Context: an optimization exercise on an open-source flow, tuned for small area. The choices shown serve that exercise and are no tape-out recipe. At most, simulation tests tie the RTL to the original design; equivalence was not proved. Some runs may be left out. An edit can pass the tests and still lose a function that they never use. Function not checked in runs 3, 4 and 11: the RTL went through the layout flow alone.

==> design/flow/run.sh <==
#!/bin/bash
# synth_recipe.tcl (not shown) runs the flow's synth.tcl, then flattens the netlist and writes it again
# the make line also repeats each setting of config.mk as NAME=value (left out here)
make -C /OpenROAD-flow-scripts/flow DESIGN_CONFIG=/design/flow/config.mk WORK_HOME=/design/flow/orfs CLKGATE_MAP_FILE= SYNTH_SCRIPT=/design/flow/synth_recipe.tcl finish
==> design/flow/config.mk <==
export PLATFORM = sky130hd
export DESIGN_NAME = fast_detector
export DESIGN_NICKNAME = fast_detector
export VERILOG_FILES = /design/flow/design.v
export SDC_FILE = /design/flow/constraint.sdc
export NUM_CORES = 4
export LEC_CHECK = 0
export CAP_MARGIN = 20
export CORE_MARGIN = 2
export CORE_UTILIZATION = 40
export SLEW_MARGIN = 20
==> design/flow/constraint.sdc <==
create_clock -name core_clock -period 5.0 [get_ports {clk}]
set_input_delay 1.0000 -clock core_clock [delete_from_list [all_inputs] [get_ports {clk}]]
set_output_delay 1.0000 -clock core_clock [all_outputs]
set_load 0.01 [all_outputs]
==> design/flow/design.v <==
`timescale 1ns / 1ps
module fast_detector(
    input clk,
    input en,
    input [7:0] row_cnt,
    input [8:0] col_cnt,
    input [7:0] f_6,
    input [7:0] f_5,
    input [7:0] f_4,
    input [7:0] f_3,
    input [7:0] f_2,
    input [7:0] f_1,
    input [7:0] f_0,
    output is_FAST
    );
parameter WIDTH = 8;
parameter ROW = 240;
parameter COL = 376;
parameter TH = 25;
reg [7:0] fast_row_cnt;
reg [8:0] fast_col_cnt;
reg start_cnt;
always @(posedge clk or negedge en) begin
    if (!en) begin
        fast_row_cnt <= 8'd7;
        fast_col_cnt <= 9'd6;
        start_cnt <= 1'b0;
    end
    else begin
        if (start_cnt) begin
            fast_col_cnt <= fast_col_cnt + 1'b1;
            if (fast_col_cnt == COL - 1) begin
                fast_col_cnt <= 1'b0;
            end
            else begin
                fast_col_cnt <= fast_col_cnt + 1'b1;
            end
            if (fast_row_cnt == ROW - 1 && fast_col_cnt == COL - 1) begin  
                fast_row_cnt <= 1'b0;    
                start_cnt <= 1'b0;
            end
            else begin
                if (fast_col_cnt == COL - 1) begin
                    fast_row_cnt <= fast_row_cnt + 1'b1;
                end
                else begin
                    fast_row_cnt <= fast_row_cnt;
                end
            end
        end
        else if (row_cnt == 8'd1 && col_cnt == 9'd33) begin
            fast_col_cnt <= 9'd7;
            start_cnt <= 1'b1;
        end
    end
end
reg [WIDTH-1:0] kernel [48:0];
always @(posedge clk or negedge en) begin
    if (!en) 
    begin: kernel_rst
        integer i;
        for(i=0;i<49;i=i+1) begin
            kernel[i] <= 1'b0;
        end
    end
    else 
        begin: kernel_inst
        integer i;
        kernel[48] <= f_6;
        kernel[41] <= f_5;
        kernel[34] <= f_4;
        kernel[27] <= f_3;
        kernel[20] <= f_2;
        kernel[13] <= f_1;
        kernel[6]  <= f_0;
        for(i=0;i<6;i=i+1) begin
            kernel[48-i-1] <= kernel[48-i];
            kernel[41-i-1] <= kernel[41-i];
            kernel[34-i-1] <= kernel[34-i];
            kernel[27-i-1] <= kernel[27-i];
            kernel[20-i-1] <= kernel[20-i];
            kernel[13-i-1] <= kernel[13-i];
            kernel[6-i-1]  <= kernel[6-i];
        end
    end
end
reg is_fast_before_8;
reg is_fast_before_9;
reg is_fast_before_10;
reg is_fast_before_11;
reg is_fast_before_12;
reg is_fast_before_13;
reg is_fast_before_14;
reg is_fast_before_15;
reg is_fast_before_16;
reg is_fast_before_17;
reg is_fast_before_18;
reg is_fast_before_19;
reg is_fast_before_20;
reg is_fast_before_21;
reg is_fast_before_22;
reg is_fast_before_23;
wire [7:0] pixel [15:0];
wire [7:0] center;
assign center = kernel[24];
assign pixel[0]  =  kernel[3];
assign pixel[1]  =  kernel[4];
assign pixel[2]  =  kernel[12];
assign pixel[3]  =  kernel[20];
assign pixel[4]  = kernel[27];
assign pixel[5]  = kernel[34];
assign pixel[6]  = kernel[40];
assign pixel[7]  = kernel[46];
assign pixel[8]  = kernel[45];
assign pixel[9]  = kernel[44];
assign pixel[10] = kernel[36];
assign pixel[11] = kernel[28];
assign pixel[12] = kernel[21];
assign pixel[13] = kernel[14];
assign pixel[14] = kernel[8];
assign pixel[15] = kernel[2];
wire [7:0] center_bright;
wire [7:0] center_dark;
assign center_bright = (8'd255 - TH) >= center ? (center + TH) : 8'd255;
assign center_dark = center >= TH ? (center - TH) : 8'd0;
reg [4:0] judge_cnt_0;
always @(posedge clk or negedge en) begin
    if (!en) begin
        judge_cnt_0 <= 1'b0;
    end
    else begin
        if (pixel[0] > center_bright || pixel[0] < center_dark) begin
            judge_cnt_0 <= 1'b1;
        end
        else begin
            judge_cnt_0 <= 1'b0;
        end
    end
end
reg [7:0] pixel_1[15:0];
reg [7:0] center_1;
reg [4:0] judge_cnt_1;
wire [7:0] center_bright_1;
wire [7:0] center_dark_1;
assign center_bright_1 = (8'd255 - TH) >= center_1 ? (center_1 + TH) : 8'd255;
assign center_dark_1 = center_1 >= TH ? (center_1 - TH) : 8'd0;
always @(posedge clk or negedge en) begin
    if (!en) begin: pipe_1
        integer i;
        for(i=0;i<16;i=i+1) begin
            pixel_1[i] <= 1'b0;
        end
    end
    else begin: pi_1
        integer i;
        for(i=0;i<16;i=i+1) begin
            pixel_1[i] <= pixel[i];
        end
    end
end
always @(posedge clk or negedge en) begin
    if (!en) begin
        judge_cnt_1 <= 1'b0;
    end
    else begin
        if ((judge_cnt_0 == 1'b0 && (pixel_1[1] > center_bright_1 || pixel_1[1] < center_dark_1)) || (pixel_1[0] < center_dark_1 && pixel_1[1] < center_dark_1) || (pixel_1[0] > center_bright_1 && pixel_1[1] > center_bright_1)) begin
            judge_cnt_1 <= judge_cnt_0 + 1'b1;
        end
        else begin
            judge_cnt_1 <= 1'b0;
        end
    end
end
reg [7:0] pixel_2[15:0];
reg [7:0] center_2;
reg [4:0] judge_cnt_2;
wire [7:0] center_bright_2;
wire [7:0] center_dark_2;
assign center_bright_2 = (8'd255 - TH) >= center_2 ? (center_2 + TH) : 8'd255;
assign center_dark_2 = center_2 >= TH ? (center_2 - TH) : 8'd0;
always @(posedge clk or negedge en) begin
    if (!en) begin: pipe_2
        integer i;
        for(i=0;i<16;i=i+1) begin
            pixel_2[i] <= 1'b0;
        end
    end
    else begin: pi_2
        integer i;
        for(i=0;i<16;i=i+1) begin
            pixel_2[i] <= pixel_1[i];
        end
    end
end
always @(posedge clk or negedge en) begin
    if (!en) begin
        judge_cnt_2 <= 1'b0;
    end
    else begin
        if ((judge_cnt_1 == 1'b0 && (pixel_2[2] > center_bright_2 || pixel_2[2] < center_dark_2)) || (pixel_2[1] < center_dark_2 && pixel_2[2] < center_dark_2) || (pixel_2[1] > center_bright_2 && pixel_2[2] > center_bright_2)) begin
            judge_cnt_2 <= judge_cnt_1 + 1'b1;
        end
        else begin
            judge_cnt_2 <= 1'b0;
        end
    end
end
reg [7:0] pixel_3[15:0];
reg [7:0] center_3;
reg [4:0] judge_cnt_3;
wire [7:0] center_bright_3;
wire [7:0] center_dark_3;
assign center_bright_3 = (8'd255 - TH) >= center_3 ? (center_3 + TH) : 8'd255;
assign center_dark_3 = center_3 >= TH ? (center_3 - TH) : 8'd0;
always @(posedge clk or negedge en) begin
    if (!en) begin: pipe_3
        integer i;
        for(i=0;i<16;i=i+1) begin
            pixel_3[i] <= 1'b0;
        end
    end
    else begin: pi_3
        integer i;
        for(i=0;i<16;i=i+1) begin
            pixel_3[i] <= pixel_2[i];
        end
    end
end
always @(posedge clk or negedge en) begin
    if (!en) begin
        judge_cnt_3 <= 1'b0;
    end
    else begin
        if ((judge_cnt_2 == 1'b0 && (pixel_3[3] > center_bright_3 || pixel_3[3] < center_dark_3)) || (pixel_3[2] < center_dark_3 && pixel_3[3] < center_dark_3) || (pixel_3[2] > center_bright_3 && pixel_3[3] > center_bright_3)) begin
            judge_cnt_3 <= judge_cnt_2 + 1'b1;
        end
        else begin
            judge_cnt_3 <= 1'b0;
        end
    end
end
reg [7:0] pixel_4[15:0];
reg [7:0] center_4;
reg [4:0] judge_cnt_4;
wire [7:0] center_bright_4;
wire [7:0] center_dark_4;
assign center_bright_4 = (8'd255 - TH) >= center_4 ? (center_4 + TH) : 8'd255;
assign center_dark_4 = center_4 >= TH ? (center_4 - TH) : 8'd0;
always @(posedge clk or negedge en) begin
    if (!en) begin: pipe_4
        integer i;
        for(i=0;i<16;i=i+1) begin
            pixel_4[i] <= 1'b0;
        end
    end
    else begin: pi_4
        integer i;
        for(i=0;i<16;i=i+1) begin
            pixel_4[i] <= pixel_3[i];
        end
    end
end
always @(posedge clk or negedge en) begin
    if (!en) begin
        judge_cnt_4 <= 1'b0;
    end
    else begin
        if ((judge_cnt_3 == 1'b0 && (pixel_4[4] > center_bright_4 || pixel_4[4] < center_dark_4)) || (pixel_4[3] < center_dark_4 && pixel_4[4] < center_dark_4) || (pixel_4[3] > center_bright_4 && pixel_4[4] > center_bright_4)) begin
            judge_cnt_4 <= judge_cnt_3 + 1'b1;
        end
        else begin
            judge_cnt_4 <= 1'b0;
        end
    end
end
reg [7:0] pixel_5[15:0];
reg [7:0] center_5;
reg [4:0] judge_cnt_5;
wire [7:0] center_bright_5;
wire [7:0] center_dark_5;
assign center_bright_5 = (8'd255 - TH) >= center_5 ? (center_5 + TH) : 8'd255;
assign center_dark_5 = center_5 >= TH ? (center_5 - TH) : 8'd0;
always @(posedge clk or negedge en) begin
    if (!en) begin: pipe_5
        integer i;
        for(i=0;i<16;i=i+1) begin
            pixel_5[i] <= 1'b0;
        end
    end
    else begin: pi_5
        integer i;
        for(i=0;i<16;i=i+1) begin
            pixel_5[i] <= pixel_4[i];
        end
    end
end
always @(posedge clk or negedge en) begin
    if (!en) begin
        judge_cnt_5 <= 1'b0;
    end
    else begin
        if ((judge_cnt_4 == 1'b0 && (pixel_5[5] > center_bright_5 || pixel_5[5] < center_dark_5)) || (pixel_5[4] < center_dark_5 && pixel_5[5] < center_dark_5) || (pixel_5[4] > center_bright_5 && pixel_5[5] > center_bright_5)) begin
            judge_cnt_5 <= judge_cnt_4 + 1'b1;
        end
        else begin
            judge_cnt_5 <= 1'b0;
        end
    end
end
reg [7:0] pixel_6[15:0];
reg [7:0] center_6;
reg [4:0] judge_cnt_6;
wire [7:0] center_bright_6;
wire [7:0] center_dark_6;
assign center_bright_6 = (8'd255 - TH) >= center_6 ? (center_6 + TH) : 8'd255;
assign center_dark_6 = center_6 >= TH ? (center_6 - TH) : 8'd0;
always @(posedge clk or negedge en) begin
    if (!en) begin: pipe_6
        integer i;
        for(i=0;i<16;i=i+1) begin
            pixel_6[i] <= 1'b0;
        end
    end
    else begin: pi_6
        integer i;
        for(i=0;i<16;i=i+1) begin
            pixel_6[i] <= pixel_5[i];
        end
    end
end
always @(posedge clk or negedge en) begin
    if (!en) begin
        judge_cnt_6 <= 1'b0;
    end
    else begin
        if ((judge_cnt_5 == 1'b0 && (pixel_6[6] > center_bright_6 || pixel_6[6] < center_dark_6)) || (pixel_6[5] < center_dark_6 && pixel_6[6] < center_dark_6) || (pixel_6[5] > center_bright_6 && pixel_6[6] > center_bright_6)) begin
            judge_cnt_6 <= judge_cnt_5 + 1'b1;
        end
        else begin
            judge_cnt_6 <= 1'b0;
        end
    end
end
reg [7:0] pixel_7[15:0];
reg [7:0] center_7;
reg [4:0] judge_cnt_7;
wire [7:0] center_bright_7;
wire [7:0] center_dark_7;
assign center_bright_7 = (8'd255 - TH) >= center_7 ? (center_7 + TH) : 8'd255;
assign center_dark_7 = center_7 >= TH ? (center_7 - TH) : 8'd0;
always @(posedge clk or negedge en) begin
    if (!en) begin: pipe_7
        integer i;
        for(i=0;i<16;i=i+1) begin
            pixel_7[i] <= 1'b0;
        end
    end
    else begin: pi_7
        integer i;
        for(i=0;i<16;i=i+1) begin
            pixel_7[i] <= pixel_6[i];
        end
    end
end
always @(posedge clk or negedge en) begin
    if (!en) begin
        judge_cnt_7 <= 1'b0;
    end
    else begin
        if ((judge_cnt_6 == 1'b0 && (pixel_7[7] > center_bright_7 || pixel_7[7] < center_dark_7)) || (pixel_7[6] < center_dark_7 && pixel_7[7] < center_dark_7) || (pixel_7[6] > center_bright_7 && pixel_7[7] > center_bright_7)) begin
            judge_cnt_7 <= judge_cnt_6 + 1'b1;
        end
        else begin
            judge_cnt_7 <= 1'b0;
        end
    end
end
reg [7:0] pixel_8[15:0];
reg [7:0] center_8;
reg [4:0] judge_cnt_8;
wire [7:0] center_bright_8;
wire [7:0] center_dark_8;
assign center_bright_8 = (8'd255 - TH) >= center_8 ? (center_8 + TH) : 8'd255;
assign center_dark_8 = center_8 >= TH ? (center_8 - TH) : 8'd0;
always @(posedge clk or negedge en) begin
    if (!en) begin: pipe_8
        integer i;
        for(i=0;i<16;i=i+1) begin
            pixel_8[i] <= 1'b0;
        end
    end
    else begin: pi_8
        integer i;
        for(i=0;i<16;i=i+1) begin
            pixel_8[i] <= pixel_7[i];
        end
    end
end
always @(posedge clk or negedge en) begin
    if (!en) begin
        judge_cnt_8 <= 1'b0;
        is_fast_before_8 <= 1'b0;
    end
    else begin
        if ((judge_cnt_7 == 1'b0 && (pixel_8[8] > center_bright_8 || pixel_8[8] < center_dark_8)) || (pixel_8[7] < center_dark_8 && pixel_8[8] < center_dark_8) || (pixel_8[7] > center_bright_8 && pixel_8[8] > center_bright_8)) begin
            judge_cnt_8 <= judge_cnt_7 + 1'b1;
            if (judge_cnt_7 + 1'b1 >= 4'd9) begin
                is_fast_before_8 <= 1'b1;
            end
            else begin
                is_fast_before_8 <= 1'b0;
            end
        end
        else begin
            is_fast_before_8 <= 1'b0;
            judge_cnt_8 <= 1'b0;
        end
    end
end
reg [7:0] pixel_9[15:0];
reg [7:0] center_9;
reg [4:0] judge_cnt_9;
wire [7:0] center_bright_9;
wire [7:0] center_dark_9;
assign center_bright_9 = (8'd255 - TH) >= center_9 ? (center_9 + TH) : 8'd255;
assign center_dark_9 = center_9 >= TH ? (center_9 - TH) : 8'd0;
always @(posedge clk or negedge en) begin
    if (!en) begin: pipe_9
        integer i;
        for(i=0;i<16;i=i+1) begin
            pixel_9[i] <= 1'b0;
        end
    end
    else begin: pi_9
        integer i;
        for(i=0;i<16;i=i+1) begin
            pixel_9[i] <= pixel_8[i];
        end
    end
end
always @(posedge clk or negedge en) begin
    if (!en) begin
        judge_cnt_9 <= 1'b0;
        is_fast_before_9 <= 1'b0;
    end
    else begin
        if ((judge_cnt_8 == 1'b0 && (pixel_9[9] > center_bright_9 || pixel_9[9] < center_dark_9)) || (pixel_9[8] < center_dark_9 && pixel_9[9] < center_dark_9) || (pixel_9[8] > center_bright_9 && pixel_9[9] > center_bright_9)) begin
            judge_cnt_9 <= judge_cnt_8 + 1'b1;
            if (judge_cnt_8 + 1'b1 >= 4'd9 || is_fast_before_8 == 1'b1) begin
                is_fast_before_9 <= 1'b1;
            end
            else begin
                is_fast_before_9 <= 1'b0;
            end
        end
        else begin
            if (is_fast_before_8 == 1'b1) begin
                is_fast_before_9 <= 1'b1;
            end
            else begin
                is_fast_before_9 <= 1'b0;
            end
            judge_cnt_9 <= 1'b0;
        end
    end
end
reg [7:0] pixel_10[15:0];
reg [7:0] center_10;
reg [4:0] judge_cnt_10;
wire [7:0] center_bright_10;
wire [7:0] center_dark_10;
assign center_bright_10 = (8'd255 - TH) >= center_10 ? (center_10 + TH) : 8'd255;
assign center_dark_10 = center_10 >= TH ? (center_10 - TH) : 8'd0;
always @(posedge clk or negedge en) begin
    if (!en) begin: pipe_10
        integer i;
        for(i=0;i<16;i=i+1) begin
            pixel_10[i] <= 1'b0;
        end
    end
    else begin: pi_10
        integer i;
        for(i=0;i<16;i=i+1) begin
            pixel_10[i] <= pixel_9[i];
        end
    end
end
always @(posedge clk or negedge en) begin
    if (!en) begin
        judge_cnt_10 <= 1'b0;
        is_fast_before_10 <= 1'b0;
    end
    else begin
        if ((judge_cnt_9 == 1'b0 && (pixel_10[10] > center_bright_10 || pixel_10[10] < center_dark_10)) || (pixel_10[9] < center_dark_10 && pixel_10[10] < center_dark_10) || (pixel_10[9] > center_bright_10 && pixel_10[10] > center_bright_10)) begin
            judge_cnt_10 <= judge_cnt_9 + 1'b1;
            if (judge_cnt_9 + 1'b1 >= 4'd9 || is_fast_before_9 == 1'b1) begin
                is_fast_before_10 <= 1'b1;
            end
            else begin
                is_fast_before_10 <= 1'b0;
            end
        end
        else begin
            if (is_fast_before_9 == 1'b1) begin
                is_fast_before_10 <= 1'b1;
            end
            else begin
                is_fast_before_10 <= 1'b0;
            end
            judge_cnt_10 <= 1'b0;
        end
    end
end
reg [7:0] pixel_11[15:0];
reg [7:0] center_11;
reg [4:0] judge_cnt_11;
wire [7:0] center_bright_11;
wire [7:0] center_dark_11;
assign center_bright_11 = (8'd255 - TH) >= center_11 ? (center_11 + TH) : 8'd255;
assign center_dark_11 = center_11 >= TH ? (center_11 - TH) : 8'd0;
always @(posedge clk or negedge en) begin
    if (!en) begin: pipe_11
        integer i;
        for(i=0;i<16;i=i+1) begin
            pixel_11[i] <= 1'b0;
        end
    end
    else begin: pi_11
        integer i;
        for(i=0;i<16;i=i+1) begin
            pixel_11[i] <= pixel_10[i];
        end
    end
end
always @(posedge clk or negedge en) begin
    if (!en) begin
        judge_cnt_11 <= 1'b0;
        is_fast_before_11 <= 1'b0;
    end
    else begin
        if ((judge_cnt_10 == 1'b0 && (pixel_11[11] > center_bright_11 || pixel_11[11] < center_dark_11)) || (pixel_11[10] < center_dark_11 && pixel_11[11] < center_dark_11) || (pixel_11[10] > center_bright_11 && pixel_11[11] > center_bright_11)) begin
            judge_cnt_11 <= judge_cnt_10 + 1'b1;
            if (judge_cnt_10 + 1'b1 >= 4'd9 || is_fast_before_10 == 1'b1) begin
                is_fast_before_11 <= 1'b1;
            end
            else begin
                is_fast_before_11 <= 1'b0;
            end
        end
        else begin
            if (is_fast_before_10 == 1'b1) begin
                is_fast_before_11 <= 1'b1;
            end
            else begin
                is_fast_before_11 <= 1'b0;
            end
            judge_cnt_11 <= 1'b0;
        end
    end
end
reg [7:0] pixel_12[15:0];
reg [7:0] center_12;
reg [4:0] judge_cnt_12;
wire [7:0] center_bright_12;
wire [7:0] center_dark_12;
assign center_bright_12 = (8'd255 - TH) >= center_12 ? (center_12 + TH) : 8'd255;
assign center_dark_12 = center_12 >= TH ? (center_12 - TH) : 8'd0;
always @(posedge clk or negedge en) begin
    if (!en) begin: pipe_12
        integer i;
        for(i=0;i<16;i=i+1) begin
            pixel_12[i] <= 1'b0;
        end
    end
    else begin: pi_12
        integer i;
        for(i=0;i<16;i=i+1) begin
            pixel_12[i] <= pixel_11[i];
        end
    end
end
always @(posedge clk or negedge en) begin
    if (!en) begin
        judge_cnt_12 <= 1'b0;
        is_fast_before_12 <= 1'b0;
    end
    else begin
        if ((judge_cnt_11 == 1'b0 && (pixel_12[12] > center_bright_12 || pixel_12[12] < center_dark_12)) || (pixel_12[11] < center_dark_12 && pixel_12[12] < center_dark_12) || (pixel_12[11] > center_bright_12 && pixel_12[12] > center_bright_12)) begin
            judge_cnt_12 <= judge_cnt_11 + 1'b1;
            if (judge_cnt_11 + 1'b1 >= 4'd9 || is_fast_before_11 == 1'b1) begin
                is_fast_before_12 <= 1'b1;
            end
            else begin
                is_fast_before_12 <= 1'b0;
            end
        end
        else begin
            if (is_fast_before_11 == 1'b1) begin
                is_fast_before_12 <= 1'b1;
            end
            else begin
                is_fast_before_12 <= 1'b0;
            end
            judge_cnt_12 <= 1'b0;
        end
    end
end
reg [7:0] pixel_13[15:0];
reg [7:0] center_13;
reg [4:0] judge_cnt_13;
wire [7:0] center_bright_13;
wire [7:0] center_dark_13;
assign center_bright_13 = (8'd255 - TH) >= center_13 ? (center_13 + TH) : 8'd255;
assign center_dark_13 = center_13 >= TH ? (center_13 - TH) : 8'd0;
always @(posedge clk or negedge en) begin
    if (!en) begin: pipe_13
        integer i;
        for(i=0;i<16;i=i+1) begin
            pixel_13[i] <= 1'b0;
        end
    end
    else begin: pi_13
        integer i;
        for(i=0;i<16;i=i+1) begin
            pixel_13[i] <= pixel_12[i];
        end
    end
end
always @(posedge clk or negedge en) begin
    if (!en) begin
        judge_cnt_13 <= 1'b0;
        is_fast_before_13 <= 1'b0;
    end
    else begin
        if ((judge_cnt_12 == 1'b0 && (pixel_13[13] > center_bright_13 || pixel_13[13] < center_dark_13)) || (pixel_13[12] < center_dark_13 && pixel_13[13] < center_dark_13) || (pixel_13[12] > center_bright_13 && pixel_13[13] > center_bright_13)) begin
            judge_cnt_13 <= judge_cnt_12 + 1'b1;
            if (judge_cnt_12 + 1'b1 >= 4'd9 || is_fast_before_12 == 1'b1) begin
                is_fast_before_13 <= 1'b1;
            end
            else begin
                is_fast_before_13 <= 1'b0;
            end
        end
        else begin
            if (is_fast_before_12 == 1'b1) begin
                is_fast_before_13 <= 1'b1;
            end
            else begin
                is_fast_before_13 <= 1'b0;
            end
            judge_cnt_13 <= 1'b0;
        end
    end
end
reg [7:0] pixel_14[15:0];
reg [7:0] center_14;
reg [4:0] judge_cnt_14;
wire [7:0] center_bright_14;
wire [7:0] center_dark_14;
assign center_bright_14 = (8'd255 - TH) >= center_14 ? (center_14 + TH) : 8'd255;
assign center_dark_14 = center_14 >= TH ? (center_14 - TH) : 8'd0;
always @(posedge clk or negedge en) begin
    if (!en) begin: pipe_14
        integer i;
        for(i=0;i<16;i=i+1) begin
            pixel_14[i] <= 1'b0;
        end
    end
    else begin: pi_14
        integer i;
        for(i=0;i<16;i=i+1) begin
            pixel_14[i] <= pixel_13[i];
        end
    end
end
always @(posedge clk or negedge en) begin
    if (!en) begin
        judge_cnt_14 <= 1'b0;
        is_fast_before_14 <= 1'b0;
    end
    else begin
        if ((judge_cnt_13 == 1'b0 && (pixel_14[14] > center_bright_14 || pixel_14[14] < center_dark_14)) || (pixel_14[13] < center_dark_14 && pixel_14[14] < center_dark_14) || (pixel_14[13] > center_bright_14 && pixel_14[14] > center_bright_14)) begin
            judge_cnt_14 <= judge_cnt_13 + 1'b1;
            if (judge_cnt_13 + 1'b1 >= 4'd9 || is_fast_before_13 == 1'b1) begin
                is_fast_before_14 <= 1'b1;
            end
            else begin
                is_fast_before_14 <= 1'b0;
            end
        end
        else begin
            if (is_fast_before_13 == 1'b1) begin
                is_fast_before_14 <= 1'b1;
            end
            else begin
                is_fast_before_14 <= 1'b0;
            end
            judge_cnt_14 <= 1'b0;
        end
    end
end
reg [7:0] pixel_15[15:0];
reg [7:0] center_15;
reg [4:0] judge_cnt_15;
wire [7:0] center_bright_15;
wire [7:0] center_dark_15;
assign center_bright_15 = (8'd255 - TH) >= center_15 ? (center_15 + TH) : 8'd255;
assign center_dark_15 = center_15 >= TH ? (center_15 - TH) : 8'd0;
always @(posedge clk or negedge en) begin
    if (!en) begin: pipe_15
        integer i;
        for(i=0;i<16;i=i+1) begin
            pixel_15[i] <= 1'b0;
        end
    end
    else begin: pi_15
        integer i;
        for(i=0;i<16;i=i+1) begin
            pixel_15[i] <= pixel_14[i];
        end
    end
end
always @(posedge clk or negedge en) begin
    if (!en) begin
        judge_cnt_15 <= 1'b0;
        is_fast_before_15 <= 1'b0;
    end
    else begin
        if ((judge_cnt_14 == 1'b0 && (pixel_15[15] > center_bright_15 || pixel_15[15] < center_dark_15)) || (pixel_15[14] < center_dark_15 && pixel_15[15] < center_dark_15) || (pixel_15[14] > center_bright_15 && pixel_15[15] > center_bright_15)) begin
            judge_cnt_15 <= judge_cnt_14 + 1'b1;
            if (judge_cnt_14 + 1'b1 >= 4'd9 || is_fast_before_14 == 1'b1) begin
                is_fast_before_15 <= 1'b1;
            end
            else begin
                is_fast_before_15 <= 1'b0;
            end
        end
        else begin
            if (is_fast_before_14 == 1'b1) begin
                is_fast_before_15 <= 1'b1;
            end
            else begin
                is_fast_before_15 <= 1'b0;
            end
            judge_cnt_15 <= 1'b0;
        end
    end
end
reg [7:0] pixel_16[15:0];
reg [7:0] center_16;
reg [4:0] judge_cnt_16;
wire [7:0] center_bright_16;
wire [7:0] center_dark_16;
assign center_bright_16 = (8'd255 - TH) >= center_16 ? (center_16 + TH) : 8'd255;
assign center_dark_16 = center_16 >= TH ? (center_16 - TH) : 8'd0;
always @(posedge clk or negedge en) begin
    if (!en) begin: pipe_16
        integer i;
        for(i=0;i<16;i=i+1) begin
            pixel_16[i] <= 1'b0;
        end
    end
    else begin: pi_16
        integer i;
        for(i=0;i<16;i=i+1) begin
            pixel_16[i] <= pixel_15[i];
        end
    end
end
always @(posedge clk or negedge en) begin
    if (!en) begin
        judge_cnt_16 <= 1'b0;
        is_fast_before_16 <= 1'b0;
    end
    else begin
        if ((judge_cnt_15 == 1'b0 && (pixel_16[0] > center_bright_16 || pixel_16[0] < center_dark_16)) || (pixel_16[15] < center_dark_16 && pixel_16[0] < center_dark_16) || (pixel_16[15] > center_bright_16 && pixel_16[0] > center_bright_16)) begin
            judge_cnt_16 <= judge_cnt_15 + 1'b1;
            if (judge_cnt_15 + 1'b1 >= 4'd9 || is_fast_before_15 == 1'b1) begin
                is_fast_before_16 <= 1'b1;
            end
            else begin
                is_fast_before_16 <= 1'b0;
            end
        end
        else begin
            if (is_fast_before_15 == 1'b1) begin
                is_fast_before_16 <= 1'b1;
            end
            else begin
                is_fast_before_16 <= 1'b0;
            end
            judge_cnt_16 <= 1'b0;
        end
    end
end
reg [7:0] pixel_17[15:0];
reg [7:0] center_17;
reg [4:0] judge_cnt_17;
wire [7:0] center_bright_17;
wire [7:0] center_dark_17;
assign center_bright_17 = (8'd255 - TH) >= center_17 ? (center_17 + TH) : 8'd255;
assign center_dark_17 = center_17 >= TH ? (center_17 - TH) : 8'd0;
always @(posedge clk or negedge en) begin
    if (!en) begin: pipe_17
        integer i;
        for(i=0;i<16;i=i+1) begin
            pixel_17[i] <= 1'b0;
        end
    end
    else begin: pi_17
        integer i;
        for(i=0;i<16;i=i+1) begin
            pixel_17[i] <= pixel_16[i];
        end
    end
end
always @(posedge clk or negedge en) begin
    if (!en) begin
        judge_cnt_17 <= 1'b0;
        is_fast_before_17 <= 1'b0;
    end
    else begin
        if ((judge_cnt_16 == 1'b0 && (pixel_17[1] > center_bright_17 || pixel_17[1] < center_dark_17)) || (pixel_17[0] < center_dark_17 && pixel_17[1] < center_dark_17) || (pixel_17[0] > center_bright_17 && pixel_17[1] > center_bright_17)) begin
            judge_cnt_17 <= judge_cnt_16 + 1'b1;
            if (judge_cnt_16 + 1'b1 >= 4'd9 || is_fast_before_16 == 1'b1) begin
                is_fast_before_17 <= 1'b1;
            end
            else begin
                is_fast_before_17 <= 1'b0;
            end
        end
        else begin
            if (is_fast_before_16 == 1'b1) begin
                is_fast_before_17 <= 1'b1;
            end
            else begin
                is_fast_before_17 <= 1'b0;
            end
            judge_cnt_17 <= 1'b0;
        end
    end
end
reg [7:0] pixel_18[15:0];
reg [7:0] center_18;
reg [4:0] judge_cnt_18;
wire [7:0] center_bright_18;
wire [7:0] center_dark_18;
assign center_bright_18 = (8'd255 - TH) >= center_18 ? (center_18 + TH) : 8'd255;
assign center_dark_18 = center_18 >= TH ? (center_18 - TH) : 8'd0;
always @(posedge clk or negedge en) begin
    if (!en) begin: pipe_18
        integer i;
        for(i=0;i<16;i=i+1) begin
            pixel_18[i] <= 1'b0;
        end
    end
    else begin: pi_18
        integer i;
        for(i=0;i<16;i=i+1) begin
            pixel_18[i] <= pixel_17[i];
        end
    end
end
always @(posedge clk or negedge en) begin
    if (!en) begin
        judge_cnt_18 <= 1'b0;
        is_fast_before_18 <= 1'b0;
    end
    else begin
        if ((judge_cnt_17 == 1'b0 && (pixel_18[2] > center_bright_18 || pixel_18[2] < center_dark_18)) || (pixel_18[1] < center_dark_18 && pixel_18[2] < center_dark_18) || (pixel_18[1] > center_bright_18 && pixel_18[2] > center_bright_18)) begin
            judge_cnt_18 <= judge_cnt_17 + 1'b1;
            if (judge_cnt_17 + 1'b1 >= 4'd9 || is_fast_before_17 == 1'b1) begin
                is_fast_before_18 <= 1'b1;
            end
            else begin
                is_fast_before_18 <= 1'b0;
            end
        end
        else begin
            if (is_fast_before_17 == 1'b1) begin
                is_fast_before_18 <= 1'b1;
            end
            else begin
                is_fast_before_18 <= 1'b0;
            end
            judge_cnt_18 <= 1'b0;
        end
    end
end
reg [7:0] pixel_19[15:0];
reg [7:0] center_19;
reg [4:0] judge_cnt_19;
wire [7:0] center_bright_19;
wire [7:0] center_dark_19;
assign center_bright_19 = (8'd255 - TH) >= center_19 ? (center_19 + TH) : 8'd255;
assign center_dark_19 = center_19 >= TH ? (center_19 - TH) : 8'd0;
always @(posedge clk or negedge en) begin
    if (!en) begin: pipe_19
        integer i;
        for(i=0;i<16;i=i+1) begin
            pixel_19[i] <= 1'b0;
        end
    end
    else begin: pi_19
        integer i;
        for(i=0;i<16;i=i+1) begin
            pixel_19[i] <= pixel_18[i];
        end
    end
end
always @(posedge clk or negedge en) begin
    if (!en) begin
        judge_cnt_19 <= 1'b0;
        is_fast_before_19 <= 1'b0;
    end
    else begin
        if ((judge_cnt_18 == 1'b0 && (pixel_19[3] > center_bright_19 || pixel_19[3] < center_dark_19)) || (pixel_19[2] < center_dark_19 && pixel_19[3] < center_dark_19) || (pixel_19[2] > center_bright_19 && pixel_19[3] > center_bright_19)) begin
            judge_cnt_19 <= judge_cnt_18 + 1'b1;
            if (judge_cnt_18 + 1'b1 >= 4'd9 || is_fast_before_18 == 1'b1) begin
                is_fast_before_19 <= 1'b1;
            end
            else begin
                is_fast_before_19 <= 1'b0;
            end
        end
        else begin
            if (is_fast_before_18 == 1'b1) begin
                is_fast_before_19 <= 1'b1;
            end
            else begin
                is_fast_before_19 <= 1'b0;
            end
            judge_cnt_19 <= 1'b0;
        end
    end
end
reg [7:0] pixel_20[15:0];
reg [7:0] center_20;
reg [4:0] judge_cnt_20;
wire [7:0] center_bright_20;
wire [7:0] center_dark_20;
assign center_bright_20 = (8'd255 - TH) >= center_20 ? (center_20 + TH) : 8'd255;
assign center_dark_20 = center_20 >= TH ? (center_20 - TH) : 8'd0;
always @(posedge clk or negedge en) begin
    if (!en) begin: pipe_20
        integer i;
        for(i=0;i<16;i=i+1) begin
            pixel_20[i] <= 1'b0;
        end
    end
    else begin: pi_20
        integer i;
        for(i=0;i<16;i=i+1) begin
            pixel_20[i] <= pixel_19[i];
        end
    end
end
always @(posedge clk or negedge en) begin
    if (!en) begin
        judge_cnt_20 <= 1'b0;
        is_fast_before_20 <= 1'b0;
    end
    else begin
        if ((judge_cnt_19 == 1'b0 && (pixel_20[4] > center_bright_20 || pixel_20[4] < center_dark_20)) || (pixel_20[3] < center_dark_20 && pixel_20[4] < center_dark_20) || (pixel_20[3] > center_bright_20 && pixel_20[4] > center_bright_20)) begin
            judge_cnt_20 <= judge_cnt_19 + 1'b1;
            if (judge_cnt_19 + 1'b1 >= 4'd9 || is_fast_before_19 == 1'b1) begin
                is_fast_before_20 <= 1'b1;
            end
            else begin
                is_fast_before_20 <= 1'b0;
            end
        end
        else begin
            if (is_fast_before_19 == 1'b1) begin
                is_fast_before_20 <= 1'b1;
            end
            else begin
                is_fast_before_20 <= 1'b0;
            end
            judge_cnt_20 <= 1'b0;
        end
    end
end
reg [7:0] pixel_21[15:0];
reg [7:0] center_21;
reg [4:0] judge_cnt_21;
wire [7:0] center_bright_21;
wire [7:0] center_dark_21;
assign center_bright_21 = (8'd255 - TH) >= center_21 ? (center_21 + TH) : 8'd255;
assign center_dark_21 = center_21 >= TH ? (center_21 - TH) : 8'd0;
always @(posedge clk or negedge en) begin
    if (!en) begin: pipe_21
        integer i;
        for(i=0;i<16;i=i+1) begin
            pixel_21[i] <= 1'b0;
        end
    end
    else begin: pi_21
        integer i;
        for(i=0;i<16;i=i+1) begin
            pixel_21[i] <= pixel_20[i];
        end
    end
end
always @(posedge clk or negedge en) begin
    if (!en) begin
        judge_cnt_21 <= 1'b0;
        is_fast_before_21 <= 1'b0;
    end
    else begin
        if ((judge_cnt_20 == 1'b0 && (pixel_21[5] > center_bright_21 || pixel_21[5] < center_dark_21)) || (pixel_21[4] < center_dark_21 && pixel_21[5] < center_dark_21) || (pixel_21[4] > center_bright_21 && pixel_21[5] > center_bright_21)) begin
            judge_cnt_21 <= judge_cnt_20 + 1'b1;
            if (judge_cnt_20 + 1'b1 >= 4'd9 || is_fast_before_20 == 1'b1) begin
                is_fast_before_21 <= 1'b1;
            end
            else begin
                is_fast_before_21 <= 1'b0;
            end
        end
        else begin
            if (is_fast_before_20 == 1'b1) begin
                is_fast_before_21 <= 1'b1;
            end
            else begin
                is_fast_before_21 <= 1'b0;
            end
            judge_cnt_21 <= 1'b0;
        end
    end
end
reg [7:0] pixel_22[15:0];
reg [7:0] center_22;
reg [4:0] judge_cnt_22;
wire [7:0] center_bright_22;
wire [7:0] center_dark_22;
assign center_bright_22 = (8'd255 - TH) >= center_22 ? (center_22 + TH) : 8'd255;
assign center_dark_22 = center_22 >= TH ? (center_22 - TH) : 8'd0;
always @(posedge clk or negedge en) begin
    if (!en) begin: pipe_22
        integer i;
        for(i=0;i<16;i=i+1) begin
            pixel_22[i] <= 1'b0;
        end
    end
    else begin: pi_22
        integer i;
        for(i=0;i<16;i=i+1) begin
            pixel_22[i] <= pixel_21[i];
        end
    end
end
always @(posedge clk or negedge en) begin
    if (!en) begin
        judge_cnt_22 <= 1'b0;
        is_fast_before_22 <= 1'b0;
    end
    else begin
        if ((judge_cnt_21 == 1'b0 && (pixel_22[6] > center_bright_22 || pixel_22[6] < center_dark_22)) || (pixel_22[5] < center_dark_22 && pixel_22[6] < center_dark_22) || (pixel_22[5] > center_bright_22 && pixel_22[6] > center_bright_22)) begin
            judge_cnt_22 <= judge_cnt_21 + 1'b1;
            if (judge_cnt_21 + 1'b1 >= 4'd9 || is_fast_before_21 == 1'b1) begin
                is_fast_before_22 <= 1'b1;
            end
            else begin
                is_fast_before_22 <= 1'b0;
            end
        end
        else begin
            if (is_fast_before_21 == 1'b1) begin
                is_fast_before_22 <= 1'b1;
            end
            else begin
                is_fast_before_22 <= 1'b0;
            end
            judge_cnt_22 <= 1'b0;
        end
    end
end
reg [7:0] pixel_23[15:0];
reg [7:0] center_23;
reg [4:0] judge_cnt_23;
wire [7:0] center_bright_23;
wire [7:0] center_dark_23;
assign center_bright_23 = (8'd255 - TH) >= center_23 ? (center_23 + TH) : 8'd255;
assign center_dark_23 = center_23 >= TH ? (center_23 - TH) : 8'd0;
always @(posedge clk or negedge en) begin
    if (!en) begin: pipe_23
        integer i;
        for(i=0;i<16;i=i+1) begin
            pixel_23[i] <= 1'b0;
        end
    end
    else begin: pi_23
        integer i;
        for(i=0;i<16;i=i+1) begin
            pixel_23[i] <= pixel_22[i];
        end
    end
end
always @(posedge clk or negedge en) begin
    if (!en) begin
        judge_cnt_23 <= 1'b0;
        is_fast_before_23 <= 1'b0;
    end
    else begin
        if ((judge_cnt_22 == 1'b0 && (pixel_23[7] > center_bright_23 || pixel_23[7] < center_dark_23)) || (pixel_23[6] < center_dark_23 && pixel_23[7] < center_dark_23) || (pixel_23[6] > center_bright_23 && pixel_23[7] > center_bright_23)) begin
            judge_cnt_23 <= judge_cnt_22 + 1'b1;
            if (judge_cnt_22 + 1'b1 >= 4'd9 || is_fast_before_22 == 1'b1) begin
                is_fast_before_23 <= 1'b1;
            end
            else begin
                is_fast_before_23 <= 1'b0;
            end
        end
        else begin
            if (is_fast_before_22 == 1'b1) begin
                is_fast_before_23 <= 1'b1;
            end
            else begin
                is_fast_before_23 <= 1'b0;
            end
            judge_cnt_23 <= 1'b0;
        end
    end
end
always @(posedge clk or negedge en) begin
    if (!en) begin
        center_1 <= 1'b0;
        center_2 <= 1'b0;
        center_3 <= 1'b0;
        center_4 <= 1'b0;
        center_5 <= 1'b0;
        center_6 <= 1'b0;
        center_7 <= 1'b0;
        center_8 <= 1'b0;
        center_9 <= 1'b0;
        center_10 <= 1'b0;
        center_11 <= 1'b0;
        center_12 <= 1'b0;
        center_13 <= 1'b0;
        center_14 <= 1'b0;
        center_15 <= 1'b0;
        center_16 <= 1'b0;
        center_17 <= 1'b0;
        center_18 <= 1'b0;
        center_19 <= 1'b0;
        center_20 <= 1'b0;
        center_21 <= 1'b0;
        center_22 <= 1'b0;
        center_23 <= 1'b0;
    end
    else begin
        center_1 <= center;
        center_2 <= center_1;
        center_3 <= center_2;
        center_4 <= center_3;
        center_5 <= center_4;
        center_6 <= center_5;
        center_7 <= center_6;
        center_8 <= center_7;
        center_9 <= center_8;
        center_10 <= center_9;
        center_11 <= center_10;
        center_12 <= center_11;
        center_13 <= center_12;
        center_14 <= center_13;
        center_15 <= center_14;
        center_16 <= center_15;
        center_17 <= center_16;
        center_18 <= center_17;
        center_19 <= center_18;
        center_20 <= center_19;
        center_21 <= center_20;
        center_22 <= center_21;
        center_23 <= center_22;
    end
end
assign is_FAST = (is_fast_before_23 || judge_cnt_23 >= 4'd9) && (fast_row_cnt >= 8'd7 && fast_row_cnt <= 8'd231 && fast_col_cnt >= 9'd7 && fast_col_cnt <= 9'd367) ? 1'b1 : 1'b0;
endmodule
==> key figures, run 1 <==
Cells and area
  • Non-clk buf share: 0.0152
  • Top class by area: sequential cells
  • Non-clk bufs: roughly 100
  • Clock-cell share of area: 0.0713

Yosys
  • Synth Register Bits: 1456
  • Ys Warns: 25
  • Post-synth ARST share: 1.00
  • Yosys cell types: 102
  • Leading area contributor after synthesis: dfrtp_1
  • Post-synth EDFFs: 0
  • Post-synth top cells: dfrtp_1, ha_1, nor2_1
  • Seq/Total Area, Yosys: 0.565

Clock tree
  • Post_cts resized: 0
  • CTS tree: built
  • CTS Buf Count: approximately 150
  • Setup bufs post-CTS: 0

Floorplan
  • Row count: roughly 150
  • Die Wd: about 400 µm

Global routing
  • Busiest grt layer: met2
  • Largest net degree at the start of global routing: 144

Status
  • Status: complete, no violations

Timing
  • Fin crit share: 0.779
  • Final hold viol count: 0
  • Fin Hold WS: between 0.2 and 0.3 ns

Routing
  • First drt pass iteration count: 7
  • Via density: slightly above 5

Setup path
  • Critical path's most frequent cell: ha_1
  • Worst path arrival time: around 4.5 ns
  • Crit start category: flop
  • Worst EP required: 5.61 ns
[run 1: critical path: cells and delay by family, from the launching register on]
family	cells	cell delay [ns]
compound gates	7	1.87
fa+ha+maj	2	0.58
buf+inv	1	0.27
flops	1	0.61
simple gates	3	0.42
[run 1: logic make-up (layout without fill, tap and decap cells)]
kind of cell / Yosys count / count (layout) / share of synthesized area
simple gates: 1498 / 1498 / 0.115
flops: 1456 / 1456 / 0.565
compound gates: 930 / 930 / 0.0963
fa+ha+maj: 858 / 858 / 0.165
buf+inv: 309 / 619 / 0.0189
xor+xnor: 269 / 269 / 0.0365
mux: 20 / 20 / 0.00314
other cells: 0 / 1 / 0
[run 1: metrics by stage]
step / instance area, µm² / instances / setup slack [ns] / utilization
floorplan: 64500 / 5340 / 1.72 / -
global placement: 68000 / 7536 / 1.11 / 0.424
detailed placement: 68000 / 7536 / 1.14 / 0.424
CTS: 73200 / 7810 / 1.12 / 0.457
global route: 73200 / 7810 / 0.718 / 0.457
finish: 73200 / 7811 / 1.11 / 0.457
[run 1: layout by cell type (no fill, tap or decap), types with 74 or more instances in the layout]
cell                n
ha_1              824
o21ai_0           193
nand2_1           348
clkdlybuf4s50_1    74
inv_1             241
nor2b_1           123
a21oi_1           238
dfrtp_1          1451
clkbuf_16         155
a21o_1            112
xor2_1            109
nor2_1            395
nand3_1           167
xnor2_1           160
nor3_1            128
[run 1: sequential cells by signal, indices dropped and copies added (netlist names), 48 cells and up]
signal    cells
kernel      192
pixel_3      88
pixel_2      56
pixel_6      64
pixel_17     48
pixel_9      64
pixel_12     48
pixel_16     56
pixel_4      56
pixel_5      56
pixel_1      48
[run 1: worst paths after layout]
check,startpoint,endpoint,slack [ns],depth (start not counted)
worst min-delay path,en,pixel_16[2][7],0.25,1
worst min register to register,pixel_15[7][1],pixel_16[7][1],0.33,0
max in group asynchronous,en,pixel_8[7][6],3.53,2
worst max register to register,center_18[0],is_fast_before_18,1.11,13
worst max-delay path,center_18[0],is_fast_before_18,1.11,13
min in group core_clock,pixel_15[7][1],pixel_16[7][1],0.33,0
### Wires at chosen ports, followed through buffers, run 1

Drawn at 1 px/µm.
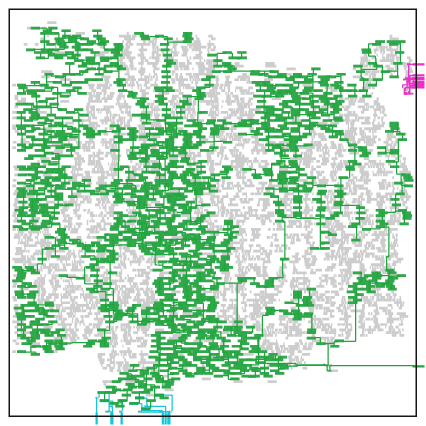
legend:
  magenta:
    port: col_cnt
    direction: input
    edge: right
    end_cells: 4
    wire: 188 µm
  cyan:
    port: f_2
    direction: input
    edge: bottom
    end_cells: 8
    wire: 264 µm
  green:
    port: en
    direction: input
    edge: right
    end_cells: 1456
    wire: 9470 µm
IO Pins: 76
number of I/O port buffers: 75

### Routed clock nets over the placement, run 1

Drawn at 1.5 px/µm.
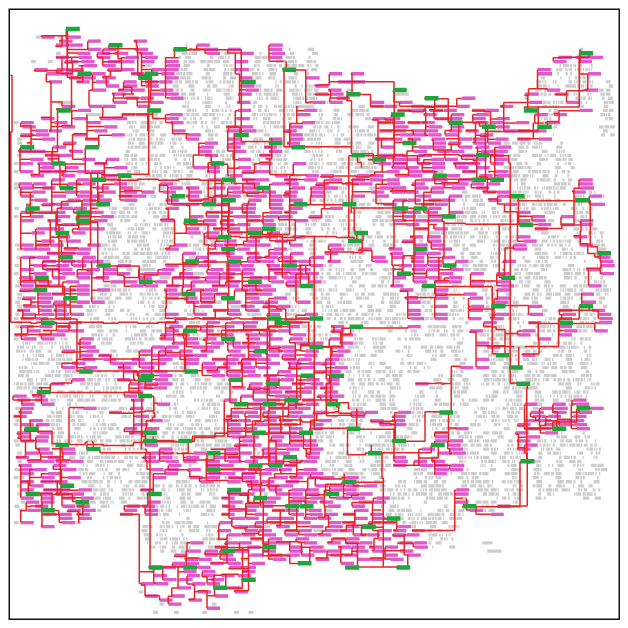
legend:
  red:
    item: clock wires
    length: 17000 µm
  magenta:
    item: flip-flops
    count: 1456
  green:
    item: clock drivers
    count: 153
flops lie: all over the die
routed clock nets: 154
Clk Latency, worst-skew pair: 0.78 ns

### Metal 1, run 1

Drawn at 1 px/µm. Cells faint in the background.
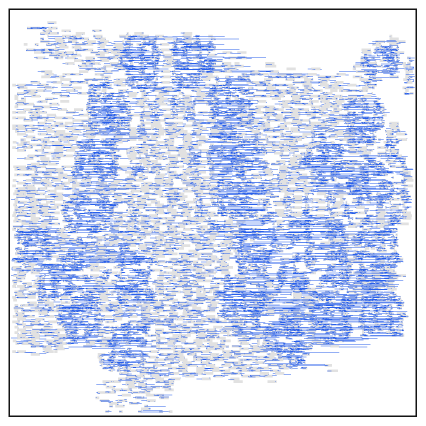
main direction: horizontal
wire length on this layer: 59.9 mm
nets with wire on the layer: 6048
longest straight run: 63.0 µm
Vias: 39500
met1 Use GR: 0.219
final WL: 130000 µm

### The whole layout, all layers, run 1

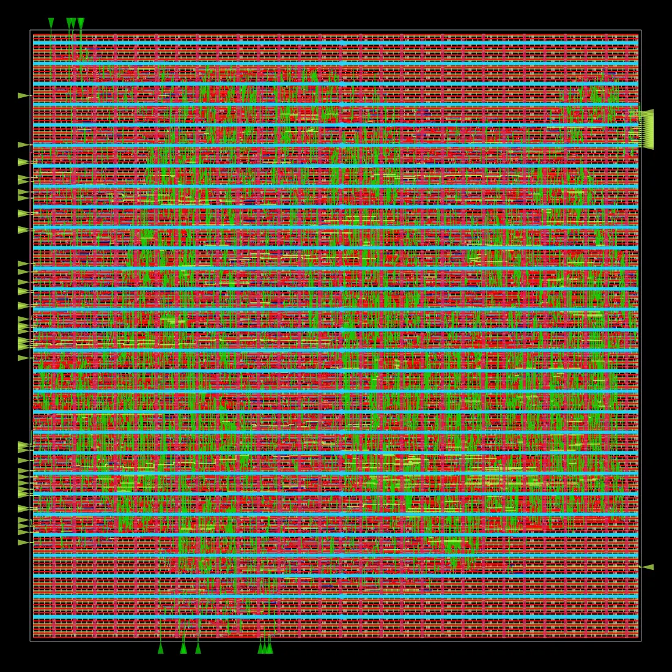

## Run 2: files that changed since run 1, shown whole
==> design/flow/design.v <==
`timescale 1ns / 1ps
module fast_detector(
    input clk,
    input en,
    input [7:0] row_cnt,
    input [8:0] col_cnt,
    input [7:0] f_6,
    input [7:0] f_5,
    input [7:0] f_4,
    input [7:0] f_3,
    input [7:0] f_2,
    input [7:0] f_1,
    input [7:0] f_0,
    output is_FAST
    );
parameter ROW = 240;
parameter COL = 376;
reg [7:0] fast_row_cnt;
reg [8:0] fast_col_cnt;
reg start_cnt;
always @(posedge clk or negedge en) begin
    if (!en) begin
        fast_row_cnt <= 8'd7;
        fast_col_cnt <= 9'd6;
        start_cnt <= 1'b0;
    end
    else begin
        if (start_cnt) begin
            if (fast_col_cnt == COL - 1)
                fast_col_cnt <= 9'd0;
            else
                fast_col_cnt <= fast_col_cnt + 1'b1;
            if (fast_row_cnt == ROW - 1 && fast_col_cnt == COL - 1) begin
                fast_row_cnt <= 8'd0;
                start_cnt <= 1'b0;
            end
            else if (fast_col_cnt == COL - 1)
                fast_row_cnt <= fast_row_cnt + 1'b1;
        end
        else if (row_cnt == 8'd1 && col_cnt == 9'd33) begin
            fast_col_cnt <= 9'd7;
            start_cnt <= 1'b1;
        end
    end
end
reg [7:0] r0_1, r6_1;
reg [7:0] r1_1, r1_2, r5_1, r5_2;
reg [7:0] r2_1, r2_2, r2_3, r3_1, r3_2, r3_3, r4_1, r4_2, r4_3;
always @(posedge clk or negedge en) begin
    if (!en) begin
        r0_1 <= 8'd0; r6_1 <= 8'd0;
        r1_1 <= 8'd0; r1_2 <= 8'd0; r5_1 <= 8'd0; r5_2 <= 8'd0;
        r2_1 <= 8'd0; r2_2 <= 8'd0; r2_3 <= 8'd0;
        r3_1 <= 8'd0; r3_2 <= 8'd0; r3_3 <= 8'd0;
        r4_1 <= 8'd0; r4_2 <= 8'd0; r4_3 <= 8'd0;
    end
    else begin
        r0_1 <= f_0; r6_1 <= f_6;
        r1_1 <= f_1; r1_2 <= r1_1; r5_1 <= f_5; r5_2 <= r5_1;
        r2_1 <= f_2; r2_2 <= r2_1; r2_3 <= r2_2;
        r3_1 <= f_3; r3_2 <= r3_1; r3_3 <= r3_2;
        r4_1 <= f_4; r4_2 <= r4_1; r4_3 <= r4_2;
    end
end
function [1:0] cls;    
    input [7:0] p;
    input [7:0] c;
    begin
        cls[1] = {1'b0, p} > ({1'b0, c} + 9'd25);
        cls[0] = ({1'b0, p} + 9'd25) < {1'b0, c};
    end
endfunction
wire [1:0] k0  = cls(f_0,  f_3);
wire [1:0] k8  = cls(f_6,  f_3);
wire [1:0] k9  = cls(r6_1, f_3);
wire [1:0] k15 = cls(r0_1, f_3);
wire [1:0] k10 = cls(r5_2, f_3);
wire [1:0] k14 = cls(r1_2, f_3);
wire [1:0] k11 = cls(r4_3, f_3);
wire [1:0] k12 = cls(r3_3, f_3);
wire [1:0] k13 = cls(r2_3, f_3);
wire [1:0] k1  = cls(f_0, r3_1);
wire [1:0] k7  = cls(f_6, r3_1);
wire [1:0] k2  = cls(f_1, r3_2);
wire [1:0] k6  = cls(f_5, r3_2);
wire [1:0] k3  = cls(f_2, r3_3);
wire [1:0] k4  = cls(f_3, r3_3);
wire [1:0] k5  = cls(f_4, r3_3);
reg [17:0] s0_1, s0_2, s0_3;    
reg [3:0]  s1_1, s1_2;          
reg [3:0]  s2_1;                
always @(posedge clk or negedge en) begin
    if (!en) begin
        s0_1 <= 18'd0; s0_2 <= 18'd0; s0_3 <= 18'd0;
        s1_1 <= 4'd0; s1_2 <= 4'd0; s2_1 <= 4'd0;
    end
    else begin
        s0_1 <= {k0, k15, k14, k13, k12, k11, k10, k9, k8};
        s0_2 <= s0_1; s0_3 <= s0_2;
        s1_1 <= {k7, k1}; s1_2 <= s1_1;
        s2_1 <= {k6, k2};
    end
end
wire [31:0] ring_w;
assign ring_w[1:0]   = s0_3[17:16];
assign ring_w[3:2]   = s1_2[1:0];
assign ring_w[5:4]   = s2_1[1:0];
assign ring_w[7:6]   = k3;
assign ring_w[9:8]   = k4;
assign ring_w[11:10] = k5;
assign ring_w[13:12] = s2_1[3:2];
assign ring_w[15:14] = s1_2[3:2];
assign ring_w[31:16] = s0_3[15:0];
wire [15:0] rb, rd;
genvar gi;
generate for (gi = 0; gi < 16; gi = gi + 1) begin: g_unpack
    assign rb[gi] = ring_w[2*gi+1];
    assign rd[gi] = ring_w[2*gi];
end endgenerate
function fast_f;
    input [15:0] b;
    input [15:0] d;
    integer j;
    reg [3:0] cnt;
    reg pb, pd, cb, cd, hit;
    begin
        cnt = 4'd0; hit = 1'b0; pb = 1'b0; pd = 1'b0;
        for (j = 0; j < 24; j = j + 1) begin
            cb = b[j % 16]; cd = d[j % 16];
            if (((cnt == 4'd0) && (cb | cd)) || (pb && cb) || (pd && cd))
                cnt = (cnt == 4'd9) ? 4'd9 : cnt + 4'd1;
            else
                cnt = 4'd0;
            if (cnt == 4'd9) hit = 1'b1;
            pb = cb; pd = cd;
        end
        fast_f = hit;
    end
endfunction
wire corner = fast_f(rb, rd);
reg [24:0] dly;
always @(posedge clk or negedge en) begin
    if (!en) dly <= 25'd0;
    else dly <= {dly[23:0], corner};
end
assign is_FAST = dly[24] && (fast_row_cnt >= 8'd7 && fast_row_cnt <= 8'd231 && fast_col_cnt >= 9'd7 && fast_col_cnt <= 9'd367);
endmodule
### The whole layout, all layers, run 2

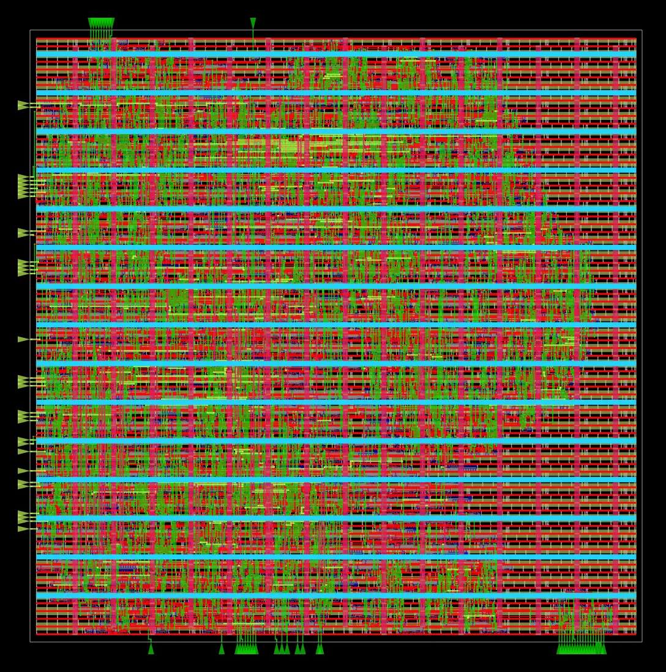
Die Wd: 215 µm
final core utilization: 0.563
Die Area: 46300 µm²

### Metal 1, run 2

Drawn at 1.5 px/µm. Cells faint in the background.
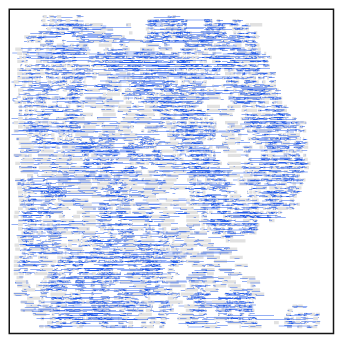
share of all routed wire: 43%
nets with wire on the layer: 2575
wire length on this layer: 22.6 mm
met1 Use GR: 0.277
final WL: 52900 µm
Vias: 16100

==> run 2 against run 1 <==
Net effect: the layout now fails its checks (setup timing); maximum frequency shrank 78%; setup slack worse by 14 ns; non-clock buffer count grew 440; clock skew decreased by 0.0095 ns; critical path depth is 94 higher; final cell count is 62% lower; sequential cell count is 1227 lower; sequential share of layout area is 27 points lower; highest routed layer unchanged.
==> key figures, run 2 <==
Timing
  • Final setup vio count: 1
  • Fin crit share: 3.54 (+2.76)
  • Final hold viol count: 0 (unchanged)
  • Fin Hold WS: 0.343 ns (+0.0893 ns)
  • Final setup margin: -12.68 ns (-13.78 ns)

Status
  • Status: finished with violations
  • Blocking Checks: setup timing

Setup path
  • Crit start category: flop
  • Reg2reg path depth: 107 (+94)
  • Worst path arrival time: 18.14 ns (+13.64 ns)
  • WP depth: 107 (+94)
  • Worst R2R Start: s1_2[0]
  • Critical path's most frequent cell: buf_4

Floorplan
  • Row count: 77 (-48%)
  • IO Pins: 76 (unchanged)

Yosys
  • Post-synth ARST share: 1.00 (unchanged)
  • Synth Register Bits: 229 (-84%)
  • Leading area contributor after synthesis: dfrtp_1
  • Ys Warns: 1 (-96%)

Hold path
  • Hold_sp: s0_2[17]

Cells and area
  • Commonest non-fill, non-tap cell in the layout: buf_4
  • Largest register FFs: 25 (-87%)

Clock tree
  • CTS tree: built
  • CTS Buf Count: 25 (-84%)
### Routing congestion map, run 2

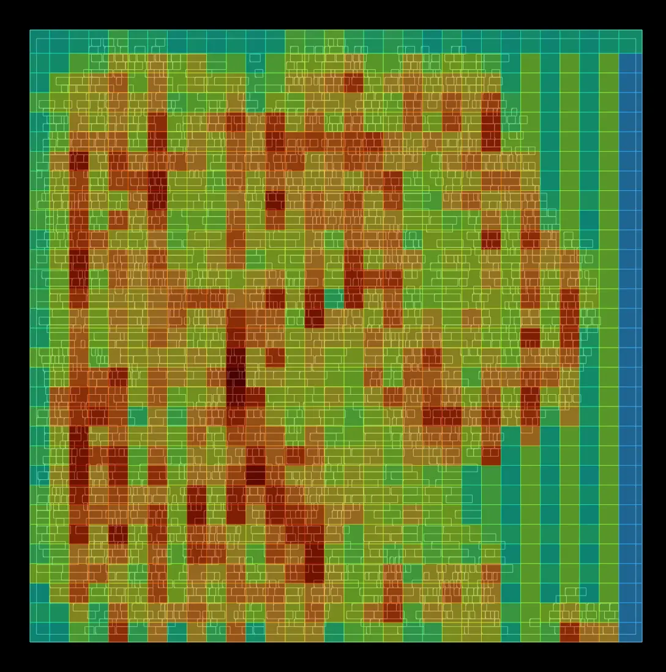
WL/cell: 17.7 µm
GRT met2 Usage: 0.408
All-Layer GR Usage: 0.228

### Wires at chosen ports, followed through buffers, run 2

Drawn at 1.5 px/µm.
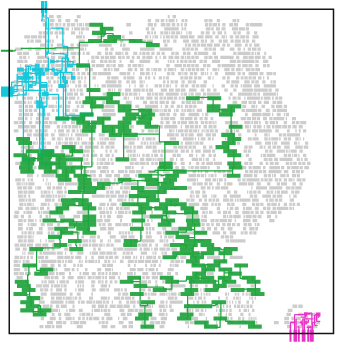
legend:
  magenta:
    port: col_cnt
    direction: input
    edge: bottom
    end_cells: 4
    wire: 138 µm
  cyan:
    port: f_2
    direction: input
    edge: 5 left, 3 top
    end_cells: 34
    wire: 751 µm
  green:
    port: en
    direction: input
    edge: left
    end_cells: 229
    wire: 1470 µm

run 2: per-stage QoR:
step	setup TNS, ns	instances	utilization
3_3_place_gp	-13.31	2884	0.521
6_report	-12.68	2995	0.563
4_1_cts	-12.46	2990	0.559
2_1_floorplan	-13.03	1825	-
3_5_place_dp	-13.87	2884	0.521
5_1_grt	-13.58	2995	0.563
run 2: per-layer routing:
| metal | global-route usage | part of all wire | up-vias |
|---|---|---|---|
| li1 | - | - | 7918 |
| met1 | 0.277 | 0.43 | 7754 |
| met2 | 0.408 | 0.49 | 347 |
| met3 | 0.0259 | 0.039 | 127 |
| met4 | 0.0966 | 0.043 | 0 |
| met5 | 0 | 0 | - |
run 2: how the worst max path moves through the flow:
stage / endpoint
CTS: dly[0]
finish: dly[0]
detailed placement: dly[0]
global route: dly[0]
floorplan: dly[0]
global placement: dly[0]
run 2: layout make-up:
cell class,count,area (µm²),area share
clock buffer,30,684,0.0275
tap,592,741,0.0298
multi-input combinational,1472,12700,0.513
timing repair buffer,544,4300,0.173
inverter,113,430,0.0173
sequential,229,5740,0.231
clock inverter,15,216,0.00871
run 2: repair_timing:
action / in CTS / in global routing
hold endpoints to repair: 0 / 0
setup buffers: 62 / 5
endpoints found under the setup margin: 1 / 1
pin swaps: 85 / 39
gates resized for setup: 99 / 31
run 2: logic make-up after synthesis:
kind of cell               share of synthesized area
and+or+nand+nor                                0.176
adders and majority gates                      0.212
xor gates and xnor gates                      0.0595
buffers and inverters                         0.0268
AOI/OAI and AO/OA                              0.195
muxes                                        0.00870
DFF                                            0.322
### Routed clock nets over the placement, run 2

Drawn at 3 px/µm.
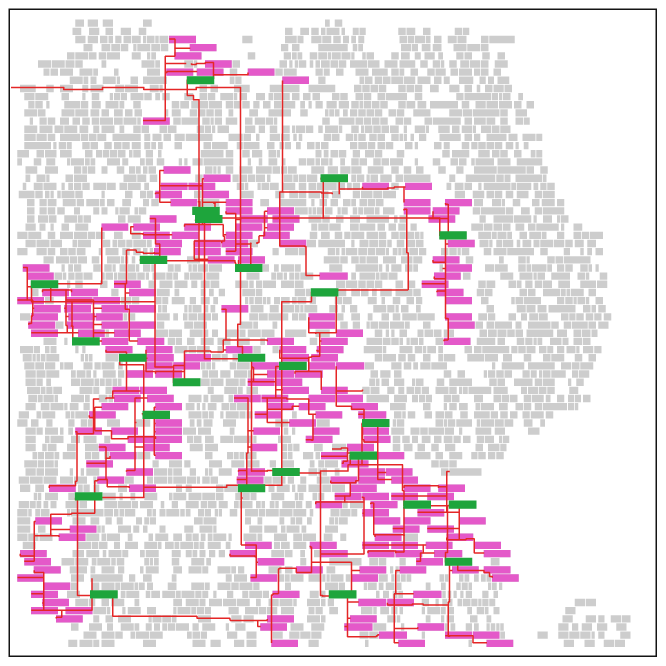

==> inputs of run 3 (changes only) <==
--- a/design/flow/design.v
+++ b/design/flow/design.v
@@ -62,30 +62,56 @@
         r4_1 <= f_4; r4_2 <= r4_1; r4_3 <= r4_2;
     end
 end
+function cy8;
+    input [7:0] a;
+    input [7:0] b;
+    integer i;
+    reg g;
+    begin
+        g = 1'b0;
+        for (i = 0; i < 8; i = i + 1)
+            g = (a[i] & b[i]) | ((a[i] | b[i]) & g);
+        cy8 = g;
+    end
+endfunction
+function [17:0] thr;
+    input [7:0] c;
+    reg [8:0] tb, td;
+    begin
+        tb = {1'b0, c} + 9'd25;
+        td = {1'b0, c} - 9'd26;
+        thr = {~tb[8], ~tb[7:0], ~td[8], ~td[7:0]};
+    end
+endfunction
 function [1:0] cls;    
     input [7:0] p;
-    input [7:0] c;
+    input [17:0] t;
     begin
-        cls[1] = {1'b0, p} > ({1'b0, c} + 9'd25);
-        cls[0] = ({1'b0, p} + 9'd25) < {1'b0, c};
+        cls[1] = t[17] & cy8(p, t[16:9]);
+        cls[0] = t[8] & ~cy8(p, t[7:0]);
     end
 endfunction
-wire [1:0] k0  = cls(f_0,  f_3);
-wire [1:0] k8  = cls(f_6,  f_3);
-wire [1:0] k9  = cls(r6_1, f_3);
-wire [1:0] k15 = cls(r0_1, f_3);
-wire [1:0] k10 = cls(r5_2, f_3);
-wire [1:0] k14 = cls(r1_2, f_3);
-wire [1:0] k11 = cls(r4_3, f_3);
-wire [1:0] k12 = cls(r3_3, f_3);
-wire [1:0] k13 = cls(r2_3, f_3);
-wire [1:0] k1  = cls(f_0, r3_1);
-wire [1:0] k7  = cls(f_6, r3_1);
-wire [1:0] k2  = cls(f_1, r3_2);
-wire [1:0] k6  = cls(f_5, r3_2);
-wire [1:0] k3  = cls(f_2, r3_3);
-wire [1:0] k4  = cls(f_3, r3_3);
-wire [1:0] k5  = cls(f_4, r3_3);
+wire [17:0] t0 = thr(f_3);
+wire [17:0] t1 = thr(r3_1);
+wire [17:0] t2 = thr(r3_2);
+wire [17:0] t3 = thr(r3_3);
+wire [1:0] k0  = cls(f_0, t0);
+wire [1:0] k8  = cls(f_6, t0);
+wire [1:0] k9  = cls(r6_1, t0);
+wire [1:0] k15 = cls(r0_1, t0);
+wire [1:0] k10 = cls(r5_2, t0);
+wire [1:0] k14 = cls(r1_2, t0);
+wire [1:0] k11 = cls(r4_3, t0);
+wire [1:0] k12;            
+wire [1:0] k13 = cls(r2_3, t0);
+wire [1:0] k1  = cls(f_0, t1);
+wire [1:0] k7  = cls(f_6, t1);
+wire [1:0] k2  = cls(f_1, t2);
+wire [1:0] k6  = cls(f_5, t2);
+wire [1:0] k3  = cls(f_2, t3);
+wire [1:0] k4  = cls(f_3, t3);
+assign k12 = {k4[0], k4[1]};
+wire [1:0] k5  = cls(f_4, t3);
 reg [17:0] s0_1, s0_2, s0_3;    
 reg [3:0]  s1_1, s1_2;          
 reg [3:0]  s2_1;                
@@ -120,19 +146,22 @@
 function fast_f;
     input [15:0] b;
     input [15:0] d;
-    integer j;
-    reg [3:0] cnt;
-    reg pb, pd, cb, cd, hit;
+    integer i, j;
+    reg a, hit, allb, alld;
     begin
-        cnt = 4'd0; hit = 1'b0; pb = 1'b0; pd = 1'b0;
-        for (j = 0; j < 24; j = j + 1) begin
-            cb = b[j % 16]; cd = d[j % 16];
-            if (((cnt == 4'd0) && (cb | cd)) || (pb && cb) || (pd && cd))
-                cnt = (cnt == 4'd9) ? 4'd9 : cnt + 4'd1;
+        hit = 1'b0;
+        a = 1'b0;
+        for (i = 0; i < 16; i = i + 1) begin
+            if (i == 0)
+                a = b[0] | d[0];
             else
-                cnt = 4'd0;
-            if (cnt == 4'd9) hit = 1'b1;
-            pb = cb; pd = cd;
+                a = (b[i] | d[i]) & ~(a & ((b[i-1] & d[i]) | (d[i-1] & b[i])));
+            allb = 1'b1; alld = 1'b1;
+            for (j = 0; j < 9; j = j + 1) begin
+                allb = allb & b[(i + j) % 16];
+                alld = alld & d[(i + j) % 16];
+            end
+            hit = hit | (a & (allb | alld));
         end
         fast_f = hit;
     end
### Routed clock nets over the placement, run 3

Drawn at 3 px/µm.
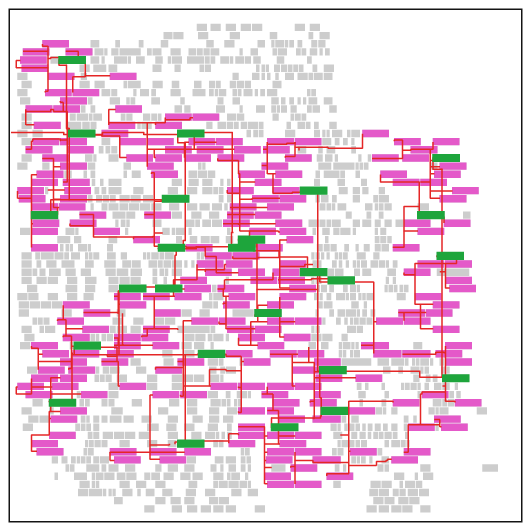
Clock Skew: 0.00728 ns

### Metal 1, run 3

Drawn at 2 px/µm. Cells faint in the background.
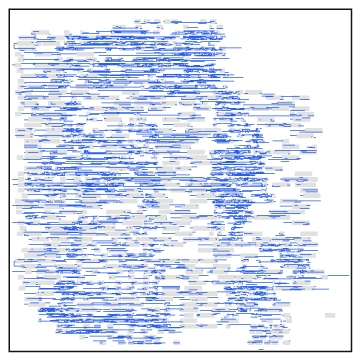
nets with wire on the layer: 1124
longest straight run: 46.0 µm
main direction: horizontal
share of all routed wire: 45%
wire length on this layer: 11700 µm
met1 Use GR: 0.251
Vias: 8149
final WL: 26000 µm

### Cell sizes after repair, run 3

Drawn at 2 px/µm.
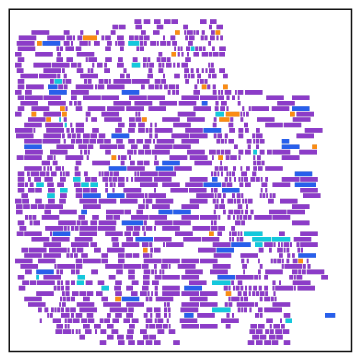
legend:
  blue:
    size: _6 and larger
    cells: 36
    share: 3.2%
  cyan:
    size: _2 cells
    cells: 25
    share: 2.2%
  purple:
    size: _0 and _1 cells
    cells: 1050
    share: 93%
  orange:
    size: _3 and _4 cells
    cells: 23
    share: 2.0%
Final Cell Area: 13100 µm²
Area Overhead vs Synth: 18.6%
Non-clk bufs: 89

### The whole layout, all layers, run 3

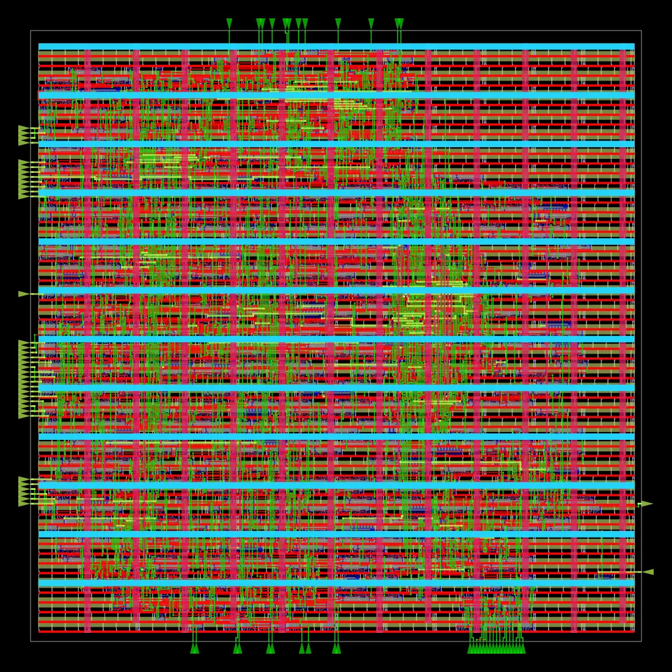
Die Wd: 170 µm
row count: 60
Non-Filler Instances: 1506
Die H: 170 µm
final core utilization: 0.484

==> run 3 against run 2 <==
Net effect: the run now finishes clean; wire length shrank 51%; global-route usage shrank 4.3 points; via count shrank 50%; final cell count shrank 50%; clock-buffer cell count shrank 1; largest cell class is now sequential cells; highest routed layer unchanged.
==> key figures, run 3 <==
Cells and area
  • FF/Latch Area: 5740 µm² (about the same)
  • Largest register FFs: 25 (unchanged)
  • Layout net count: 1206
  • Multi-input gate area: 5100 µm² (-60%)
  • Commonest non-fill, non-tap cell in the layout: dfrtp_1

Timing
  • Final setup vio count: 0 (-1)
  • Fin crit share: 0.867 (-2.67)
  • Final TNS setup: 0 ns (+12.68 ns)
  • Final hold viol count: 0 (unchanged)
  • Final setup margin: 0.664 ns (+13.34 ns)

Floorplan
  • IO Pins: 76 (unchanged)
  • Die Area: 29000 µm² (-37%)

Clock tree
  • Setup bufs post-CTS: 0 (-100%)
  • CTS Buf Count: 25 (unchanged)
  • Post_cts resized: 0 (-100%)
  • CTS tree: built

Yosys
  • Leading area contributor after synthesis: dfrtp_1
  • Post-synth ARST share: 1.00 (unchanged)
  • Synth Register Bits: 229 (unchanged)
  • Syn Nets: ~1100
  • Ys Warns: 1 (unchanged)

Global routing
  • All-Layer GR Usage: 0.185 (-0.0429)

Setup path
  • WP depth: 12 (-89%)
  • Worst path arrival time: 4.71 ns (-13.43 ns)
  • Critical path's most frequent cell: nor2_1
  • Crit start category: input port

Routing
  • WL/cell: 17.3 µm (-2.1%)

Status
  • Status: complete, no violations
run 3: cells by family (layout without fill, tap and decap cells):
family / count (synthesis) / after routing / share of synthesized area
xor gates and xnor gates: 48 / 48 / 0.0387
muxes: 5 / 5 / 0.00509
AOI/OAI and AO/OA: 243 / 243 / 0.143
adders and majority gates: 153 / 153 / 0.143
DFF: 229 / 229 / 0.518
buffers and inverters: 57 / 162 / 0.0214
and+or+nand+nor: 294 / 294 / 0.131
run 3: layout make-up:
class,instances,area share
Multi-Input combinational cell,743,0.388
Timing Repair Buffer,89,0.0681
Tap cell,372,0.0355
Inverter,29,0.00829
Clock buffer,29,0.0503
Sequential cell,229,0.437
Clock inverter,15,0.0126
run 3: per-stage QoR:
step,cells,hold WS [ns]
after detailed placement,1461,0.335
after CTS,1505,0.346
after global placement,1461,0.331
after global routing,1506,0.350
after floorplan,1029,0.331
final,1506,0.341
run 3: worst register-to-register path: cells and delay by family (launching register included):
kind | cells | cell delay [ns]
compound gates | 6 | 2.38
fa+ha+maj | 1 | 0.37
buf+inv | 1 | 0.08
flops | 1 | 0.55
mux | 1 | 0.23
simple gates | 3 | 0.56
run 3: final timing paths:
check | startpoint | end | slack (ns)
setup / recovery | f_2[0] | dly[0] | 0.66
hold / removal | s1_1[2] | s1_2[2] | 0.34
setup reg to reg | r3_3[2] | dly[0] | 0.71
hold reg to reg | s1_1[2] | s1_2[2] | 0.34
max in group asynchronous | en | fast_row_cnt[2] | 3.74
min in group asynchronous | en | fast_row_cnt[7] | 0.43
run 3: routing by layer:
| layer | track usage | routed length [µm] | up-vias | share of wire |
|---|---|---|---|---|
| met5 | 0 | 0 | - | 0 |
| met3 | 0.0233 | 1090 | 47 | 0.042 |
| met2 | 0.313 | 12500 | 205 | 0.48 |
| li1 | - | - | 3950 | - |
| met1 | 0.251 | 11700 | 3947 | 0.45 |
| met4 | 0.0531 | 698 | 0 | 0.027 |
### Routing congestion map, run 3

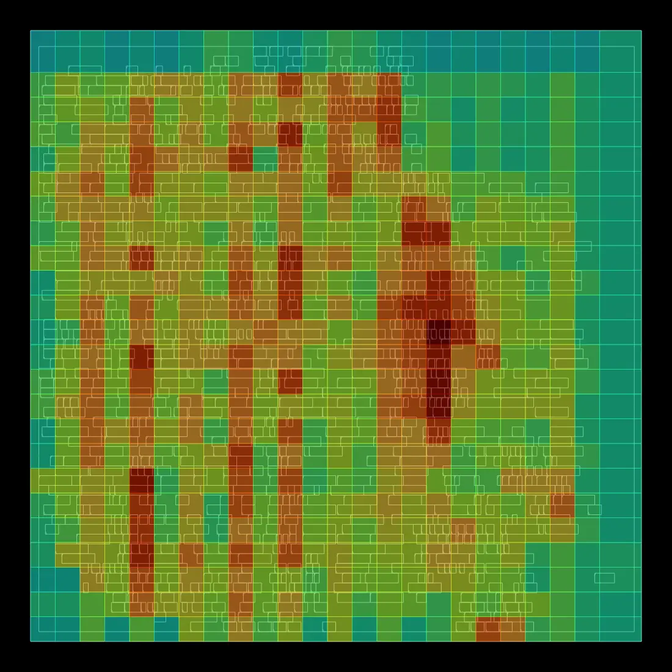

==> inputs of run 4 (changes only) <==
--- a/design/flow/config.mk
+++ b/design/flow/config.mk
@@ -8,4 +8,5 @@
 export CAP_MARGIN = 20
 export CORE_MARGIN = 2
 export CORE_UTILIZATION = 40
+export CTS_BUF_LIST = sky130_fd_sc_hd__clkbuf_4
 export SLEW_MARGIN = 20
### Routing congestion map, run 4

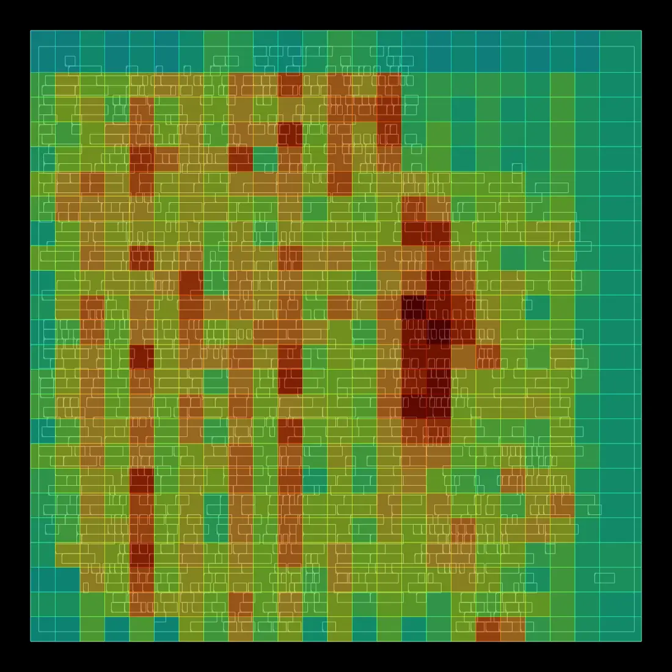
WL/cell: 16.7 µm
final core utilization: 0.481
busiest grt layer: met2

### Cell sizes after repair, run 4

Drawn at 2 px/µm.
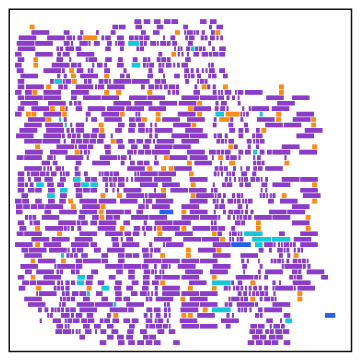
legend:
  cyan:
    size: _2 cells
    cells: 28
    share: 2.3%
  blue:
    size: _6 and larger
    cells: 3
    share: 0.25%
  orange:
    size: _3 and _4 cells
    cells: 107
    share: 9.0%
  purple:
    size: _0 and _1 cells
    cells: 1056
    share: 88%
final setup margin: 0.665 ns
Final Cell Area: 13000 µm²
Area Overhead vs Synth: 17.8%

==> run 4 against run 3 <==
Net effect: critical path type is now reg -> reg; setup slack better by 0.0011 ns; largest cell class unchanged; synthesized cell count unchanged; critical path depth unchanged; core utilization down 0.31 points.
==> key figures, run 4 <==
Timing
  • Final setup vio count: 0 (unchanged)
  • RSZ-0062 raised after global routing: false
  • Fin crit share: 0.867 (about the same)
  • Final TNS setup: 0 ns (unchanged)
  • Final hold viol count: 0 (unchanged)
  • Max Fclk: 231 MHz

Floorplan
  • Row count: 60 (unchanged)
  • Die H: 170 µm (unchanged)
  • Die Wd: 170 µm (unchanged)
  • IO Pins: 76 (unchanged)
  • Die Area: 29000 µm² (unchanged)

Clock tree
  • CTS Buf Count: 59 (+140%)
  • CTS tree: built
  • Post_cts resized: 0 (unchanged)
  • Setup bufs post-CTS: 0 (unchanged)

Yosys
  • Ys Warns: 1 (unchanged)
  • Syn Nets: 1118 (unchanged)
  • Post-synth ARST share: 1.00 (unchanged)
  • Leading area contributor after synthesis: dfrtp_1
  • Synth Register Bits: 229 (unchanged)

Global routing
  • All-Layer GR Usage: 0.188 (+0.00225)
  • Initial antenna violation count: 0

Setup path
  • Crit start category: flop
  • WP depth: 12 (unchanged)
  • Critical path's most frequent cell: nor2_1

Status
  • Status: complete, no violations

Cells and area
  • Largest register FFs: 25 (unchanged)
  • Commonest non-fill, non-tap cell in the layout: dfrtp_1
  • Layout net count: 1240 (+2.8%)

Routing
  • Final WL: 26100 µm (+0.46%)
### Routed clock nets over the placement, run 4

Drawn at 3 px/µm.
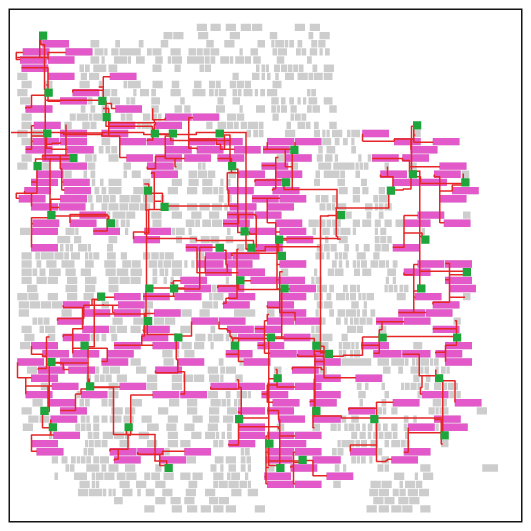
Clk Latency, worst-skew pair: 0.67 ns
Clock Skew: 0.0299 ns

### Metal 1, run 4

Drawn at 2 px/µm. Cells faint in the background.
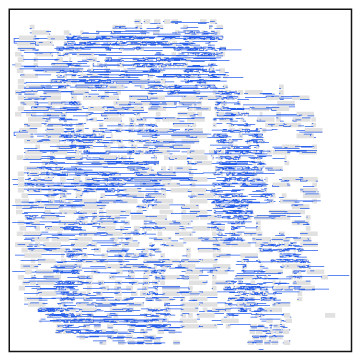
longest straight run: 47.8 µm
wire length on this layer: 11700 µm
nets with wire on the layer: 1159
share of all routed wire: 45%
main direction: horizontal
met1 Use GR: 0.248
Vias: 8356

-- run 4: cell counts after synthesis --
No cell type changed its count.
-- run 4: area by class of cell --
class / instances / area [µm²]
Inverter: 29 / 109
Timing Repair Buffer: 89 / 893
Sequential cell: 229 / 5740
Clock buffer: 90 / 676
Fill cell: 2571 / 14100
Tap cell: 372 / 465
Multi-Input combinational cell: 743 / 5100
Clock inverter: 14 / 66.3
-- run 4: worst paths after layout --
path                            startpoint              end  slack (ns)
worst min-delay path                    en  fast_col_cnt[8]        0.21
min in group core_clock             dly[1]           dly[2]        0.34
worst max-delay path               r3_3[2]           dly[0]        0.67
worst min register to register      dly[1]           dly[2]        0.34
worst max register to register     r3_3[2]           dly[0]        0.67
max in group asynchronous               en  fast_row_cnt[2]        3.59
-- run 4: logic make-up after synthesis --
group           synth area share
compound gates             0.143
xor+xnor                  0.0387
fa+ha+maj                  0.143
buf+inv                   0.0214
flops                      0.518
mux                      0.00509
simple gates               0.131
-- run 4: layer usage --
| metal | vias up | wire [µm] | global-route usage |
|---|---|---|---|
| met5 | - | 0 | 0 |
| met4 | 0 | 657 | 0.0647 |
| met3 | 55 | 1200 | 0.0319 |
| met2 | 236 | 12600 | 0.312 |
| met1 | 4005 | 11700 | 0.248 |
| li1 | 4060 | - | - |
-- run 4: stage by stage --
step / setup WS (ns) / instances / cell area (µm²) / hold slack [ns]
global route: 0.378 / 1566 / 13000 / 0.169
CTS: 0.709 / 1565 / 13000 / 0.321
floorplan: 1.25 / 1029 / 11100 / 0.331
finish: 0.665 / 1566 / 13000 / 0.205
detailed placement: 0.249 / 1461 / 12300 / 0.335
global placement: 0.238 / 1461 / 12300 / 0.331
### The whole layout, all layers, run 4

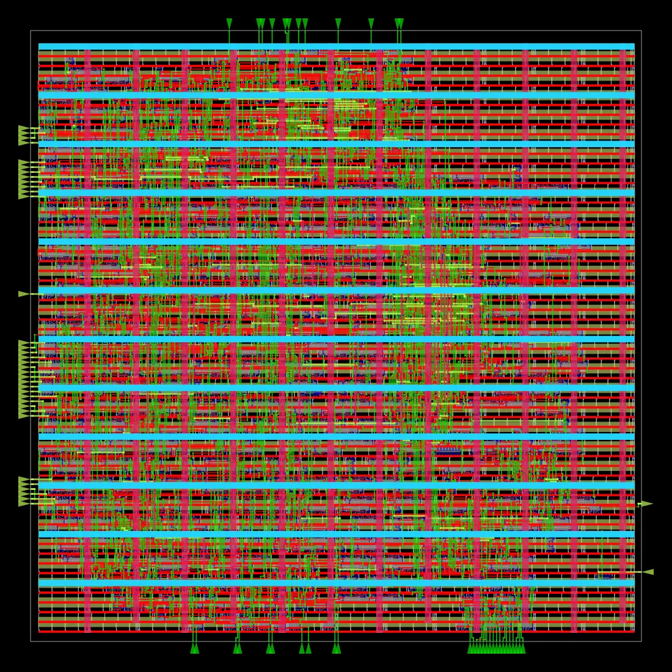

==> inputs of run 5 (changes only) <==
--- a/design/flow/design.v
+++ b/design/flow/design.v
@@ -62,7 +62,7 @@
         r4_1 <= f_4; r4_2 <= r4_1; r4_3 <= r4_2;
     end
 end
-function cy8;
+function gt8;
     input [7:0] a;
     input [7:0] b;
     integer i;
@@ -70,8 +70,8 @@
     begin
         g = 1'b0;
         for (i = 0; i < 8; i = i + 1)
-            g = (a[i] & b[i]) | ((a[i] | b[i]) & g);
-        cy8 = g;
+            g = (a[i] & ~b[i]) | ((a[i] | ~b[i]) & g);
+        gt8 = g;
     end
 endfunction
 function [17:0] thr;
@@ -80,15 +80,15 @@
     begin
         tb = {1'b0, c} + 9'd25;
         td = {1'b0, c} - 9'd26;
-        thr = {~tb[8], ~tb[7:0], ~td[8], ~td[7:0]};
+        thr = {~tb[8], tb[7:0], ~td[8], td[7:0]};
     end
 endfunction
 function [1:0] cls;    
     input [7:0] p;
     input [17:0] t;
     begin
-        cls[1] = t[17] & cy8(p, t[16:9]);
-        cls[0] = t[8] & ~cy8(p, t[7:0]);
+        cls[1] = t[17] & gt8(p, t[16:9]);
+        cls[0] = t[8] & ~gt8(p, t[7:0]);
     end
 endfunction
 wire [17:0] t0 = thr(f_3);
@@ -102,7 +102,7 @@
 wire [1:0] k10 = cls(r5_2, t0);
 wire [1:0] k14 = cls(r1_2, t0);
 wire [1:0] k11 = cls(r4_3, t0);
-wire [1:0] k12;            
+wire [1:0] k12 = cls(r3_3, t0);
 wire [1:0] k13 = cls(r2_3, t0);
 wire [1:0] k1  = cls(f_0, t1);
 wire [1:0] k7  = cls(f_6, t1);
@@ -110,7 +110,6 @@
 wire [1:0] k6  = cls(f_5, t2);
 wire [1:0] k3  = cls(f_2, t3);
 wire [1:0] k4  = cls(f_3, t3);
-assign k12 = {k4[0], k4[1]};
 wire [1:0] k5  = cls(f_4, t3);
 reg [17:0] s0_1, s0_2, s0_3;    
 reg [3:0]  s1_1, s1_2;          
--- a/design/flow/config.mk
+++ b/design/flow/config.mk
@@ -8,5 +8,4 @@
 export CAP_MARGIN = 20
 export CORE_MARGIN = 2
 export CORE_UTILIZATION = 40
-export CTS_BUF_LIST = sky130_fd_sc_hd__clkbuf_4
 export SLEW_MARGIN = 20
### The whole layout, all layers, run 5

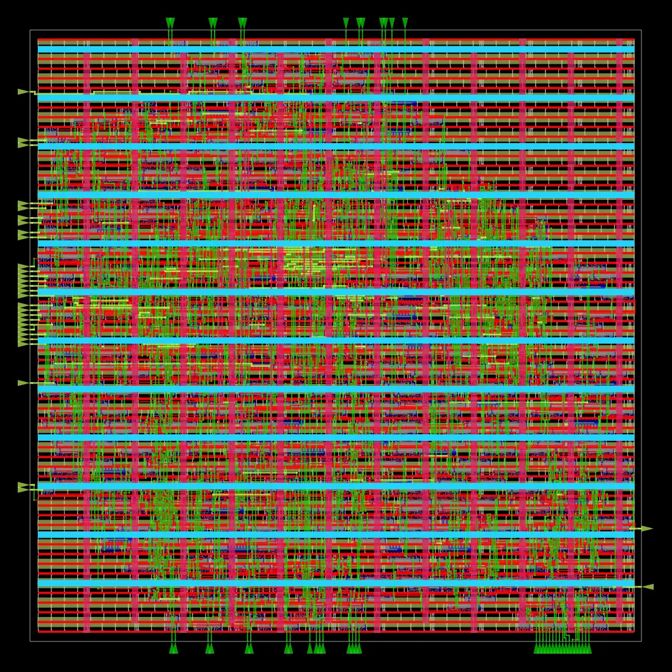
row count: 61
Die Wd: 171 µm
Die H: 171 µm

### Wires at chosen ports, followed through buffers, run 5

Drawn at 2 px/µm.
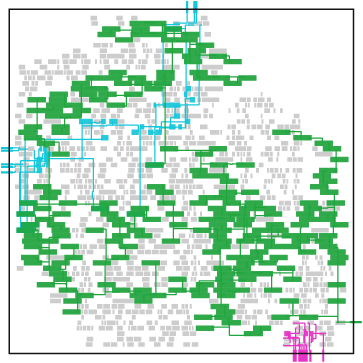

### Cell sizes after repair, run 5

Drawn at 2 px/µm.
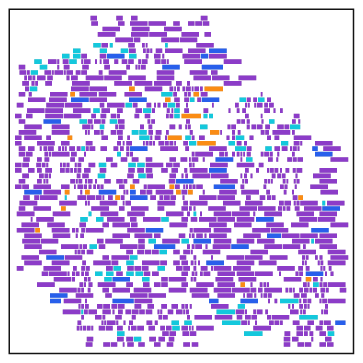
final setup margin: 0.728 ns
Area Overhead vs Synth: 18.4%

### Routing congestion map, run 5

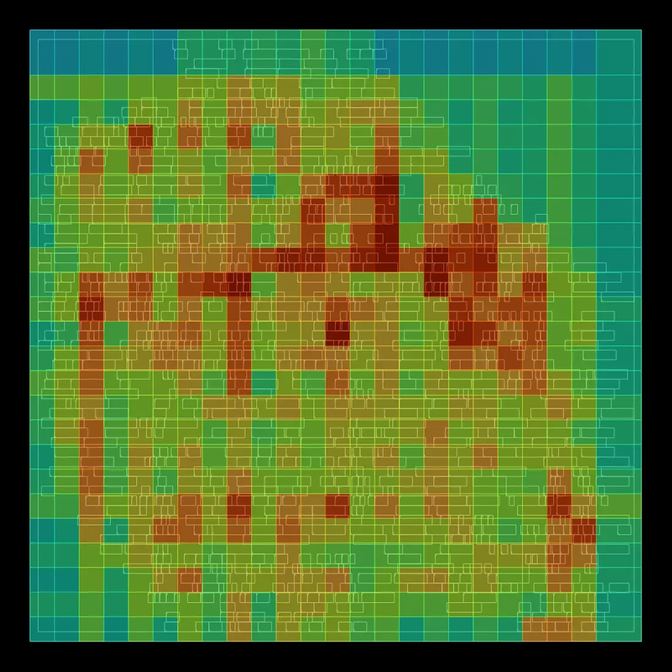
GRT met2 Usage: 0.328
met1 Use GR: 0.241
Global Route met3 Usage: 0.0274

==> run 5 against run 4 <==
Net effect: global-route usage increased by 0.16 points; clock skew decreased by 0.019 ns; critical path type unchanged; still clean on timing, DRC and antenna; sequential cell count unchanged; first-iteration DRC count decreased by 5.6%; wire length increased by 3.8%; core utilization decreased by 0.27 points.
==> key figures, run 5 <==
Timing
  • Fin crit share: 0.854 (-0.0125)
  • Clock Skew: 0.0107 ns (-0.0191 ns)
  • Final hold viol count: 0 (unchanged)
  • RSZ-0062 raised after global routing: false
  • Max Slew Vio Count: 0
  • Final TNS setup: 0 ns (unchanged)
  • Max Fclk: 234 MHz (+1.5%)
  • Final setup vio count: 0 (unchanged)

Clock tree
  • CTS tree: built
  • Post_cts resized: 0 (unchanged)
  • CTS clk-pin slew, worst paths: approximately 0.07 ns
  • Clk Latency, worst-skew pair: 0.52 ns (-0.15 ns)
  • Setup bufs post-CTS: 0 (unchanged)
  • CTS H-tree lvls: 1
  • CTS Buf Count: 27 (-54%)

Yosys
  • Post-synthesis mux area share: 0.00279 (-0.00229)
  • Leading area contributor after synthesis: dfrtp_1
  • Largest family of logic cells by synthesized area: adder cells
  • Seq/Total Area, Yosys: 0.512
  • Ys Warns: 1 (unchanged)
  • Synth Area in XOR/XNOR: 0.0366 (-0.00201)
  • Syn Nets: 1088 (-2.7%)
  • Synth Area in Simple Gates: 0.124 (-0.00743)
  • Post-synth ARST share: 1.00 (unchanged)
  • Mapped Avg Cell Area: about 11 µm²
  • Post-Synth Adder-Cell Area: 0.153 (+0.0108)
  • Synth Register Bits: 229 (unchanged)
  • Synth Area in Compound Gates: 0.148 (+0.00450)

Global routing
  • All-Layer GR Usage: 0.189 (+0.00161)
  • Vias in the first global route: around 7900
  • Initial antenna violation count: 0 (unchanged)

Cells and area
  • Commonest non-fill, non-tap cell in the layout: dfrtp_1
  • Layout net count: 1173 (-5.4%)
  • Largest register FFs: 25 (unchanged)
  • Filler instances: 2493 (-3.0%)
  • FF/Latch Area: 5740 µm² (unchanged)
  • Multi-input gate area: 5200 µm² (+1.9%)
  • Final Cell Area: 13300 µm² (+1.7%)
  • Non-Filler Instances: 1481 (-5.4%)
  • Share of layout cells above drive strength 1: 0.132

Routing
  • Final WL: 27100 µm (+3.8%)
  • Vias: 7933 (-5.1%)
  • WL/cell: 18.3 µm (+9.7%)

Setup path
  • Crit start category: flop
  • Worst EP required: 5.37 ns
  • Worst-path fanout max: 15
  • CP endpoint kind: flop

Place
  • Post-DP HPWL: 20600 µm
  • Gpl congestion: 0.869
  • Dpl cells: 1433 (-1.9%)
  • Worst slack, placed: 0.415 ns (+0.166 ns)
  • Placed inst area: 12300 µm² (+0.50%)

Status
  • Status: complete, no violations

Floorplan
  • Die Area: 29400 µm² (+1.1%)
  • IO Pins: 76 (unchanged)
  • Initial core utilization: 0.404
[run 5: path summary, 6_finish.rpt]
path,slack (ns),depth (start not counted),endpoint,from
setup / recovery,0.73,12,dly[0],r3_3[1]
hold / removal,0.34,0,s0_3[12],s0_2[12]
setup reg to reg,0.73,12,dly[0],r3_3[1]
hold reg to reg,0.34,0,s0_3[12],s0_2[12]
max in group asynchronous,3.46,2,r2_2[5],en
min in group asynchronous,0.54,1,fast_row_cnt[4],en
[run 5: final cells by class]
type	instances	share of cell area
clock buffers	30	0.0526
clock inverters	18	0.0172
inverters	19	0.00538
multi-input cells	720	0.392
flip-flops and latches	229	0.433
well taps	378	0.0357
repair buffers	87	0.0647
[run 5: metrics by stage]
| step | hold WS (ns) | util |
|---|---|---|
| 3_5_place_dp | 0.335 | 0.445 |
| 5_1_grt | 0.350 | 0.479 |
| 2_1_floorplan | 0.331 | - |
| 6_report | 0.342 | 0.479 |
| 3_3_place_gp | 0.332 | 0.445 |
| 4_1_cts | 0.345 | 0.479 |
[run 5: logic make-up after synthesis]
kind of cell / after synthesis
muxes: 3
xor gates and xnor gates: 46
AOI/OAI and AO/OA: 237
buffers and inverters: 50
adders and majority gates: 163
DFF: 229
and+or+nand+nor: 271
[run 5: routing by layer]
layer	routed length (µm)	up-vias	track usage
met3	1030	59	0.0274
li1	-	3853	-
met4	1000	0	0.0693
met5	0	-	0
met2	13200	196	0.328
met1	11900	3825	0.241
[run 5: critical path, stage by stage, from the launching register on]
cell       delay (ns)
dfrtp_1          0.68
ha_1             0.39
a21oi_1          0.12
xnor2_1          0.53
maj3_1           0.26
o21ai_0          0.29
a221oi_4         0.59
a22o_2           0.27
o211ai_1         0.14
a2111oi_2        0.34
o211ai_1         0.15
nor4_1           0.25
o211ai_1         0.13
### Routed clock nets over the placement, run 5

Drawn at 3 px/µm.
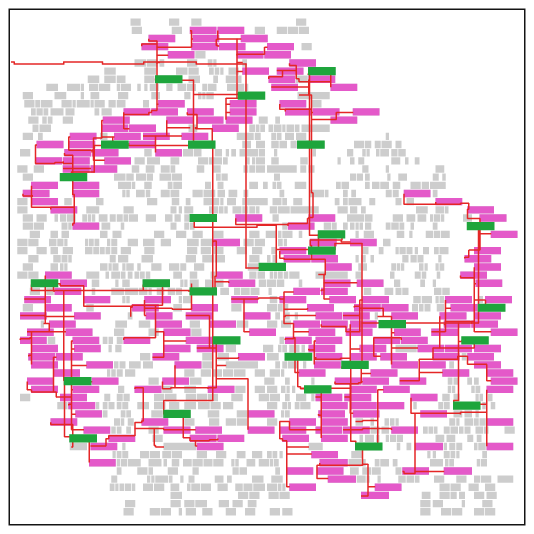

==> run 6: a larger rewrite; changed files in full <==
removed: design/flow/run.sh
==> design/flow/design.v <==
`timescale 1ns / 1ps
module fast_detector(
    input clk,
    input en,
    input [7:0] row_cnt,
    input [8:0] col_cnt,
    input [7:0] f_6,
    input [7:0] f_5,
    input [7:0] f_4,
    input [7:0] f_3,
    input [7:0] f_2,
    input [7:0] f_1,
    input [7:0] f_0,
    output is_FAST
    );
parameter ROW = 240;
parameter COL = 376;
reg [7:0] fast_row_cnt;
reg [8:0] fast_col_cnt;
reg start_cnt;
always @(posedge clk or negedge en) begin
    if (!en) begin
        fast_row_cnt <= 8'd7;
        fast_col_cnt <= 9'd6;
        start_cnt <= 1'b0;
    end
    else begin
        if (start_cnt) begin
            if (fast_col_cnt == COL - 1)
                fast_col_cnt <= 9'd0;
            else
                fast_col_cnt <= fast_col_cnt + 1'b1;
            if (fast_row_cnt == ROW - 1 && fast_col_cnt == COL - 1) begin
                fast_row_cnt <= 8'd0;
                start_cnt <= 1'b0;
            end
            else if (fast_col_cnt == COL - 1)
                fast_row_cnt <= fast_row_cnt + 1'b1;
        end
        else if (row_cnt == 8'd1 && col_cnt == 9'd33) begin
            fast_col_cnt <= 9'd7;
            start_cnt <= 1'b1;
        end
    end
end
reg [7:0] r0_1, r6_1;
reg [7:0] r1_1, r1_2, r5_1, r5_2;
reg [7:0] r2_1, r2_2, r2_3, r3_1, r3_2, r3_3, r4_1, r4_2, r4_3;
always @(posedge clk or negedge en) begin
    if (!en) begin
        r0_1 <= 8'd0; r6_1 <= 8'd0;
        r1_1 <= 8'd0; r1_2 <= 8'd0; r5_1 <= 8'd0; r5_2 <= 8'd0;
        r2_1 <= 8'd0; r2_2 <= 8'd0; r2_3 <= 8'd0;
        r3_1 <= 8'd0; r3_2 <= 8'd0; r3_3 <= 8'd0;
        r4_1 <= 8'd0; r4_2 <= 8'd0; r4_3 <= 8'd0;
    end
    else begin
        r0_1 <= f_0; r6_1 <= f_6;
        r1_1 <= f_1; r1_2 <= r1_1; r5_1 <= f_5; r5_2 <= r5_1;
        r2_1 <= f_2; r2_2 <= r2_1; r2_3 <= r2_2;
        r3_1 <= f_3; r3_2 <= r3_1; r3_3 <= r3_2;
        r4_1 <= f_4; r4_2 <= r4_1; r4_3 <= r4_2;
    end
end
function cy8;
    input [7:0] a;
    input [7:0] b;
    integer i;
    reg g;
    begin
        g = 1'b0;
        for (i = 0; i < 8; i = i + 1)
            g = (a[i] & b[i]) | ((a[i] | b[i]) & g);
        cy8 = g;
    end
endfunction
function [17:0] thr;
    input [7:0] c;
    reg [8:0] tb, td;
    begin
        tb = {1'b0, c} + 9'd25;
        td = {1'b0, c} - 9'd26;
        thr = {~tb[8], ~tb[7:0], ~td[8], ~td[7:0]};
    end
endfunction
function [1:0] cls;    
    input [7:0] p;
    input [17:0] t;
    begin
        cls[1] = t[17] & cy8(p, t[16:9]);
        cls[0] = t[8] & ~cy8(p, t[7:0]);
    end
endfunction
wire [17:0] t0 = thr(f_3);
wire [17:0] t1 = thr(r3_1);
wire [17:0] t3 = thr(r3_3);
wire [1:0] k0  = cls(f_0, t0);
wire [1:0] k8  = cls(f_6, t0);
wire [1:0] k9  = cls(r6_1, t0);
wire [1:0] k15 = cls(r0_1, t0);
wire [1:0] k10 = cls(r5_2, t0);
wire [1:0] k14 = cls(r1_2, t0);
wire [1:0] k11 = cls(r4_3, t0);
wire [1:0] k12;            
wire [1:0] k13 = cls(r2_3, t0);
wire [1:0] k1  = cls(f_0, t1);
wire [1:0] k7  = cls(f_6, t1);
wire [1:0] k2  = cls(r1_1, t3);
wire [1:0] k6  = cls(r5_1, t3);
wire [1:0] k3  = cls(f_2, t3);
wire [1:0] k4  = cls(f_3, t3);
assign k12 = {k4[0], k4[1]};
wire [1:0] k5  = cls(f_4, t3);
reg [17:0] s0_1, s0_2, s0_3;    
reg [3:0]  s1_1, s1_2;          
always @(posedge clk or negedge en) begin
    if (!en) begin
        s0_1 <= 18'd0; s0_2 <= 18'd0; s0_3 <= 18'd0;
        s1_1 <= 4'd0; s1_2 <= 4'd0;
    end
    else begin
        s0_1 <= {k0, k15, k14, k13, k12, k11, k10, k9, k8};
        s0_2 <= s0_1; s0_3 <= s0_2;
        s1_1 <= {k7, k1}; s1_2 <= s1_1;
    end
end
wire [31:0] ring_w;
assign ring_w[1:0]   = s0_3[17:16];
assign ring_w[3:2]   = s1_2[1:0];
assign ring_w[5:4]   = k2;
assign ring_w[7:6]   = k3;
assign ring_w[9:8]   = k4;
assign ring_w[11:10] = k5;
assign ring_w[13:12] = k6;
assign ring_w[15:14] = s1_2[3:2];
assign ring_w[31:16] = s0_3[15:0];
wire [15:0] rb, rd;
genvar gi;
generate for (gi = 0; gi < 16; gi = gi + 1) begin: g_unpack
    assign rb[gi] = ring_w[2*gi+1];
    assign rd[gi] = ring_w[2*gi];
end endgenerate
function [15:0] all9;
    input [15:0] v;
    reg [7:0] sa, pb, sb, pa;    
    integer i;
    begin
        sa[7] = v[7];  pa[0] = v[0];
        sb[7] = v[15]; pb[0] = v[8];
        for (i = 6; i >= 0; i = i - 1) begin
            sa[i] = sa[i+1] & v[i];
            sb[i] = sb[i+1] & v[i+8];
        end
        for (i = 1; i < 8; i = i + 1) begin
            pa[i] = pa[i-1] & v[i];
            pb[i] = pb[i-1] & v[i+8];
        end
        for (i = 0; i < 8; i = i + 1) begin
            all9[i]   = sa[i] & pb[i];
            all9[i+8] = sb[i] & pa[i];
        end
    end
endfunction
function fast_f;
    input [15:0] b;
    input [15:0] d;
    integer i;
    reg [15:0] run, a;
    reg hit;
    begin
        run = all9(b) | all9(d);
        hit = 1'b0;
        for (i = 0; i < 16; i = i + 1) begin
            if (i == 0)
                a[i] = b[0] | d[0];
            else
                a[i] = (b[i] | d[i]) & ~(a[i-1] & ((b[i-1] & d[i]) | (d[i-1] & b[i])));
            hit = hit | (a[i] & run[i]);
        end
        fast_f = hit;
    end
endfunction
wire corner = fast_f(rb, rd);
reg [24:0] dly;
always @(posedge clk or negedge en) begin
    if (!en) dly <= 25'd0;
    else dly <= {dly[23:0], corner};
end
assign is_FAST = dly[24] && (fast_row_cnt >= 8'd7 && fast_row_cnt <= 8'd231 && fast_col_cnt >= 9'd7 && fast_col_cnt <= 9'd367);
endmodule
==> design/flow/flow/run.sh <==
#!/bin/bash
# Standard layout, with two changes to how it is built:
#  - ports are buffered with the smallest buffer (buf_1) instead of the default pick
#  - clock tree: sink clusters sized for the flop clock-pin slew limit, no dummy loads
set -euo pipefail
export BUFFER_PORTS_ARGS="-buffer_cell sky130_fd_sc_hd__buf_1"
export CTS_ARGS="-sink_clustering_enable -repair_clock_nets -dont_use_dummy_load -buf_list sky130_fd_sc_hd__clkbuf_16 -sink_clustering_size 28 -sink_clustering_max_diameter 80"
bash standard.sh finish > standard_flow.log 2>&1
==> design/flow/standard.sh <==
#!/bin/bash
# synth_recipe.tcl (not shown) runs the flow's synth.tcl, then flattens the netlist and writes it again
# the make line also repeats each setting of config.mk as NAME=value (left out here)
make -C /OpenROAD-flow-scripts/flow DESIGN_CONFIG=/design/flow/config.mk WORK_HOME=/design/flow/orfs CLKGATE_MAP_FILE= SYNTH_SCRIPT=/design/flow/synth_recipe.tcl "${@:-finish}"
### Routed clock nets over the placement, run 6

Drawn at 3 px/µm.
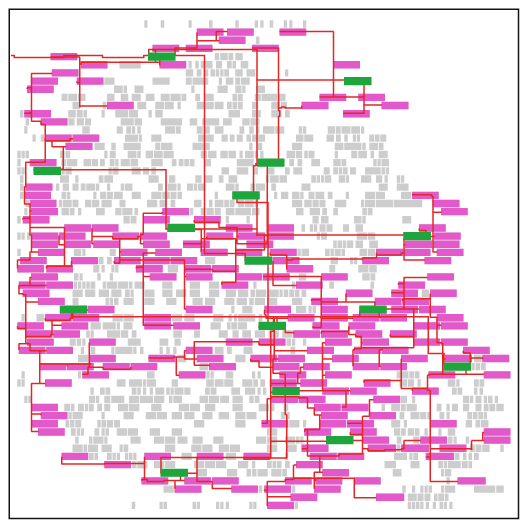
legend:
  green:
    item: clock drivers
    count: 15
  red:
    item: clock wires
    length: 2630 µm
  magenta:
    item: flip-flops
    count: 225
flops lie: all over the die
routed clock nets: 16
Clk Latency, worst-skew pair: 0.50 ns
Clock Skew: 0.0520 ns

### Wires at chosen ports, followed through buffers, run 6

Drawn at 2 px/µm.
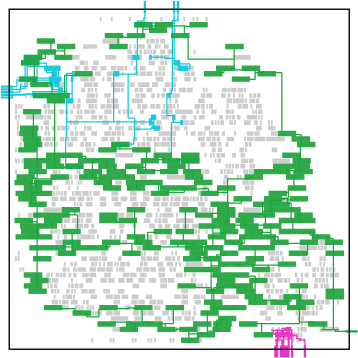

==> run 6 against run 5 <==
Net effect: non-clock buffer count down 1; core utilization down 3.3 points; wire length down 1.1%; synthesized area down 2.5%; die area down 2.5%; setup slack worse by 0.25 ns; sequential share of layout area up 3.8 points; global-route usage up 0.24 points; critical path depth up 1; synthesized cell count up 1.5%; critical path type unchanged; critical endpoint unchanged; largest cell class unchanged.
==> key figures, run 6 <==
Yosys
  • Syn Nets: 1100 (+1.1%)
  • Synth Area in Simple Gates: 0.125 (+0.00124)
  • Post-synthesis mux area share: 0.00676 (+0.00397)
  • Ys Warns: 1 (unchanged)
  • Synth Register Bits: 225 (-1.7%)
  • Seq/Total Area, Yosys: 0.516 (+0.00404)
  • Leading area contributor after synthesis: dfrtp_1
  • Yosys top cell area share: 0.504
  • Yosys cell types: 92
  • Mapped Avg Cell Area: 10.8 µm² (-4.0%)
  • Synth Area in XOR/XNOR: 0.0333 (-0.00330)
  • Post-Synth Adder-Cell Area: 0.119 (-0.0342)
  • Post-synth ARST share: 1.00 (unchanged)
  • Largest family of logic cells by synthesized area: compound AO/OA/AOI/OAI gates

Clock tree
  • CTS H-tree lvls: 1 (unchanged)
  • CTS clk-pin slew, worst paths: 0.10 ns (+0.03 ns)
  • CTS Buf Count: 15 (-44%)
  • CTS tree: built

Cells and area
  • Filler instances: 2560 (+2.7%)
  • Largest register FFs: 25 (unchanged)
  • Layout net count: 1168 (-0.43%)
  • Commonest non-fill, non-tap cell in the layout: dfrtp_1
  • Multi-input gate area: 5010 µm² (-3.6%)
  • Share of layout cells above drive strength 1: 0.0667 (-0.0657)

Setup path
  • Worst EP required: 5.37 ns (about the same)
  • Crit start category: flop
  • Worst-path fanout max: 14 (-1)
  • Worst setup path category: reg -> reg
  • CP endpoint kind: flop

Timing
  • Max Fclk: 221 MHz (-5.5%)
  • RSZ-0062 raised after global routing: false
  • Min Tclk post-route: approximately 4.5 ns
  • Final setup vio count: 0 (unchanged)
  • Final hold viol count: 0 (unchanged)
  • Max Slew Vio Count: 0 (unchanged)
  • Rel. slew slack: 0.321
  • Final TNS setup: 0 ns (unchanged)

Floorplan
  • Initial core utilization: 0.406 (+0.00200)
  • Die Area: 28600 µm² (-2.5%)
  • Die Wd: 169 µm (-1.2%)
  • Die H: 169 µm (-1.2%)
  • Row count: 60 (-1.6%)
  • IO Pins: 76 (unchanged)

Status
  • Status: complete, no violations

Global routing
  • All-Layer GR Usage: 0.192 (+0.00235)
  • Vias in the first global route: 7864 (-0.59%)
  • Initial antenna violation count: 0 (unchanged)

Place
  • Post-DP HPWL: 20200 µm (-1.8%)
  • Gpl congestion: 0.881 (+1.5%)
  • Worst slack, placed: 0.287 ns (-0.128 ns)

Routing
  • First drt pass iteration count: 6
  • WL/cell: 18.9 µm (+3.1%)
  • Starting DRT DRC Count: around 440
### Cell sizes after repair, run 6

Drawn at 2 px/µm.
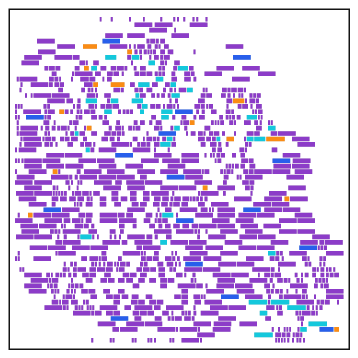
Non-clk bufs: 86
Final Cell Area: 12000 µm²
final setup margin: 0.481 ns
Area Overhead vs Synth: 9.65%

### Metal 1, run 6

Drawn at 2 px/µm. Cells faint in the background.
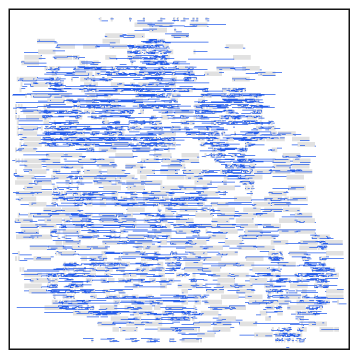
wire length on this layer: 11700 µm
share of all routed wire: 44%
Vias: 8032
met1 Use GR: 0.257
final WL: 26800 µm

run 6: what timing repair did:
item	CTS	global route
resized for setup	0	1
hold buffers	0	0
buffers inserted	0	0
setup endpoints to repair	0	1
run 6: area by class of cell:
| type | instances | area share |
|---|---|---|
| flip-flops and latches | 225 | 0.471 |
| well taps | 341 | 0.0356 |
| inverters | 38 | 0.0119 |
| clock buffers | 15 | 0.0314 |
| repair buffers | 86 | 0.0318 |
| multi-input cells | 716 | 0.418 |
run 6: cells by family after synthesis:
kind of cell | count (synthesis)
flip-flops | 225
XOR/XNOR | 39
buffers and inverters | 73
AND/OR/NAND/NOR | 279
adder cells (fa/ha/maj) | 127
AO/OA/AOI/OAI | 264
multiplexers | 7
run 6: path summary, 6_finish.rpt:
path	start	cells past startpoint	to	slack (ns)
worst min register to register	dly[9]	0	dly[10]	0.33
max in group asynchronous	en	2	r2_3[1]	3.57
worst max-delay path	r3_3[3]	13	dly[0]	0.48
worst max register to register	r3_3[3]	13	dly[0]	0.48
min in group asynchronous	en	1	dly[18]	0.46
worst min-delay path	dly[9]	0	dly[10]	0.33
run 6: worst max-delay path, cell delays in order, from the launching register on:
cell and delay, ns:
dfrtp_1 0.76, o21ai_1 0.24, xnor2_1 0.78, nor2_1 0.15, a221oi_2 0.31, a21oi_2 0.15, and4b_1 0.21, o32a_1 0.38
a31o_1 0.29, a21oi_4 0.22, nor3_2 0.11, o311ai_4 0.32, mux2_2 0.38, o311ai_2 0.07
run 6: layer usage:
layer,track usage,part of all wire,vias to the layer above
li1,-,-,3838
met1,0.257,0.44,3932
met5,0,0,-
met2,0.322,0.49,212
met4,0.0598,0.030,0
met3,0.0280,0.048,50
run 6: per-stage QoR:
stage | std cells | util | instance area (µm²) | hold WS [ns]
3_3_place_gp | 1406 | 0.430 | 11600 | 0.331
4_1_cts | 1421 | 0.445 | 12000 | 0.333
6_report | 1421 | 0.445 | 12000 | 0.330
2_1_floorplan | 1014 | - | 10900 | 0.331
5_1_grt | 1421 | 0.445 | 12000 | 0.335
3_5_place_dp | 1406 | 0.431 | 11600 | 0.335
### The whole layout, all layers, run 6

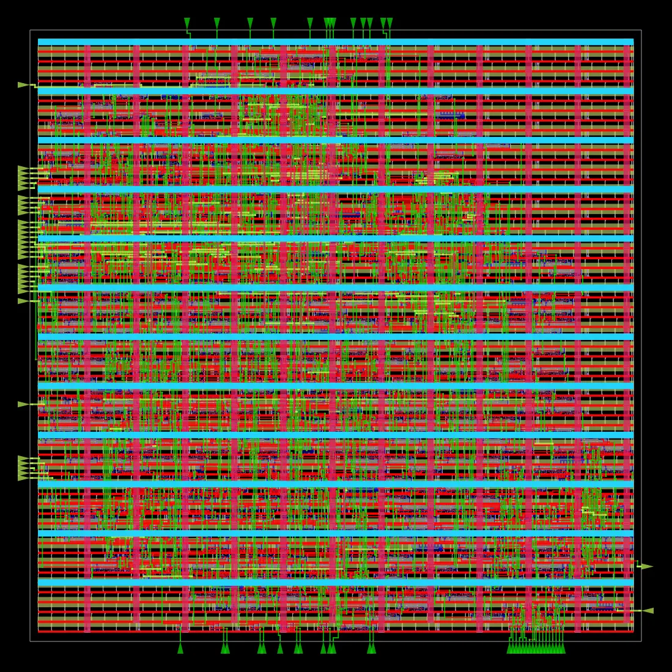

==> inputs of run 7 (changes only) <==
==> design/flow/flow/run.sh (replaced) <==
#!/bin/bash
# Standard layout, with two changes to how it is built:
#  - ports are buffered with the smallest buffer (buf_1) instead of the default pick
#  - clock tree: sink clusters sized for the flop clock-pin slew limit, no dummy loads
set -euo pipefail
export BUFFER_PORTS_ARGS="-buffer_cell sky130_fd_sc_hd__buf_1"
export CTS_ARGS="-sink_clustering_enable -repair_clock_nets -dont_use_dummy_load -buf_list sky130_fd_sc_hd__clkbuf_8 -sink_clustering_size 16 -sink_clustering_max_diameter 60"
bash standard.sh finish > standard_flow.log 2>&1
### The whole layout, all layers, run 7

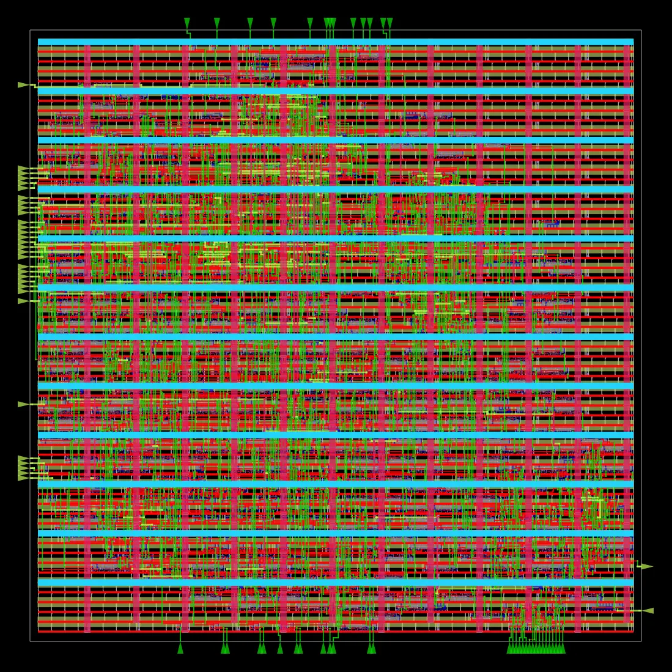
final core utilization: 0.444
Final Cell Area: 11900 µm²
Die H: 169 µm
Die Wd: 169 µm
row count: 60

### Wires at chosen ports, followed through buffers, run 7

Drawn at 2 px/µm.
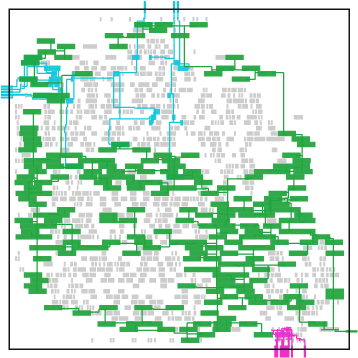
legend:
  cyan:
    port: f_2
    direction: input
    edge: 5 left, 3 top
    end_cells: 32
    wire: 618 µm
  magenta:
    port: col_cnt
    direction: input
    edge: bottom
    end_cells: 4
    wire: 129 µm
  green:
    port: en
    direction: input
    edge: right
    end_cells: 225
    wire: 1500 µm

### Routed clock nets over the placement, run 7

Drawn at 3 px/µm.
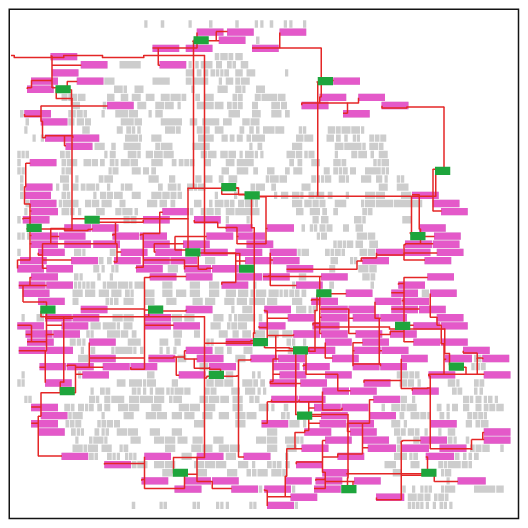
legend:
  green:
    item: clock drivers
    count: 24
  red:
    item: clock wires
    length: 2810 µm
  magenta:
    item: flip-flops
    count: 225
routed clock nets: 25
flops lie: all over the die
Clk Latency, worst-skew pair: 0.57 ns

### Routing congestion map, run 7

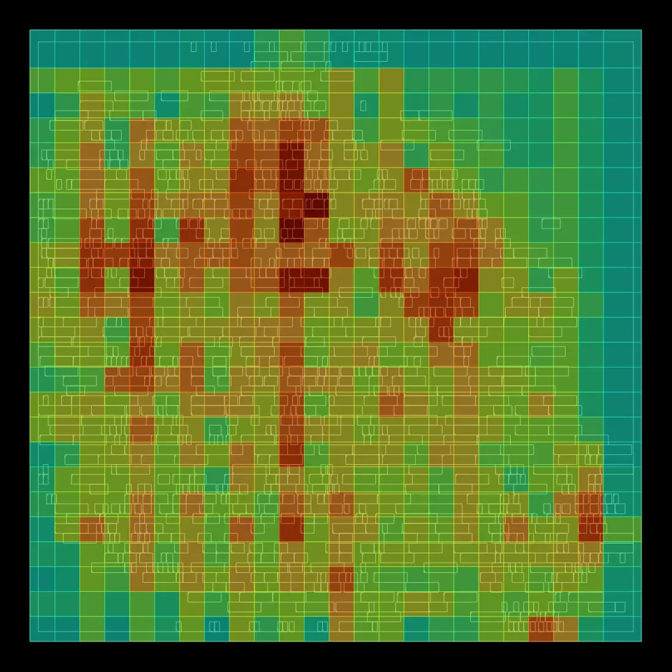
GRT met2 Usage: 0.325
Global Route met3 Usage: 0.0245
WL/cell: 18.9 µm

==> run 7 against run 6 <==
Net effect: via count increased by 0.34%; register-to-register slack improved by 0.02 ns; global-route usage increased by 0.13 points; setup slack improved by 0.021 ns; sequential share of layout area is 0.18 points higher; non-clock buffer count did not move; critical path type unchanged; highest routed layer unchanged.
==> key figures, run 7 <==
Floorplan
  • Die Area: 28600 µm² (unchanged)
  • IO Pins: 76 (unchanged)
  • Initial core utilization: 0.406 (unchanged)

Setup path
  • Reg2reg path depth: 15 (+2)
  • Worst R2R Start: r3_3[2]
  • Worst-path fanout max: 12 (-2)
  • Worst EP required: 5.43 ns (+0.06 ns)
  • CP endpoint kind: flop
  • Worst setup path category: reg -> reg
  • Crit start category: flop
  • FF-to-FF setup slack: 0.50 ns (+0.02 ns)

Global routing
  • Busiest grt layer: met2
  • All-Layer GR Usage: 0.193 (+0.00127)
  • Met1 Use GR: 0.258 (+0.00122)
  • Initial antenna violation count: 0 (unchanged)

Yosys
  • Seq/Total Area, Yosys: 0.516 (unchanged)
  • Yosys cell types: 92 (unchanged)
  • Leading area contributor after synthesis: dfrtp_1
  • Ys Warns: 1 (unchanged)
  • Synth Register Bits: 225 (unchanged)
  • Post-synth ARST share: 1.00 (unchanged)

Routing
  • Vias: 8059 (+0.34%)
  • First drt pass iteration count: 6 (unchanged)
  • Starting DRT DRC Count: 524 (+18%)

Timing
  • Final hold viol count: 0 (unchanged)
  • RSZ-0062 raised after global routing: false
  • Min Tclk post-route: 4.50 ns (-0.0209 ns)
  • Final setup margin: 0.501 ns (+0.0209 ns)
  • Rel. slew slack: 0.317 (-0.00414)
  • Final TNS setup: 0 ns (unchanged)
  • Clock Skew: 0.0622 ns (+0.0102 ns)
  • Max Slew Vio Count: 0 (unchanged)

Cells and area
  • Share of layout cells above drive strength 1: 0.0744 (+0.00771)
  • Area Overhead vs Synth: 9.24%
  • Largest register FFs: 25 (unchanged)
  • Filler instances: 2579 (+0.74%)
  • Layout net count: 1177 (+0.77%)

Clock tree
  • CTS clk-pin slew, worst paths: 0.10 ns (about the same)
  • CTS tree: built

Hold path
  • Hold_sp: r4_2[7]
  • Hold-critical path depth: 0 (unchanged)

Place
  • Worst slack, placed: 0.287 ns (unchanged)
  • Gpl congestion: 0.881 (unchanged)
  • Post-DP HPWL: 20200 µm (unchanged)

Status
  • Status: complete, no violations
==> run 7: cell count changes in the layout (fill, tap and decap cells not counted), sizes merged <==
cell	previous run	this run
clkbuf	16	25
==> run 7: what timing repair did <==
item | in CTS | in global routing
resized for setup | 0 | 1
endpoints found under the setup margin | 0 | 1
setup buffers | 0 | 0
hold buffers | 0 | 0
endpoints found under the hold margin | 0 | 0
==> run 7: area by class of cell <==
cell class,count,share of cell area
clock buffers,24,0.0277
inverters,38,0.0120
multi-input cells,716,0.420
flip-flops and latches,225,0.473
well taps,341,0.0358
repair buffers,86,0.0319
==> run 7: worst max-delay path, cell delays in order (launching register included) <==
cell and delay, ns:
dfrtp_1 0.56, inv_1 0.08, ha_1 0.28, nand3b_2 0.32, xnor2_2 0.53, a211oi_1 0.15
a2111oi_0 0.51, a211oi_2 0.24, o21bai_1 0.23, o311a_1 0.15, a31o_1 0.25, a21oi_4 0.22
nor3_2 0.11, o311ai_4 0.32, mux2_2 0.38, o311ai_2 0.07
==> run 7: how the worst max path moves through the flow <==
stage,end,slack [ns],cells after the start,startpoint
floorplan,s0_1[0],0.92,11,f_3[1]
global placement,dly[0],0.47,15,r3_3[1]
detailed placement,dly[0],0.29,15,r3_3[1]
CTS,dly[0],0.29,15,r3_3[1]
global route,dly[0],0.11,13,r3_3[1]
finish,dly[0],0.50,15,r3_3[2]
==> run 7: layer usage <==
layer,up-vias,share of wire
met5,-,0
met4,0,0.033
met3,60,0.046
met2,212,0.49
met1,3937,0.43
li1,3850,-
==> run 7: logic make-up (layout without fill, tap and decap cells) <==
logic type	Yosys count	after routing	synth area share
fa+ha+maj	127	127	0.119
mux	7	7	0.00676
buf+inv	73	148	0.0274
flops	225	225	0.516
xor+xnor	39	39	0.0333
compound gates	264	264	0.172
simple gates	279	279	0.125
==> run 7: stage by stage <==
stage,std cells,utilization,cell area [µm²],hold WS [ns]
2_1_floorplan,1014,-,10900,0.331
3_3_place_gp,1406,0.430,11600,0.331
3_5_place_dp,1406,0.431,11600,0.335
4_1_cts,1430,0.443,11900,0.294
5_1_grt,1430,0.444,11900,0.296
6_report,1430,0.444,11900,0.300
### Cell sizes after repair, run 7

Drawn at 2 px/µm.
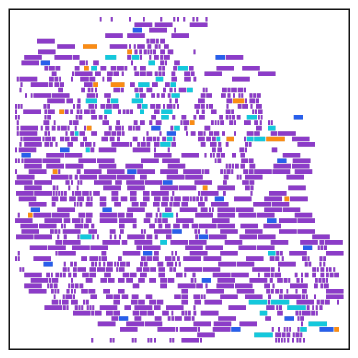

==> inputs of run 8 (changes only) <==
==> design/flow/flow/run.sh (replaced) <==
#!/bin/bash
# Standard layout, with two changes to how it is built:
#  - ports are buffered with the smallest buffer (buf_1) instead of the default pick
#  - cells on paths with slack are downsized after global routing
#  - clock tree: sink clusters sized for the flop clock-pin slew limit, no dummy loads
set -euo pipefail
export BUFFER_PORTS_ARGS="-buffer_cell sky130_fd_sc_hd__buf_1"
export CTS_ARGS="-sink_clustering_enable -repair_clock_nets -dont_use_dummy_load -buf_list sky130_fd_sc_hd__clkbuf_8 -sink_clustering_size 16 -sink_clustering_max_diameter 60"
export RECOVER_POWER=100
bash standard.sh finish > standard_flow.log 2>&1
### Cell sizes after repair, run 8

Drawn at 2 px/µm.
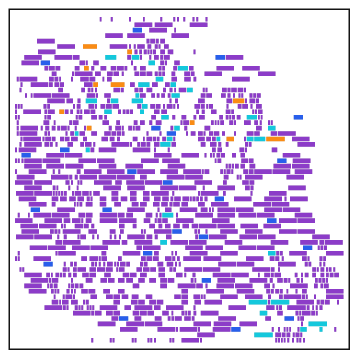
final setup margin: 0.423 ns
Final Cell Area: 11900 µm²
Area Overhead vs Synth: 8.76%

### Metal 1, run 8

Drawn at 2 px/µm. Cells faint in the background.
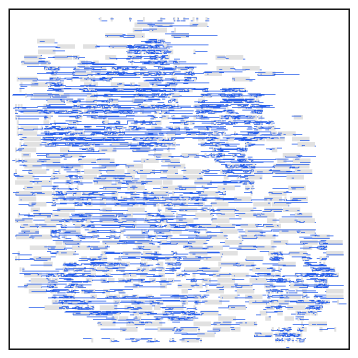
final WL: 27000 µm
Vias: 8108
met1 Use GR: 0.258

### Routing congestion map, run 8

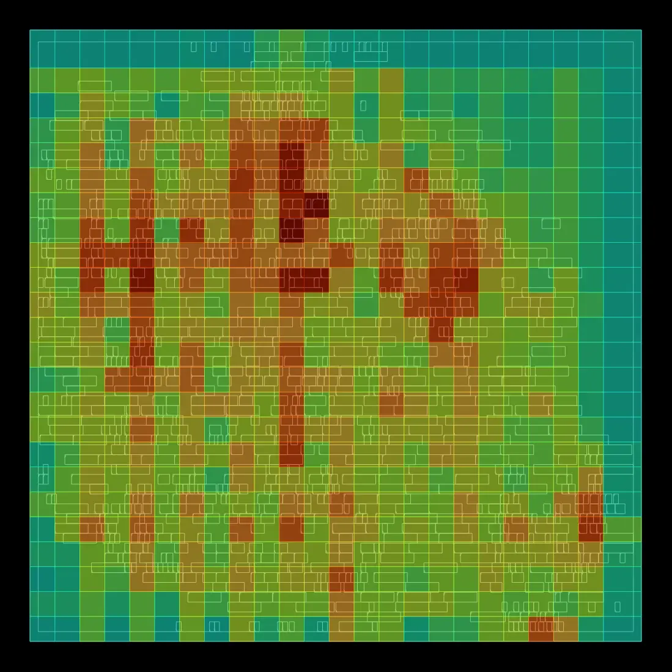
All-Layer GR Usage: 0.193
final core utilization: 0.442

### Wires at chosen ports, followed through buffers, run 8

Drawn at 2 px/µm.
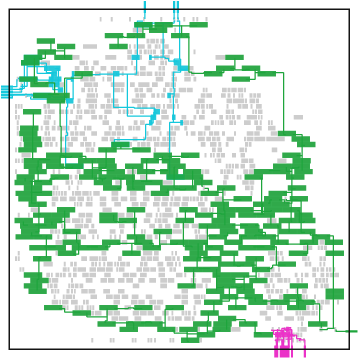
legend:
  cyan:
    port: f_2
    direction: input
    edge: 5 left, 3 top
    end_cells: 32
    wire: 626 µm
  magenta:
    port: col_cnt
    direction: input
    edge: bottom
    end_cells: 4
    wire: 129 µm
  green:
    port: en
    direction: input
    edge: right
    end_cells: 225
    wire: 1470 µm

==> run 8 against run 7 <==
Net effect: now fails the layout checks on capacitance limit, slew limit; cell area shrank 0.44%; clock skew grew 0.0029 ns; global-route usage unchanged; synthesized area unchanged; synthesized cell count stayed put; via count increased by 0.61%; critical endpoint unchanged.
==> key figures, run 8 <==
Status
  • Status: finished with violations
  • Blocking Checks: capacitance limit, slew limit

Place
  • Worst slack, placed: 0.287 ns (unchanged)
  • Post-DP HPWL: 20200 µm (unchanged)
  • Placed inst area: 11600 µm² (unchanged)
  • Gpl congestion: 0.881 (unchanged)

Setup path
  • WP depth: 14 (-1)
  • Crit-path max cell delay: 0.85 ns (+0.29 ns)
  • FF-to-FF setup slack: 0.42 ns (-0.08 ns)
  • CP Capture Point: dly[0]
  • Worst-path fanout max: 12 (unchanged)
  • Crit path buf inv count: 0 (-1)
  • CP cell instances: ha_1 -> a21oi_1 -> xnor2_1 -> o22ai_1 -> o221ai_1 -> a32oi_1 -> nand2b_1 -> o31a_1 -> a31o_1 -> a21oi_4 -> nor3_2 -> o311ai_4 -> mux2_2 -> o311ai_2
  • CP endpoint kind: flop
  • Worst setup path category: reg -> reg
  • Critical path's top delay family: compound AO/OA/AOI/OAI gates
  • Slowest CP cell: xnor2_1
  • Reg2reg path depth: 14 (-1)
  • Worst EP required: 5.43 ns (about the same)
  • Worst setup startpoint: r3_3[1]

Cells and area
  • Filler instances: 2594 (+0.58%)
  • Layout net count: 1177 (unchanged)
  • Share of layout cells above drive strength 1: 0.0661 (-0.00826)
  • Largest register FFs: 25 (unchanged)

Clock tree
  • # hold bufs at CTS: 0 (unchanged)
  • Clk Latency, worst-skew pair: 0.57 ns (about the same)
  • CTS clk-pin slew, worst paths: 0.10 ns (about the same)
  • CTS tree: built

Yosys
  • Seq/Total Area, Yosys: 0.516 (unchanged)
  • Synth Area in XOR/XNOR: 0.0333 (unchanged)
  • Ys Warns: 1 (unchanged)
  • Yosys cell types: 92 (unchanged)
  • Largest family of logic cells by synthesized area: compound AO/OA/AOI/OAI gates
  • Post-Synth Adder-Cell Area: 0.119 (unchanged)
  • Post-synthesis mux area share: 0.00676 (unchanged)
  • Leading area contributor after synthesis: dfrtp_1
  • Synth Area in Simple Gates: 0.125 (unchanged)

Floorplan
  • IO Pins: 76 (unchanged)
  • Die Area: 28600 µm² (unchanged)
  • Die Wd: 169 µm (unchanged)
  • Die H: 169 µm (unchanged)
  • Row count: 60 (unchanged)
  • Initial core utilization: 0.406 (unchanged)

Routing
  • First drt pass iteration count: 5 (-1)
  • Starting DRT DRC Count: 481 (-8.2%)

Timing
  • Final hold viol count: 0 (unchanged)
  • Final TNS setup: 0 ns (unchanged)
  • Clock Skew: 0.0651 ns (+0.00290 ns)
  • Max Slew Vio Count: 232 (+232)
  • RSZ-0062 raised after global routing: false
  • Min Tclk post-route: 4.58 ns (+0.0780 ns)
  • Rel. slew slack: -0.620 (-0.937)

Hold path
  • Hold_sp: r4_2[7]

Run
  • Max-Cap Viols: 4
[run 8: worst min path at each step]
stage / cells after the start / slack (ns) / endpoint
after floorplan: 0 / 0.33 / dly[10]
after global placement: 0 / 0.33 / s0_3[7]
after detailed placement: 0 / 0.33 / dly[22]
after CTS: 0 / 0.29 / r4_3[7]
after global routing: 0 / 0.30 / r4_2[4]
final: 0 / 0.30 / r4_3[7]
[run 8: cells by family after synthesis]
family                   Yosys count
flip-flops                       225
multiplexers                       7
buffers and inverters             73
AO/OA/AOI/OAI                    264
AND/OR/NAND/NOR                  279
XOR/XNOR                          39
adder cells (fa/ha/maj)          127
[run 8: per-layer routing]
metal,wire length (µm),share of wire,track usage,vias to the layer above
li1,-,-,-,3853
met1,11700,0.43,0.258,3982
met2,13200,0.49,0.325,218
met3,1220,0.045,0.0245,55
met4,843,0.031,0.0647,0
met5,0,0,0,-
[run 8: final cells by class]
type,instances,area [µm²],area share
inverter,38,143,0.0120
multi-input combinational,716,4990,0.420
sequential,225,5640,0.475
tap,341,427,0.0359
clock buffer,24,330,0.0278
timing repair buffer,86,347,0.0292
[run 8: what timing repair did]
item | CTS | global route
setup buffers | 0 | 0
setup endpoints to repair | 0 | 1
resized for setup | 0 | 1
[run 8: stage by stage]
step                      hold slack (ns)  cells   util
after floorplan                     0.331   1014      -
after global routing                0.296   1430  0.442
after global placement              0.331   1406  0.430
final                               0.298   1430  0.442
after CTS                           0.294   1430  0.443
after detailed placement            0.335   1406  0.431
[run 8: worst register-to-register path: cells and delay by family, from the launching register on]
kind / cells / cell delay, ns
adder cells (fa/ha/maj): 1 / 0.30
XOR/XNOR: 1 / 0.85
AO/OA/AOI/OAI: 9 / 2.00
multiplexers: 1 / 0.38
flip-flops: 1 / 0.55
AND/OR/NAND/NOR: 2 / 0.40
### The whole layout, all layers, run 8

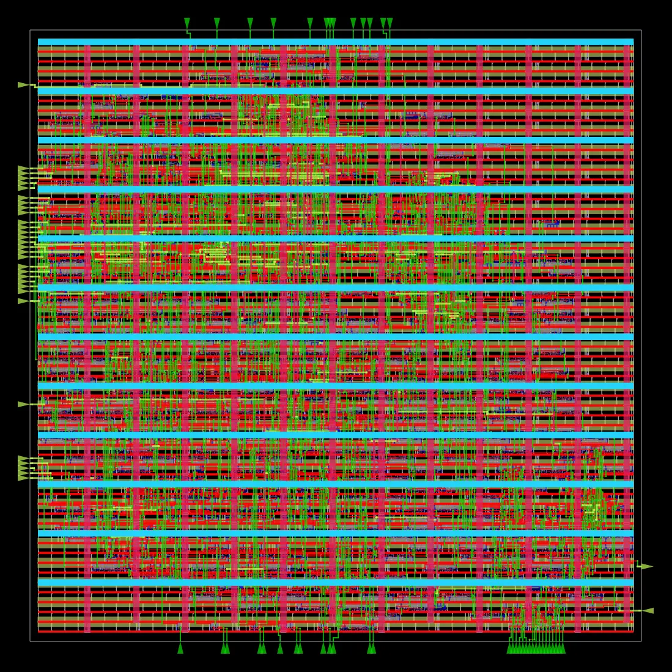

==> inputs of run 9 (changes only) <==
--- a/design/flow/design.v
+++ b/design/flow/design.v
@@ -140,41 +140,40 @@
     assign rb[gi] = ring_w[2*gi+1];
     assign rd[gi] = ring_w[2*gi];
 end endgenerate
-function [15:0] all9;
-    input [15:0] v;
-    reg [7:0] sa, pb, sb, pa;    
-    integer i;
-    begin
-        sa[7] = v[7];  pa[0] = v[0];
-        sb[7] = v[15]; pb[0] = v[8];
-        for (i = 6; i >= 0; i = i - 1) begin
-            sa[i] = sa[i+1] & v[i];
-            sb[i] = sb[i+1] & v[i+8];
-        end
-        for (i = 1; i < 8; i = i + 1) begin
-            pa[i] = pa[i-1] & v[i];
-            pb[i] = pb[i-1] & v[i+8];
-        end
-        for (i = 0; i < 8; i = i + 1) begin
-            all9[i]   = sa[i] & pb[i];
-            all9[i+8] = sb[i] & pa[i];
-        end
-    end
-endfunction
 function fast_f;
     input [15:0] b;
     input [15:0] d;
     integer i;
-    reg [15:0] run, a;
+    reg [15:0] n, e, a, run;
+    reg [7:0] sa, pb, sb, pa;    
     reg hit;
     begin
-        run = all9(b) | all9(d);
+        for (i = 0; i < 16; i = i + 1) begin
+            n[i] = b[i] | d[i];
+            e[i] = (b[i] & b[(i + 1) % 16]) | (d[i] & d[(i + 1) % 16]);
+        end
+        sa[7] = e[7];  pa[0] = e[0];
+        sb[7] = e[15]; pb[0] = e[8];
+        for (i = 6; i >= 0; i = i - 1) begin
+            sa[i] = sa[i+1] & e[i];
+            sb[i] = sb[i+1] & e[i+8];
+        end
+        for (i = 1; i < 8; i = i + 1) begin
+            pa[i] = pa[i-1] & e[i];
+            pb[i] = pb[i-1] & e[i+8];
+        end
+        run[0] = pa[7];
+        run[8] = pb[7];
+        for (i = 1; i < 8; i = i + 1) begin
+            run[i]   = sa[i] & pb[i-1];
+            run[i+8] = sb[i] & pa[i-1];
+        end
         hit = 1'b0;
         for (i = 0; i < 16; i = i + 1) begin
             if (i == 0)
-                a[i] = b[0] | d[0];
+                a[i] = n[0];
             else
-                a[i] = (b[i] | d[i]) & ~(a[i-1] & ((b[i-1] & d[i]) | (d[i-1] & b[i])));
+                a[i] = n[i] & (e[i-1] | ~a[i-1]);
             hit = hit | (a[i] & run[i]);
         end
         fast_f = hit;
==> design/flow/flow/run.sh (replaced) <==
#!/bin/bash
# Standard layout with these changes to how it is built:
#  - after the standard synthesis, its combinational logic is re-mapped for
#    area with ABC (registers, their names and cells are left untouched)
#  - ports are buffered with the smallest buffer (buf_1) instead of the default pick
#  - clock tree: sink clusters sized for the flop clock-pin slew limit, no dummy loads
set -euo pipefail
here=$(pwd)
res=$here/orfs/results/$FLOW_PLATFORM/fast_detector/base
lib=$FLOW_HOME/platforms/$FLOW_PLATFORM/lib/sky130_fd_sc_hd__tt_025C_1v80.lib
yosys_bin=$FLOW_HOME/../tools/install/yosys/bin/yosys
[ -x "$yosys_bin" ] || yosys_bin=yosys

export BUFFER_PORTS_ARGS="-buffer_cell sky130_fd_sc_hd__buf_1"
export CTS_ARGS="-sink_clustering_enable -repair_clock_nets -dont_use_dummy_load -buf_list sky130_fd_sc_hd__clkbuf_8 -sink_clustering_size 16 -sink_clustering_max_diameter 60"

# 1. standard synthesis
bash standard.sh synth > synth_flow.log 2>&1

# 2. area re-mapping of the combinational logic
cp "$res/1_2_yosys.v" "$here/standard_synth.v"
sed -e "s#LIBFILE#$lib#g" -e "s#INFILE#$here/standard_synth.v#" \
    -e "s#ABCSCRIPT#$here/flow/abc_area.script#" -e "s#OUTFILE#$here/resynth.v#" \
    -e "s#TOPNAME#$FLOW_TOP#" flow/resynth.ys > resynth_run.ys
"$yosys_bin" -s resynth_run.ys > resynth.log 2>&1
cp "$here/resynth.v" "$res/1_2_yosys.v"
rm -f "$res/1_synth.odb" "$res/1_synth.sdc"
touch "$res/1_2_yosys.v"

# 3. the rest of the standard layout on the re-mapped netlist
bash standard.sh finish > layout_flow.log 2>&1
==> design/flow/flow/abc_area.script (new file) <==
strash
&get -n
&st
&deepsyn -T 60
&put
dc2
&get -n
&st
&dch -f
&nf -a
&st
&dch -f
&nf -a
&put
topo
dnsize
==> design/flow/flow/resynth.ys (new file) <==
# Re-map the combinational logic of the standard synthesis netlist for area.
# Registers (and tie cells) are kept as they are: same instances, names and cells.
read_liberty -ignore_miss_func LIBFILE
read_verilog INFILE
hierarchy -top TOPNAME
setattr -mod -set keep_hierarchy 1 sky130_fd_sc_hd__df* sky130_fd_sc_hd__conb*
flatten
opt_clean -purge
techmap
opt -fast -purge
abc -liberty LIBFILE -script ABCSCRIPT -dont_use sky130_fd_sc_hd__lpflow_bleeder_1 -dont_use sky130_fd_sc_hd__lpflow_clkbufkapwr_1 -dont_use sky130_fd_sc_hd__lpflow_clkbufkapwr_16 -dont_use sky130_fd_sc_hd__lpflow_clkbufkapwr_2 -dont_use sky130_fd_sc_hd__lpflow_clkbufkapwr_4 -dont_use sky130_fd_sc_hd__lpflow_clkbufkapwr_8 -dont_use sky130_fd_sc_hd__lpflow_clkinvkapwr_1 -dont_use sky130_fd_sc_hd__lpflow_clkinvkapwr_16 -dont_use sky130_fd_sc_hd__lpflow_clkinvkapwr_2 -dont_use sky130_fd_sc_hd__lpflow_clkinvkapwr_4 -dont_use sky130_fd_sc_hd__lpflow_clkinvkapwr_8 -dont_use sky130_fd_sc_hd__lpflow_decapkapwr_12 -dont_use sky130_fd_sc_hd__lpflow_decapkapwr_3 -dont_use sky130_fd_sc_hd__lpflow_decapkapwr_4 -dont_use sky130_fd_sc_hd__lpflow_decapkapwr_6 -dont_use sky130_fd_sc_hd__lpflow_decapkapwr_8 -dont_use sky130_fd_sc_hd__lpflow_inputiso0n_1 -dont_use sky130_fd_sc_hd__lpflow_inputiso0p_1 -dont_use sky130_fd_sc_hd__lpflow_inputiso1n_1 -dont_use sky130_fd_sc_hd__lpflow_inputiso1p_1 -dont_use sky130_fd_sc_hd__lpflow_inputisolatch_1 -dont_use sky130_fd_sc_hd__lpflow_isobufsrc_1 -dont_use sky130_fd_sc_hd__lpflow_isobufsrc_16 -dont_use sky130_fd_sc_hd__lpflow_isobufsrc_2 -dont_use sky130_fd_sc_hd__lpflow_isobufsrc_4 -dont_use sky130_fd_sc_hd__lpflow_isobufsrc_8 -dont_use sky130_fd_sc_hd__lpflow_isobufsrckapwr_16 -dont_use sky130_fd_sc_hd__lpflow_lsbuf_lh_hl_isowell_tap_1 -dont_use sky130_fd_sc_hd__lpflow_lsbuf_lh_hl_isowell_tap_2 -dont_use sky130_fd_sc_hd__lpflow_lsbuf_lh_hl_isowell_tap_4 -dont_use sky130_fd_sc_hd__lpflow_lsbuf_lh_isowell_4 -dont_use sky130_fd_sc_hd__lpflow_lsbuf_lh_isowell_tap_1 -dont_use sky130_fd_sc_hd__lpflow_lsbuf_lh_isowell_tap_2 -dont_use sky130_fd_sc_hd__lpflow_lsbuf_lh_isowell_tap_4 -dont_use sky130_fd_sc_hd__probe_p_8 -dont_use sky130_fd_sc_hd__probec_p_8 
opt_clean -purge
hilomap -singleton -hicell sky130_fd_sc_hd__conb_1 HI -locell sky130_fd_sc_hd__conb_1 LO
insbuf -buf sky130_fd_sc_hd__buf_4 A X
splitnets
opt_clean -purge
blackbox sky130_fd_sc_hd__*
stat -liberty LIBFILE
write_verilog -noattr -nohex -nodec OUTFILE
--- a/design/flow/config.mk
+++ b/design/flow/config.mk
@@ -8,4 +8,5 @@
 export CAP_MARGIN = 20
 export CORE_MARGIN = 2
 export CORE_UTILIZATION = 40
+export GPL_TIMING_DRIVEN = 0
 export SLEW_MARGIN = 20
### The whole layout, all layers, run 9

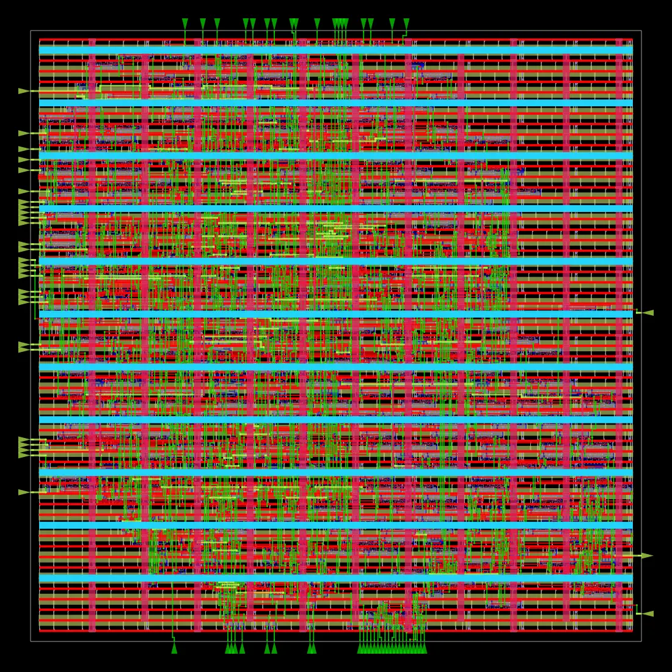
Non-Filler Instances: 1262
Final Cell Area: 10700 µm²
row count: 56
final core utilization: 0.461

### Routing congestion map, run 9

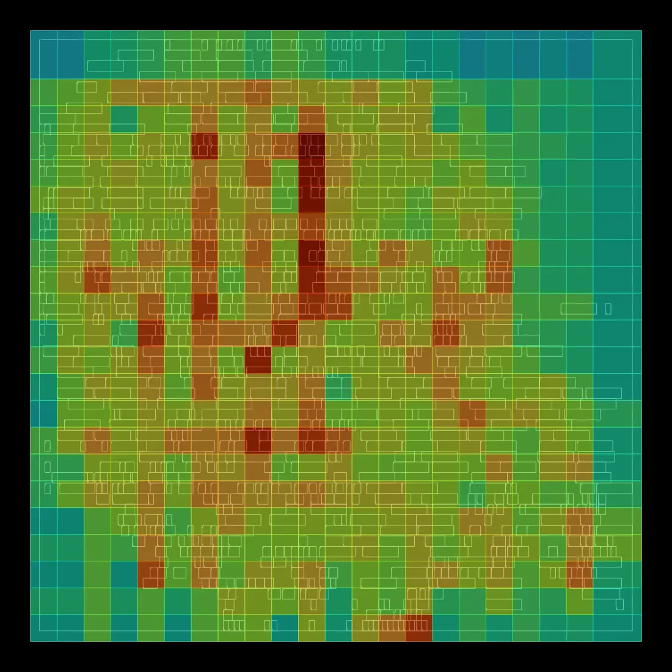
met1 Use GR: 0.258
WL/cell: 17.5 µm
GRT met2 Usage: 0.302
All-Layer GR Usage: 0.182

### Routed clock nets over the placement, run 9

Drawn at 4 px/µm.
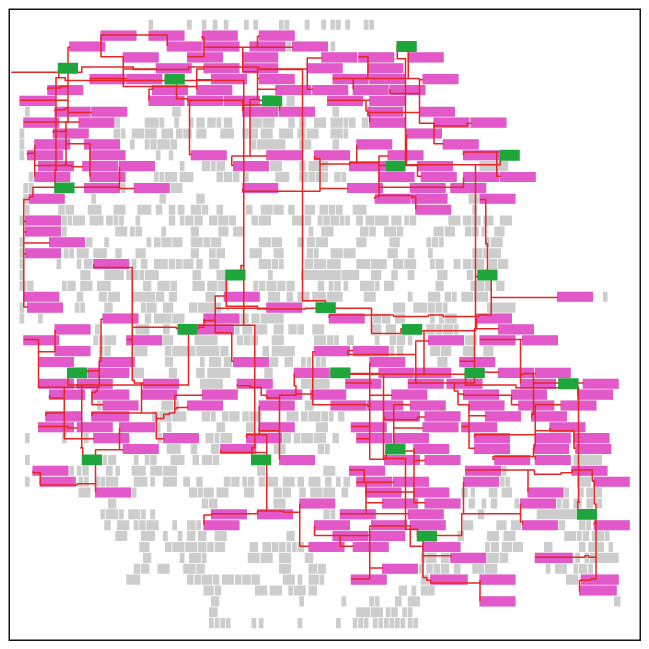
Clock Skew: 0.0576 ns
Clk Latency, worst-skew pair: 0.53 ns

### Cell sizes after repair, run 9

Drawn at 2 px/µm.
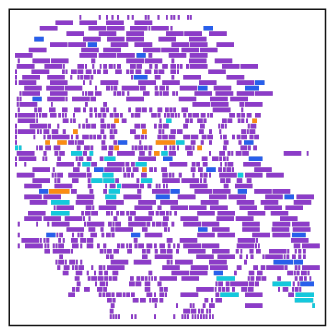
legend:
  purple:
    size: _0 and _1 cells
    cells: 877
    share: 93%
  orange:
    size: _3 and _4 cells
    cells: 12
    share: 1.3%
  blue:
    size: _6 and larger
    cells: 28
    share: 3.0%
  cyan:
    size: _2 cells
    cells: 26
    share: 2.8%
Area Overhead vs Synth: 14.0%
Non-clk bufs: 90
final setup margin: 0.279 ns

==> run 9 against run 8 <==
Net effect: the run now finishes clean; non-clock buffer count grew 4; register-to-register slack lost 0.14 ns; synthesized cell count shrank 18%; clock skew shrank 0.0075 ns; final cell count shrank 12%; die area shrank 14%; critical endpoint unchanged; largest cell class unchanged.
==> key figures, run 9 <==
Cells and area
  • Largest register FFs: 25 (unchanged)
  • Commonest non-fill, non-tap cell in the layout: dfrtp_1
  • FF/Latch Area: 5640 µm² (+0.11%)
  • Layout net count: 1020 (-13%)
  • Share of layout cells above drive strength 1: 0.0700 (+0.00387)
  • Filler instances: 2204 (-15%)
  • Ant diodes: 0
  • Multi-input gate area: 3820 µm² (-24%)
  • Most frequent cells in the layout: dfrtp_1, buf_1, nand2_1

Timing
  • Rel. slew slack: 0.322 (+0.942)
  • Worst-Margin Slew: a little over 1 ns
  • Max Fclk: roughly 210 MHz
  • Max Slew Vio Count: 0 (-100%)
  • Final hold viol count: 0 (unchanged)
  • Fin crit share: 0.944
  • Min Tclk post-route: 4.72 ns (+0.144 ns)
  • Final TNS setup: 0 ns (unchanged)

Global routing
  • Initial antenna violation count: 0
  • Vias in the first global route: approximately 6700

Place
  • Placed inst area: 10300 µm² (-11%)
  • Post-DP HPWL: 15900 µm (-21%)
  • Gpl congestion: 0.798 (-9.5%)

Clock tree
  • CTS tree: built
  • Worst-case clock buffer depth: 3
  • # hold bufs at CTS: 0 (unchanged)
  • CTS clk-pin slew, worst paths: 0.10 ns (about the same)

Setup path
  • Worst EP required: 5.42 ns (about the same)
  • Critical path's most frequent cell: a21o_1
  • Worst-path fanout max: 14 (+2)
  • Slowest CP cell: dfrtp_4
  • Crit path buf inv count: 1 (+1)
  • Crit-path max cell delay: 0.57 ns (-0.28 ns)
  • CP cell instances: o211ai_1 -> buf_4 -> xnor2_2 -> o22ai_1 -> a21o_1 -> a21oi_1 -> o22ai_2 -> a222oi_1 -> o21ai_1 -> a21o_1 -> a21o_1 -> a211o_1 -> a31o_1 -> a21oi_2 -> o21ai_0 -> a22oi_1 -> o221ai_1 -> a21bo_1 -> a311o_1
  • CP endpoint kind: flop
  • Critical path's top delay family: compound AO/OA/AOI/OAI gates
  • Crit start category: flop
  • Worst setup path category: reg -> reg

Yosys
  • Syn Nets: a little over 900
  • Ys Warns: 1 (unchanged)
  • Synthesized area: 9410 µm²

Routing
  • Post-route ant nets: 0
  • Final WL: 22000 µm (-18%)
  • First drt pass iteration count: 5 (unchanged)
  • Vias: 7030 (-13%)
  • # DRC: 0
  • Starting DRT DRC Count: 626 (+30%)

Floorplan
  • Die Area: 24800 µm² (-14%)
  • IO Pins: 76 (unchanged)
  • Die Wd: 157 µm (-7.0%)
  • Die H: 157 µm (-7.0%)
  • Initial core utilization: 0.404 (-0.00182)

Run
  • Max-Cap Viols: 0 (-4)

Status
  • Status: complete, no violations
[run 9: worst reg2reg max path, stage by stage, from the launching register on]
cell	delay (ns)
dfrtp_4	0.57
o211ai_1	0.32
buf_4	0.18
xnor2_2	0.18
o22ai_1	0.15
a21o_1	0.18
a21oi_1	0.21
o22ai_2	0.15
a222oi_1	0.32
o21ai_1	0.15
a21o_1	0.21
a21o_1	0.19
a211o_1	0.30
a31o_1	0.23
a21oi_2	0.20
o21ai_0	0.12
a22oi_1	0.27
o221ai_1	0.19
a21bo_1	0.22
a311o_1	0.30
[run 9: timing repair]
item / in CTS / in global routing
setup buffers: 0 / 8
resized for setup: 5 / 19
hold endpoints to repair: 0 / 0
gates cloned: 0 / 0
pin swaps: 0 / 5
endpoints found under the setup margin: 1 / 1
[run 9: per-layer routing]
metal | global-route usage | vias to the layer above | share of wire
met4 | 0.0355 | 0 | 0.017
li1 | - | 3421 | -
met1 | 0.258 | 3398 | 0.46
met2 | 0.302 | 182 | 0.47
met5 | 0 | - | 0
met3 | 0.0259 | 29 | 0.044
[run 9: path summary, 6_finish.rpt]
path | from | end | slack, ns | depth (start not counted)
max | r3_3[1] | dly[0] | 0.28 | 19
min reg2reg | r3_2[6] | r3_3[6] | 0.31 | 0
min in group asynchronous | en | dly[24] | 0.48 | 1
min | r3_2[6] | r3_3[6] | 0.31 | 0
max reg2reg | r3_3[1] | dly[0] | 0.28 | 19
max in group asynchronous | en | r5_1[0] | 3.45 | 4
[run 9: per-stage QoR]
step           instances  hold slack (ns)  worst slack, ns  utilization
6_report            1262            0.310            0.279        0.461
5_1_grt             1262            0.303         -0.00723        0.461
4_1_cts             1254            0.301           0.0171        0.456
3_5_place_dp        1233            0.335           -0.564        0.442
3_3_place_gp        1226            0.331            -7.81        0.434
2_1_floorplan        832            0.331            0.571            -
[run 9: final cells by class]
class,count,area share
Sequential cell,225,0.526
Multi-Input combinational cell,586,0.356
Timing Repair Buffer,90,0.0460
Tap cell,319,0.0372
Clock buffer,21,0.0270
Inverter,21,0.00735
### Metal 1, run 9

Drawn at 2 px/µm. Cells faint in the background.
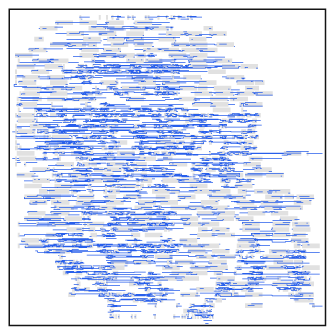

==> inputs of run 10 (changes only) <==
--- a/design/flow/config.mk
+++ b/design/flow/config.mk
@@ -8,5 +8,4 @@
 export CAP_MARGIN = 20
 export CORE_MARGIN = 2
 export CORE_UTILIZATION = 40
-export GPL_TIMING_DRIVEN = 0
 export SLEW_MARGIN = 20
### Metal 1, run 10

Drawn at 2 px/µm. Cells faint in the background.
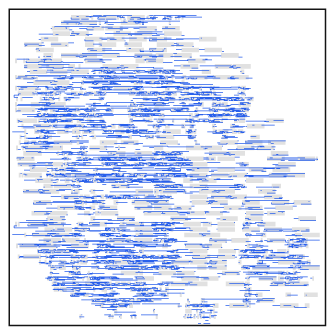
met1 Use GR: 0.258
final WL: 22500 µm
Vias: 7048

### Cell sizes after repair, run 10

Drawn at 2 px/µm.
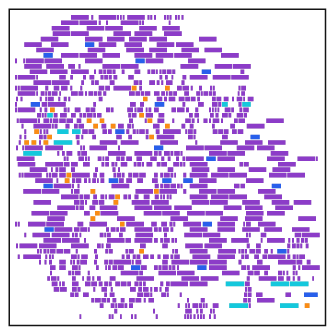
legend:
  blue:
    size: _6 and larger
    cells: 21
    share: 2.2%
  cyan:
    size: _2 cells
    cells: 12
    share: 1.3%
  orange:
    size: _3 and _4 cells
    cells: 28
    share: 2.9%
  purple:
    size: _0 and _1 cells
    cells: 894
    share: 94%
Area Overhead vs Synth: 12.9%
Final Cell Area: 10600 µm²
final setup margin: 0.347 ns

==> run 10 against run 9 <==
Net effect: critical path depth did not move; via count rose by 0.26%; non-clock buffer count rose by 13; hold slack better by 0.021 ns; setup slack gained 0.068 ns; maximum frequency grew 1.5%; sequential cell count did not move; final cell count grew 0.95%; sequential share of layout area rose by 0.47 points; critical endpoint unchanged.
==> key figures, run 10 <==
Hold path
  • Worst Hold End: s0_3[9]
  • Hold_sp: s0_2[9]
  • Hold-critical path depth: 0 (unchanged)

Place
  • Gpl congestion: 0.891 (+12%)
  • Placed inst area: 10300 µm² (+0.28%)

Timing
  • Final hold viol count: 0 (unchanged)
  • Min Tclk post-route: 4.65 ns (-0.0680 ns)
  • Rel. slew slack: 0.356 (+0.0340)
  • Max Fclk: 215 MHz (+1.5%)
  • Fin crit share: 0.931 (-0.0136)
  • Max Slew Vio Count: 0 (unchanged)

Setup path
  • Crit start category: flop
  • Worst-path fanout max: 13 (-1)
  • Reg-to-Reg End: dly[0]
  • Reg2reg path depth: 19 (unchanged)
  • Worst setup path category: reg -> reg
  • CP endpoint kind: flop
  • FF-to-FF setup slack: 0.35 ns (+0.07 ns)
  • CP cell instances: buf_4 -> nand3_1 -> nand2_1 -> maj3_1 -> a21oi_1 -> a2bb2oi_1 -> o21ai_0 -> a222oi_1 -> o21ai_1 -> a21o_1 -> a21o_1 -> a211o_1 -> a31o_1 -> a21oi_2 -> o21ai_0 -> a22oi_2 -> o221ai_1 -> a21bo_1 -> a311o_1
  • Worst EP required: 5.40 ns (-0.02 ns)
  • Crit-path max cell delay: 0.49 ns (-0.08 ns)
  • Slowest CP cell: dfrtp_2

Floorplan
  • Die Area: 24800 µm² (unchanged)
  • Die H: 157 µm (unchanged)
  • Die Wd: 157 µm (unchanged)
  • IO Pins: 76 (unchanged)
  • Row count: 56 (unchanged)
  • Initial core utilization: 0.404 (unchanged)

Yosys
  • Ys Warns: 1 (unchanged)
  • Syn Nets: 907 (unchanged)

Status
  • Status: complete, no violations

Cells and area
  • Layout net count: 1032 (+1.2%)
  • Share of layout cells above drive strength 1: 0.0639 (-0.00612)
  • Ant diodes: 0 (unchanged)

Clock tree
  • # hold bufs at CTS: 0 (unchanged)
  • CTS tree: built
  • CTS clk-pin slew, worst paths: 0.08 ns (-0.02 ns)

Routing
  • First drt pass iteration count: 8 (+3)
  • Starting DRT DRC Count: 524 (-16%)

Global routing
  • Vias in the first global route: 6565 (-1.3%)

Run
  • Max-Cap Viols: 0 (unchanged)
### Routing congestion map, run 10

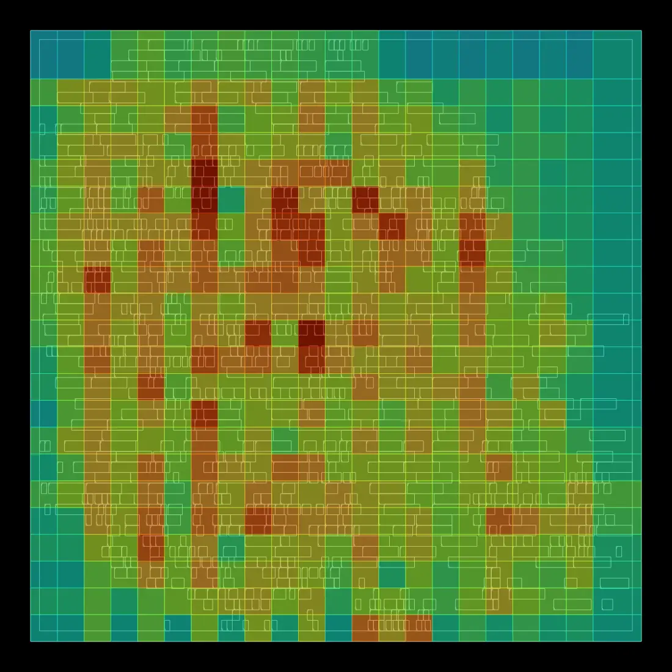
WL/cell: 17.6 µm
Global Route met3 Usage: 0.0242
final core utilization: 0.456
GRT met2 Usage: 0.308

### Routed clock nets over the placement, run 10

Drawn at 4 px/µm.
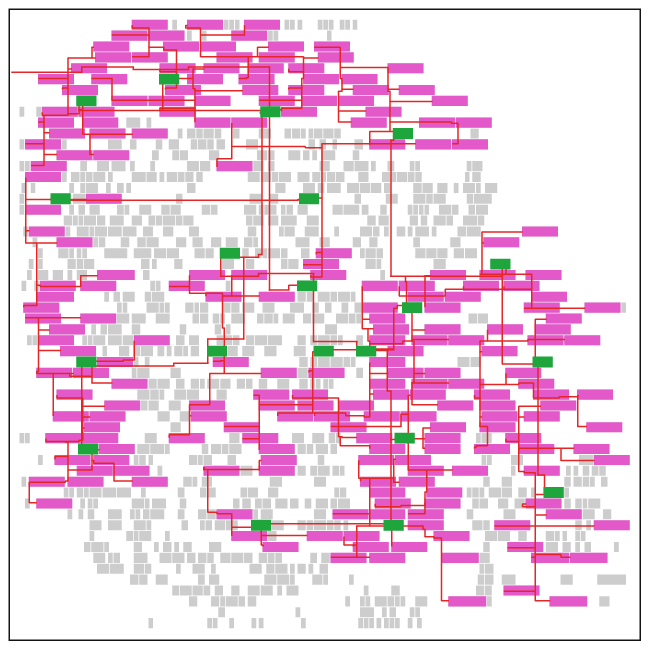
Clk Latency, worst-skew pair: 0.52 ns
Clock Skew: 0.0281 ns

## run 10: worst max path at each step
stage	startpoint	to	slack, ns	depth (start not counted)
floorplan	r3_3[1]	dly[0]	0.57	18
global placement	f_3[1]	dly[0]	0.27	19
detailed placement	f_3[1]	dly[0]	0.16	19
CTS	r3_3[1]	dly[0]	0.18	19
global route	r3_3[1]	dly[0]	-0.01	19
finish	r3_3[1]	dly[0]	0.35	19
## run 10: worst max-delay path: cells and delay by family, from the launching register on
kind | cells | cell delay [ns]
flops | 1 | 0.49
fa+ha+maj | 1 | 0.37
simple gates | 2 | 0.25
buf+inv | 1 | 0.19
compound gates | 15 | 3.24
## run 10: through the flow
stage               cells  worst slack [ns]  hold slack [ns]
detailed placement   1254             0.164            0.335
finish               1274             0.347            0.331
CTS                  1274             0.176            0.319
global placement     1254             0.270            0.331
floorplan             832             0.571            0.331
global route         1274           -0.0142            0.338
## run 10: cell type report
type | instances | area, µm²
fillers | 2240 | 12600
flip-flops and latches | 225 | 5640
multi-input cells | 586 | 3720
repair buffers | 103 | 508
well taps | 319 | 399
clock buffers | 20 | 275
inverters | 21 | 78.8
## run 10: timing repair
| action | 4_1_cts | 5_1_grt |
|---|---|---|
| gates resized for setup | 0 | 8 |
| buffers inserted | 0 | 0 |
| setup endpoints to repair | 0 | 1 |
## run 10: metal layers
metal  routed length (µm)  global-route usage  up-vias
met1                10200               0.258     3396
met3                  940              0.0242       29
met4                  452              0.0411        0
met2                10900               0.308      196
met5                    0                   0        -
li1                     -                   -     3427
### Wires at chosen ports, followed through buffers, run 10

Drawn at 2 px/µm.
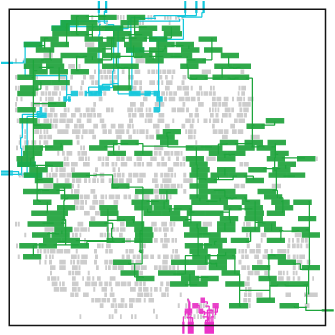

==> inputs of run 11 (changes only) <==
--- a/design/flow/design.v
+++ b/design/flow/design.v
@@ -18,6 +18,9 @@
 reg [7:0] fast_row_cnt;
 reg [8:0] fast_col_cnt;
 reg start_cnt;
+wire col_end = (fast_col_cnt == COL - 1);
+wire row_end = (fast_row_cnt == ROW - 1);
+wire trig = (row_cnt == 8'd1) && (col_cnt == 9'd33);
 always @(posedge clk or negedge en) begin
     if (!en) begin
         fast_row_cnt <= 8'd7;
@@ -25,22 +28,24 @@
         start_cnt <= 1'b0;
     end
     else begin
+        if (!start_cnt && trig)
+            fast_col_cnt <= 9'd7;
+        else if (col_end)
+            fast_col_cnt <= 9'd0;
+        else
+            fast_col_cnt <= fast_col_cnt + 1'b1;
         if (start_cnt) begin
-            if (fast_col_cnt == COL - 1)
-                fast_col_cnt <= 9'd0;
-            else
-                fast_col_cnt <= fast_col_cnt + 1'b1;
-            if (fast_row_cnt == ROW - 1 && fast_col_cnt == COL - 1) begin
-                fast_row_cnt <= 8'd0;
-                start_cnt <= 1'b0;
+            if (col_end) begin
+                if (row_end) begin
+                    fast_row_cnt <= 8'd0;
+                    start_cnt <= 1'b0;
+                end
+                else
+                    fast_row_cnt <= fast_row_cnt + 1'b1;
             end
-            else if (fast_col_cnt == COL - 1)
-                fast_row_cnt <= fast_row_cnt + 1'b1;
         end
-        else if (row_cnt == 8'd1 && col_cnt == 9'd33) begin
-            fast_col_cnt <= 9'd7;
+        else if (trig)
             start_cnt <= 1'b1;
-        end
     end
 end
 reg [7:0] r0_1, r6_1;
@@ -185,5 +190,5 @@
     if (!en) dly <= 25'd0;
     else dly <= {dly[23:0], corner};
 end
-assign is_FAST = dly[24] && (fast_row_cnt >= 8'd7 && fast_row_cnt <= 8'd231 && fast_col_cnt >= 9'd7 && fast_col_cnt <= 9'd367);
+assign is_FAST = dly[24] && start_cnt && (fast_row_cnt >= 8'd7 && fast_row_cnt <= 8'd231 && fast_col_cnt >= 9'd7 && fast_col_cnt <= 9'd367);
 endmodule
==> design/flow/flow/run.sh (replaced) <==
#!/bin/bash
# Standard layout with these changes to how it is built:
#  - the netlist is our own Yosys synthesis of the RTL (-nofsm -noshare,
#    flattened), mapped for area with ABC; its registers get the names of the
#    standard synthesis's registers (paired by the RTL register bit on their Q
#    pin, same cell types).  If they do not pair up one to one, the standard
#    synthesis netlist is used, with only its combinational logic re-mapped.
#  - ports are buffered with the smallest buffer (buf_1) instead of the default pick
#  - clock tree: sink clusters sized for the flop clock-pin slew limit, no dummy loads
set -euo pipefail
here=$(pwd)
res=$here/orfs/results/$FLOW_PLATFORM/fast_detector/base
lib=$FLOW_HOME/platforms/$FLOW_PLATFORM/lib/sky130_fd_sc_hd__tt_025C_1v80.lib
yosys_bin=$FLOW_HOME/../tools/install/yosys/bin/yosys
[ -x "$yosys_bin" ] || yosys_bin=yosys

export BUFFER_PORTS_ARGS="-buffer_cell sky130_fd_sc_hd__buf_1"
export CTS_ARGS="-sink_clustering_enable -repair_clock_nets -dont_use_dummy_load -buf_list sky130_fd_sc_hd__clkbuf_8 -sink_clustering_size 16 -sink_clustering_max_diameter 60"

bash standard.sh synth > synth_flow.log 2>&1
cp "$res/1_2_yosys.v" "$here/standard_synth.v"

subst() {
  sed -e "s#LIBFILE#$lib#g" -e "s#INFILE#$here/standard_synth.v#" \
      -e "s#DESIGNFILE#$FLOW_DESIGN#" -e "s#ABCSCRIPT#$here/flow/abc_area.script#" \
      -e "s#OUTFILE#$2#" -e "s#TOPNAME#$FLOW_TOP#g" "$1"
}

# 2a. own synthesis from the RTL, registers renamed to the standard names
use=""
subst flow/ownsynth.ys "$here/own_synth.v" > ownsynth_run.ys
if "$yosys_bin" -s ownsynth_run.ys > ownsynth.log 2>&1 &&
   python3 flow/rename_regs.py "$here/standard_synth.v" "$here/own_synth.v" "$here/own_renamed.v" > rename.log 2>&1; then
  use="$here/own_renamed.v"
fi
# 2b. fallback: re-map only the combinational logic of the standard netlist
if [ -z "$use" ]; then
  subst flow/resynth.ys "$here/resynth.v" > resynth_run.ys
  "$yosys_bin" -s resynth_run.ys > resynth.log 2>&1
  use="$here/resynth.v"
fi
echo "netlist used: $use" > netlist_choice.log
cp "$use" "$res/1_2_yosys.v"
rm -f "$res/1_synth.odb" "$res/1_synth.sdc"
touch "$res/1_2_yosys.v"

# 3. the rest of the standard layout on that netlist
bash standard.sh finish > layout_flow.log 2>&1
==> design/flow/flow/ownsynth.ys (new file) <==
# Our own synthesis of the design straight from the RTL, mapped for area.
# Register names are then matched to the standard synthesis (rename_regs.py).
read_verilog -defer DESIGNFILE
hierarchy -check -top TOPNAME
synth -top TOPNAME -flatten -nofsm -noshare
opt_clean -purge
dfflibmap -liberty LIBFILE -dont_use sky130_fd_sc_hd__lpflow_bleeder_1 -dont_use sky130_fd_sc_hd__lpflow_clkbufkapwr_1 -dont_use sky130_fd_sc_hd__lpflow_clkbufkapwr_16 -dont_use sky130_fd_sc_hd__lpflow_clkbufkapwr_2 -dont_use sky130_fd_sc_hd__lpflow_clkbufkapwr_4 -dont_use sky130_fd_sc_hd__lpflow_clkbufkapwr_8 -dont_use sky130_fd_sc_hd__lpflow_clkinvkapwr_1 -dont_use sky130_fd_sc_hd__lpflow_clkinvkapwr_16 -dont_use sky130_fd_sc_hd__lpflow_clkinvkapwr_2 -dont_use sky130_fd_sc_hd__lpflow_clkinvkapwr_4 -dont_use sky130_fd_sc_hd__lpflow_clkinvkapwr_8 -dont_use sky130_fd_sc_hd__lpflow_decapkapwr_12 -dont_use sky130_fd_sc_hd__lpflow_decapkapwr_3 -dont_use sky130_fd_sc_hd__lpflow_decapkapwr_4 -dont_use sky130_fd_sc_hd__lpflow_decapkapwr_6 -dont_use sky130_fd_sc_hd__lpflow_decapkapwr_8 -dont_use sky130_fd_sc_hd__lpflow_inputiso0n_1 -dont_use sky130_fd_sc_hd__lpflow_inputiso0p_1 -dont_use sky130_fd_sc_hd__lpflow_inputiso1n_1 -dont_use sky130_fd_sc_hd__lpflow_inputiso1p_1 -dont_use sky130_fd_sc_hd__lpflow_inputisolatch_1 -dont_use sky130_fd_sc_hd__lpflow_isobufsrc_1 -dont_use sky130_fd_sc_hd__lpflow_isobufsrc_16 -dont_use sky130_fd_sc_hd__lpflow_isobufsrc_2 -dont_use sky130_fd_sc_hd__lpflow_isobufsrc_4 -dont_use sky130_fd_sc_hd__lpflow_isobufsrc_8 -dont_use sky130_fd_sc_hd__lpflow_isobufsrckapwr_16 -dont_use sky130_fd_sc_hd__lpflow_lsbuf_lh_hl_isowell_tap_1 -dont_use sky130_fd_sc_hd__lpflow_lsbuf_lh_hl_isowell_tap_2 -dont_use sky130_fd_sc_hd__lpflow_lsbuf_lh_hl_isowell_tap_4 -dont_use sky130_fd_sc_hd__lpflow_lsbuf_lh_isowell_4 -dont_use sky130_fd_sc_hd__lpflow_lsbuf_lh_isowell_tap_1 -dont_use sky130_fd_sc_hd__lpflow_lsbuf_lh_isowell_tap_2 -dont_use sky130_fd_sc_hd__lpflow_lsbuf_lh_isowell_tap_4 -dont_use sky130_fd_sc_hd__probe_p_8 -dont_use sky130_fd_sc_hd__probec_p_8 
opt
abc -liberty LIBFILE -script ABCSCRIPT -dont_use sky130_fd_sc_hd__lpflow_bleeder_1 -dont_use sky130_fd_sc_hd__lpflow_clkbufkapwr_1 -dont_use sky130_fd_sc_hd__lpflow_clkbufkapwr_16 -dont_use sky130_fd_sc_hd__lpflow_clkbufkapwr_2 -dont_use sky130_fd_sc_hd__lpflow_clkbufkapwr_4 -dont_use sky130_fd_sc_hd__lpflow_clkbufkapwr_8 -dont_use sky130_fd_sc_hd__lpflow_clkinvkapwr_1 -dont_use sky130_fd_sc_hd__lpflow_clkinvkapwr_16 -dont_use sky130_fd_sc_hd__lpflow_clkinvkapwr_2 -dont_use sky130_fd_sc_hd__lpflow_clkinvkapwr_4 -dont_use sky130_fd_sc_hd__lpflow_clkinvkapwr_8 -dont_use sky130_fd_sc_hd__lpflow_decapkapwr_12 -dont_use sky130_fd_sc_hd__lpflow_decapkapwr_3 -dont_use sky130_fd_sc_hd__lpflow_decapkapwr_4 -dont_use sky130_fd_sc_hd__lpflow_decapkapwr_6 -dont_use sky130_fd_sc_hd__lpflow_decapkapwr_8 -dont_use sky130_fd_sc_hd__lpflow_inputiso0n_1 -dont_use sky130_fd_sc_hd__lpflow_inputiso0p_1 -dont_use sky130_fd_sc_hd__lpflow_inputiso1n_1 -dont_use sky130_fd_sc_hd__lpflow_inputiso1p_1 -dont_use sky130_fd_sc_hd__lpflow_inputisolatch_1 -dont_use sky130_fd_sc_hd__lpflow_isobufsrc_1 -dont_use sky130_fd_sc_hd__lpflow_isobufsrc_16 -dont_use sky130_fd_sc_hd__lpflow_isobufsrc_2 -dont_use sky130_fd_sc_hd__lpflow_isobufsrc_4 -dont_use sky130_fd_sc_hd__lpflow_isobufsrc_8 -dont_use sky130_fd_sc_hd__lpflow_isobufsrckapwr_16 -dont_use sky130_fd_sc_hd__lpflow_lsbuf_lh_hl_isowell_tap_1 -dont_use sky130_fd_sc_hd__lpflow_lsbuf_lh_hl_isowell_tap_2 -dont_use sky130_fd_sc_hd__lpflow_lsbuf_lh_hl_isowell_tap_4 -dont_use sky130_fd_sc_hd__lpflow_lsbuf_lh_isowell_4 -dont_use sky130_fd_sc_hd__lpflow_lsbuf_lh_isowell_tap_1 -dont_use sky130_fd_sc_hd__lpflow_lsbuf_lh_isowell_tap_2 -dont_use sky130_fd_sc_hd__lpflow_lsbuf_lh_isowell_tap_4 -dont_use sky130_fd_sc_hd__probe_p_8 -dont_use sky130_fd_sc_hd__probec_p_8 
opt_clean -purge
setundef -zero
hilomap -singleton -hicell sky130_fd_sc_hd__conb_1 HI -locell sky130_fd_sc_hd__conb_1 LO
insbuf -buf sky130_fd_sc_hd__buf_4 A X
splitnets
opt_clean -purge
rename -hide w:*$func$*
stat -liberty LIBFILE
write_verilog -noattr -nohex -nodec OUTFILE
==> design/flow/flow/rename_regs.py (new file) <==
#!/usr/bin/env python3
"""Give the registers of our own synthesis netlist the instance names the
standard synthesis gave them, matching each register by the net on its Q pin
(both netlists name it after the RTL register bit).  Refuses (exit 1) unless
the registers pair up one to one with the same cell type (drive strength may
differ)."""
import re, sys

CELL = re.compile(r'^\s*(sky130_fd_sc_hd__\w+)\s+(\\\S+\s|\S+)\s*\((.*?)\);', re.M | re.S)
PIN = re.compile(r'\.(\w+)\(\s*([^()]*?)\s*\)')

def norm(n):
    n = n.strip()
    if n.startswith('\\'):
        n = n[1:]
    return n.strip()

def regs(text):
    out = {}
    for m in CELL.finditer(text):
        cell, inst, body = m.group(1), m.group(2), m.group(3)
        if not re.match(r'sky130_fd_sc_hd__(df|sdf|edf|dl)', cell):
            continue
        pins = dict((p, v) for p, v in PIN.findall(body))
        q = pins.get('Q') or pins.get('Q_N')
        if q is None:
            raise SystemExit('register without Q: %s' % inst)
        key = norm(q)
        if key in out:
            raise SystemExit('two registers drive %s' % key)
        out[key] = (cell, inst, m.start(2), m.end(2))
    return out

def base(cell):
    return re.sub(r'_\d+$', '', cell)

std = open(sys.argv[1]).read()
own = open(sys.argv[2]).read()
rs, ro = regs(std), regs(own)
if set(rs) != set(ro):
    print('register sets differ: only standard %s, only own %s' % (sorted(set(rs) - set(ro))[:10], sorted(set(ro) - set(rs))[:10]))
    sys.exit(1)
for k in rs:
    if base(rs[k][0]) != base(ro[k][0]):
        print('cell type differs for %s: %s vs %s' % (k, rs[k][0], ro[k][0]))
        sys.exit(1)
# rename from the end so that offsets stay valid
edits = sorted(((ro[k][2], ro[k][3], rs[k][1]) for k in ro), reverse=True)
names = set(m.group(2).strip() for m in CELL.finditer(own))
for s, e, new in edits:
    own = own[:s] + new.rstrip() + ' ' + own[e:]
# no other instance may already carry one of the new names
newnames = set(rs[k][1].strip() for k in rs)
oldregnames = set(ro[k][1].strip() for k in ro)
if (names - oldregnames) & newnames:
    print('name clash')
    sys.exit(1)
if re.search(r'\\[^\s]*[/:]', own):
    print('identifier with / or : left')
    sys.exit(1)
open(sys.argv[3], 'w').write(own)
print('renamed %d registers' % len(rs))
### Wires at chosen ports, followed through buffers, run 11

Drawn at 2 px/µm.
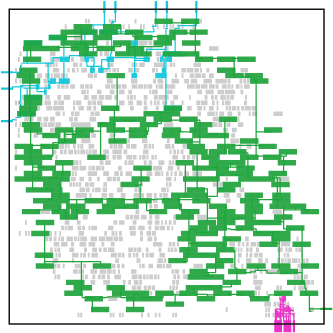
legend:
  cyan:
    port: f_2
    direction: input
    edge: 5 top, 3 left
    end_cells: 26
    wire: 506 µm
  green:
    port: en
    direction: input
    edge: right
    end_cells: 225
    wire: 1480 µm
  magenta:
    port: col_cnt
    direction: input
    edge: bottom
    end_cells: 3
    wire: 105 µm

### The whole layout, all layers, run 11

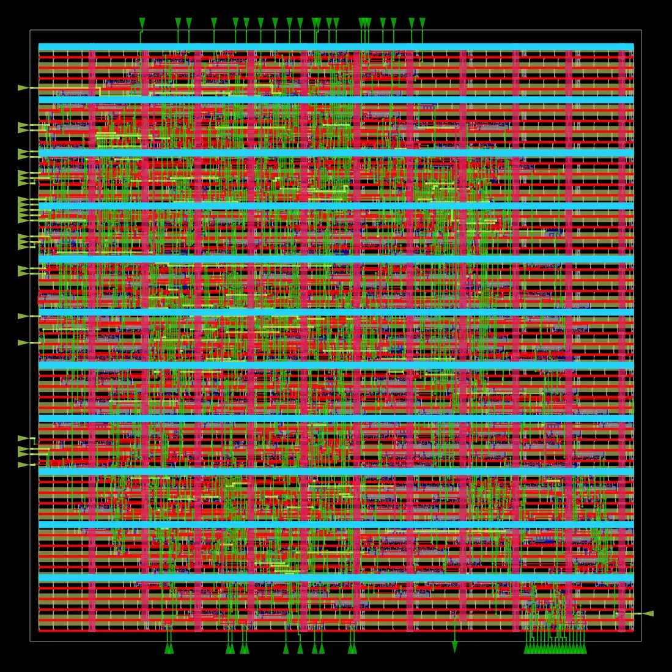
row count: 55
final core utilization: 0.468
final WL: 22700 µm
Die Wd: 157 µm
Non-Filler Instances: 1263

==> run 11 against run 10 <==
Net effect: still clean; critical path depth unchanged; maximum frequency is 2.3% lower; die area shrank 0.98%; clock skew is 0.031 ns higher; via count down 0.52%; setup slack lost 0.11 ns; critical endpoint unchanged.
==> key figures, run 11 <==
Place
  • Gpl congestion: 0.849 (-4.8%)
  • Worst slack, placed: -0.0971 ns (-0.261 ns)
  • Dpl cells: 1237 (-1.4%)

Yosys
  • Syn Nets: 893 (-1.5%)
  • Ys Warns: 1 (unchanged)
  • Synthesized area: 9310 µm²

Floorplan
  • Core Region: 22800 µm²
  • Die Area: 24500 µm² (-0.98%)
  • IO Pins: 76 (unchanged)

Setup path
  • Worst setup path category: reg -> reg
  • Worst-path fanout max: 8 (-5)
  • CP endpoint kind: flop
  • FF-to-FF setup slack: 0.24 ns (-0.11 ns)
  • Crit start category: flop
  • Worst EP required: 5.36 ns (-0.04 ns)
  • Reg2reg path depth: 19 (unchanged)

Clock tree
  • # hold bufs at CTS: 0 (unchanged)
  • CTS clk-pin slew, worst paths: 0.10 ns (+0.02 ns)
  • CTS tree: built

Timing
  • Fin Hold WS: 0.302 ns (-0.0293 ns)
  • Max Slew Vio Count: 0 (unchanged)
  • Min Tclk post-route: 4.76 ns (+0.111 ns)
  • Final hold viol count: 0 (unchanged)
  • Fin crit share: 0.953 (+0.0222)
  • Rel. slew slack: 0.348 (-0.00750)

Routing
  • First drt pass iteration count: 5 (-3)
  • WL/cell: 17.9 µm (+1.8%)
  • Vias: 7011 (-0.52%)

Global routing
  • Vias in the first global route: 6755 (+2.9%)

Cells and area
  • Most frequent cells in the layout: dfrtp_1, o21ai_0, buf_1
  • Filler instances: 2124 (-5.2%)
  • Ant diodes: 0 (unchanged)
  • Area Overhead vs Synth: 14.6%
  • Largest register FFs: 25
  • Share of layout cells above drive strength 1: 0.0821 (+0.0182)
  • Layout net count: 1027 (-0.48%)

Run
  • Max-Cap Viols: 0 (unchanged)

Hold path
  • Hold-critical path depth: 0 (unchanged)

Status
  • Status: complete, no violations
### Routed clock nets over the placement, run 11

Drawn at 4 px/µm.
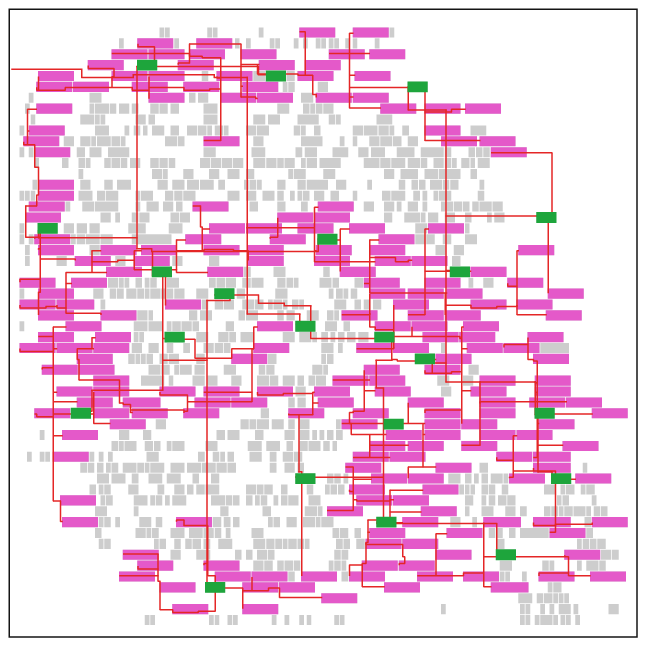
legend:
  magenta:
    item: flip-flops
    count: 225
  red:
    item: clock wires
    length: 2630 µm
  green:
    item: clock drivers
    count: 21
flops lie: all over the die
routed clock nets: 22
Clk Latency, worst-skew pair: 0.54 ns
Clock Skew: 0.0589 ns

### Cell sizes after repair, run 11

Drawn at 2 px/µm.
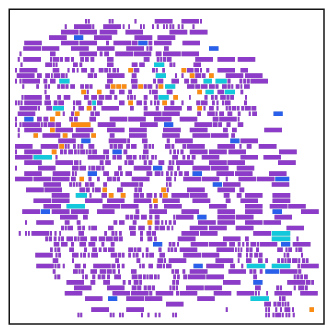
final setup margin: 0.236 ns
Final Cell Area: 10700 µm²

[run 11: cell type report]
| type | count | area [µm²] | share of cell area |
|---|---|---|---|
| Clock buffer | 21 | 289 | 0.0271 |
| Inverter | 11 | 41.3 | 0.00387 |
| Multi-Input combinational cell | 582 | 3730 | 0.349 |
| Sequential cell | 225 | 5640 | 0.529 |
| Tap cell | 313 | 392 | 0.0367 |
| Timing Repair Buffer | 111 | 581 | 0.0544 |
[run 11: critical path, stage by stage (launching register included)]
cell	delay (ns)
dfrtp_2	0.41
buf_4	0.15
and3_1	0.19
or2_1	0.35
a222oi_1	0.45
nor3_1	0.08
a221oi_1	0.28
nor2_1	0.09
a221oi_1	0.30
a2bb2oi_2	0.25
mux2_1	0.25
a31oi_2	0.14
a211oi_2	0.33
o311ai_2	0.19
a311oi_2	0.37
o22a_1	0.19
a21oi_1	0.09
and3_1	0.16
a311oi_1	0.19
nand3_1	0.10
[run 11: final timing paths]
path | from | to
setup / recovery | r3_3[1] | dly[0]
hold / removal | dly[0] | dly[1]
setup reg to reg | r3_3[1] | dly[0]
hold reg to reg | dly[0] | dly[1]
max in group asynchronous | en | dly[0]
min in group asynchronous | en | dly[18]
[run 11: routing by layer]
metal | GRT usage | vias up | wire length, µm
li1 | - | 3402 | -
met3 | 0.0274 | 38 | 929
met5 | 0 | - | 0
met1 | 0.260 | 3389 | 9970
met2 | 0.316 | 182 | 11200
met4 | 0.0542 | 0 | 575
[run 11: timing repair]
item / in CTS / in global routing
gates resized for setup: 1 / 22
buffers inserted: 0 / 5
gates cloned: 0 / 0
pin swaps: 0 / 15
endpoints found under the setup margin: 1 / 1
[run 11: metrics by stage]
stage,util,instance area [µm²]
final,0.468,10700
after global routing,0.468,10700
after floorplan,-,9310
after global placement,0.450,10200
after CTS,0.463,10500
after detailed placement,0.450,10200
### Metal 1, run 11

Drawn at 2 px/µm. Cells faint in the background.
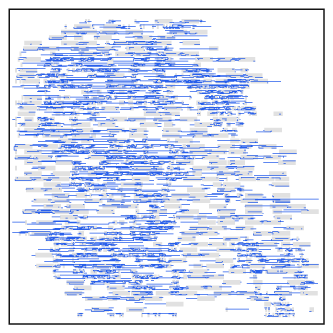

==> inputs of run 12 (changes only) <==
--- a/design/flow/design.v
+++ b/design/flow/design.v
@@ -99,8 +99,6 @@
 wire [17:0] t0 = thr(f_3);
 wire [17:0] t1 = thr(r3_1);
 wire [17:0] t3 = thr(r3_3);
-wire [1:0] k0  = cls(f_0, t0);
-wire [1:0] k8  = cls(f_6, t0);
 wire [1:0] k9  = cls(r6_1, t0);
 wire [1:0] k15 = cls(r0_1, t0);
 wire [1:0] k10 = cls(r5_2, t0);
@@ -108,6 +106,8 @@
 wire [1:0] k11 = cls(r4_3, t0);
 wire [1:0] k12;            
 wire [1:0] k13 = cls(r2_3, t0);
+wire [1:0] k0  = cls(r0_1, t1);
+wire [1:0] k8  = cls(r6_1, t1);
 wire [1:0] k1  = cls(f_0, t1);
 wire [1:0] k7  = cls(f_6, t1);
 wire [1:0] k2  = cls(r1_1, t3);
@@ -116,29 +116,30 @@
 wire [1:0] k4  = cls(f_3, t3);
 assign k12 = {k4[0], k4[1]};
 wire [1:0] k5  = cls(f_4, t3);
-reg [17:0] s0_1, s0_2, s0_3;    
-reg [3:0]  s1_1, s1_2;          
+reg [13:0] s0_1, s0_2, s0_3;    
+reg [7:0]  s1_1, s1_2;          
 always @(posedge clk or negedge en) begin
     if (!en) begin
-        s0_1 <= 18'd0; s0_2 <= 18'd0; s0_3 <= 18'd0;
-        s1_1 <= 4'd0; s1_2 <= 4'd0;
+        s0_1 <= 14'd0; s0_2 <= 14'd0; s0_3 <= 14'd0;
+        s1_1 <= 8'd0; s1_2 <= 8'd0;
     end
     else begin
-        s0_1 <= {k0, k15, k14, k13, k12, k11, k10, k9, k8};
+        s0_1 <= {k15, k14, k13, k12, k11, k10, k9};
         s0_2 <= s0_1; s0_3 <= s0_2;
-        s1_1 <= {k7, k1}; s1_2 <= s1_1;
+        s1_1 <= {k8, k7, k1, k0}; s1_2 <= s1_1;
     end
 end
 wire [31:0] ring_w;
-assign ring_w[1:0]   = s0_3[17:16];
-assign ring_w[3:2]   = s1_2[1:0];
+assign ring_w[1:0]   = s1_2[1:0];
+assign ring_w[3:2]   = s1_2[3:2];
 assign ring_w[5:4]   = k2;
 assign ring_w[7:6]   = k3;
 assign ring_w[9:8]   = k4;
 assign ring_w[11:10] = k5;
 assign ring_w[13:12] = k6;
-assign ring_w[15:14] = s1_2[3:2];
-assign ring_w[31:16] = s0_3[15:0];
+assign ring_w[15:14] = s1_2[5:4];
+assign ring_w[17:16] = s1_2[7:6];
+assign ring_w[31:18] = s0_3;
 wire [15:0] rb, rd;
 genvar gi;
 generate for (gi = 0; gi < 16; gi = gi + 1) begin: g_unpack
### Metal 1, run 12

Drawn at 2 px/µm. Cells faint in the background.
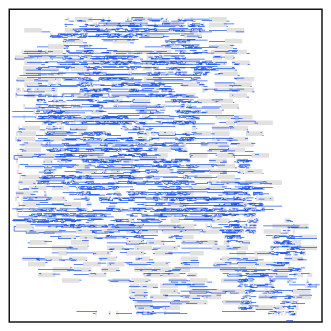
main direction: horizontal
longest straight run: 35.5 µm
wire length on this layer: 10500 µm
share of all routed wire: 47%
nets with wire on the layer: 968
met1 Use GR: 0.277
final WL: 22500 µm

### Routed clock nets over the placement, run 12

Drawn at 4 px/µm.
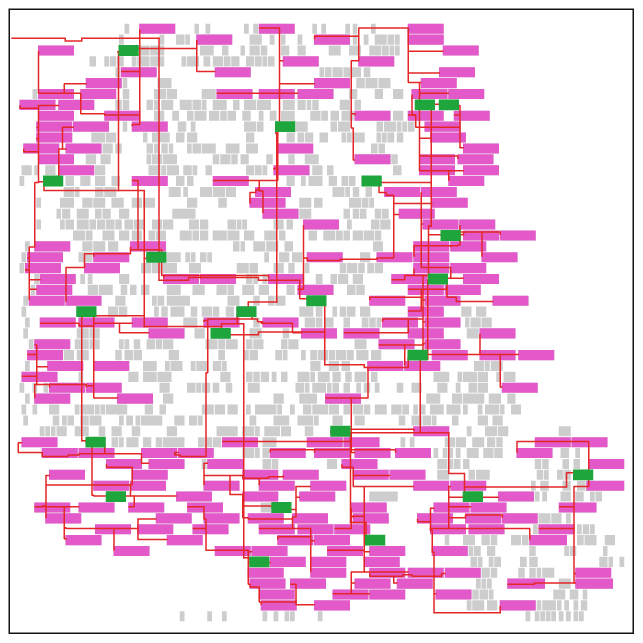
legend:
  red:
    item: clock wires
    length: 2660 µm
  magenta:
    item: flip-flops
    count: 221
  green:
    item: clock drivers
    count: 22
flops lie: all over the die
Clock Skew: 0.0723 ns

==> run 12 against run 11 <==
Net effect: synthesized area decreased by 1.2%; critical endpoint unchanged; critical path depth did not move; hold slack got worse by 0.0032 ns; die area down 1.2%.
==> key figures, run 12 <==
Status
  • Status: complete, no violations

Clock tree
  • CTS clk-pin slew, worst paths: 0.10 ns (about the same)
  • Clk Latency, worst-skew pair: 0.54 ns (about the same)
  • CTS tree: built

Setup path
  • Reg-to-Reg End: dly[0]
  • CP endpoint kind: flop
  • Crit-path max cell delay: 0.50 ns (+0.05 ns)
  • CP cell instances: buf_4 -> o211ai_1 -> nand2b_1 -> xor2_1 -> buf_4 -> o22ai_1 -> o21ai_0 -> maj3_1 -> mux2_1 -> a211oi_2 -> o32a_1 -> a221o_1 -> a311oi_2 -> o311a_1 -> o221ai_1 -> o21a_1 -> a21oi_1 -> or4b_1 -> nand3_1
  • Worst-path fanout max: 18 (+10)
  • Slowest CP cell: or4b_1
  • Worst EP required: 5.46 ns (+0.10 ns)

Floorplan
  • Row count: 55 (unchanged)
  • IO Pins: 76 (unchanged)
  • Core Region: 22600 µm² (-0.60%)
  • Die Wd: 156 µm (-0.60%)

Routing
  • First drt pass iteration count: 5 (unchanged)

Timing
  • Min Tclk post-route: 4.77 ns (+0.00515 ns)
  • Max Slew Vio Count: 0 (unchanged)
  • Fin Hold WS: 0.299 ns (-0.00323 ns)

Yosys
  • Ys Warns: 1 (unchanged)
  • Syn Nets: 885 (-0.90%)

Run
  • Max-Cap Viols: 0 (unchanged)

Cells and area
  • Most frequent cells in the layout: dfrtp_1, o21ai_0, buf_1
  • Final Cell Area: 10600 µm² (-0.81%)

Hold path
  • Hold_sp: s1_1[6]
### The whole layout, all layers, run 12

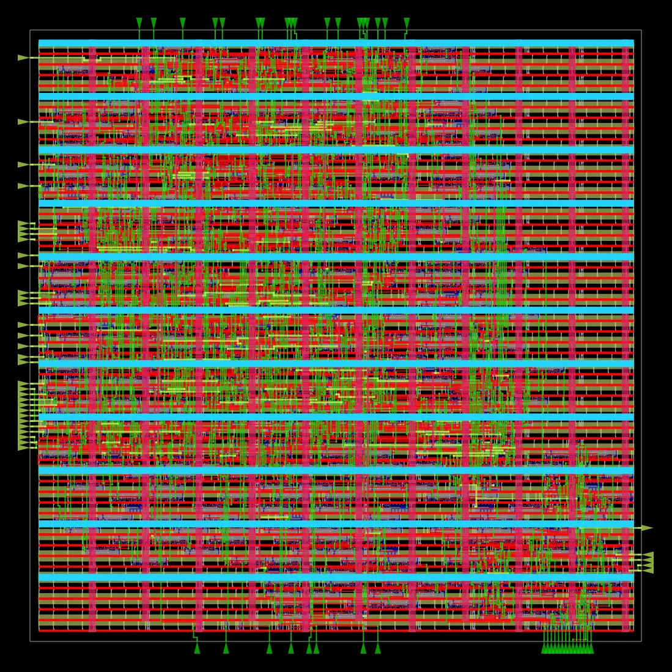
Die H: 156 µm
final core utilization: 0.467

### Routing congestion map, run 12

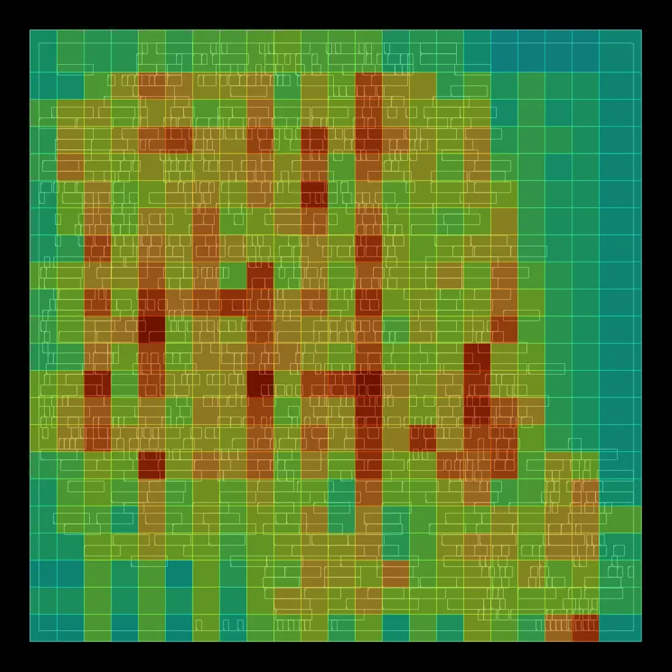
Global Route met3 Usage: 0.0225
GRT met2 Usage: 0.289
WL/cell: 18.2 µm

## run 12: metal layers
metal  share of wire  track usage
met2            0.46        0.289
met4           0.029       0.0599
met3           0.045       0.0225
met1            0.47        0.277
met5               0            0
## run 12: layout make-up
class | instances | area, µm²
well taps | 285 | 357
clock buffers | 22 | 303
flip-flops and latches | 221 | 5540
inverters | 8 | 30.0
repair buffers | 122 | 651
fillers | 2084 | 12100
multi-input cells | 581 | 3710
## run 12: critical path, delay by kind of cell (launching register included)
family	cells	cell delay [ns]
AO/OA/AOI/OAI	11	2.19
AND/OR/NAND/NOR	3	0.75
buffers and inverters	2	0.40
flip-flops	1	0.39
adder cells (fa/ha/maj)	1	0.38
multiplexers	1	0.35
XOR/XNOR	1	0.22
## run 12: through the flow
| stage | cells | worst slack [ns] | util |
|---|---|---|---|
| after global routing | 1239 | -0.0513 | 0.467 |
| after CTS | 1235 | 0.0408 | 0.463 |
| after detailed placement | 1213 | -0.120 | 0.449 |
| after floorplan | 810 | 0.369 | - |
| after global placement | 1213 | -0.0245 | 0.449 |
| final | 1239 | 0.231 | 0.467 |
## run 12: worst max path at each step
| stage | startpoint | endpoint | depth (start not counted) |
|---|---|---|---|
| 2_1_floorplan | r3_3[1] | dly[0] | 17 |
| 3_3_place_gp | f_3[0] | dly[0] | 19 |
| 3_5_place_dp | f_3[0] | dly[0] | 19 |
| 4_1_cts | r3_3[1] | dly[0] | 19 |
| 5_1_grt | r3_3[1] | dly[0] | 19 |
| 6_report | r3_3[1] | dly[0] | 19 |
## run 12: what timing repair did
item / 4_1_cts / 5_1_grt
pin swaps: 0 / 6
hold buffers: 0 / 0
endpoints found under the hold margin: 0 / 0
endpoints found under the setup margin: 1 / 1
gates cloned: 0 / 0
gates resized for setup: 3 / 18
buffers inserted: 0 / 4
### Cell sizes after repair, run 12

Drawn at 2 px/µm.
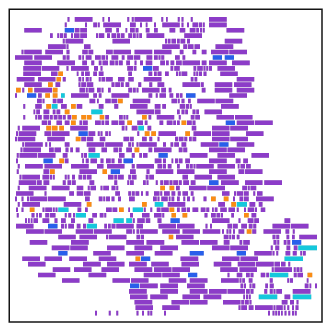

==> inputs of run 13 (changes only) <==
--- a/design/flow/flow/run.sh
+++ b/design/flow/flow/run.sh
@@ -15,7 +15,7 @@
 [ -x "$yosys_bin" ] || yosys_bin=yosys
 
 export BUFFER_PORTS_ARGS="-buffer_cell sky130_fd_sc_hd__buf_1"
-export CTS_ARGS="-sink_clustering_enable -repair_clock_nets -dont_use_dummy_load -buf_list sky130_fd_sc_hd__clkbuf_8 -sink_clustering_size 16 -sink_clustering_max_diameter 60"
+export CTS_ARGS="-sink_clustering_enable -repair_clock_nets -dont_use_dummy_load -buf_list sky130_fd_sc_hd__clkbuf_8 -sink_clustering_size 20 -sink_clustering_max_diameter 60"
 
 bash standard.sh synth > synth_flow.log 2>&1
 cp "$res/1_2_yosys.v" "$here/standard_synth.v"
--- a/design/flow/config.mk
+++ b/design/flow/config.mk
@@ -5,7 +5,7 @@
 export SDC_FILE = /design/flow/constraint.sdc
 export NUM_CORES = 4
 export LEC_CHECK = 0
-export CAP_MARGIN = 20
+export CAP_MARGIN = 5
 export CORE_MARGIN = 2
 export CORE_UTILIZATION = 40
-export SLEW_MARGIN = 20
+export SLEW_MARGIN = 5
### Cell sizes after repair, run 13

Drawn at 2 px/µm.
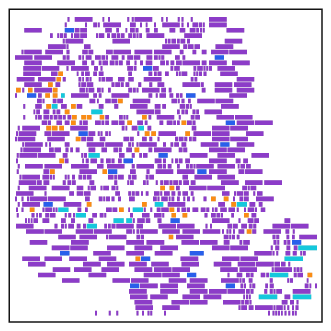
legend:
  blue:
    size: _6 and larger
    cells: 21
    share: 2.2%
  purple:
    size: _0 and _1 cells
    cells: 865
    share: 91%
  cyan:
    size: _2 cells
    cells: 18
    share: 1.9%
  orange:
    size: _3 and _4 cells
    cells: 48
    share: 5.0%
Final Cell Area: 10600 µm²
Area Overhead vs Synth: 14.7%
Non-clk bufs: 122
final setup margin: 0.259 ns

### Wires at chosen ports, followed through buffers, run 13

Drawn at 2 px/µm.
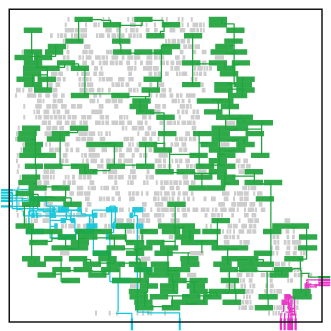
legend:
  green:
    port: en
    direction: input
    edge: right
    end_cells: 221
    wire: 1410 µm
  cyan:
    port: f_2
    direction: input
    edge: 6 left, 2 bottom
    end_cells: 26
    wire: 515 µm
  magenta:
    port: col_cnt
    direction: input
    edge: 6 bottom, 3 right
    end_cells: 3
    wire: 113 µm

### The whole layout, all layers, run 13

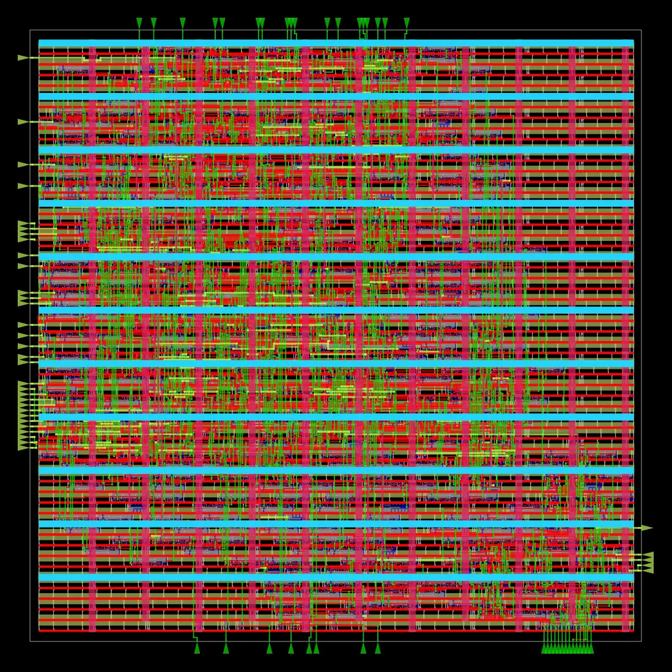
Die Area: 24200 µm²
final core utilization: 0.466

### Metal 1, run 13

Drawn at 2 px/µm. Cells faint in the background.
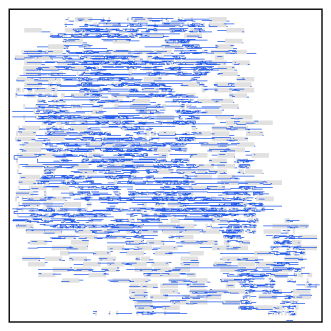
Vias: 7107
final WL: 22500 µm

==> run 13 against run 12 <==
Net effect: sequential cell count did not move; clock skew fell by 0.016 ns; setup slack improved by 0.028 ns; cell area fell by 0.26%; maximum frequency rose by 0.59%; critical endpoint unchanged; largest cell class unchanged.
==> key figures, run 13 <==
Setup path
  • WP depth: 19 (unchanged)
  • Reg2reg path depth: 19
  • Worst setup path category: reg -> reg
  • CP cell instances: buf_4 -> o211ai_1 -> nand2b_1 -> xor2_1 -> buf_4 -> o22ai_1 -> o21ai_0 -> maj3_1 -> mux2_1 -> a211oi_2 -> o32a_1 -> a221o_1 -> a311oi_2 -> o311a_1 -> o221ai_1 -> o21a_1 -> a21oi_1 -> or4b_1 -> nand3_1
  • CP endpoint kind: flop
  • Critical path's top delay family: compound AO/OA/AOI/OAI gates
  • FF-to-FF setup slack: approximately 0.26 ns
  • Crit-path max cell delay: 0.50 ns (about the same)
  • Slowest CP cell: or4b_1
  • Worst-path fanout max: 18 (unchanged)
  • Critical path's most frequent cell: buf_4
  • Crit path buf inv count: 2 (unchanged)
  • Worst EP required: 5.46 ns (about the same)

Routing
  • WL/cell: 18.2 µm (about the same)
  • Via density: 5.75
  • Post-route ant nets: 0
  • Starting DRT DRC Count: 475
  • First drt pass iteration count: 6 (+1)

Clock tree
  • Worst-case clock buffer depth: 3
  • CTS tree: built
  • Root Driver: clkbuf_8
  • CTS clk-pin slew, worst paths: 0.11 ns (about the same)
  • Clk Latency, worst-skew pair: 0.54 ns (about the same)
  • CTS H-tree lvls: 1

Floorplan
  • Die H: 156 µm (unchanged)
  • Row count: 55 (unchanged)
  • Die Wd: 156 µm (unchanged)
  • Initial core utilization: 0.406
  • Core Region: 22600 µm² (unchanged)
  • IO Pins: 76 (unchanged)

Run
  • Max-Cap Viols: 0 (unchanged)

Yosys
  • Syn Nets: 885 (unchanged)
  • Ys Warns: 1 (unchanged)
  • Synthesized area: 9200 µm²
  • Mapped Avg Cell Area: around 11 µm²

Place
  • Post-DP HPWL: 16100 µm
  • Gpl congestion: approximately 0.85

Cells and area
  • Register bank with the most flops: dly
  • Layout net count: a little over 1000
  • Largest register FFs: 25
  • Most frequent cells in the layout: dfrtp_1, o21ai_0, buf_1

Hold path
  • Worst hold path class: reg -> reg
  • Hold-critical path depth: 0

Timing
  • Max Slew Vio Count: 0 (unchanged)
  • Final setup vio count: 0
  • Final hold viol count: 0
  • Clock Skew: 0.0567 ns (-0.0157 ns)
  • Min Tclk post-route: 4.74 ns (-0.0281 ns)

Status
  • Status: complete, no violations

Global routing
  • Vias in the first global route: 6680
  • Initial antenna violation count: 0
## run 13: worst paths after layout
| kind | from | end |
|---|---|---|
| setup / recovery | r3_3[1] | dly[0] |
| max in group asynchronous | en | r3_2[7] |
| setup reg to reg | r3_3[1] | dly[0] |
| hold reg to reg | s0_1[12] | s0_2[12] |
| min in group asynchronous | en | fast_col_cnt[3] |
| hold / removal | s0_1[12] | s0_2[12] |
## run 13: per-stage QoR
step / instances / hold slack [ns] / area, µm² / worst slack [ns]
6_report: 1237 / 0.302 / 10600 / 0.259
3_5_place_dp: 1213 / 0.335 / 10200 / -0.120
4_1_cts: 1233 / 0.303 / 10500 / 0.0134
5_1_grt: 1237 / 0.294 / 10600 / -0.0272
3_3_place_gp: 1213 / 0.331 / 10200 / -0.0245
2_1_floorplan: 810 / 0.331 / 9200 / 0.369
## run 13: layout make-up
type / instances / area (µm²)
fill: 2083 / 12100
sequential: 221 / 5540
multi-input combinational: 581 / 3710
timing repair buffer: 122 / 651
tap: 285 / 357
clock buffer: 20 / 275
inverter: 8 / 30.0
## run 13: layer usage
metal / vias up / GRT usage / wire length (µm)
li1: 3436 / - / -
met1: 3401 / 0.277 / 10500
met2: 226 / 0.288 / 10200
met3: 44 / 0.0219 / 1060
met4: 0 / 0.0599 / 704
met5: - / 0 / 0
## run 13: repair_timing
action | in CTS | in global routing
hold buffers | 0 | 0
gates cloned | 0 | 0
pin swaps | 0 | 6
setup buffers | 0 | 4
endpoints found under the setup margin | 1 | 1
resized for setup | 2 | 19
### Routing congestion map, run 13

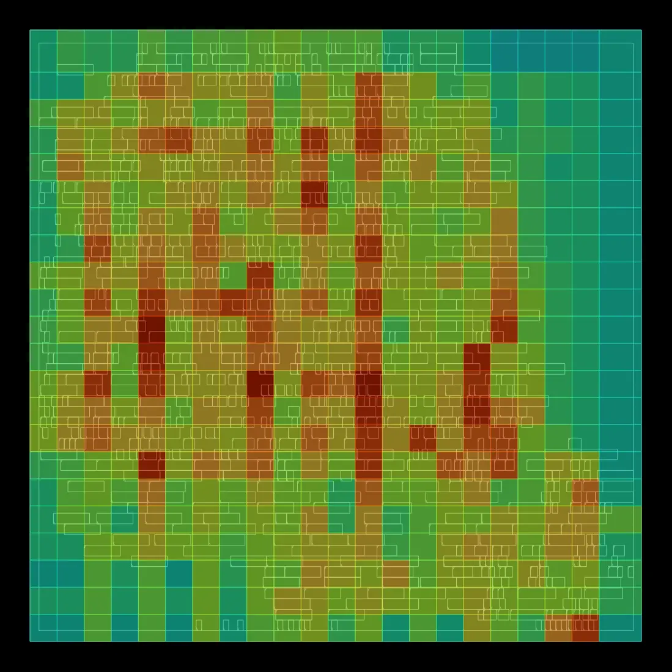

==> inputs of run 14 (changes only) <==
--- a/design/flow/design.v
+++ b/design/flow/design.v
@@ -15,6 +15,7 @@
     );
 parameter ROW = 240;
 parameter COL = 376;
+localparam [17:0] THR0 = {1'b1, 8'hE6, 1'b0, 8'h19};
 reg [7:0] fast_row_cnt;
 reg [8:0] fast_col_cnt;
 reg start_cnt;
@@ -50,20 +51,21 @@
 end
 reg [7:0] r0_1, r6_1;
 reg [7:0] r1_1, r1_2, r5_1, r5_2;
-reg [7:0] r2_1, r2_2, r2_3, r3_1, r3_2, r3_3, r4_1, r4_2, r4_3;
+reg [7:0] r2_1, r2_2, r2_3, r3_1, r3_2, r4_1, r4_2, r4_3;
+reg [17:0] t3;    
 always @(posedge clk or negedge en) begin
     if (!en) begin
         r0_1 <= 8'd0; r6_1 <= 8'd0;
         r1_1 <= 8'd0; r1_2 <= 8'd0; r5_1 <= 8'd0; r5_2 <= 8'd0;
         r2_1 <= 8'd0; r2_2 <= 8'd0; r2_3 <= 8'd0;
-        r3_1 <= 8'd0; r3_2 <= 8'd0; r3_3 <= 8'd0;
+        r3_1 <= 8'd0; r3_2 <= 8'd0; t3 <= THR0;
         r4_1 <= 8'd0; r4_2 <= 8'd0; r4_3 <= 8'd0;
     end
     else begin
         r0_1 <= f_0; r6_1 <= f_6;
         r1_1 <= f_1; r1_2 <= r1_1; r5_1 <= f_5; r5_2 <= r5_1;
         r2_1 <= f_2; r2_2 <= r2_1; r2_3 <= r2_2;
-        r3_1 <= f_3; r3_2 <= r3_1; r3_3 <= r3_2;
+        r3_1 <= f_3; r3_2 <= r3_1; t3 <= thr(r3_2);
         r4_1 <= f_4; r4_2 <= r4_1; r4_3 <= r4_2;
     end
 end
@@ -98,7 +100,6 @@
 endfunction
 wire [17:0] t0 = thr(f_3);
 wire [17:0] t1 = thr(r3_1);
-wire [17:0] t3 = thr(r3_3);
 wire [1:0] k9  = cls(r6_1, t0);
 wire [1:0] k15 = cls(r0_1, t0);
 wire [1:0] k10 = cls(r5_2, t0);
==> design/flow/flow/abc_area.script (replaced) <==
strash
&get -n
&st
&deepsyn -T 60
&put
dc2
&get -n
&st
&dch -f
&nf -R 1000
&put
topo
dnsize
### Routing congestion map, run 14

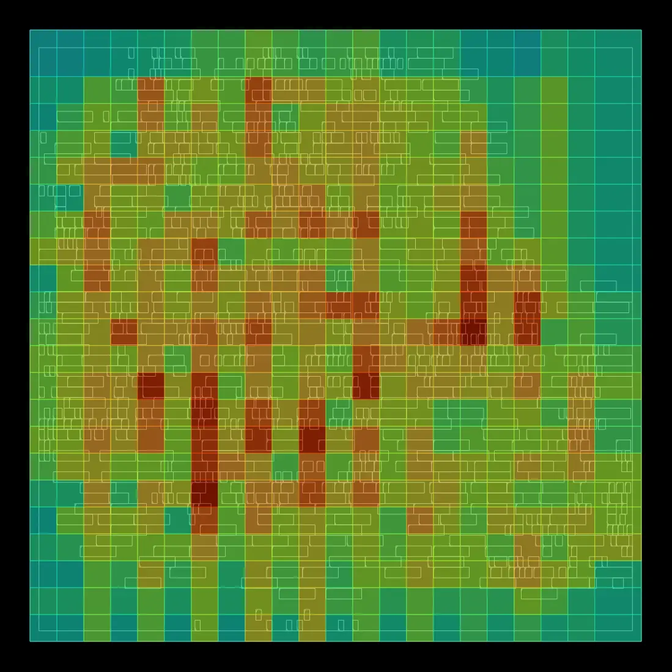
final core utilization: 0.461
All-Layer GR Usage: 0.181
met1 Use GR: 0.270
Global Route met3 Usage: 0.0246
GRT met2 Usage: 0.280

### Metal 1, run 14

Drawn at 2 px/µm. Cells faint in the background.
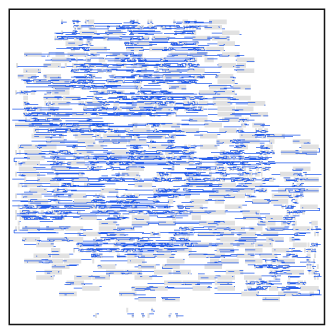
main direction: horizontal
nets with wire on the layer: 926
Vias: 6964
final WL: 21800 µm

==> run 14 against run 13 <==
Net effect: synthesized cell count fell by 0.25%; cell area decreased by 0.62%; core utilization shrank 0.57 points; still clean on timing, DRC and antenna; critical path type is now in -> reg; register-to-register slack better by 0.27 ns.
==> key figures, run 14 <==
Status
  • Status: complete, no violations

Timing
  • Min Tclk post-route: 4.50 ns (-0.237 ns)
  • Max Slew Vio Count: 0 (unchanged)
  • Final hold viol count: 0 (unchanged)
  • Fin Hold WS: 0.338 ns (+0.0355 ns)

Routing
  • First drt pass iteration count: 5 (-1)
  • Starting DRT DRC Count: 509 (+7.2%)

Clock tree
  • CTS tree: built
  • # hold bufs at CTS: 0 (unchanged)
  • Clk Latency, worst-skew pair: 0.53 ns (about the same)

Yosys
  • Synthesized area: 9350 µm² (+1.6%)
  • Syn Nets: 883 (-0.23%)
  • Ys Warns: 1 (unchanged)

Cells and area
  • Multi-input gate area: 3530 µm² (-4.8%)
  • Register bank with the most flops: dly
  • Largest register FFs: 25 (unchanged)
  • Filler instances: 2119 (+1.7%)

Floorplan
  • Core Region: 22800 µm² (+0.61%)
  • Die H: 157 µm (+0.79%)
  • IO Pins: 76 (unchanged)
  • Initial core utilization: 0.410 (+0.00408)

Setup path
  • Worst-path fanout max: 5 (-13)
  • CP endpoint kind: flop
  • Reg-to-Reg End: dly[0]
  • Worst EP required: 5.42 ns (-0.04 ns)
  • Worst setup path category: in -> reg
  • Crit-path max cell delay: 0.32 ns (-0.18 ns)

Global routing
  • Initial antenna violation count: 0 (unchanged)
  • Vias in the first global route: 6663 (-0.25%)
  • Busiest grt layer: met2

Hold path
  • Worst hold path class: reg -> reg
  • Hold-critical path depth: 0 (unchanged)
  • Hold_sp: s0_2[6]

Run
  • Max-Cap Viols: 0 (unchanged)
### Wires at chosen ports, followed through buffers, run 14

Drawn at 2 px/µm.
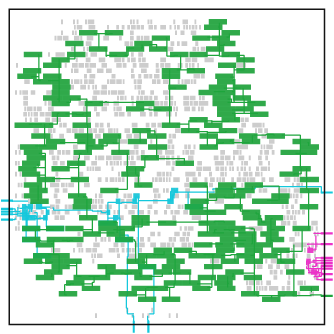
legend:
  magenta:
    port: col_cnt
    direction: input
    edge: right
    end_cells: 3
    wire: 99.4 µm
  green:
    port: en
    direction: input
    edge: right
    end_cells: 231
    wire: 1480 µm
  cyan:
    port: f_2
    direction: input
    edge: 5 left, 2 bottom, 1 right
    end_cells: 25
    wire: 476 µm

### Cell sizes after repair, run 14

Drawn at 2 px/µm.
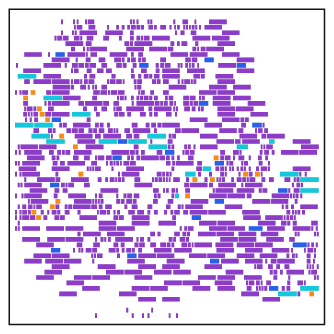
Non-clk bufs: 95
Final Cell Area: 10500 µm²
final setup margin: 0.496 ns
Area Overhead vs Synth: 12.2%

==> run 14: repair_timing <==
action,CTS,global route
endpoints found under the hold margin,0,0
buffers inserted,0,2
resized for setup,0,8
endpoints found under the setup margin,0,1
==> run 14: stage by stage <==
step                      TNS, ns  area (µm²)  cells  setup slack (ns)
after detailed placement   -0.133       10200   1214            -0.133
after global placement          0       10200   1214            0.0679
after global routing            0       10500   1235          0.000997
after floorplan                 0        9350    808             0.696
after CTS                       0       10400   1233             0.345
final                           0       10500   1235             0.496
==> run 14: area by class of cell <==
class                   count  share of cell area
inverters                  13             0.00465
flip-flops and latches    231               0.553
multi-input cells         564               0.336
repair buffers             95              0.0439
clock buffers              19              0.0249
well taps                 313              0.0373
==> run 14: routing by layer <==
layer | share of wire | vias up | wire length (µm)
met5 | 0 | - | 0
met4 | 0.020 | 0 | 433
met3 | 0.050 | 39 | 1080
met2 | 0.45 | 226 | 9880
met1 | 0.48 | 3345 | 10400
li1 | - | 3354 | -
==> run 14: worst max-delay path, delay by kind of cell <==
kind / cells / cell delay, ns
compound gates: 17 / 3.04
buf+inv: 3 / 0.41
simple gates: 4 / 0.34
mux: 1 / 0.13
==> run 14: worst max-delay path by stage <==
stage                 from      to  slack (ns)  cells after the start
floorplan           f_2[2]  dly[0]        0.70                     23
global placement    f_2[1]  dly[0]        0.07                     25
detailed placement  f_2[1]  dly[0]       -0.13                     25
CTS                  t3[1]  dly[0]        0.35                     25
global route         t3[0]  dly[0]       0.001                     25
finish              f_2[1]  dly[0]        0.50                     25
### Routed clock nets over the placement, run 14

Drawn at 4 px/µm.
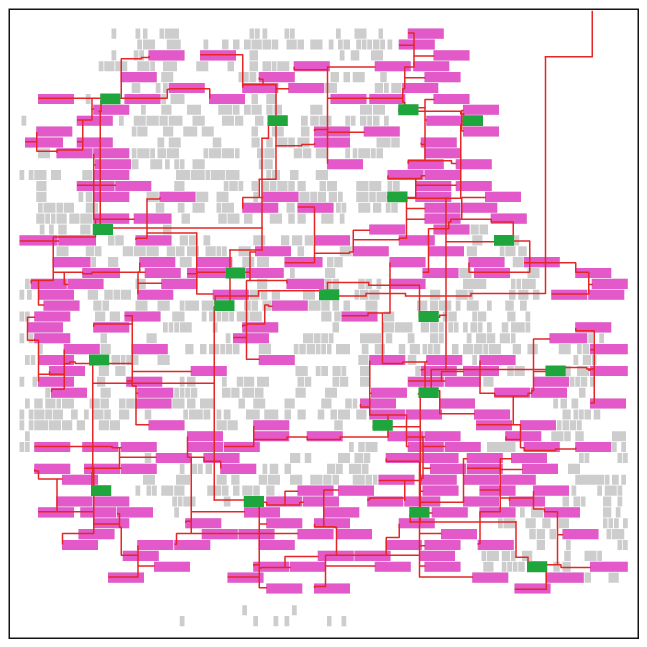

==> inputs of run 15 (changes only) <==
--- a/design/flow/flow/run.sh
+++ b/design/flow/flow/run.sh
@@ -15,7 +15,7 @@
 [ -x "$yosys_bin" ] || yosys_bin=yosys
 
 export BUFFER_PORTS_ARGS="-buffer_cell sky130_fd_sc_hd__buf_1"
-export CTS_ARGS="-sink_clustering_enable -repair_clock_nets -dont_use_dummy_load -buf_list sky130_fd_sc_hd__clkbuf_8 -sink_clustering_size 20 -sink_clustering_max_diameter 60"
+export CTS_ARGS="-sink_clustering_enable -repair_clock_nets -dont_use_dummy_load -buf_list sky130_fd_sc_hd__clkbuf_4 -sink_clustering_size 9 -sink_clustering_max_diameter 60"
 
 bash standard.sh synth > synth_flow.log 2>&1
 cp "$res/1_2_yosys.v" "$here/standard_synth.v"
### Routed clock nets over the placement, run 15

Drawn at 4 px/µm.
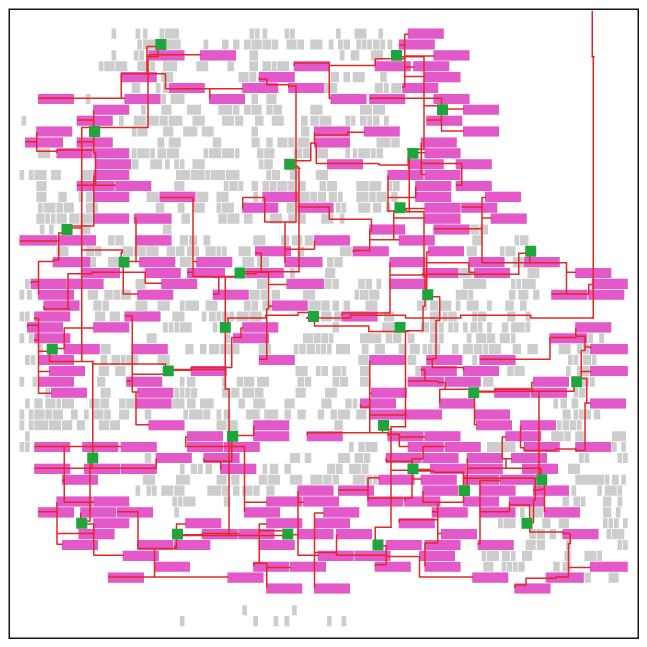
legend:
  red:
    item: clock wires
    length: 2750 µm
  magenta:
    item: flip-flops
    count: 231
  green:
    item: clock drivers
    count: 30
flops lie: all over the die
routed clock nets: 31
Clock Skew: 0.0626 ns

### Wires at chosen ports, followed through buffers, run 15

Drawn at 2 px/µm.
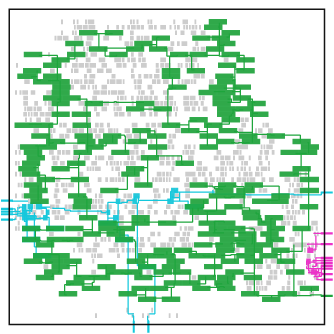

==> run 15 against run 14 <==
Net effect: non-clock buffer count unchanged; sequential share of layout area increased by 0.21 points; register-to-register slack got worse by 0.03 ns; global-route usage increased by 0.19 points; wire length increased by 0.70%; clock-buffer cell count increased by 11; hold slack got worse by 0.0091 ns; core utilization decreased by 0.18 points; die area unchanged; synthesized area unchanged; highest routed layer unchanged.
==> key figures, run 15 <==
Clock tree
  • CTS tree: built
  • CTS clk-pin slew, worst paths: approximately 0.09 ns
  • Clk Latency, worst-skew pair: 0.67 ns (+0.14 ns)

Cells and area
  • Non-Filler Instances: 1247 (+0.97%)
  • Largest register FFs: 25 (unchanged)
  • Area Overhead vs Synth: 11.8%
  • Share of layout cells above drive strength 1: 0.0761
  • Final Cell Area: 10500 µm² (-0.38%)
  • Filler instances: 2132 (+0.61%)
  • FF/Latch Area: approximately 5800 µm²
  • Multi-input gate area: 3520 µm² (-0.18%)
  • Most frequent cells in the layout: dfrtp_1, buf_1, nand2_1
  • Register bank with the most flops: dly
  • Commonest non-fill, non-tap cell in the layout: dfrtp_1
  • Final core utilization: 0.459 (-0.00176)

Global routing
  • Vias in the first global route: 6733 (+1.1%)
  • Initial antenna violation count: 1 (+1)
  • Remaining Overflow, GRT: 0

Hold path
  • Hold-critical path depth: 0 (unchanged)
  • Worst hold path class: reg -> reg

Run
  • Max-Cap Viols: 0 (unchanged)

Routing
  • First drt pass iteration count: 5 (unchanged)
  • Starting DRT DRC Count: 528 (+3.7%)
  • Via density: roughly 5.7

Floorplan
  • Die Wd: roughly 160 µm
  • IO Pins: 76 (unchanged)
  • Die Area: roughly 25000 µm²
  • Initial core utilization: 0.410 (unchanged)
  • Die H: 157 µm (unchanged)
  • Row count: 55
  • Core Region: 22800 µm² (unchanged)

Timing
  • Final setup margin: 0.503 ns (+0.00691 ns)
  • Max Slew Vio Count: 0 (unchanged)
  • Worst-Margin Slew: around 1.1 ns
  • Min Tclk post-route: 4.50 ns (-0.00691 ns)
  • Final hold viol count: 0 (unchanged)
  • RSZ-0062 raised after global routing: false
  • Fin Hold WS: 0.329 ns (-0.00914 ns)
  • Rel. slew slack: 0.256

Setup path
  • Worst path arrival time: ~5 ns
  • CP endpoint kind: flop
  • Worst setup path category: reg -> reg
  • Worst-path fanout max: 10 (+5)
  • Worst EP required: 5.56 ns (+0.14 ns)

Status
  • Status: complete, no violations

Yosys
  • Synthesized area: 9350 µm² (unchanged)
  • Syn Nets: 883 (unchanged)
  • Mapped Avg Cell Area: 11.6 µm²
  • Ys Warns: 1 (unchanged)

Place
  • Worst slack, placed: -0.133 ns (unchanged)
  • Placed inst area: 10200 µm² (unchanged)
  • Dpl cells: 1214 (unchanged)
### Routing congestion map, run 15

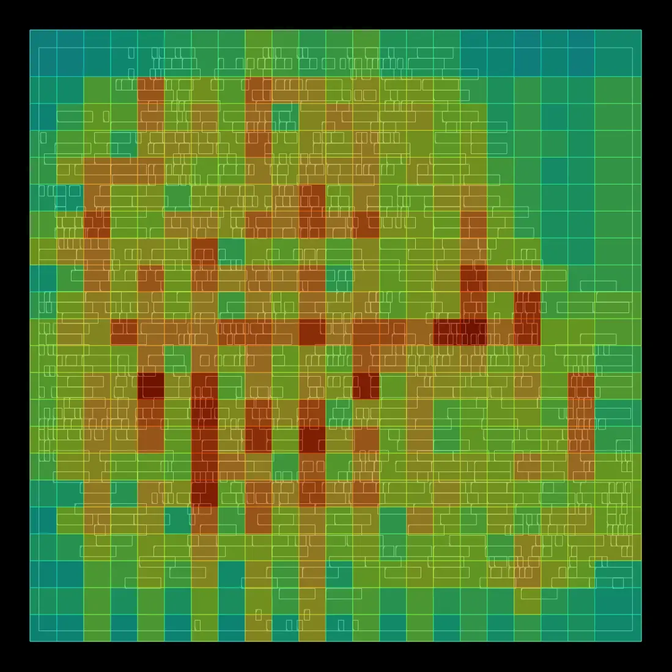
met1 Use GR: 0.268
GRT met2 Usage: 0.282
WL/cell: 17.6 µm
All-Layer GR Usage: 0.183
Global Route met3 Usage: 0.0307

### Metal 1, run 15

Drawn at 2 px/µm. Cells faint in the background.
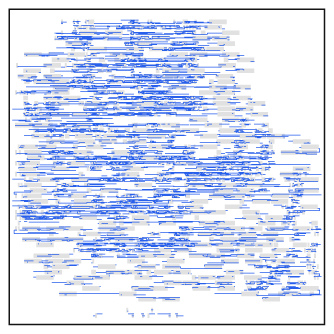
Vias: 7094
final WL: 22000 µm

[run 15: per-layer routing]
metal,part of all wire,track usage
met5,0,0
met4,0.021,0.0494
met3,0.050,0.0307
met2,0.45,0.282
met1,0.47,0.268
[run 15: final timing paths]
path | startpoint | end | slack [ns]
min | r4_2[1] | r4_3[1] | 0.33
min in group asynchronous | en | fast_col_cnt[0] | 0.47
min reg2reg | r4_2[1] | r4_3[1] | 0.33
max | t3[1] | dly[0] | 0.50
max reg2reg | t3[1] | dly[0] | 0.50
max in group asynchronous | en | t3[1] | 3.49
[run 15: worst max-delay path: stages, from the launching register on]
cell and delay (ns):
dfrtp_2 0.50, a22oi_1 0.19, o21ai_0 0.11, o221ai_1 0.10, a21oi_1 0.11, a221oi_1 0.31, o21ai_1 0.12, a21oi_1 0.30
a22oi_1 0.18, nand2b_1 0.13, nand3_1 0.07, o21ai_0 0.14, a221oi_2 0.08, o22ai_1 0.22, o22ai_1 0.13, nor2_1 0.17
o32ai_2 0.12, nor2_1 0.13, o22ai_1 0.11, a221oi_1 0.27, o22ai_1 0.16, or4b_1 0.51, nand4_1 0.08, a31oi_1 0.04
o21ai_0 0.09
[run 15: final cells by class]
type,count,share of cell area
sequential,231,0.555
multi-input combinational,564,0.337
timing repair buffer,95,0.0441
tap,313,0.0375
clock buffer,30,0.0216
inverter,13,0.00467
antenna,1,0.000239
[run 15: per-stage QoR]
step / TNS [ns]
global placement: 0
global route: 0
floorplan: 0
finish: 0
CTS: 0
detailed placement: -0.133
[run 15: timing repair]
item                                    CTS  global route
endpoints found under the setup margin    0             1
resized for setup                         0             8
hold endpoints to repair                  0             0
buffers inserted                          0             2
hold buffers                              0             0
### The whole layout, all layers, run 15

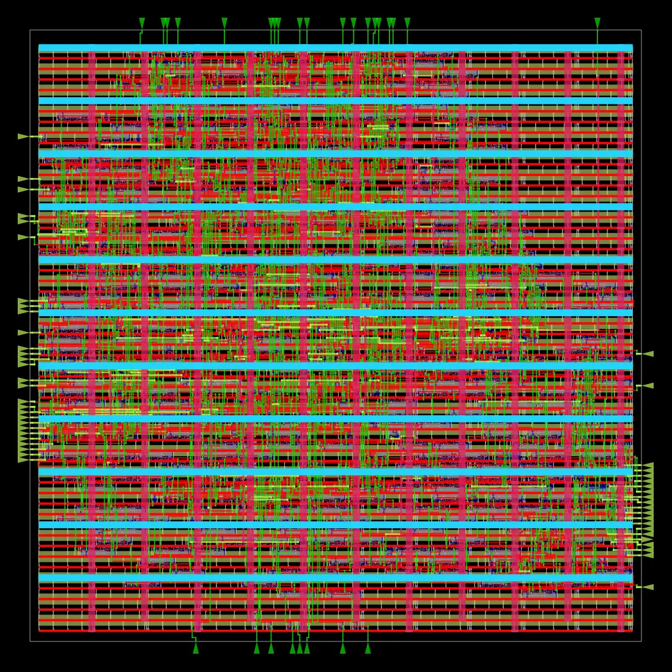

==> inputs of run 16 (changes only) <==
--- a/design/flow/config.mk
+++ b/design/flow/config.mk
@@ -8,4 +8,5 @@
 export CAP_MARGIN = 5
 export CORE_MARGIN = 2
 export CORE_UTILIZATION = 40
+export GPL_TIMING_DRIVEN = 0
 export SLEW_MARGIN = 5
### The whole layout, all layers, run 16

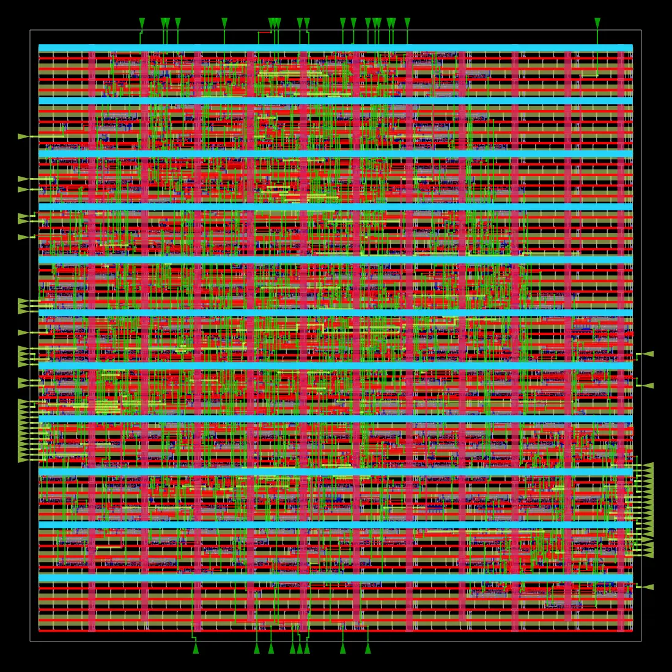
Die H: 157 µm
Non-Filler Instances: 1232
final core utilization: 0.456
final WL: 21400 µm
Die Wd: 157 µm

### Wires at chosen ports, followed through buffers, run 16

Drawn at 2 px/µm.
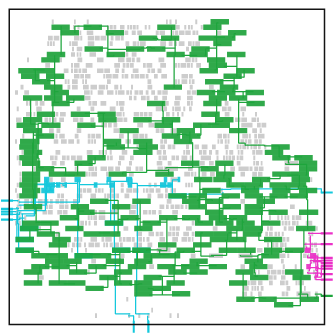

### Metal 1, run 16

Drawn at 2 px/µm. Cells faint in the background.
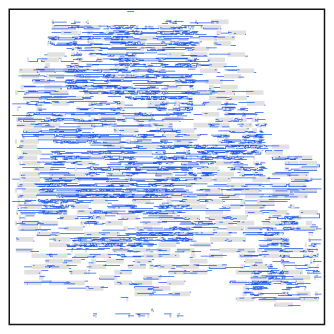
main direction: horizontal
wire length on this layer: 10400 µm
Vias: 6847
met1 Use GR: 0.267

### Routing congestion map, run 16

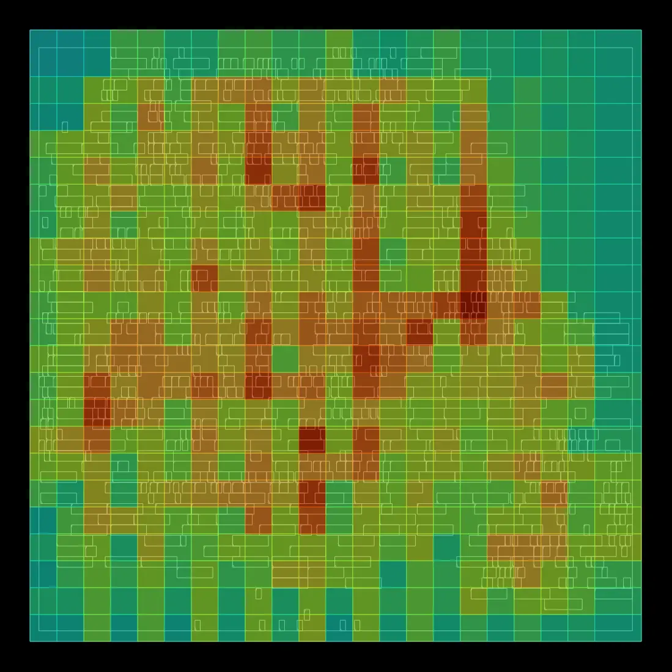
All-Layer GR Usage: 0.180
Global Route met3 Usage: 0.0280

==> run 16 against run 15 <==
Net effect: die area unchanged; via count decreased by 3.5%; clock skew decreased by 0.038 ns; core utilization decreased by 0.25 points; hold slack got worse by 0.16 ns; sequential share of layout area increased by 0.30 points; synthesized cell count unchanged; maximum frequency increased by 0.18%; largest cell class unchanged.
==> key figures, run 16 <==
Timing
  • Worst-Margin Slew: 1.09 ns (-0.0175 ns)
  • Rel. slew slack: 0.268 (+0.0117)
  • Final hold viol count: 0 (unchanged)
  • Min Tclk post-route: 4.49 ns (-0.00799 ns)

Place
  • Dpl cells: 1202 (-0.99%)
  • Worst slack, placed: -0.462 ns (-0.329 ns)

Clock tree
  • CTS clk-pin slew, worst paths: 0.11 ns (+0.02 ns)
  • Setup bufs post-CTS: 0 (unchanged)
  • Clk Latency, worst-skew pair: 0.66 ns (about the same)

Cells and area
  • Register bank with the most flops: dly
  • Share of layout cells above drive strength 1: 0.0643 (-0.0118)
  • Most frequent cells in the layout: dfrtp_1, buf_1, nand2_1
  • Filler instances: 2179 (+2.2%)
  • FF/Latch Area: 5800 µm² (unchanged)
  • Area Overhead vs Synth: 11.2%
  • Multi-input gate area: 3530 µm² (+0.18%)

Status
  • Status: complete, no violations

Setup path
  • Crit path buf inv count: 2 (+2)
  • Slowest CP cell: o32ai_2
  • Worst-path fanout max: 5 (-5)
  • CP cell instances: buf_1 -> a22oi_1 -> a21oi_1 -> a221oi_1 -> nor2_1 -> a221oi_1 -> o211a_1 -> a22oi_1 -> nand3_1 -> o21ai_0 -> a221oi_2 -> o22ai_1 -> o22ai_1 -> nor2_1 -> o32ai_2 -> nor2_1 -> o22ai_1 -> a221oi_2 -> o22ai_1 -> clkinv_1 -> a21oi_1 -> a21oi_1 -> mux2i_1 -> o21ai_0
  • CP endpoint kind: flop
  • Crit-path max cell delay: 0.30 ns (-0.21 ns)
  • Worst path arrival time: 5.04 ns (about the same)

Floorplan
  • IO Pins: 76 (unchanged)
  • Die Area: 24600 µm² (unchanged)
  • Row count: 55 (unchanged)

Run
  • Max-Cap Viols: 0 (unchanged)

Yosys
  • Mapped Avg Cell Area: 11.6 µm² (unchanged)
  • Ys Warns: 1 (unchanged)
  • Syn Nets: 883 (unchanged)

Global routing
  • Busiest grt layer: met2
  • GRT met2 Usage: 0.279 (-0.00272)
  • Initial antenna violation count: 1 (unchanged)

Routing
  • First drt pass iteration count: 5 (unchanged)
  • Via density: 5.56 (-2.3%)
[run 16: changes by cell type in the layout (fill, tap and decap cells not counted), sizes merged]
cell / change
buf: -15
[run 16: path summary, 6_finish.rpt]
check                      cells after the start         endpoint  slack (ns)  startpoint
max reg2reg                                   23           dly[0]        0.52       t3[2]
min                                            1  fast_col_cnt[0]        0.17          en
max in group asynchronous                      5            t3[0]        3.50          en
max                                           24           dly[0]        0.51      f_2[2]
min reg2reg                                    0          s0_3[0]        0.34     s0_2[0]
min in group core_clock                        0          s0_3[0]        0.34     s0_2[0]
[run 16: final cells by class]
| cell class | count | area share |
|---|---|---|
| well taps | 313 | 0.0377 |
| inverters | 13 | 0.00469 |
| diodes | 1 | 0.000241 |
| repair buffers | 81 | 0.0390 |
| clock buffers | 29 | 0.0209 |
| multi-input cells | 564 | 0.339 |
| flip-flops and latches | 231 | 0.558 |
[run 16: repair_timing]
item	in CTS	in global routing
gates resized for setup	0	11
setup endpoints to repair	0	1
hold buffers	0	0
[run 16: worst register-to-register path: stages, from the launching register on]
cell and delay, ns:
dfrtp_2 0.50, a22oi_1 0.21, a21oi_1 0.10, a221oi_1 0.29, nor2_1 0.10, a221oi_1 0.27, o211a_1 0.29, a22oi_1 0.15
nand3_1 0.11, o21ai_0 0.14, a221oi_2 0.26, o22ai_1 0.18, o22ai_1 0.17, nor2_1 0.09, o32ai_2 0.30, nor2_1 0.09
o22ai_1 0.22, a221oi_2 0.07, o22ai_1 0.20, clkinv_1 0.09, a21oi_1 0.20, a21oi_1 0.11, mux2i_1 0.17, o21ai_0 0.09
[run 16: metal layers]
metal,share of wire,vias to the layer above
met5,0,-
met4,0.019,0
met3,0.046,34
met2,0.45,194
met1,0.48,3254
li1,-,3365
[run 16: stage by stage]
step	util	hold slack [ns]	TNS, ns	area (µm²)
after floorplan	-	0.331	0	9350
after global placement	0.440	0.331	-1785.01	10000
after detailed placement	0.445	0.335	-0.462	10100
after CTS	0.455	0.112	0	10400
after global routing	0.456	0.109	0	10400
final	0.456	0.172	0	10400
### Cell sizes after repair, run 16

Drawn at 2 px/µm.
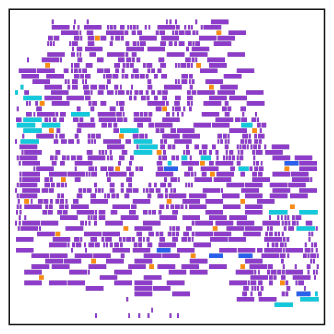

==> inputs of run 17 (changes only) <==
--- a/design/flow/config.mk
+++ b/design/flow/config.mk
@@ -7,6 +7,6 @@
 export LEC_CHECK = 0
 export CAP_MARGIN = 5
 export CORE_MARGIN = 2
-export CORE_UTILIZATION = 40
+export CORE_UTILIZATION = 60
 export GPL_TIMING_DRIVEN = 0
 export SLEW_MARGIN = 5
### Cell sizes after repair, run 17

Drawn at 3 px/µm.
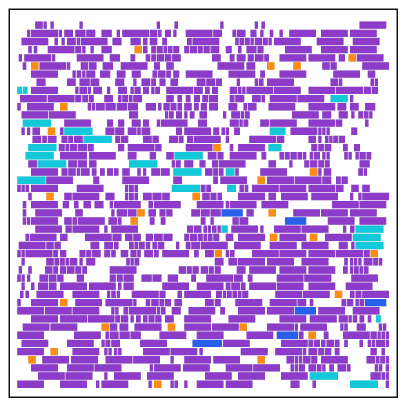
legend:
  blue:
    size: _6 and larger
    cells: 6
    share: 0.65%
  purple:
    size: _0 and _1 cells
    cells: 858
    share: 93%
  cyan:
    size: _2 cells
    cells: 25
    share: 2.7%
  orange:
    size: _3 and _4 cells
    cells: 29
    share: 3.2%
Final Cell Area: 10200 µm²
Non-clk bufs: 81
final setup margin: 0.256 ns
Area Overhead vs Synth: 9.64%

### The whole layout, all layers, run 17

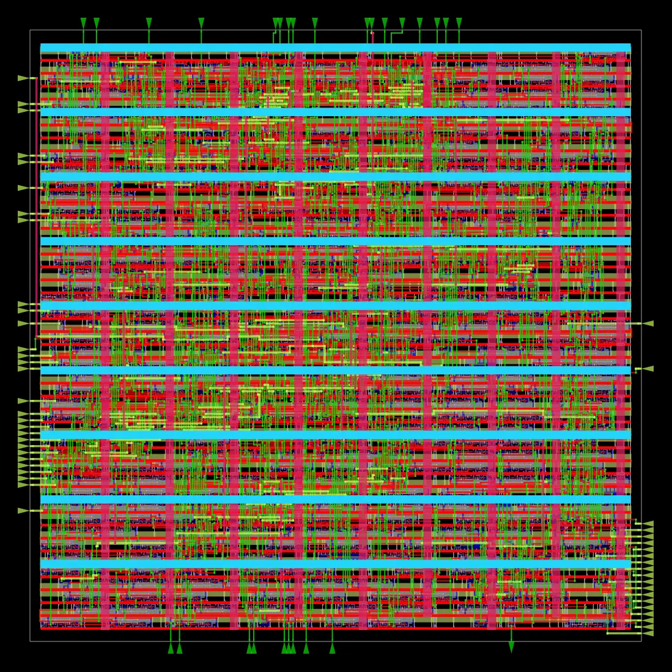
final WL: 21300 µm
Die Wd: 129 µm
Die H: 129 µm
row count: 45

==> run 17 against run 16 <==
Net effect: global-route usage rose by 8.6 points; cell area is 1.4% lower; core utilization rose by 22 points; highest routed layer unchanged; via count is 5.2% higher; sequential share of layout area rose by 0.79 points.
==> key figures, run 17 <==
Setup path
  • Slowest CP cell: a221oi_1
  • Crit path buf inv count: 2 (unchanged)
  • CP cell instances: buf_1 -> a22oi_1 -> a21oi_1 -> a221oi_1 -> nor2_1 -> a221oi_1 -> o211a_1 -> a22oi_1 -> nand3_1 -> o21ai_0 -> a221oi_2 -> o22ai_2 -> o22ai_1 -> nor2_1 -> o32ai_2 -> nor2_1 -> o22ai_1 -> a221oi_1 -> o22ai_1 -> clkinv_1 -> a21oi_1 -> a21oi_1 -> mux2i_1 -> o21ai_0
  • Crit-path max cell delay: 0.32 ns (+0.02 ns)
  • Worst R2R Start: t3[2]
  • Worst path arrival time: 5.28 ns (+0.24 ns)
  • Worst setup startpoint: f_2[2]

Cells and area
  • Register bank with the most flops: dly
  • Share of layout cells above drive strength 1: 0.0654 (+0.00109)
  • Most frequent cells in the layout: dfrtp_1, buf_1, nand2_1

Timing
  • Worst-Margin Slew: 1.08 ns (-0.0119 ns)
  • Rel. slew slack: 0.276 (+0.00797)
  • Min Tclk post-route: 4.74 ns (+0.255 ns)

Hold path
  • Hold_sp: s0_2[7]

Floorplan
  • Die Area: 16600 µm² (-33%)
  • IO Pins: 76 (unchanged)

Clock tree
  • CTS clk-pin slew, worst paths: 0.11 ns (about the same)

Yosys
  • Syn Nets: 883 (unchanged)
  • Mapped Avg Cell Area: 11.6 µm² (unchanged)
  • Ys Warns: 1 (unchanged)

Routing
  • Via density: 6.51 (+17%)
  • First drt pass iteration count: 7 (+2)

Place
  • Worst slack, placed: -0.554 ns (-0.0917 ns)

Run
  • Max-Cap Viols: 0 (unchanged)

Status
  • Status: complete, no violations
### Routed clock nets over the placement, run 17

Drawn at 4 px/µm.
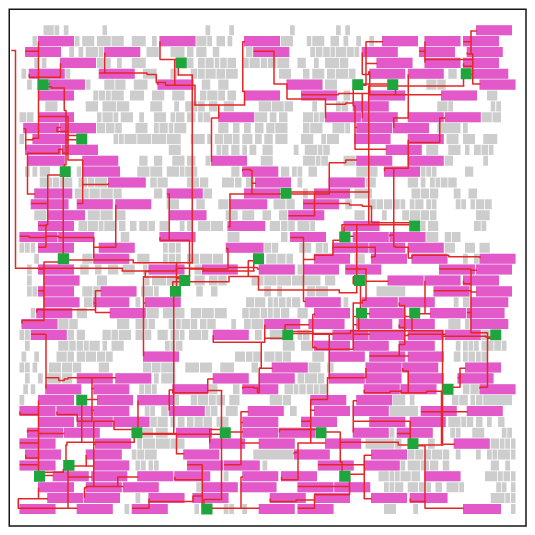
legend:
  magenta:
    item: flip-flops
    count: 231
  red:
    item: clock wires
    length: 2500 µm
  green:
    item: clock drivers
    count: 29
routed clock nets: 30
Clk Latency, worst-skew pair: 0.64 ns
Clock Skew: 0.0279 ns

### Routing congestion map, run 17

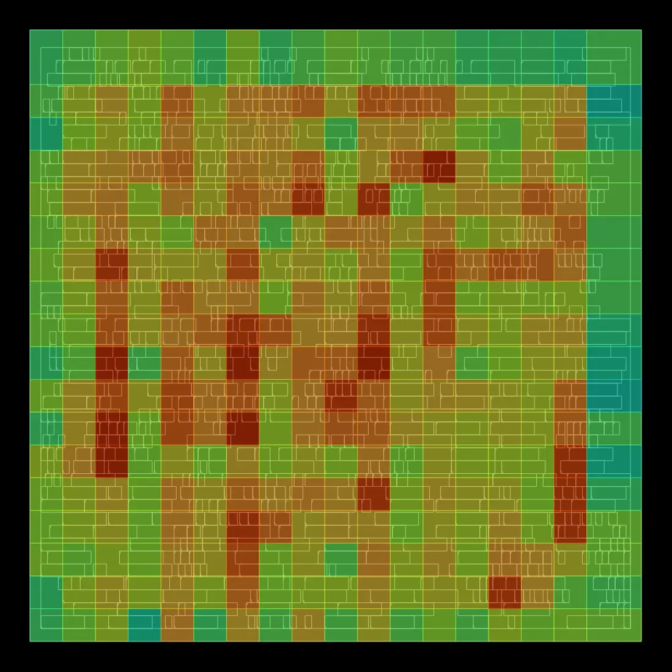
met1 Use GR: 0.392
WL/cell: 19.3 µm
GRT met2 Usage: 0.429
Global Route met3 Usage: 0.0383
All-Layer GR Usage: 0.266

==> run 17: path summary, 6_finish.rpt <==
path,endpoint,slack (ns),depth (start not counted)
worst max-delay path,dly[0],0.26,24
worst min-delay path,s0_3[7],0.33,0
worst max register to register,dly[0],0.29,23
worst min register to register,s0_3[7],0.33,0
max in group asynchronous,t3[10],3.36,4
min in group asynchronous,s0_3[7],0.38,1
==> run 17: layout make-up <==
type                            count  area [µm²]  share of cell area
Inverter                           13        48.8             0.00476
Antenna cell                        1        2.50            0.000244
Sequential cell                   231        5800               0.566
Clock buffer                       29         218              0.0212
Timing Repair Buffer               81         413              0.0403
Tap cell                          188         235              0.0230
Multi-Input combinational cell    564        3530               0.345
==> run 17: per-stage QoR <==
stage          TNS (ns)  std cells  hold slack (ns)  utilization
4_1_cts               0       1106            0.334        0.672
5_1_grt         -0.0228       1107            0.340        0.674
3_5_place_dp     -0.554       1077            0.335        0.657
6_report              0       1107            0.334        0.674
2_1_floorplan         0        808            0.331            -
3_3_place_gp   -1639.82       1071            0.332        0.649
==> run 17: what timing repair did <==
item / in CTS / in global routing
hold buffers: 0 / 0
gates resized for setup: 0 / 14
setup endpoints to repair: 0 / 1
==> run 17: layer usage <==
layer / GRT usage / vias to the layer above / wire (µm)
met5: 0 / - / 0
met4: 0.0620 / 0 / 417
met3: 0.0383 / 41 / 1340
met2: 0.429 / 333 / 10200
met1: 0.392 / 3481 / 9370
li1: - / 3349 / -
==> run 17: worst reg2reg max path, delay by kind of cell (launching register included) <==
kind	cells	cell delay, ns
AOI/OAI and AO/OA	17	3.43
DFF	1	0.50
and+or+nand+nor	4	0.41
muxes	1	0.18
buffers and inverters	1	0.09
### Metal 1, run 17

Drawn at 3 px/µm. Cells faint in the background.
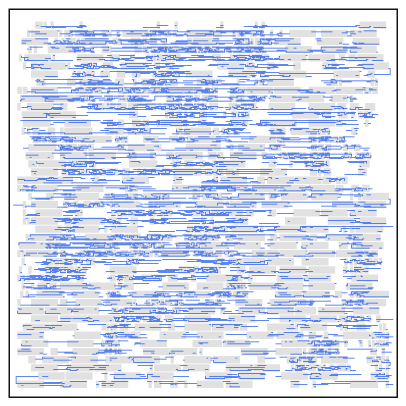

==> inputs of run 18 (changes only) <==
--- a/design/flow/config.mk
+++ b/design/flow/config.mk
@@ -7,6 +7,5 @@
 export LEC_CHECK = 0
 export CAP_MARGIN = 5
 export CORE_MARGIN = 2
-export CORE_UTILIZATION = 60
-export GPL_TIMING_DRIVEN = 0
+export CORE_UTILIZATION = 76
 export SLEW_MARGIN = 5
### Metal 1, run 18

Drawn at 3 px/µm. Cells faint in the background.
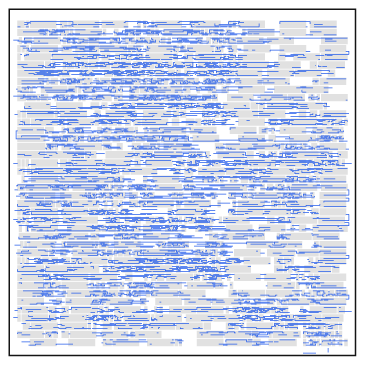
wire length on this layer: 8960 µm
main direction: horizontal
share of all routed wire: 39%
Vias: 7685
met1 Use GR: 0.473
final WL: 23200 µm

### Routing congestion map, run 18

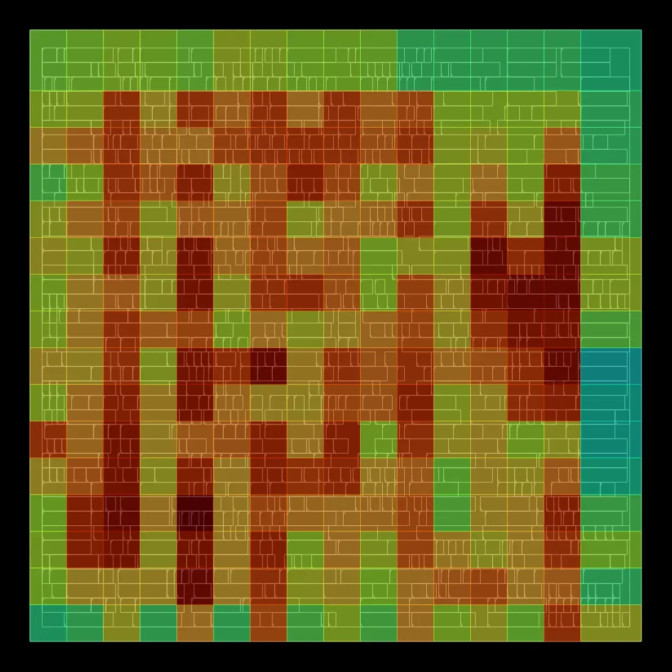
GRT met2 Usage: 0.597
WL/cell: 21.7 µm
Global Route met3 Usage: 0.0633
final core utilization: 0.847

==> run 18 against run 17 <==
Net effect: global-route usage rose by 9.3 points; clock skew rose by 0.0085 ns; synthesized cell count is the same; core utilization grew 17 points; register-to-register slack worse by 0.02 ns; clock-buffer cell count stayed put; critical path type is now reg -> reg; critical endpoint unchanged; largest cell class unchanged.
==> key figures, run 18 <==
Status
  • Status: complete, no violations

Global routing
  • All-Layer GR Usage: 0.359 (+0.0926)
  • Global-route wire length before repair: 37400 µm
  • Largest net degree at the start of global routing: 85
  • Initial antenna violation count: 0

Cells and area
  • Share of layout cells above drive strength 1: 0.0661 (+0.000729)
  • Most frequent cells in the layout: dfrtp_1, buf_1, nand2_1
  • Largest regs: dly (25), t3 (18)
  • Non-Filler Instances: 1070 (-3.3%)
  • Largest register FFs: 25
  • Register bank with the most flops: dly
  • Area Overhead vs Synth: 8.83%
  • Ant diodes: 0 (-1)
  • Commonest non-fill, non-tap cell in the layout: dfrtp_1

Clock tree
  • # hold bufs at CTS: 0 (unchanged)
  • Worst-case clock buffer depth: 3
  • CTS clk-pin slew, worst paths: 0.09 ns (-0.02 ns)

Yosys
  • Synthesized area: slightly above 9000 µm²
  • Mapped Cells: a little over 800
  • Ys Warns: 1 (unchanged)
  • Syn Nets: 883 (unchanged)
  • Mapped Avg Cell Area: 11.6 µm² (unchanged)

Floorplan
  • Row count: 40 (-11%)
  • Core Region: approximately 12000 µm²
  • IO Pins: 76 (unchanged)

Run
  • Max-Cap Viols: 0 (unchanged)

Hold path
  • Worst hold path class: reg -> reg

Routing
  • Via density: 7.18 (+10%)
  • Starting DRT DRC Count: approximately 1200
  • First drt pass iteration count: 8 (+1)

Setup path
  • Slowest CP cell: dfrtp_1
  • Crit path buf inv count: 1 (-1)
  • Worst EP required: 5.58 ns
  • Crit-path max cell delay: 0.60 ns (+0.28 ns)
  • Worst path arrival time: 5.31 ns (+0.03 ns)

Timing
  • Min Tclk post-route: 4.73 ns (-0.0189 ns)
  • Rel. slew slack: 0.317 (+0.0414)
  • Final setup margin: 0.275 ns (+0.0189 ns)
  • Worst-Margin Slew: 1.02 ns (-0.0616 ns)
  • Final setup vio count: 0
  • Fin crit share: 0.945

Place
  • Worst slack, placed: -0.279 ns (+0.275 ns)
  • Dpl cells: 1040 (-3.4%)
### The whole layout, all layers, run 18

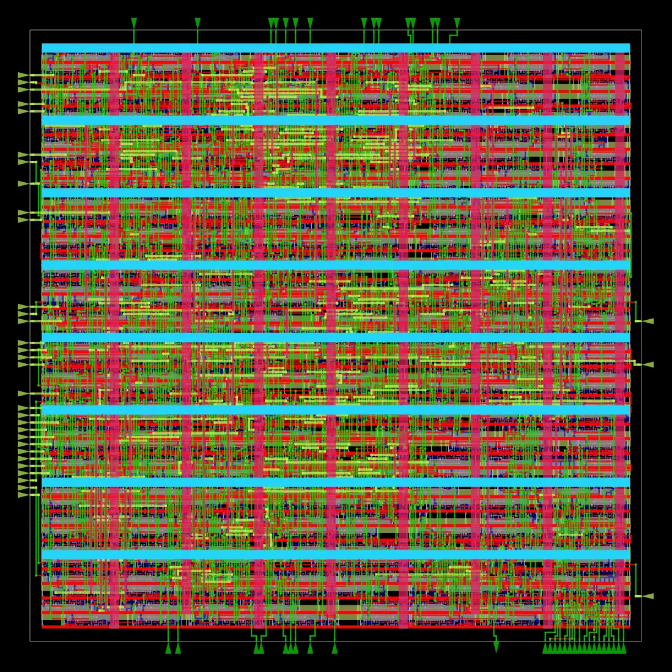
Final Cell Area: 10200 µm²
Die H: 115 µm
Die Area: 13200 µm²
Die Wd: 115 µm

### Routed clock nets over the placement, run 18

Drawn at 4 px/µm.
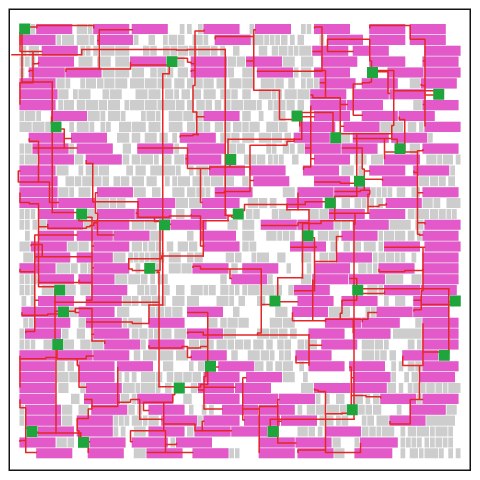
legend:
  magenta:
    item: flip-flops
    count: 231
  green:
    item: clock drivers
    count: 29
  red:
    item: clock wires
    length: 2360 µm
flops lie: all over the die
Clk Latency, worst-skew pair: 0.67 ns
Clock Skew: 0.0365 ns

-- run 18: routing by layer --
layer,vias to the layer above,part of all wire,track usage
met5,-,0,0
met2,517,0.50,0.597
met3,106,0.075,0.0633
li1,3364,-,-
met4,0,0.042,0.157
met1,3698,0.39,0.473
-- run 18: timing repair --
item | CTS | global route
endpoints found under the setup margin | 0 | 1
buffers inserted | 0 | 1
gates resized for setup | 0 | 6
-- run 18: area by class of cell --
class                           count  area (µm²)  share of cell area
Clock buffer                       29         218              0.0214
Inverter                           13        48.8             0.00480
Multi-Input combinational cell    564        3530               0.347
Sequential cell                   231        5800               0.570
Tap cell                          147         184              0.0181
Timing Repair Buffer               86         393              0.0386
-- run 18: metrics by stage --
step / instance area (µm²) / hold slack, ns / TNS, ns
floorplan: 9350 / 0.331 / 0
global placement: 9920 / 0.332 / 0
detailed placement: 9920 / 0.335 / -0.279
CTS: 10100 / 0.322 / 0
global route: 10200 / 0.324 / -0.0453
finish: 10200 / 0.318 / 0
-- run 18: path summary, 6_finish.rpt --
| kind | depth (start not counted) | endpoint | slack, ns | from |
|---|---|---|---|---|
| max | 25 | dly[0] | 0.27 | t3[2] |
| min | 0 | r4_3[1] | 0.32 | r4_2[1] |
| max reg2reg | 25 | dly[0] | 0.27 | t3[2] |
| min reg2reg | 0 | r4_3[1] | 0.32 | r4_2[1] |
| max in group asynchronous | 2 | t3[10] | 3.51 | en |
| min in group asynchronous | 1 | dly[22] | 0.52 | en |

==> layout pictures side by side <==
Wires at chosen ports, followed through buffers.
Plate I
Drawn at 2 px/µm.
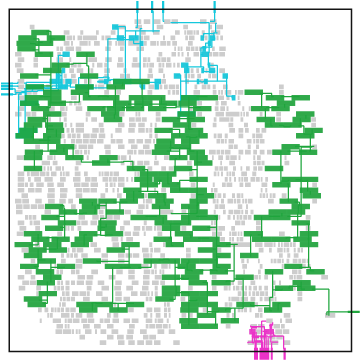
Plate II
Drawn at 2 px/µm.
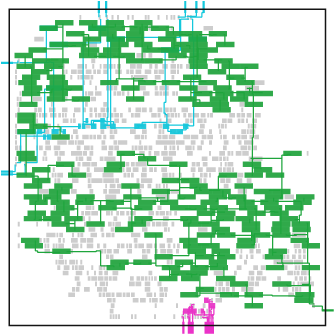
Plate III
Drawn at 2 px/µm.
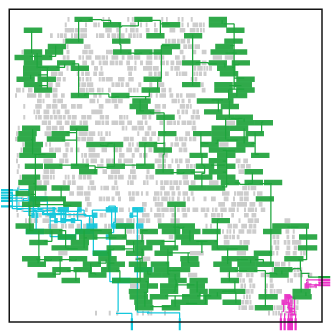
Plate IV
Drawn at 3 px/µm.
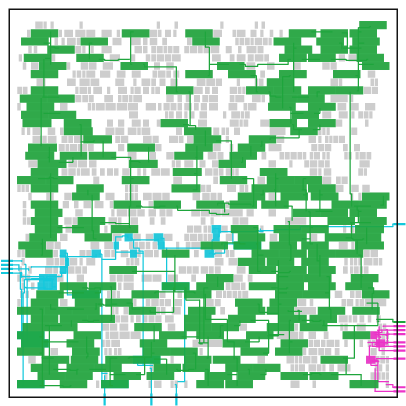
Plate V
Drawn at 3 px/µm.
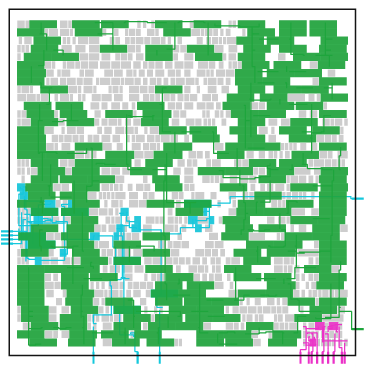
run 18 -> Plate V
run 9 -> Plate II
run 4 -> Plate I
run 12 -> Plate III
run 17 -> Plate IV


==> gallery <==
Routing congestion map.
panel A
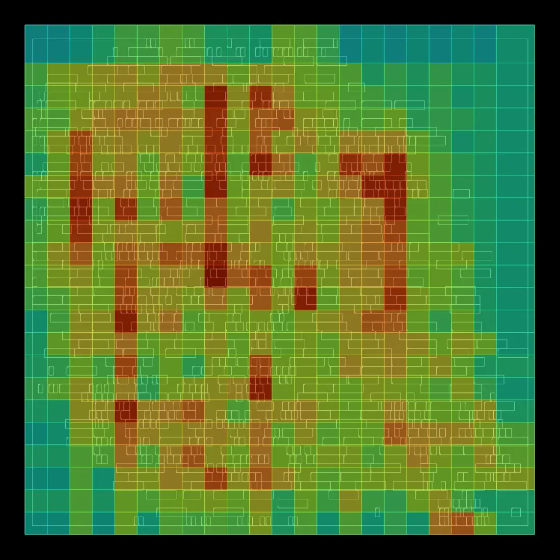
panel B
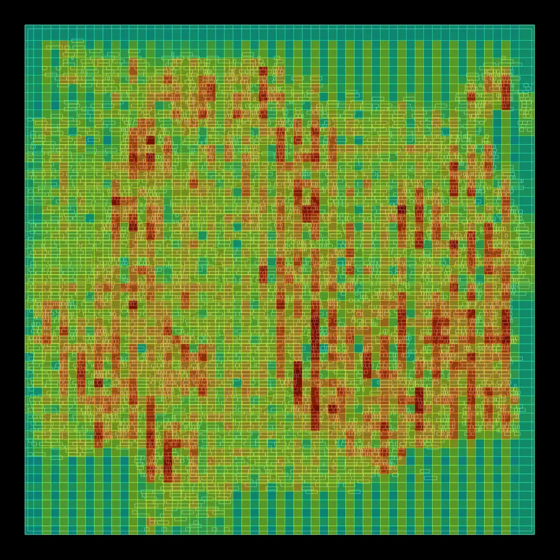
panel B: run 1
panel A: run 11
Of these, highest track usage: panel A

afterwards: timing with drivers on the ports:
How much do the figures lean on ideal ports? The routed layouts below were timed once more, with nothing changed but the port constraints. Step 1 (the two cells are an assumption about what drives the block):
set clk [get_ports {clk}]
set_driving_cell -lib_cell sky130_fd_sc_hd__clkbuf_16 $clk
set_driving_cell -lib_cell sky130_fd_sc_hd__buf_2 [delete_from_list [all_inputs] $clk]
Step 2, shift: input delay + t, output delay - t, t = (earliest + latest rising clock arrival at the registers) / 2. This alone moves slack from input paths to output paths. Three values: no drivers, after step 1, after step 2; two values: the first two.
| run | shift t [ns] | slack for setup (ns) | worst hold slack (ns) |
|---|---|---|---|
| run 1 | 0.830 | 1.106 / 1.106 / 1.106 | 0.254 / 0.307 / 0.329 |
| run 2 | 0.597 | -12.676 / -12.676 / -13.218 | 0.343 / 0.343 / 0.343 |
| run 3 | 0.548 | 0.664 / 0.686 / 0.138 | 0.341 / 0.341 / 0.341 |
| run 4 | 0.695 | 0.665 / 0.665 / 0.106 | 0.205 / 0.226 / 0.337 |
| run 5 | 0.562 | 0.728 / 0.728 / 0.408 | 0.342 / 0.342 / 0.342 |
| run 6 | 0.526 | 0.481 / 0.481 / 0.481 | 0.330 / 0.330 / 0.330 |
| run 7 | 0.577 | 0.501 / 0.501 / 0.501 | 0.300 / 0.300 / 0.300 |
| run 8 | 0.577 | 0.423 / 0.423 / 0.303 | 0.298 / 0.298 / 0.298 |
| run 9 | 0.549 | 0.279 / 0.279 / -0.197 | 0.310 / 0.310 / 0.310 |
| run 10 | 0.544 | 0.347 / 0.347 / 0.199 | 0.331 / 0.331 / 0.331 |
| run 11 | 0.551 | 0.236 / 0.236 / 0.091 | 0.302 / 0.302 / 0.302 |
| run 12 | 0.554 | 0.231 / 0.231 / -0.019 | 0.299 / 0.299 / 0.299 |
| run 13 | 0.554 | 0.259 / 0.259 / -0.011 | 0.302 / 0.302 / 0.302 |
| run 14 | 0.535 | 0.496 / 0.515 / -0.020 | 0.338 / 0.338 / 0.338 |
| run 15 | 0.684 | 0.503 / 0.503 / -0.017 | 0.329 / 0.329 / 0.329 |
| run 16 | 0.690 | 0.511 / 0.515 / -0.160 | 0.172 / 0.153 / 0.337 |
| run 17 | 0.661 | 0.256 / 0.271 / -0.390 | 0.334 / 0.334 / 0.334 |
| run 18 | 0.678 | 0.275 / 0.275 / -0.269 | 0.318 / 0.318 / 0.318 |
Met with ideal ports but missed after step 2: setup timing in 8 of these runs. For run 16, which loses most, drivers alone change the setup slack by +0.004 ns; drivers and shift together by -0.671 ns.
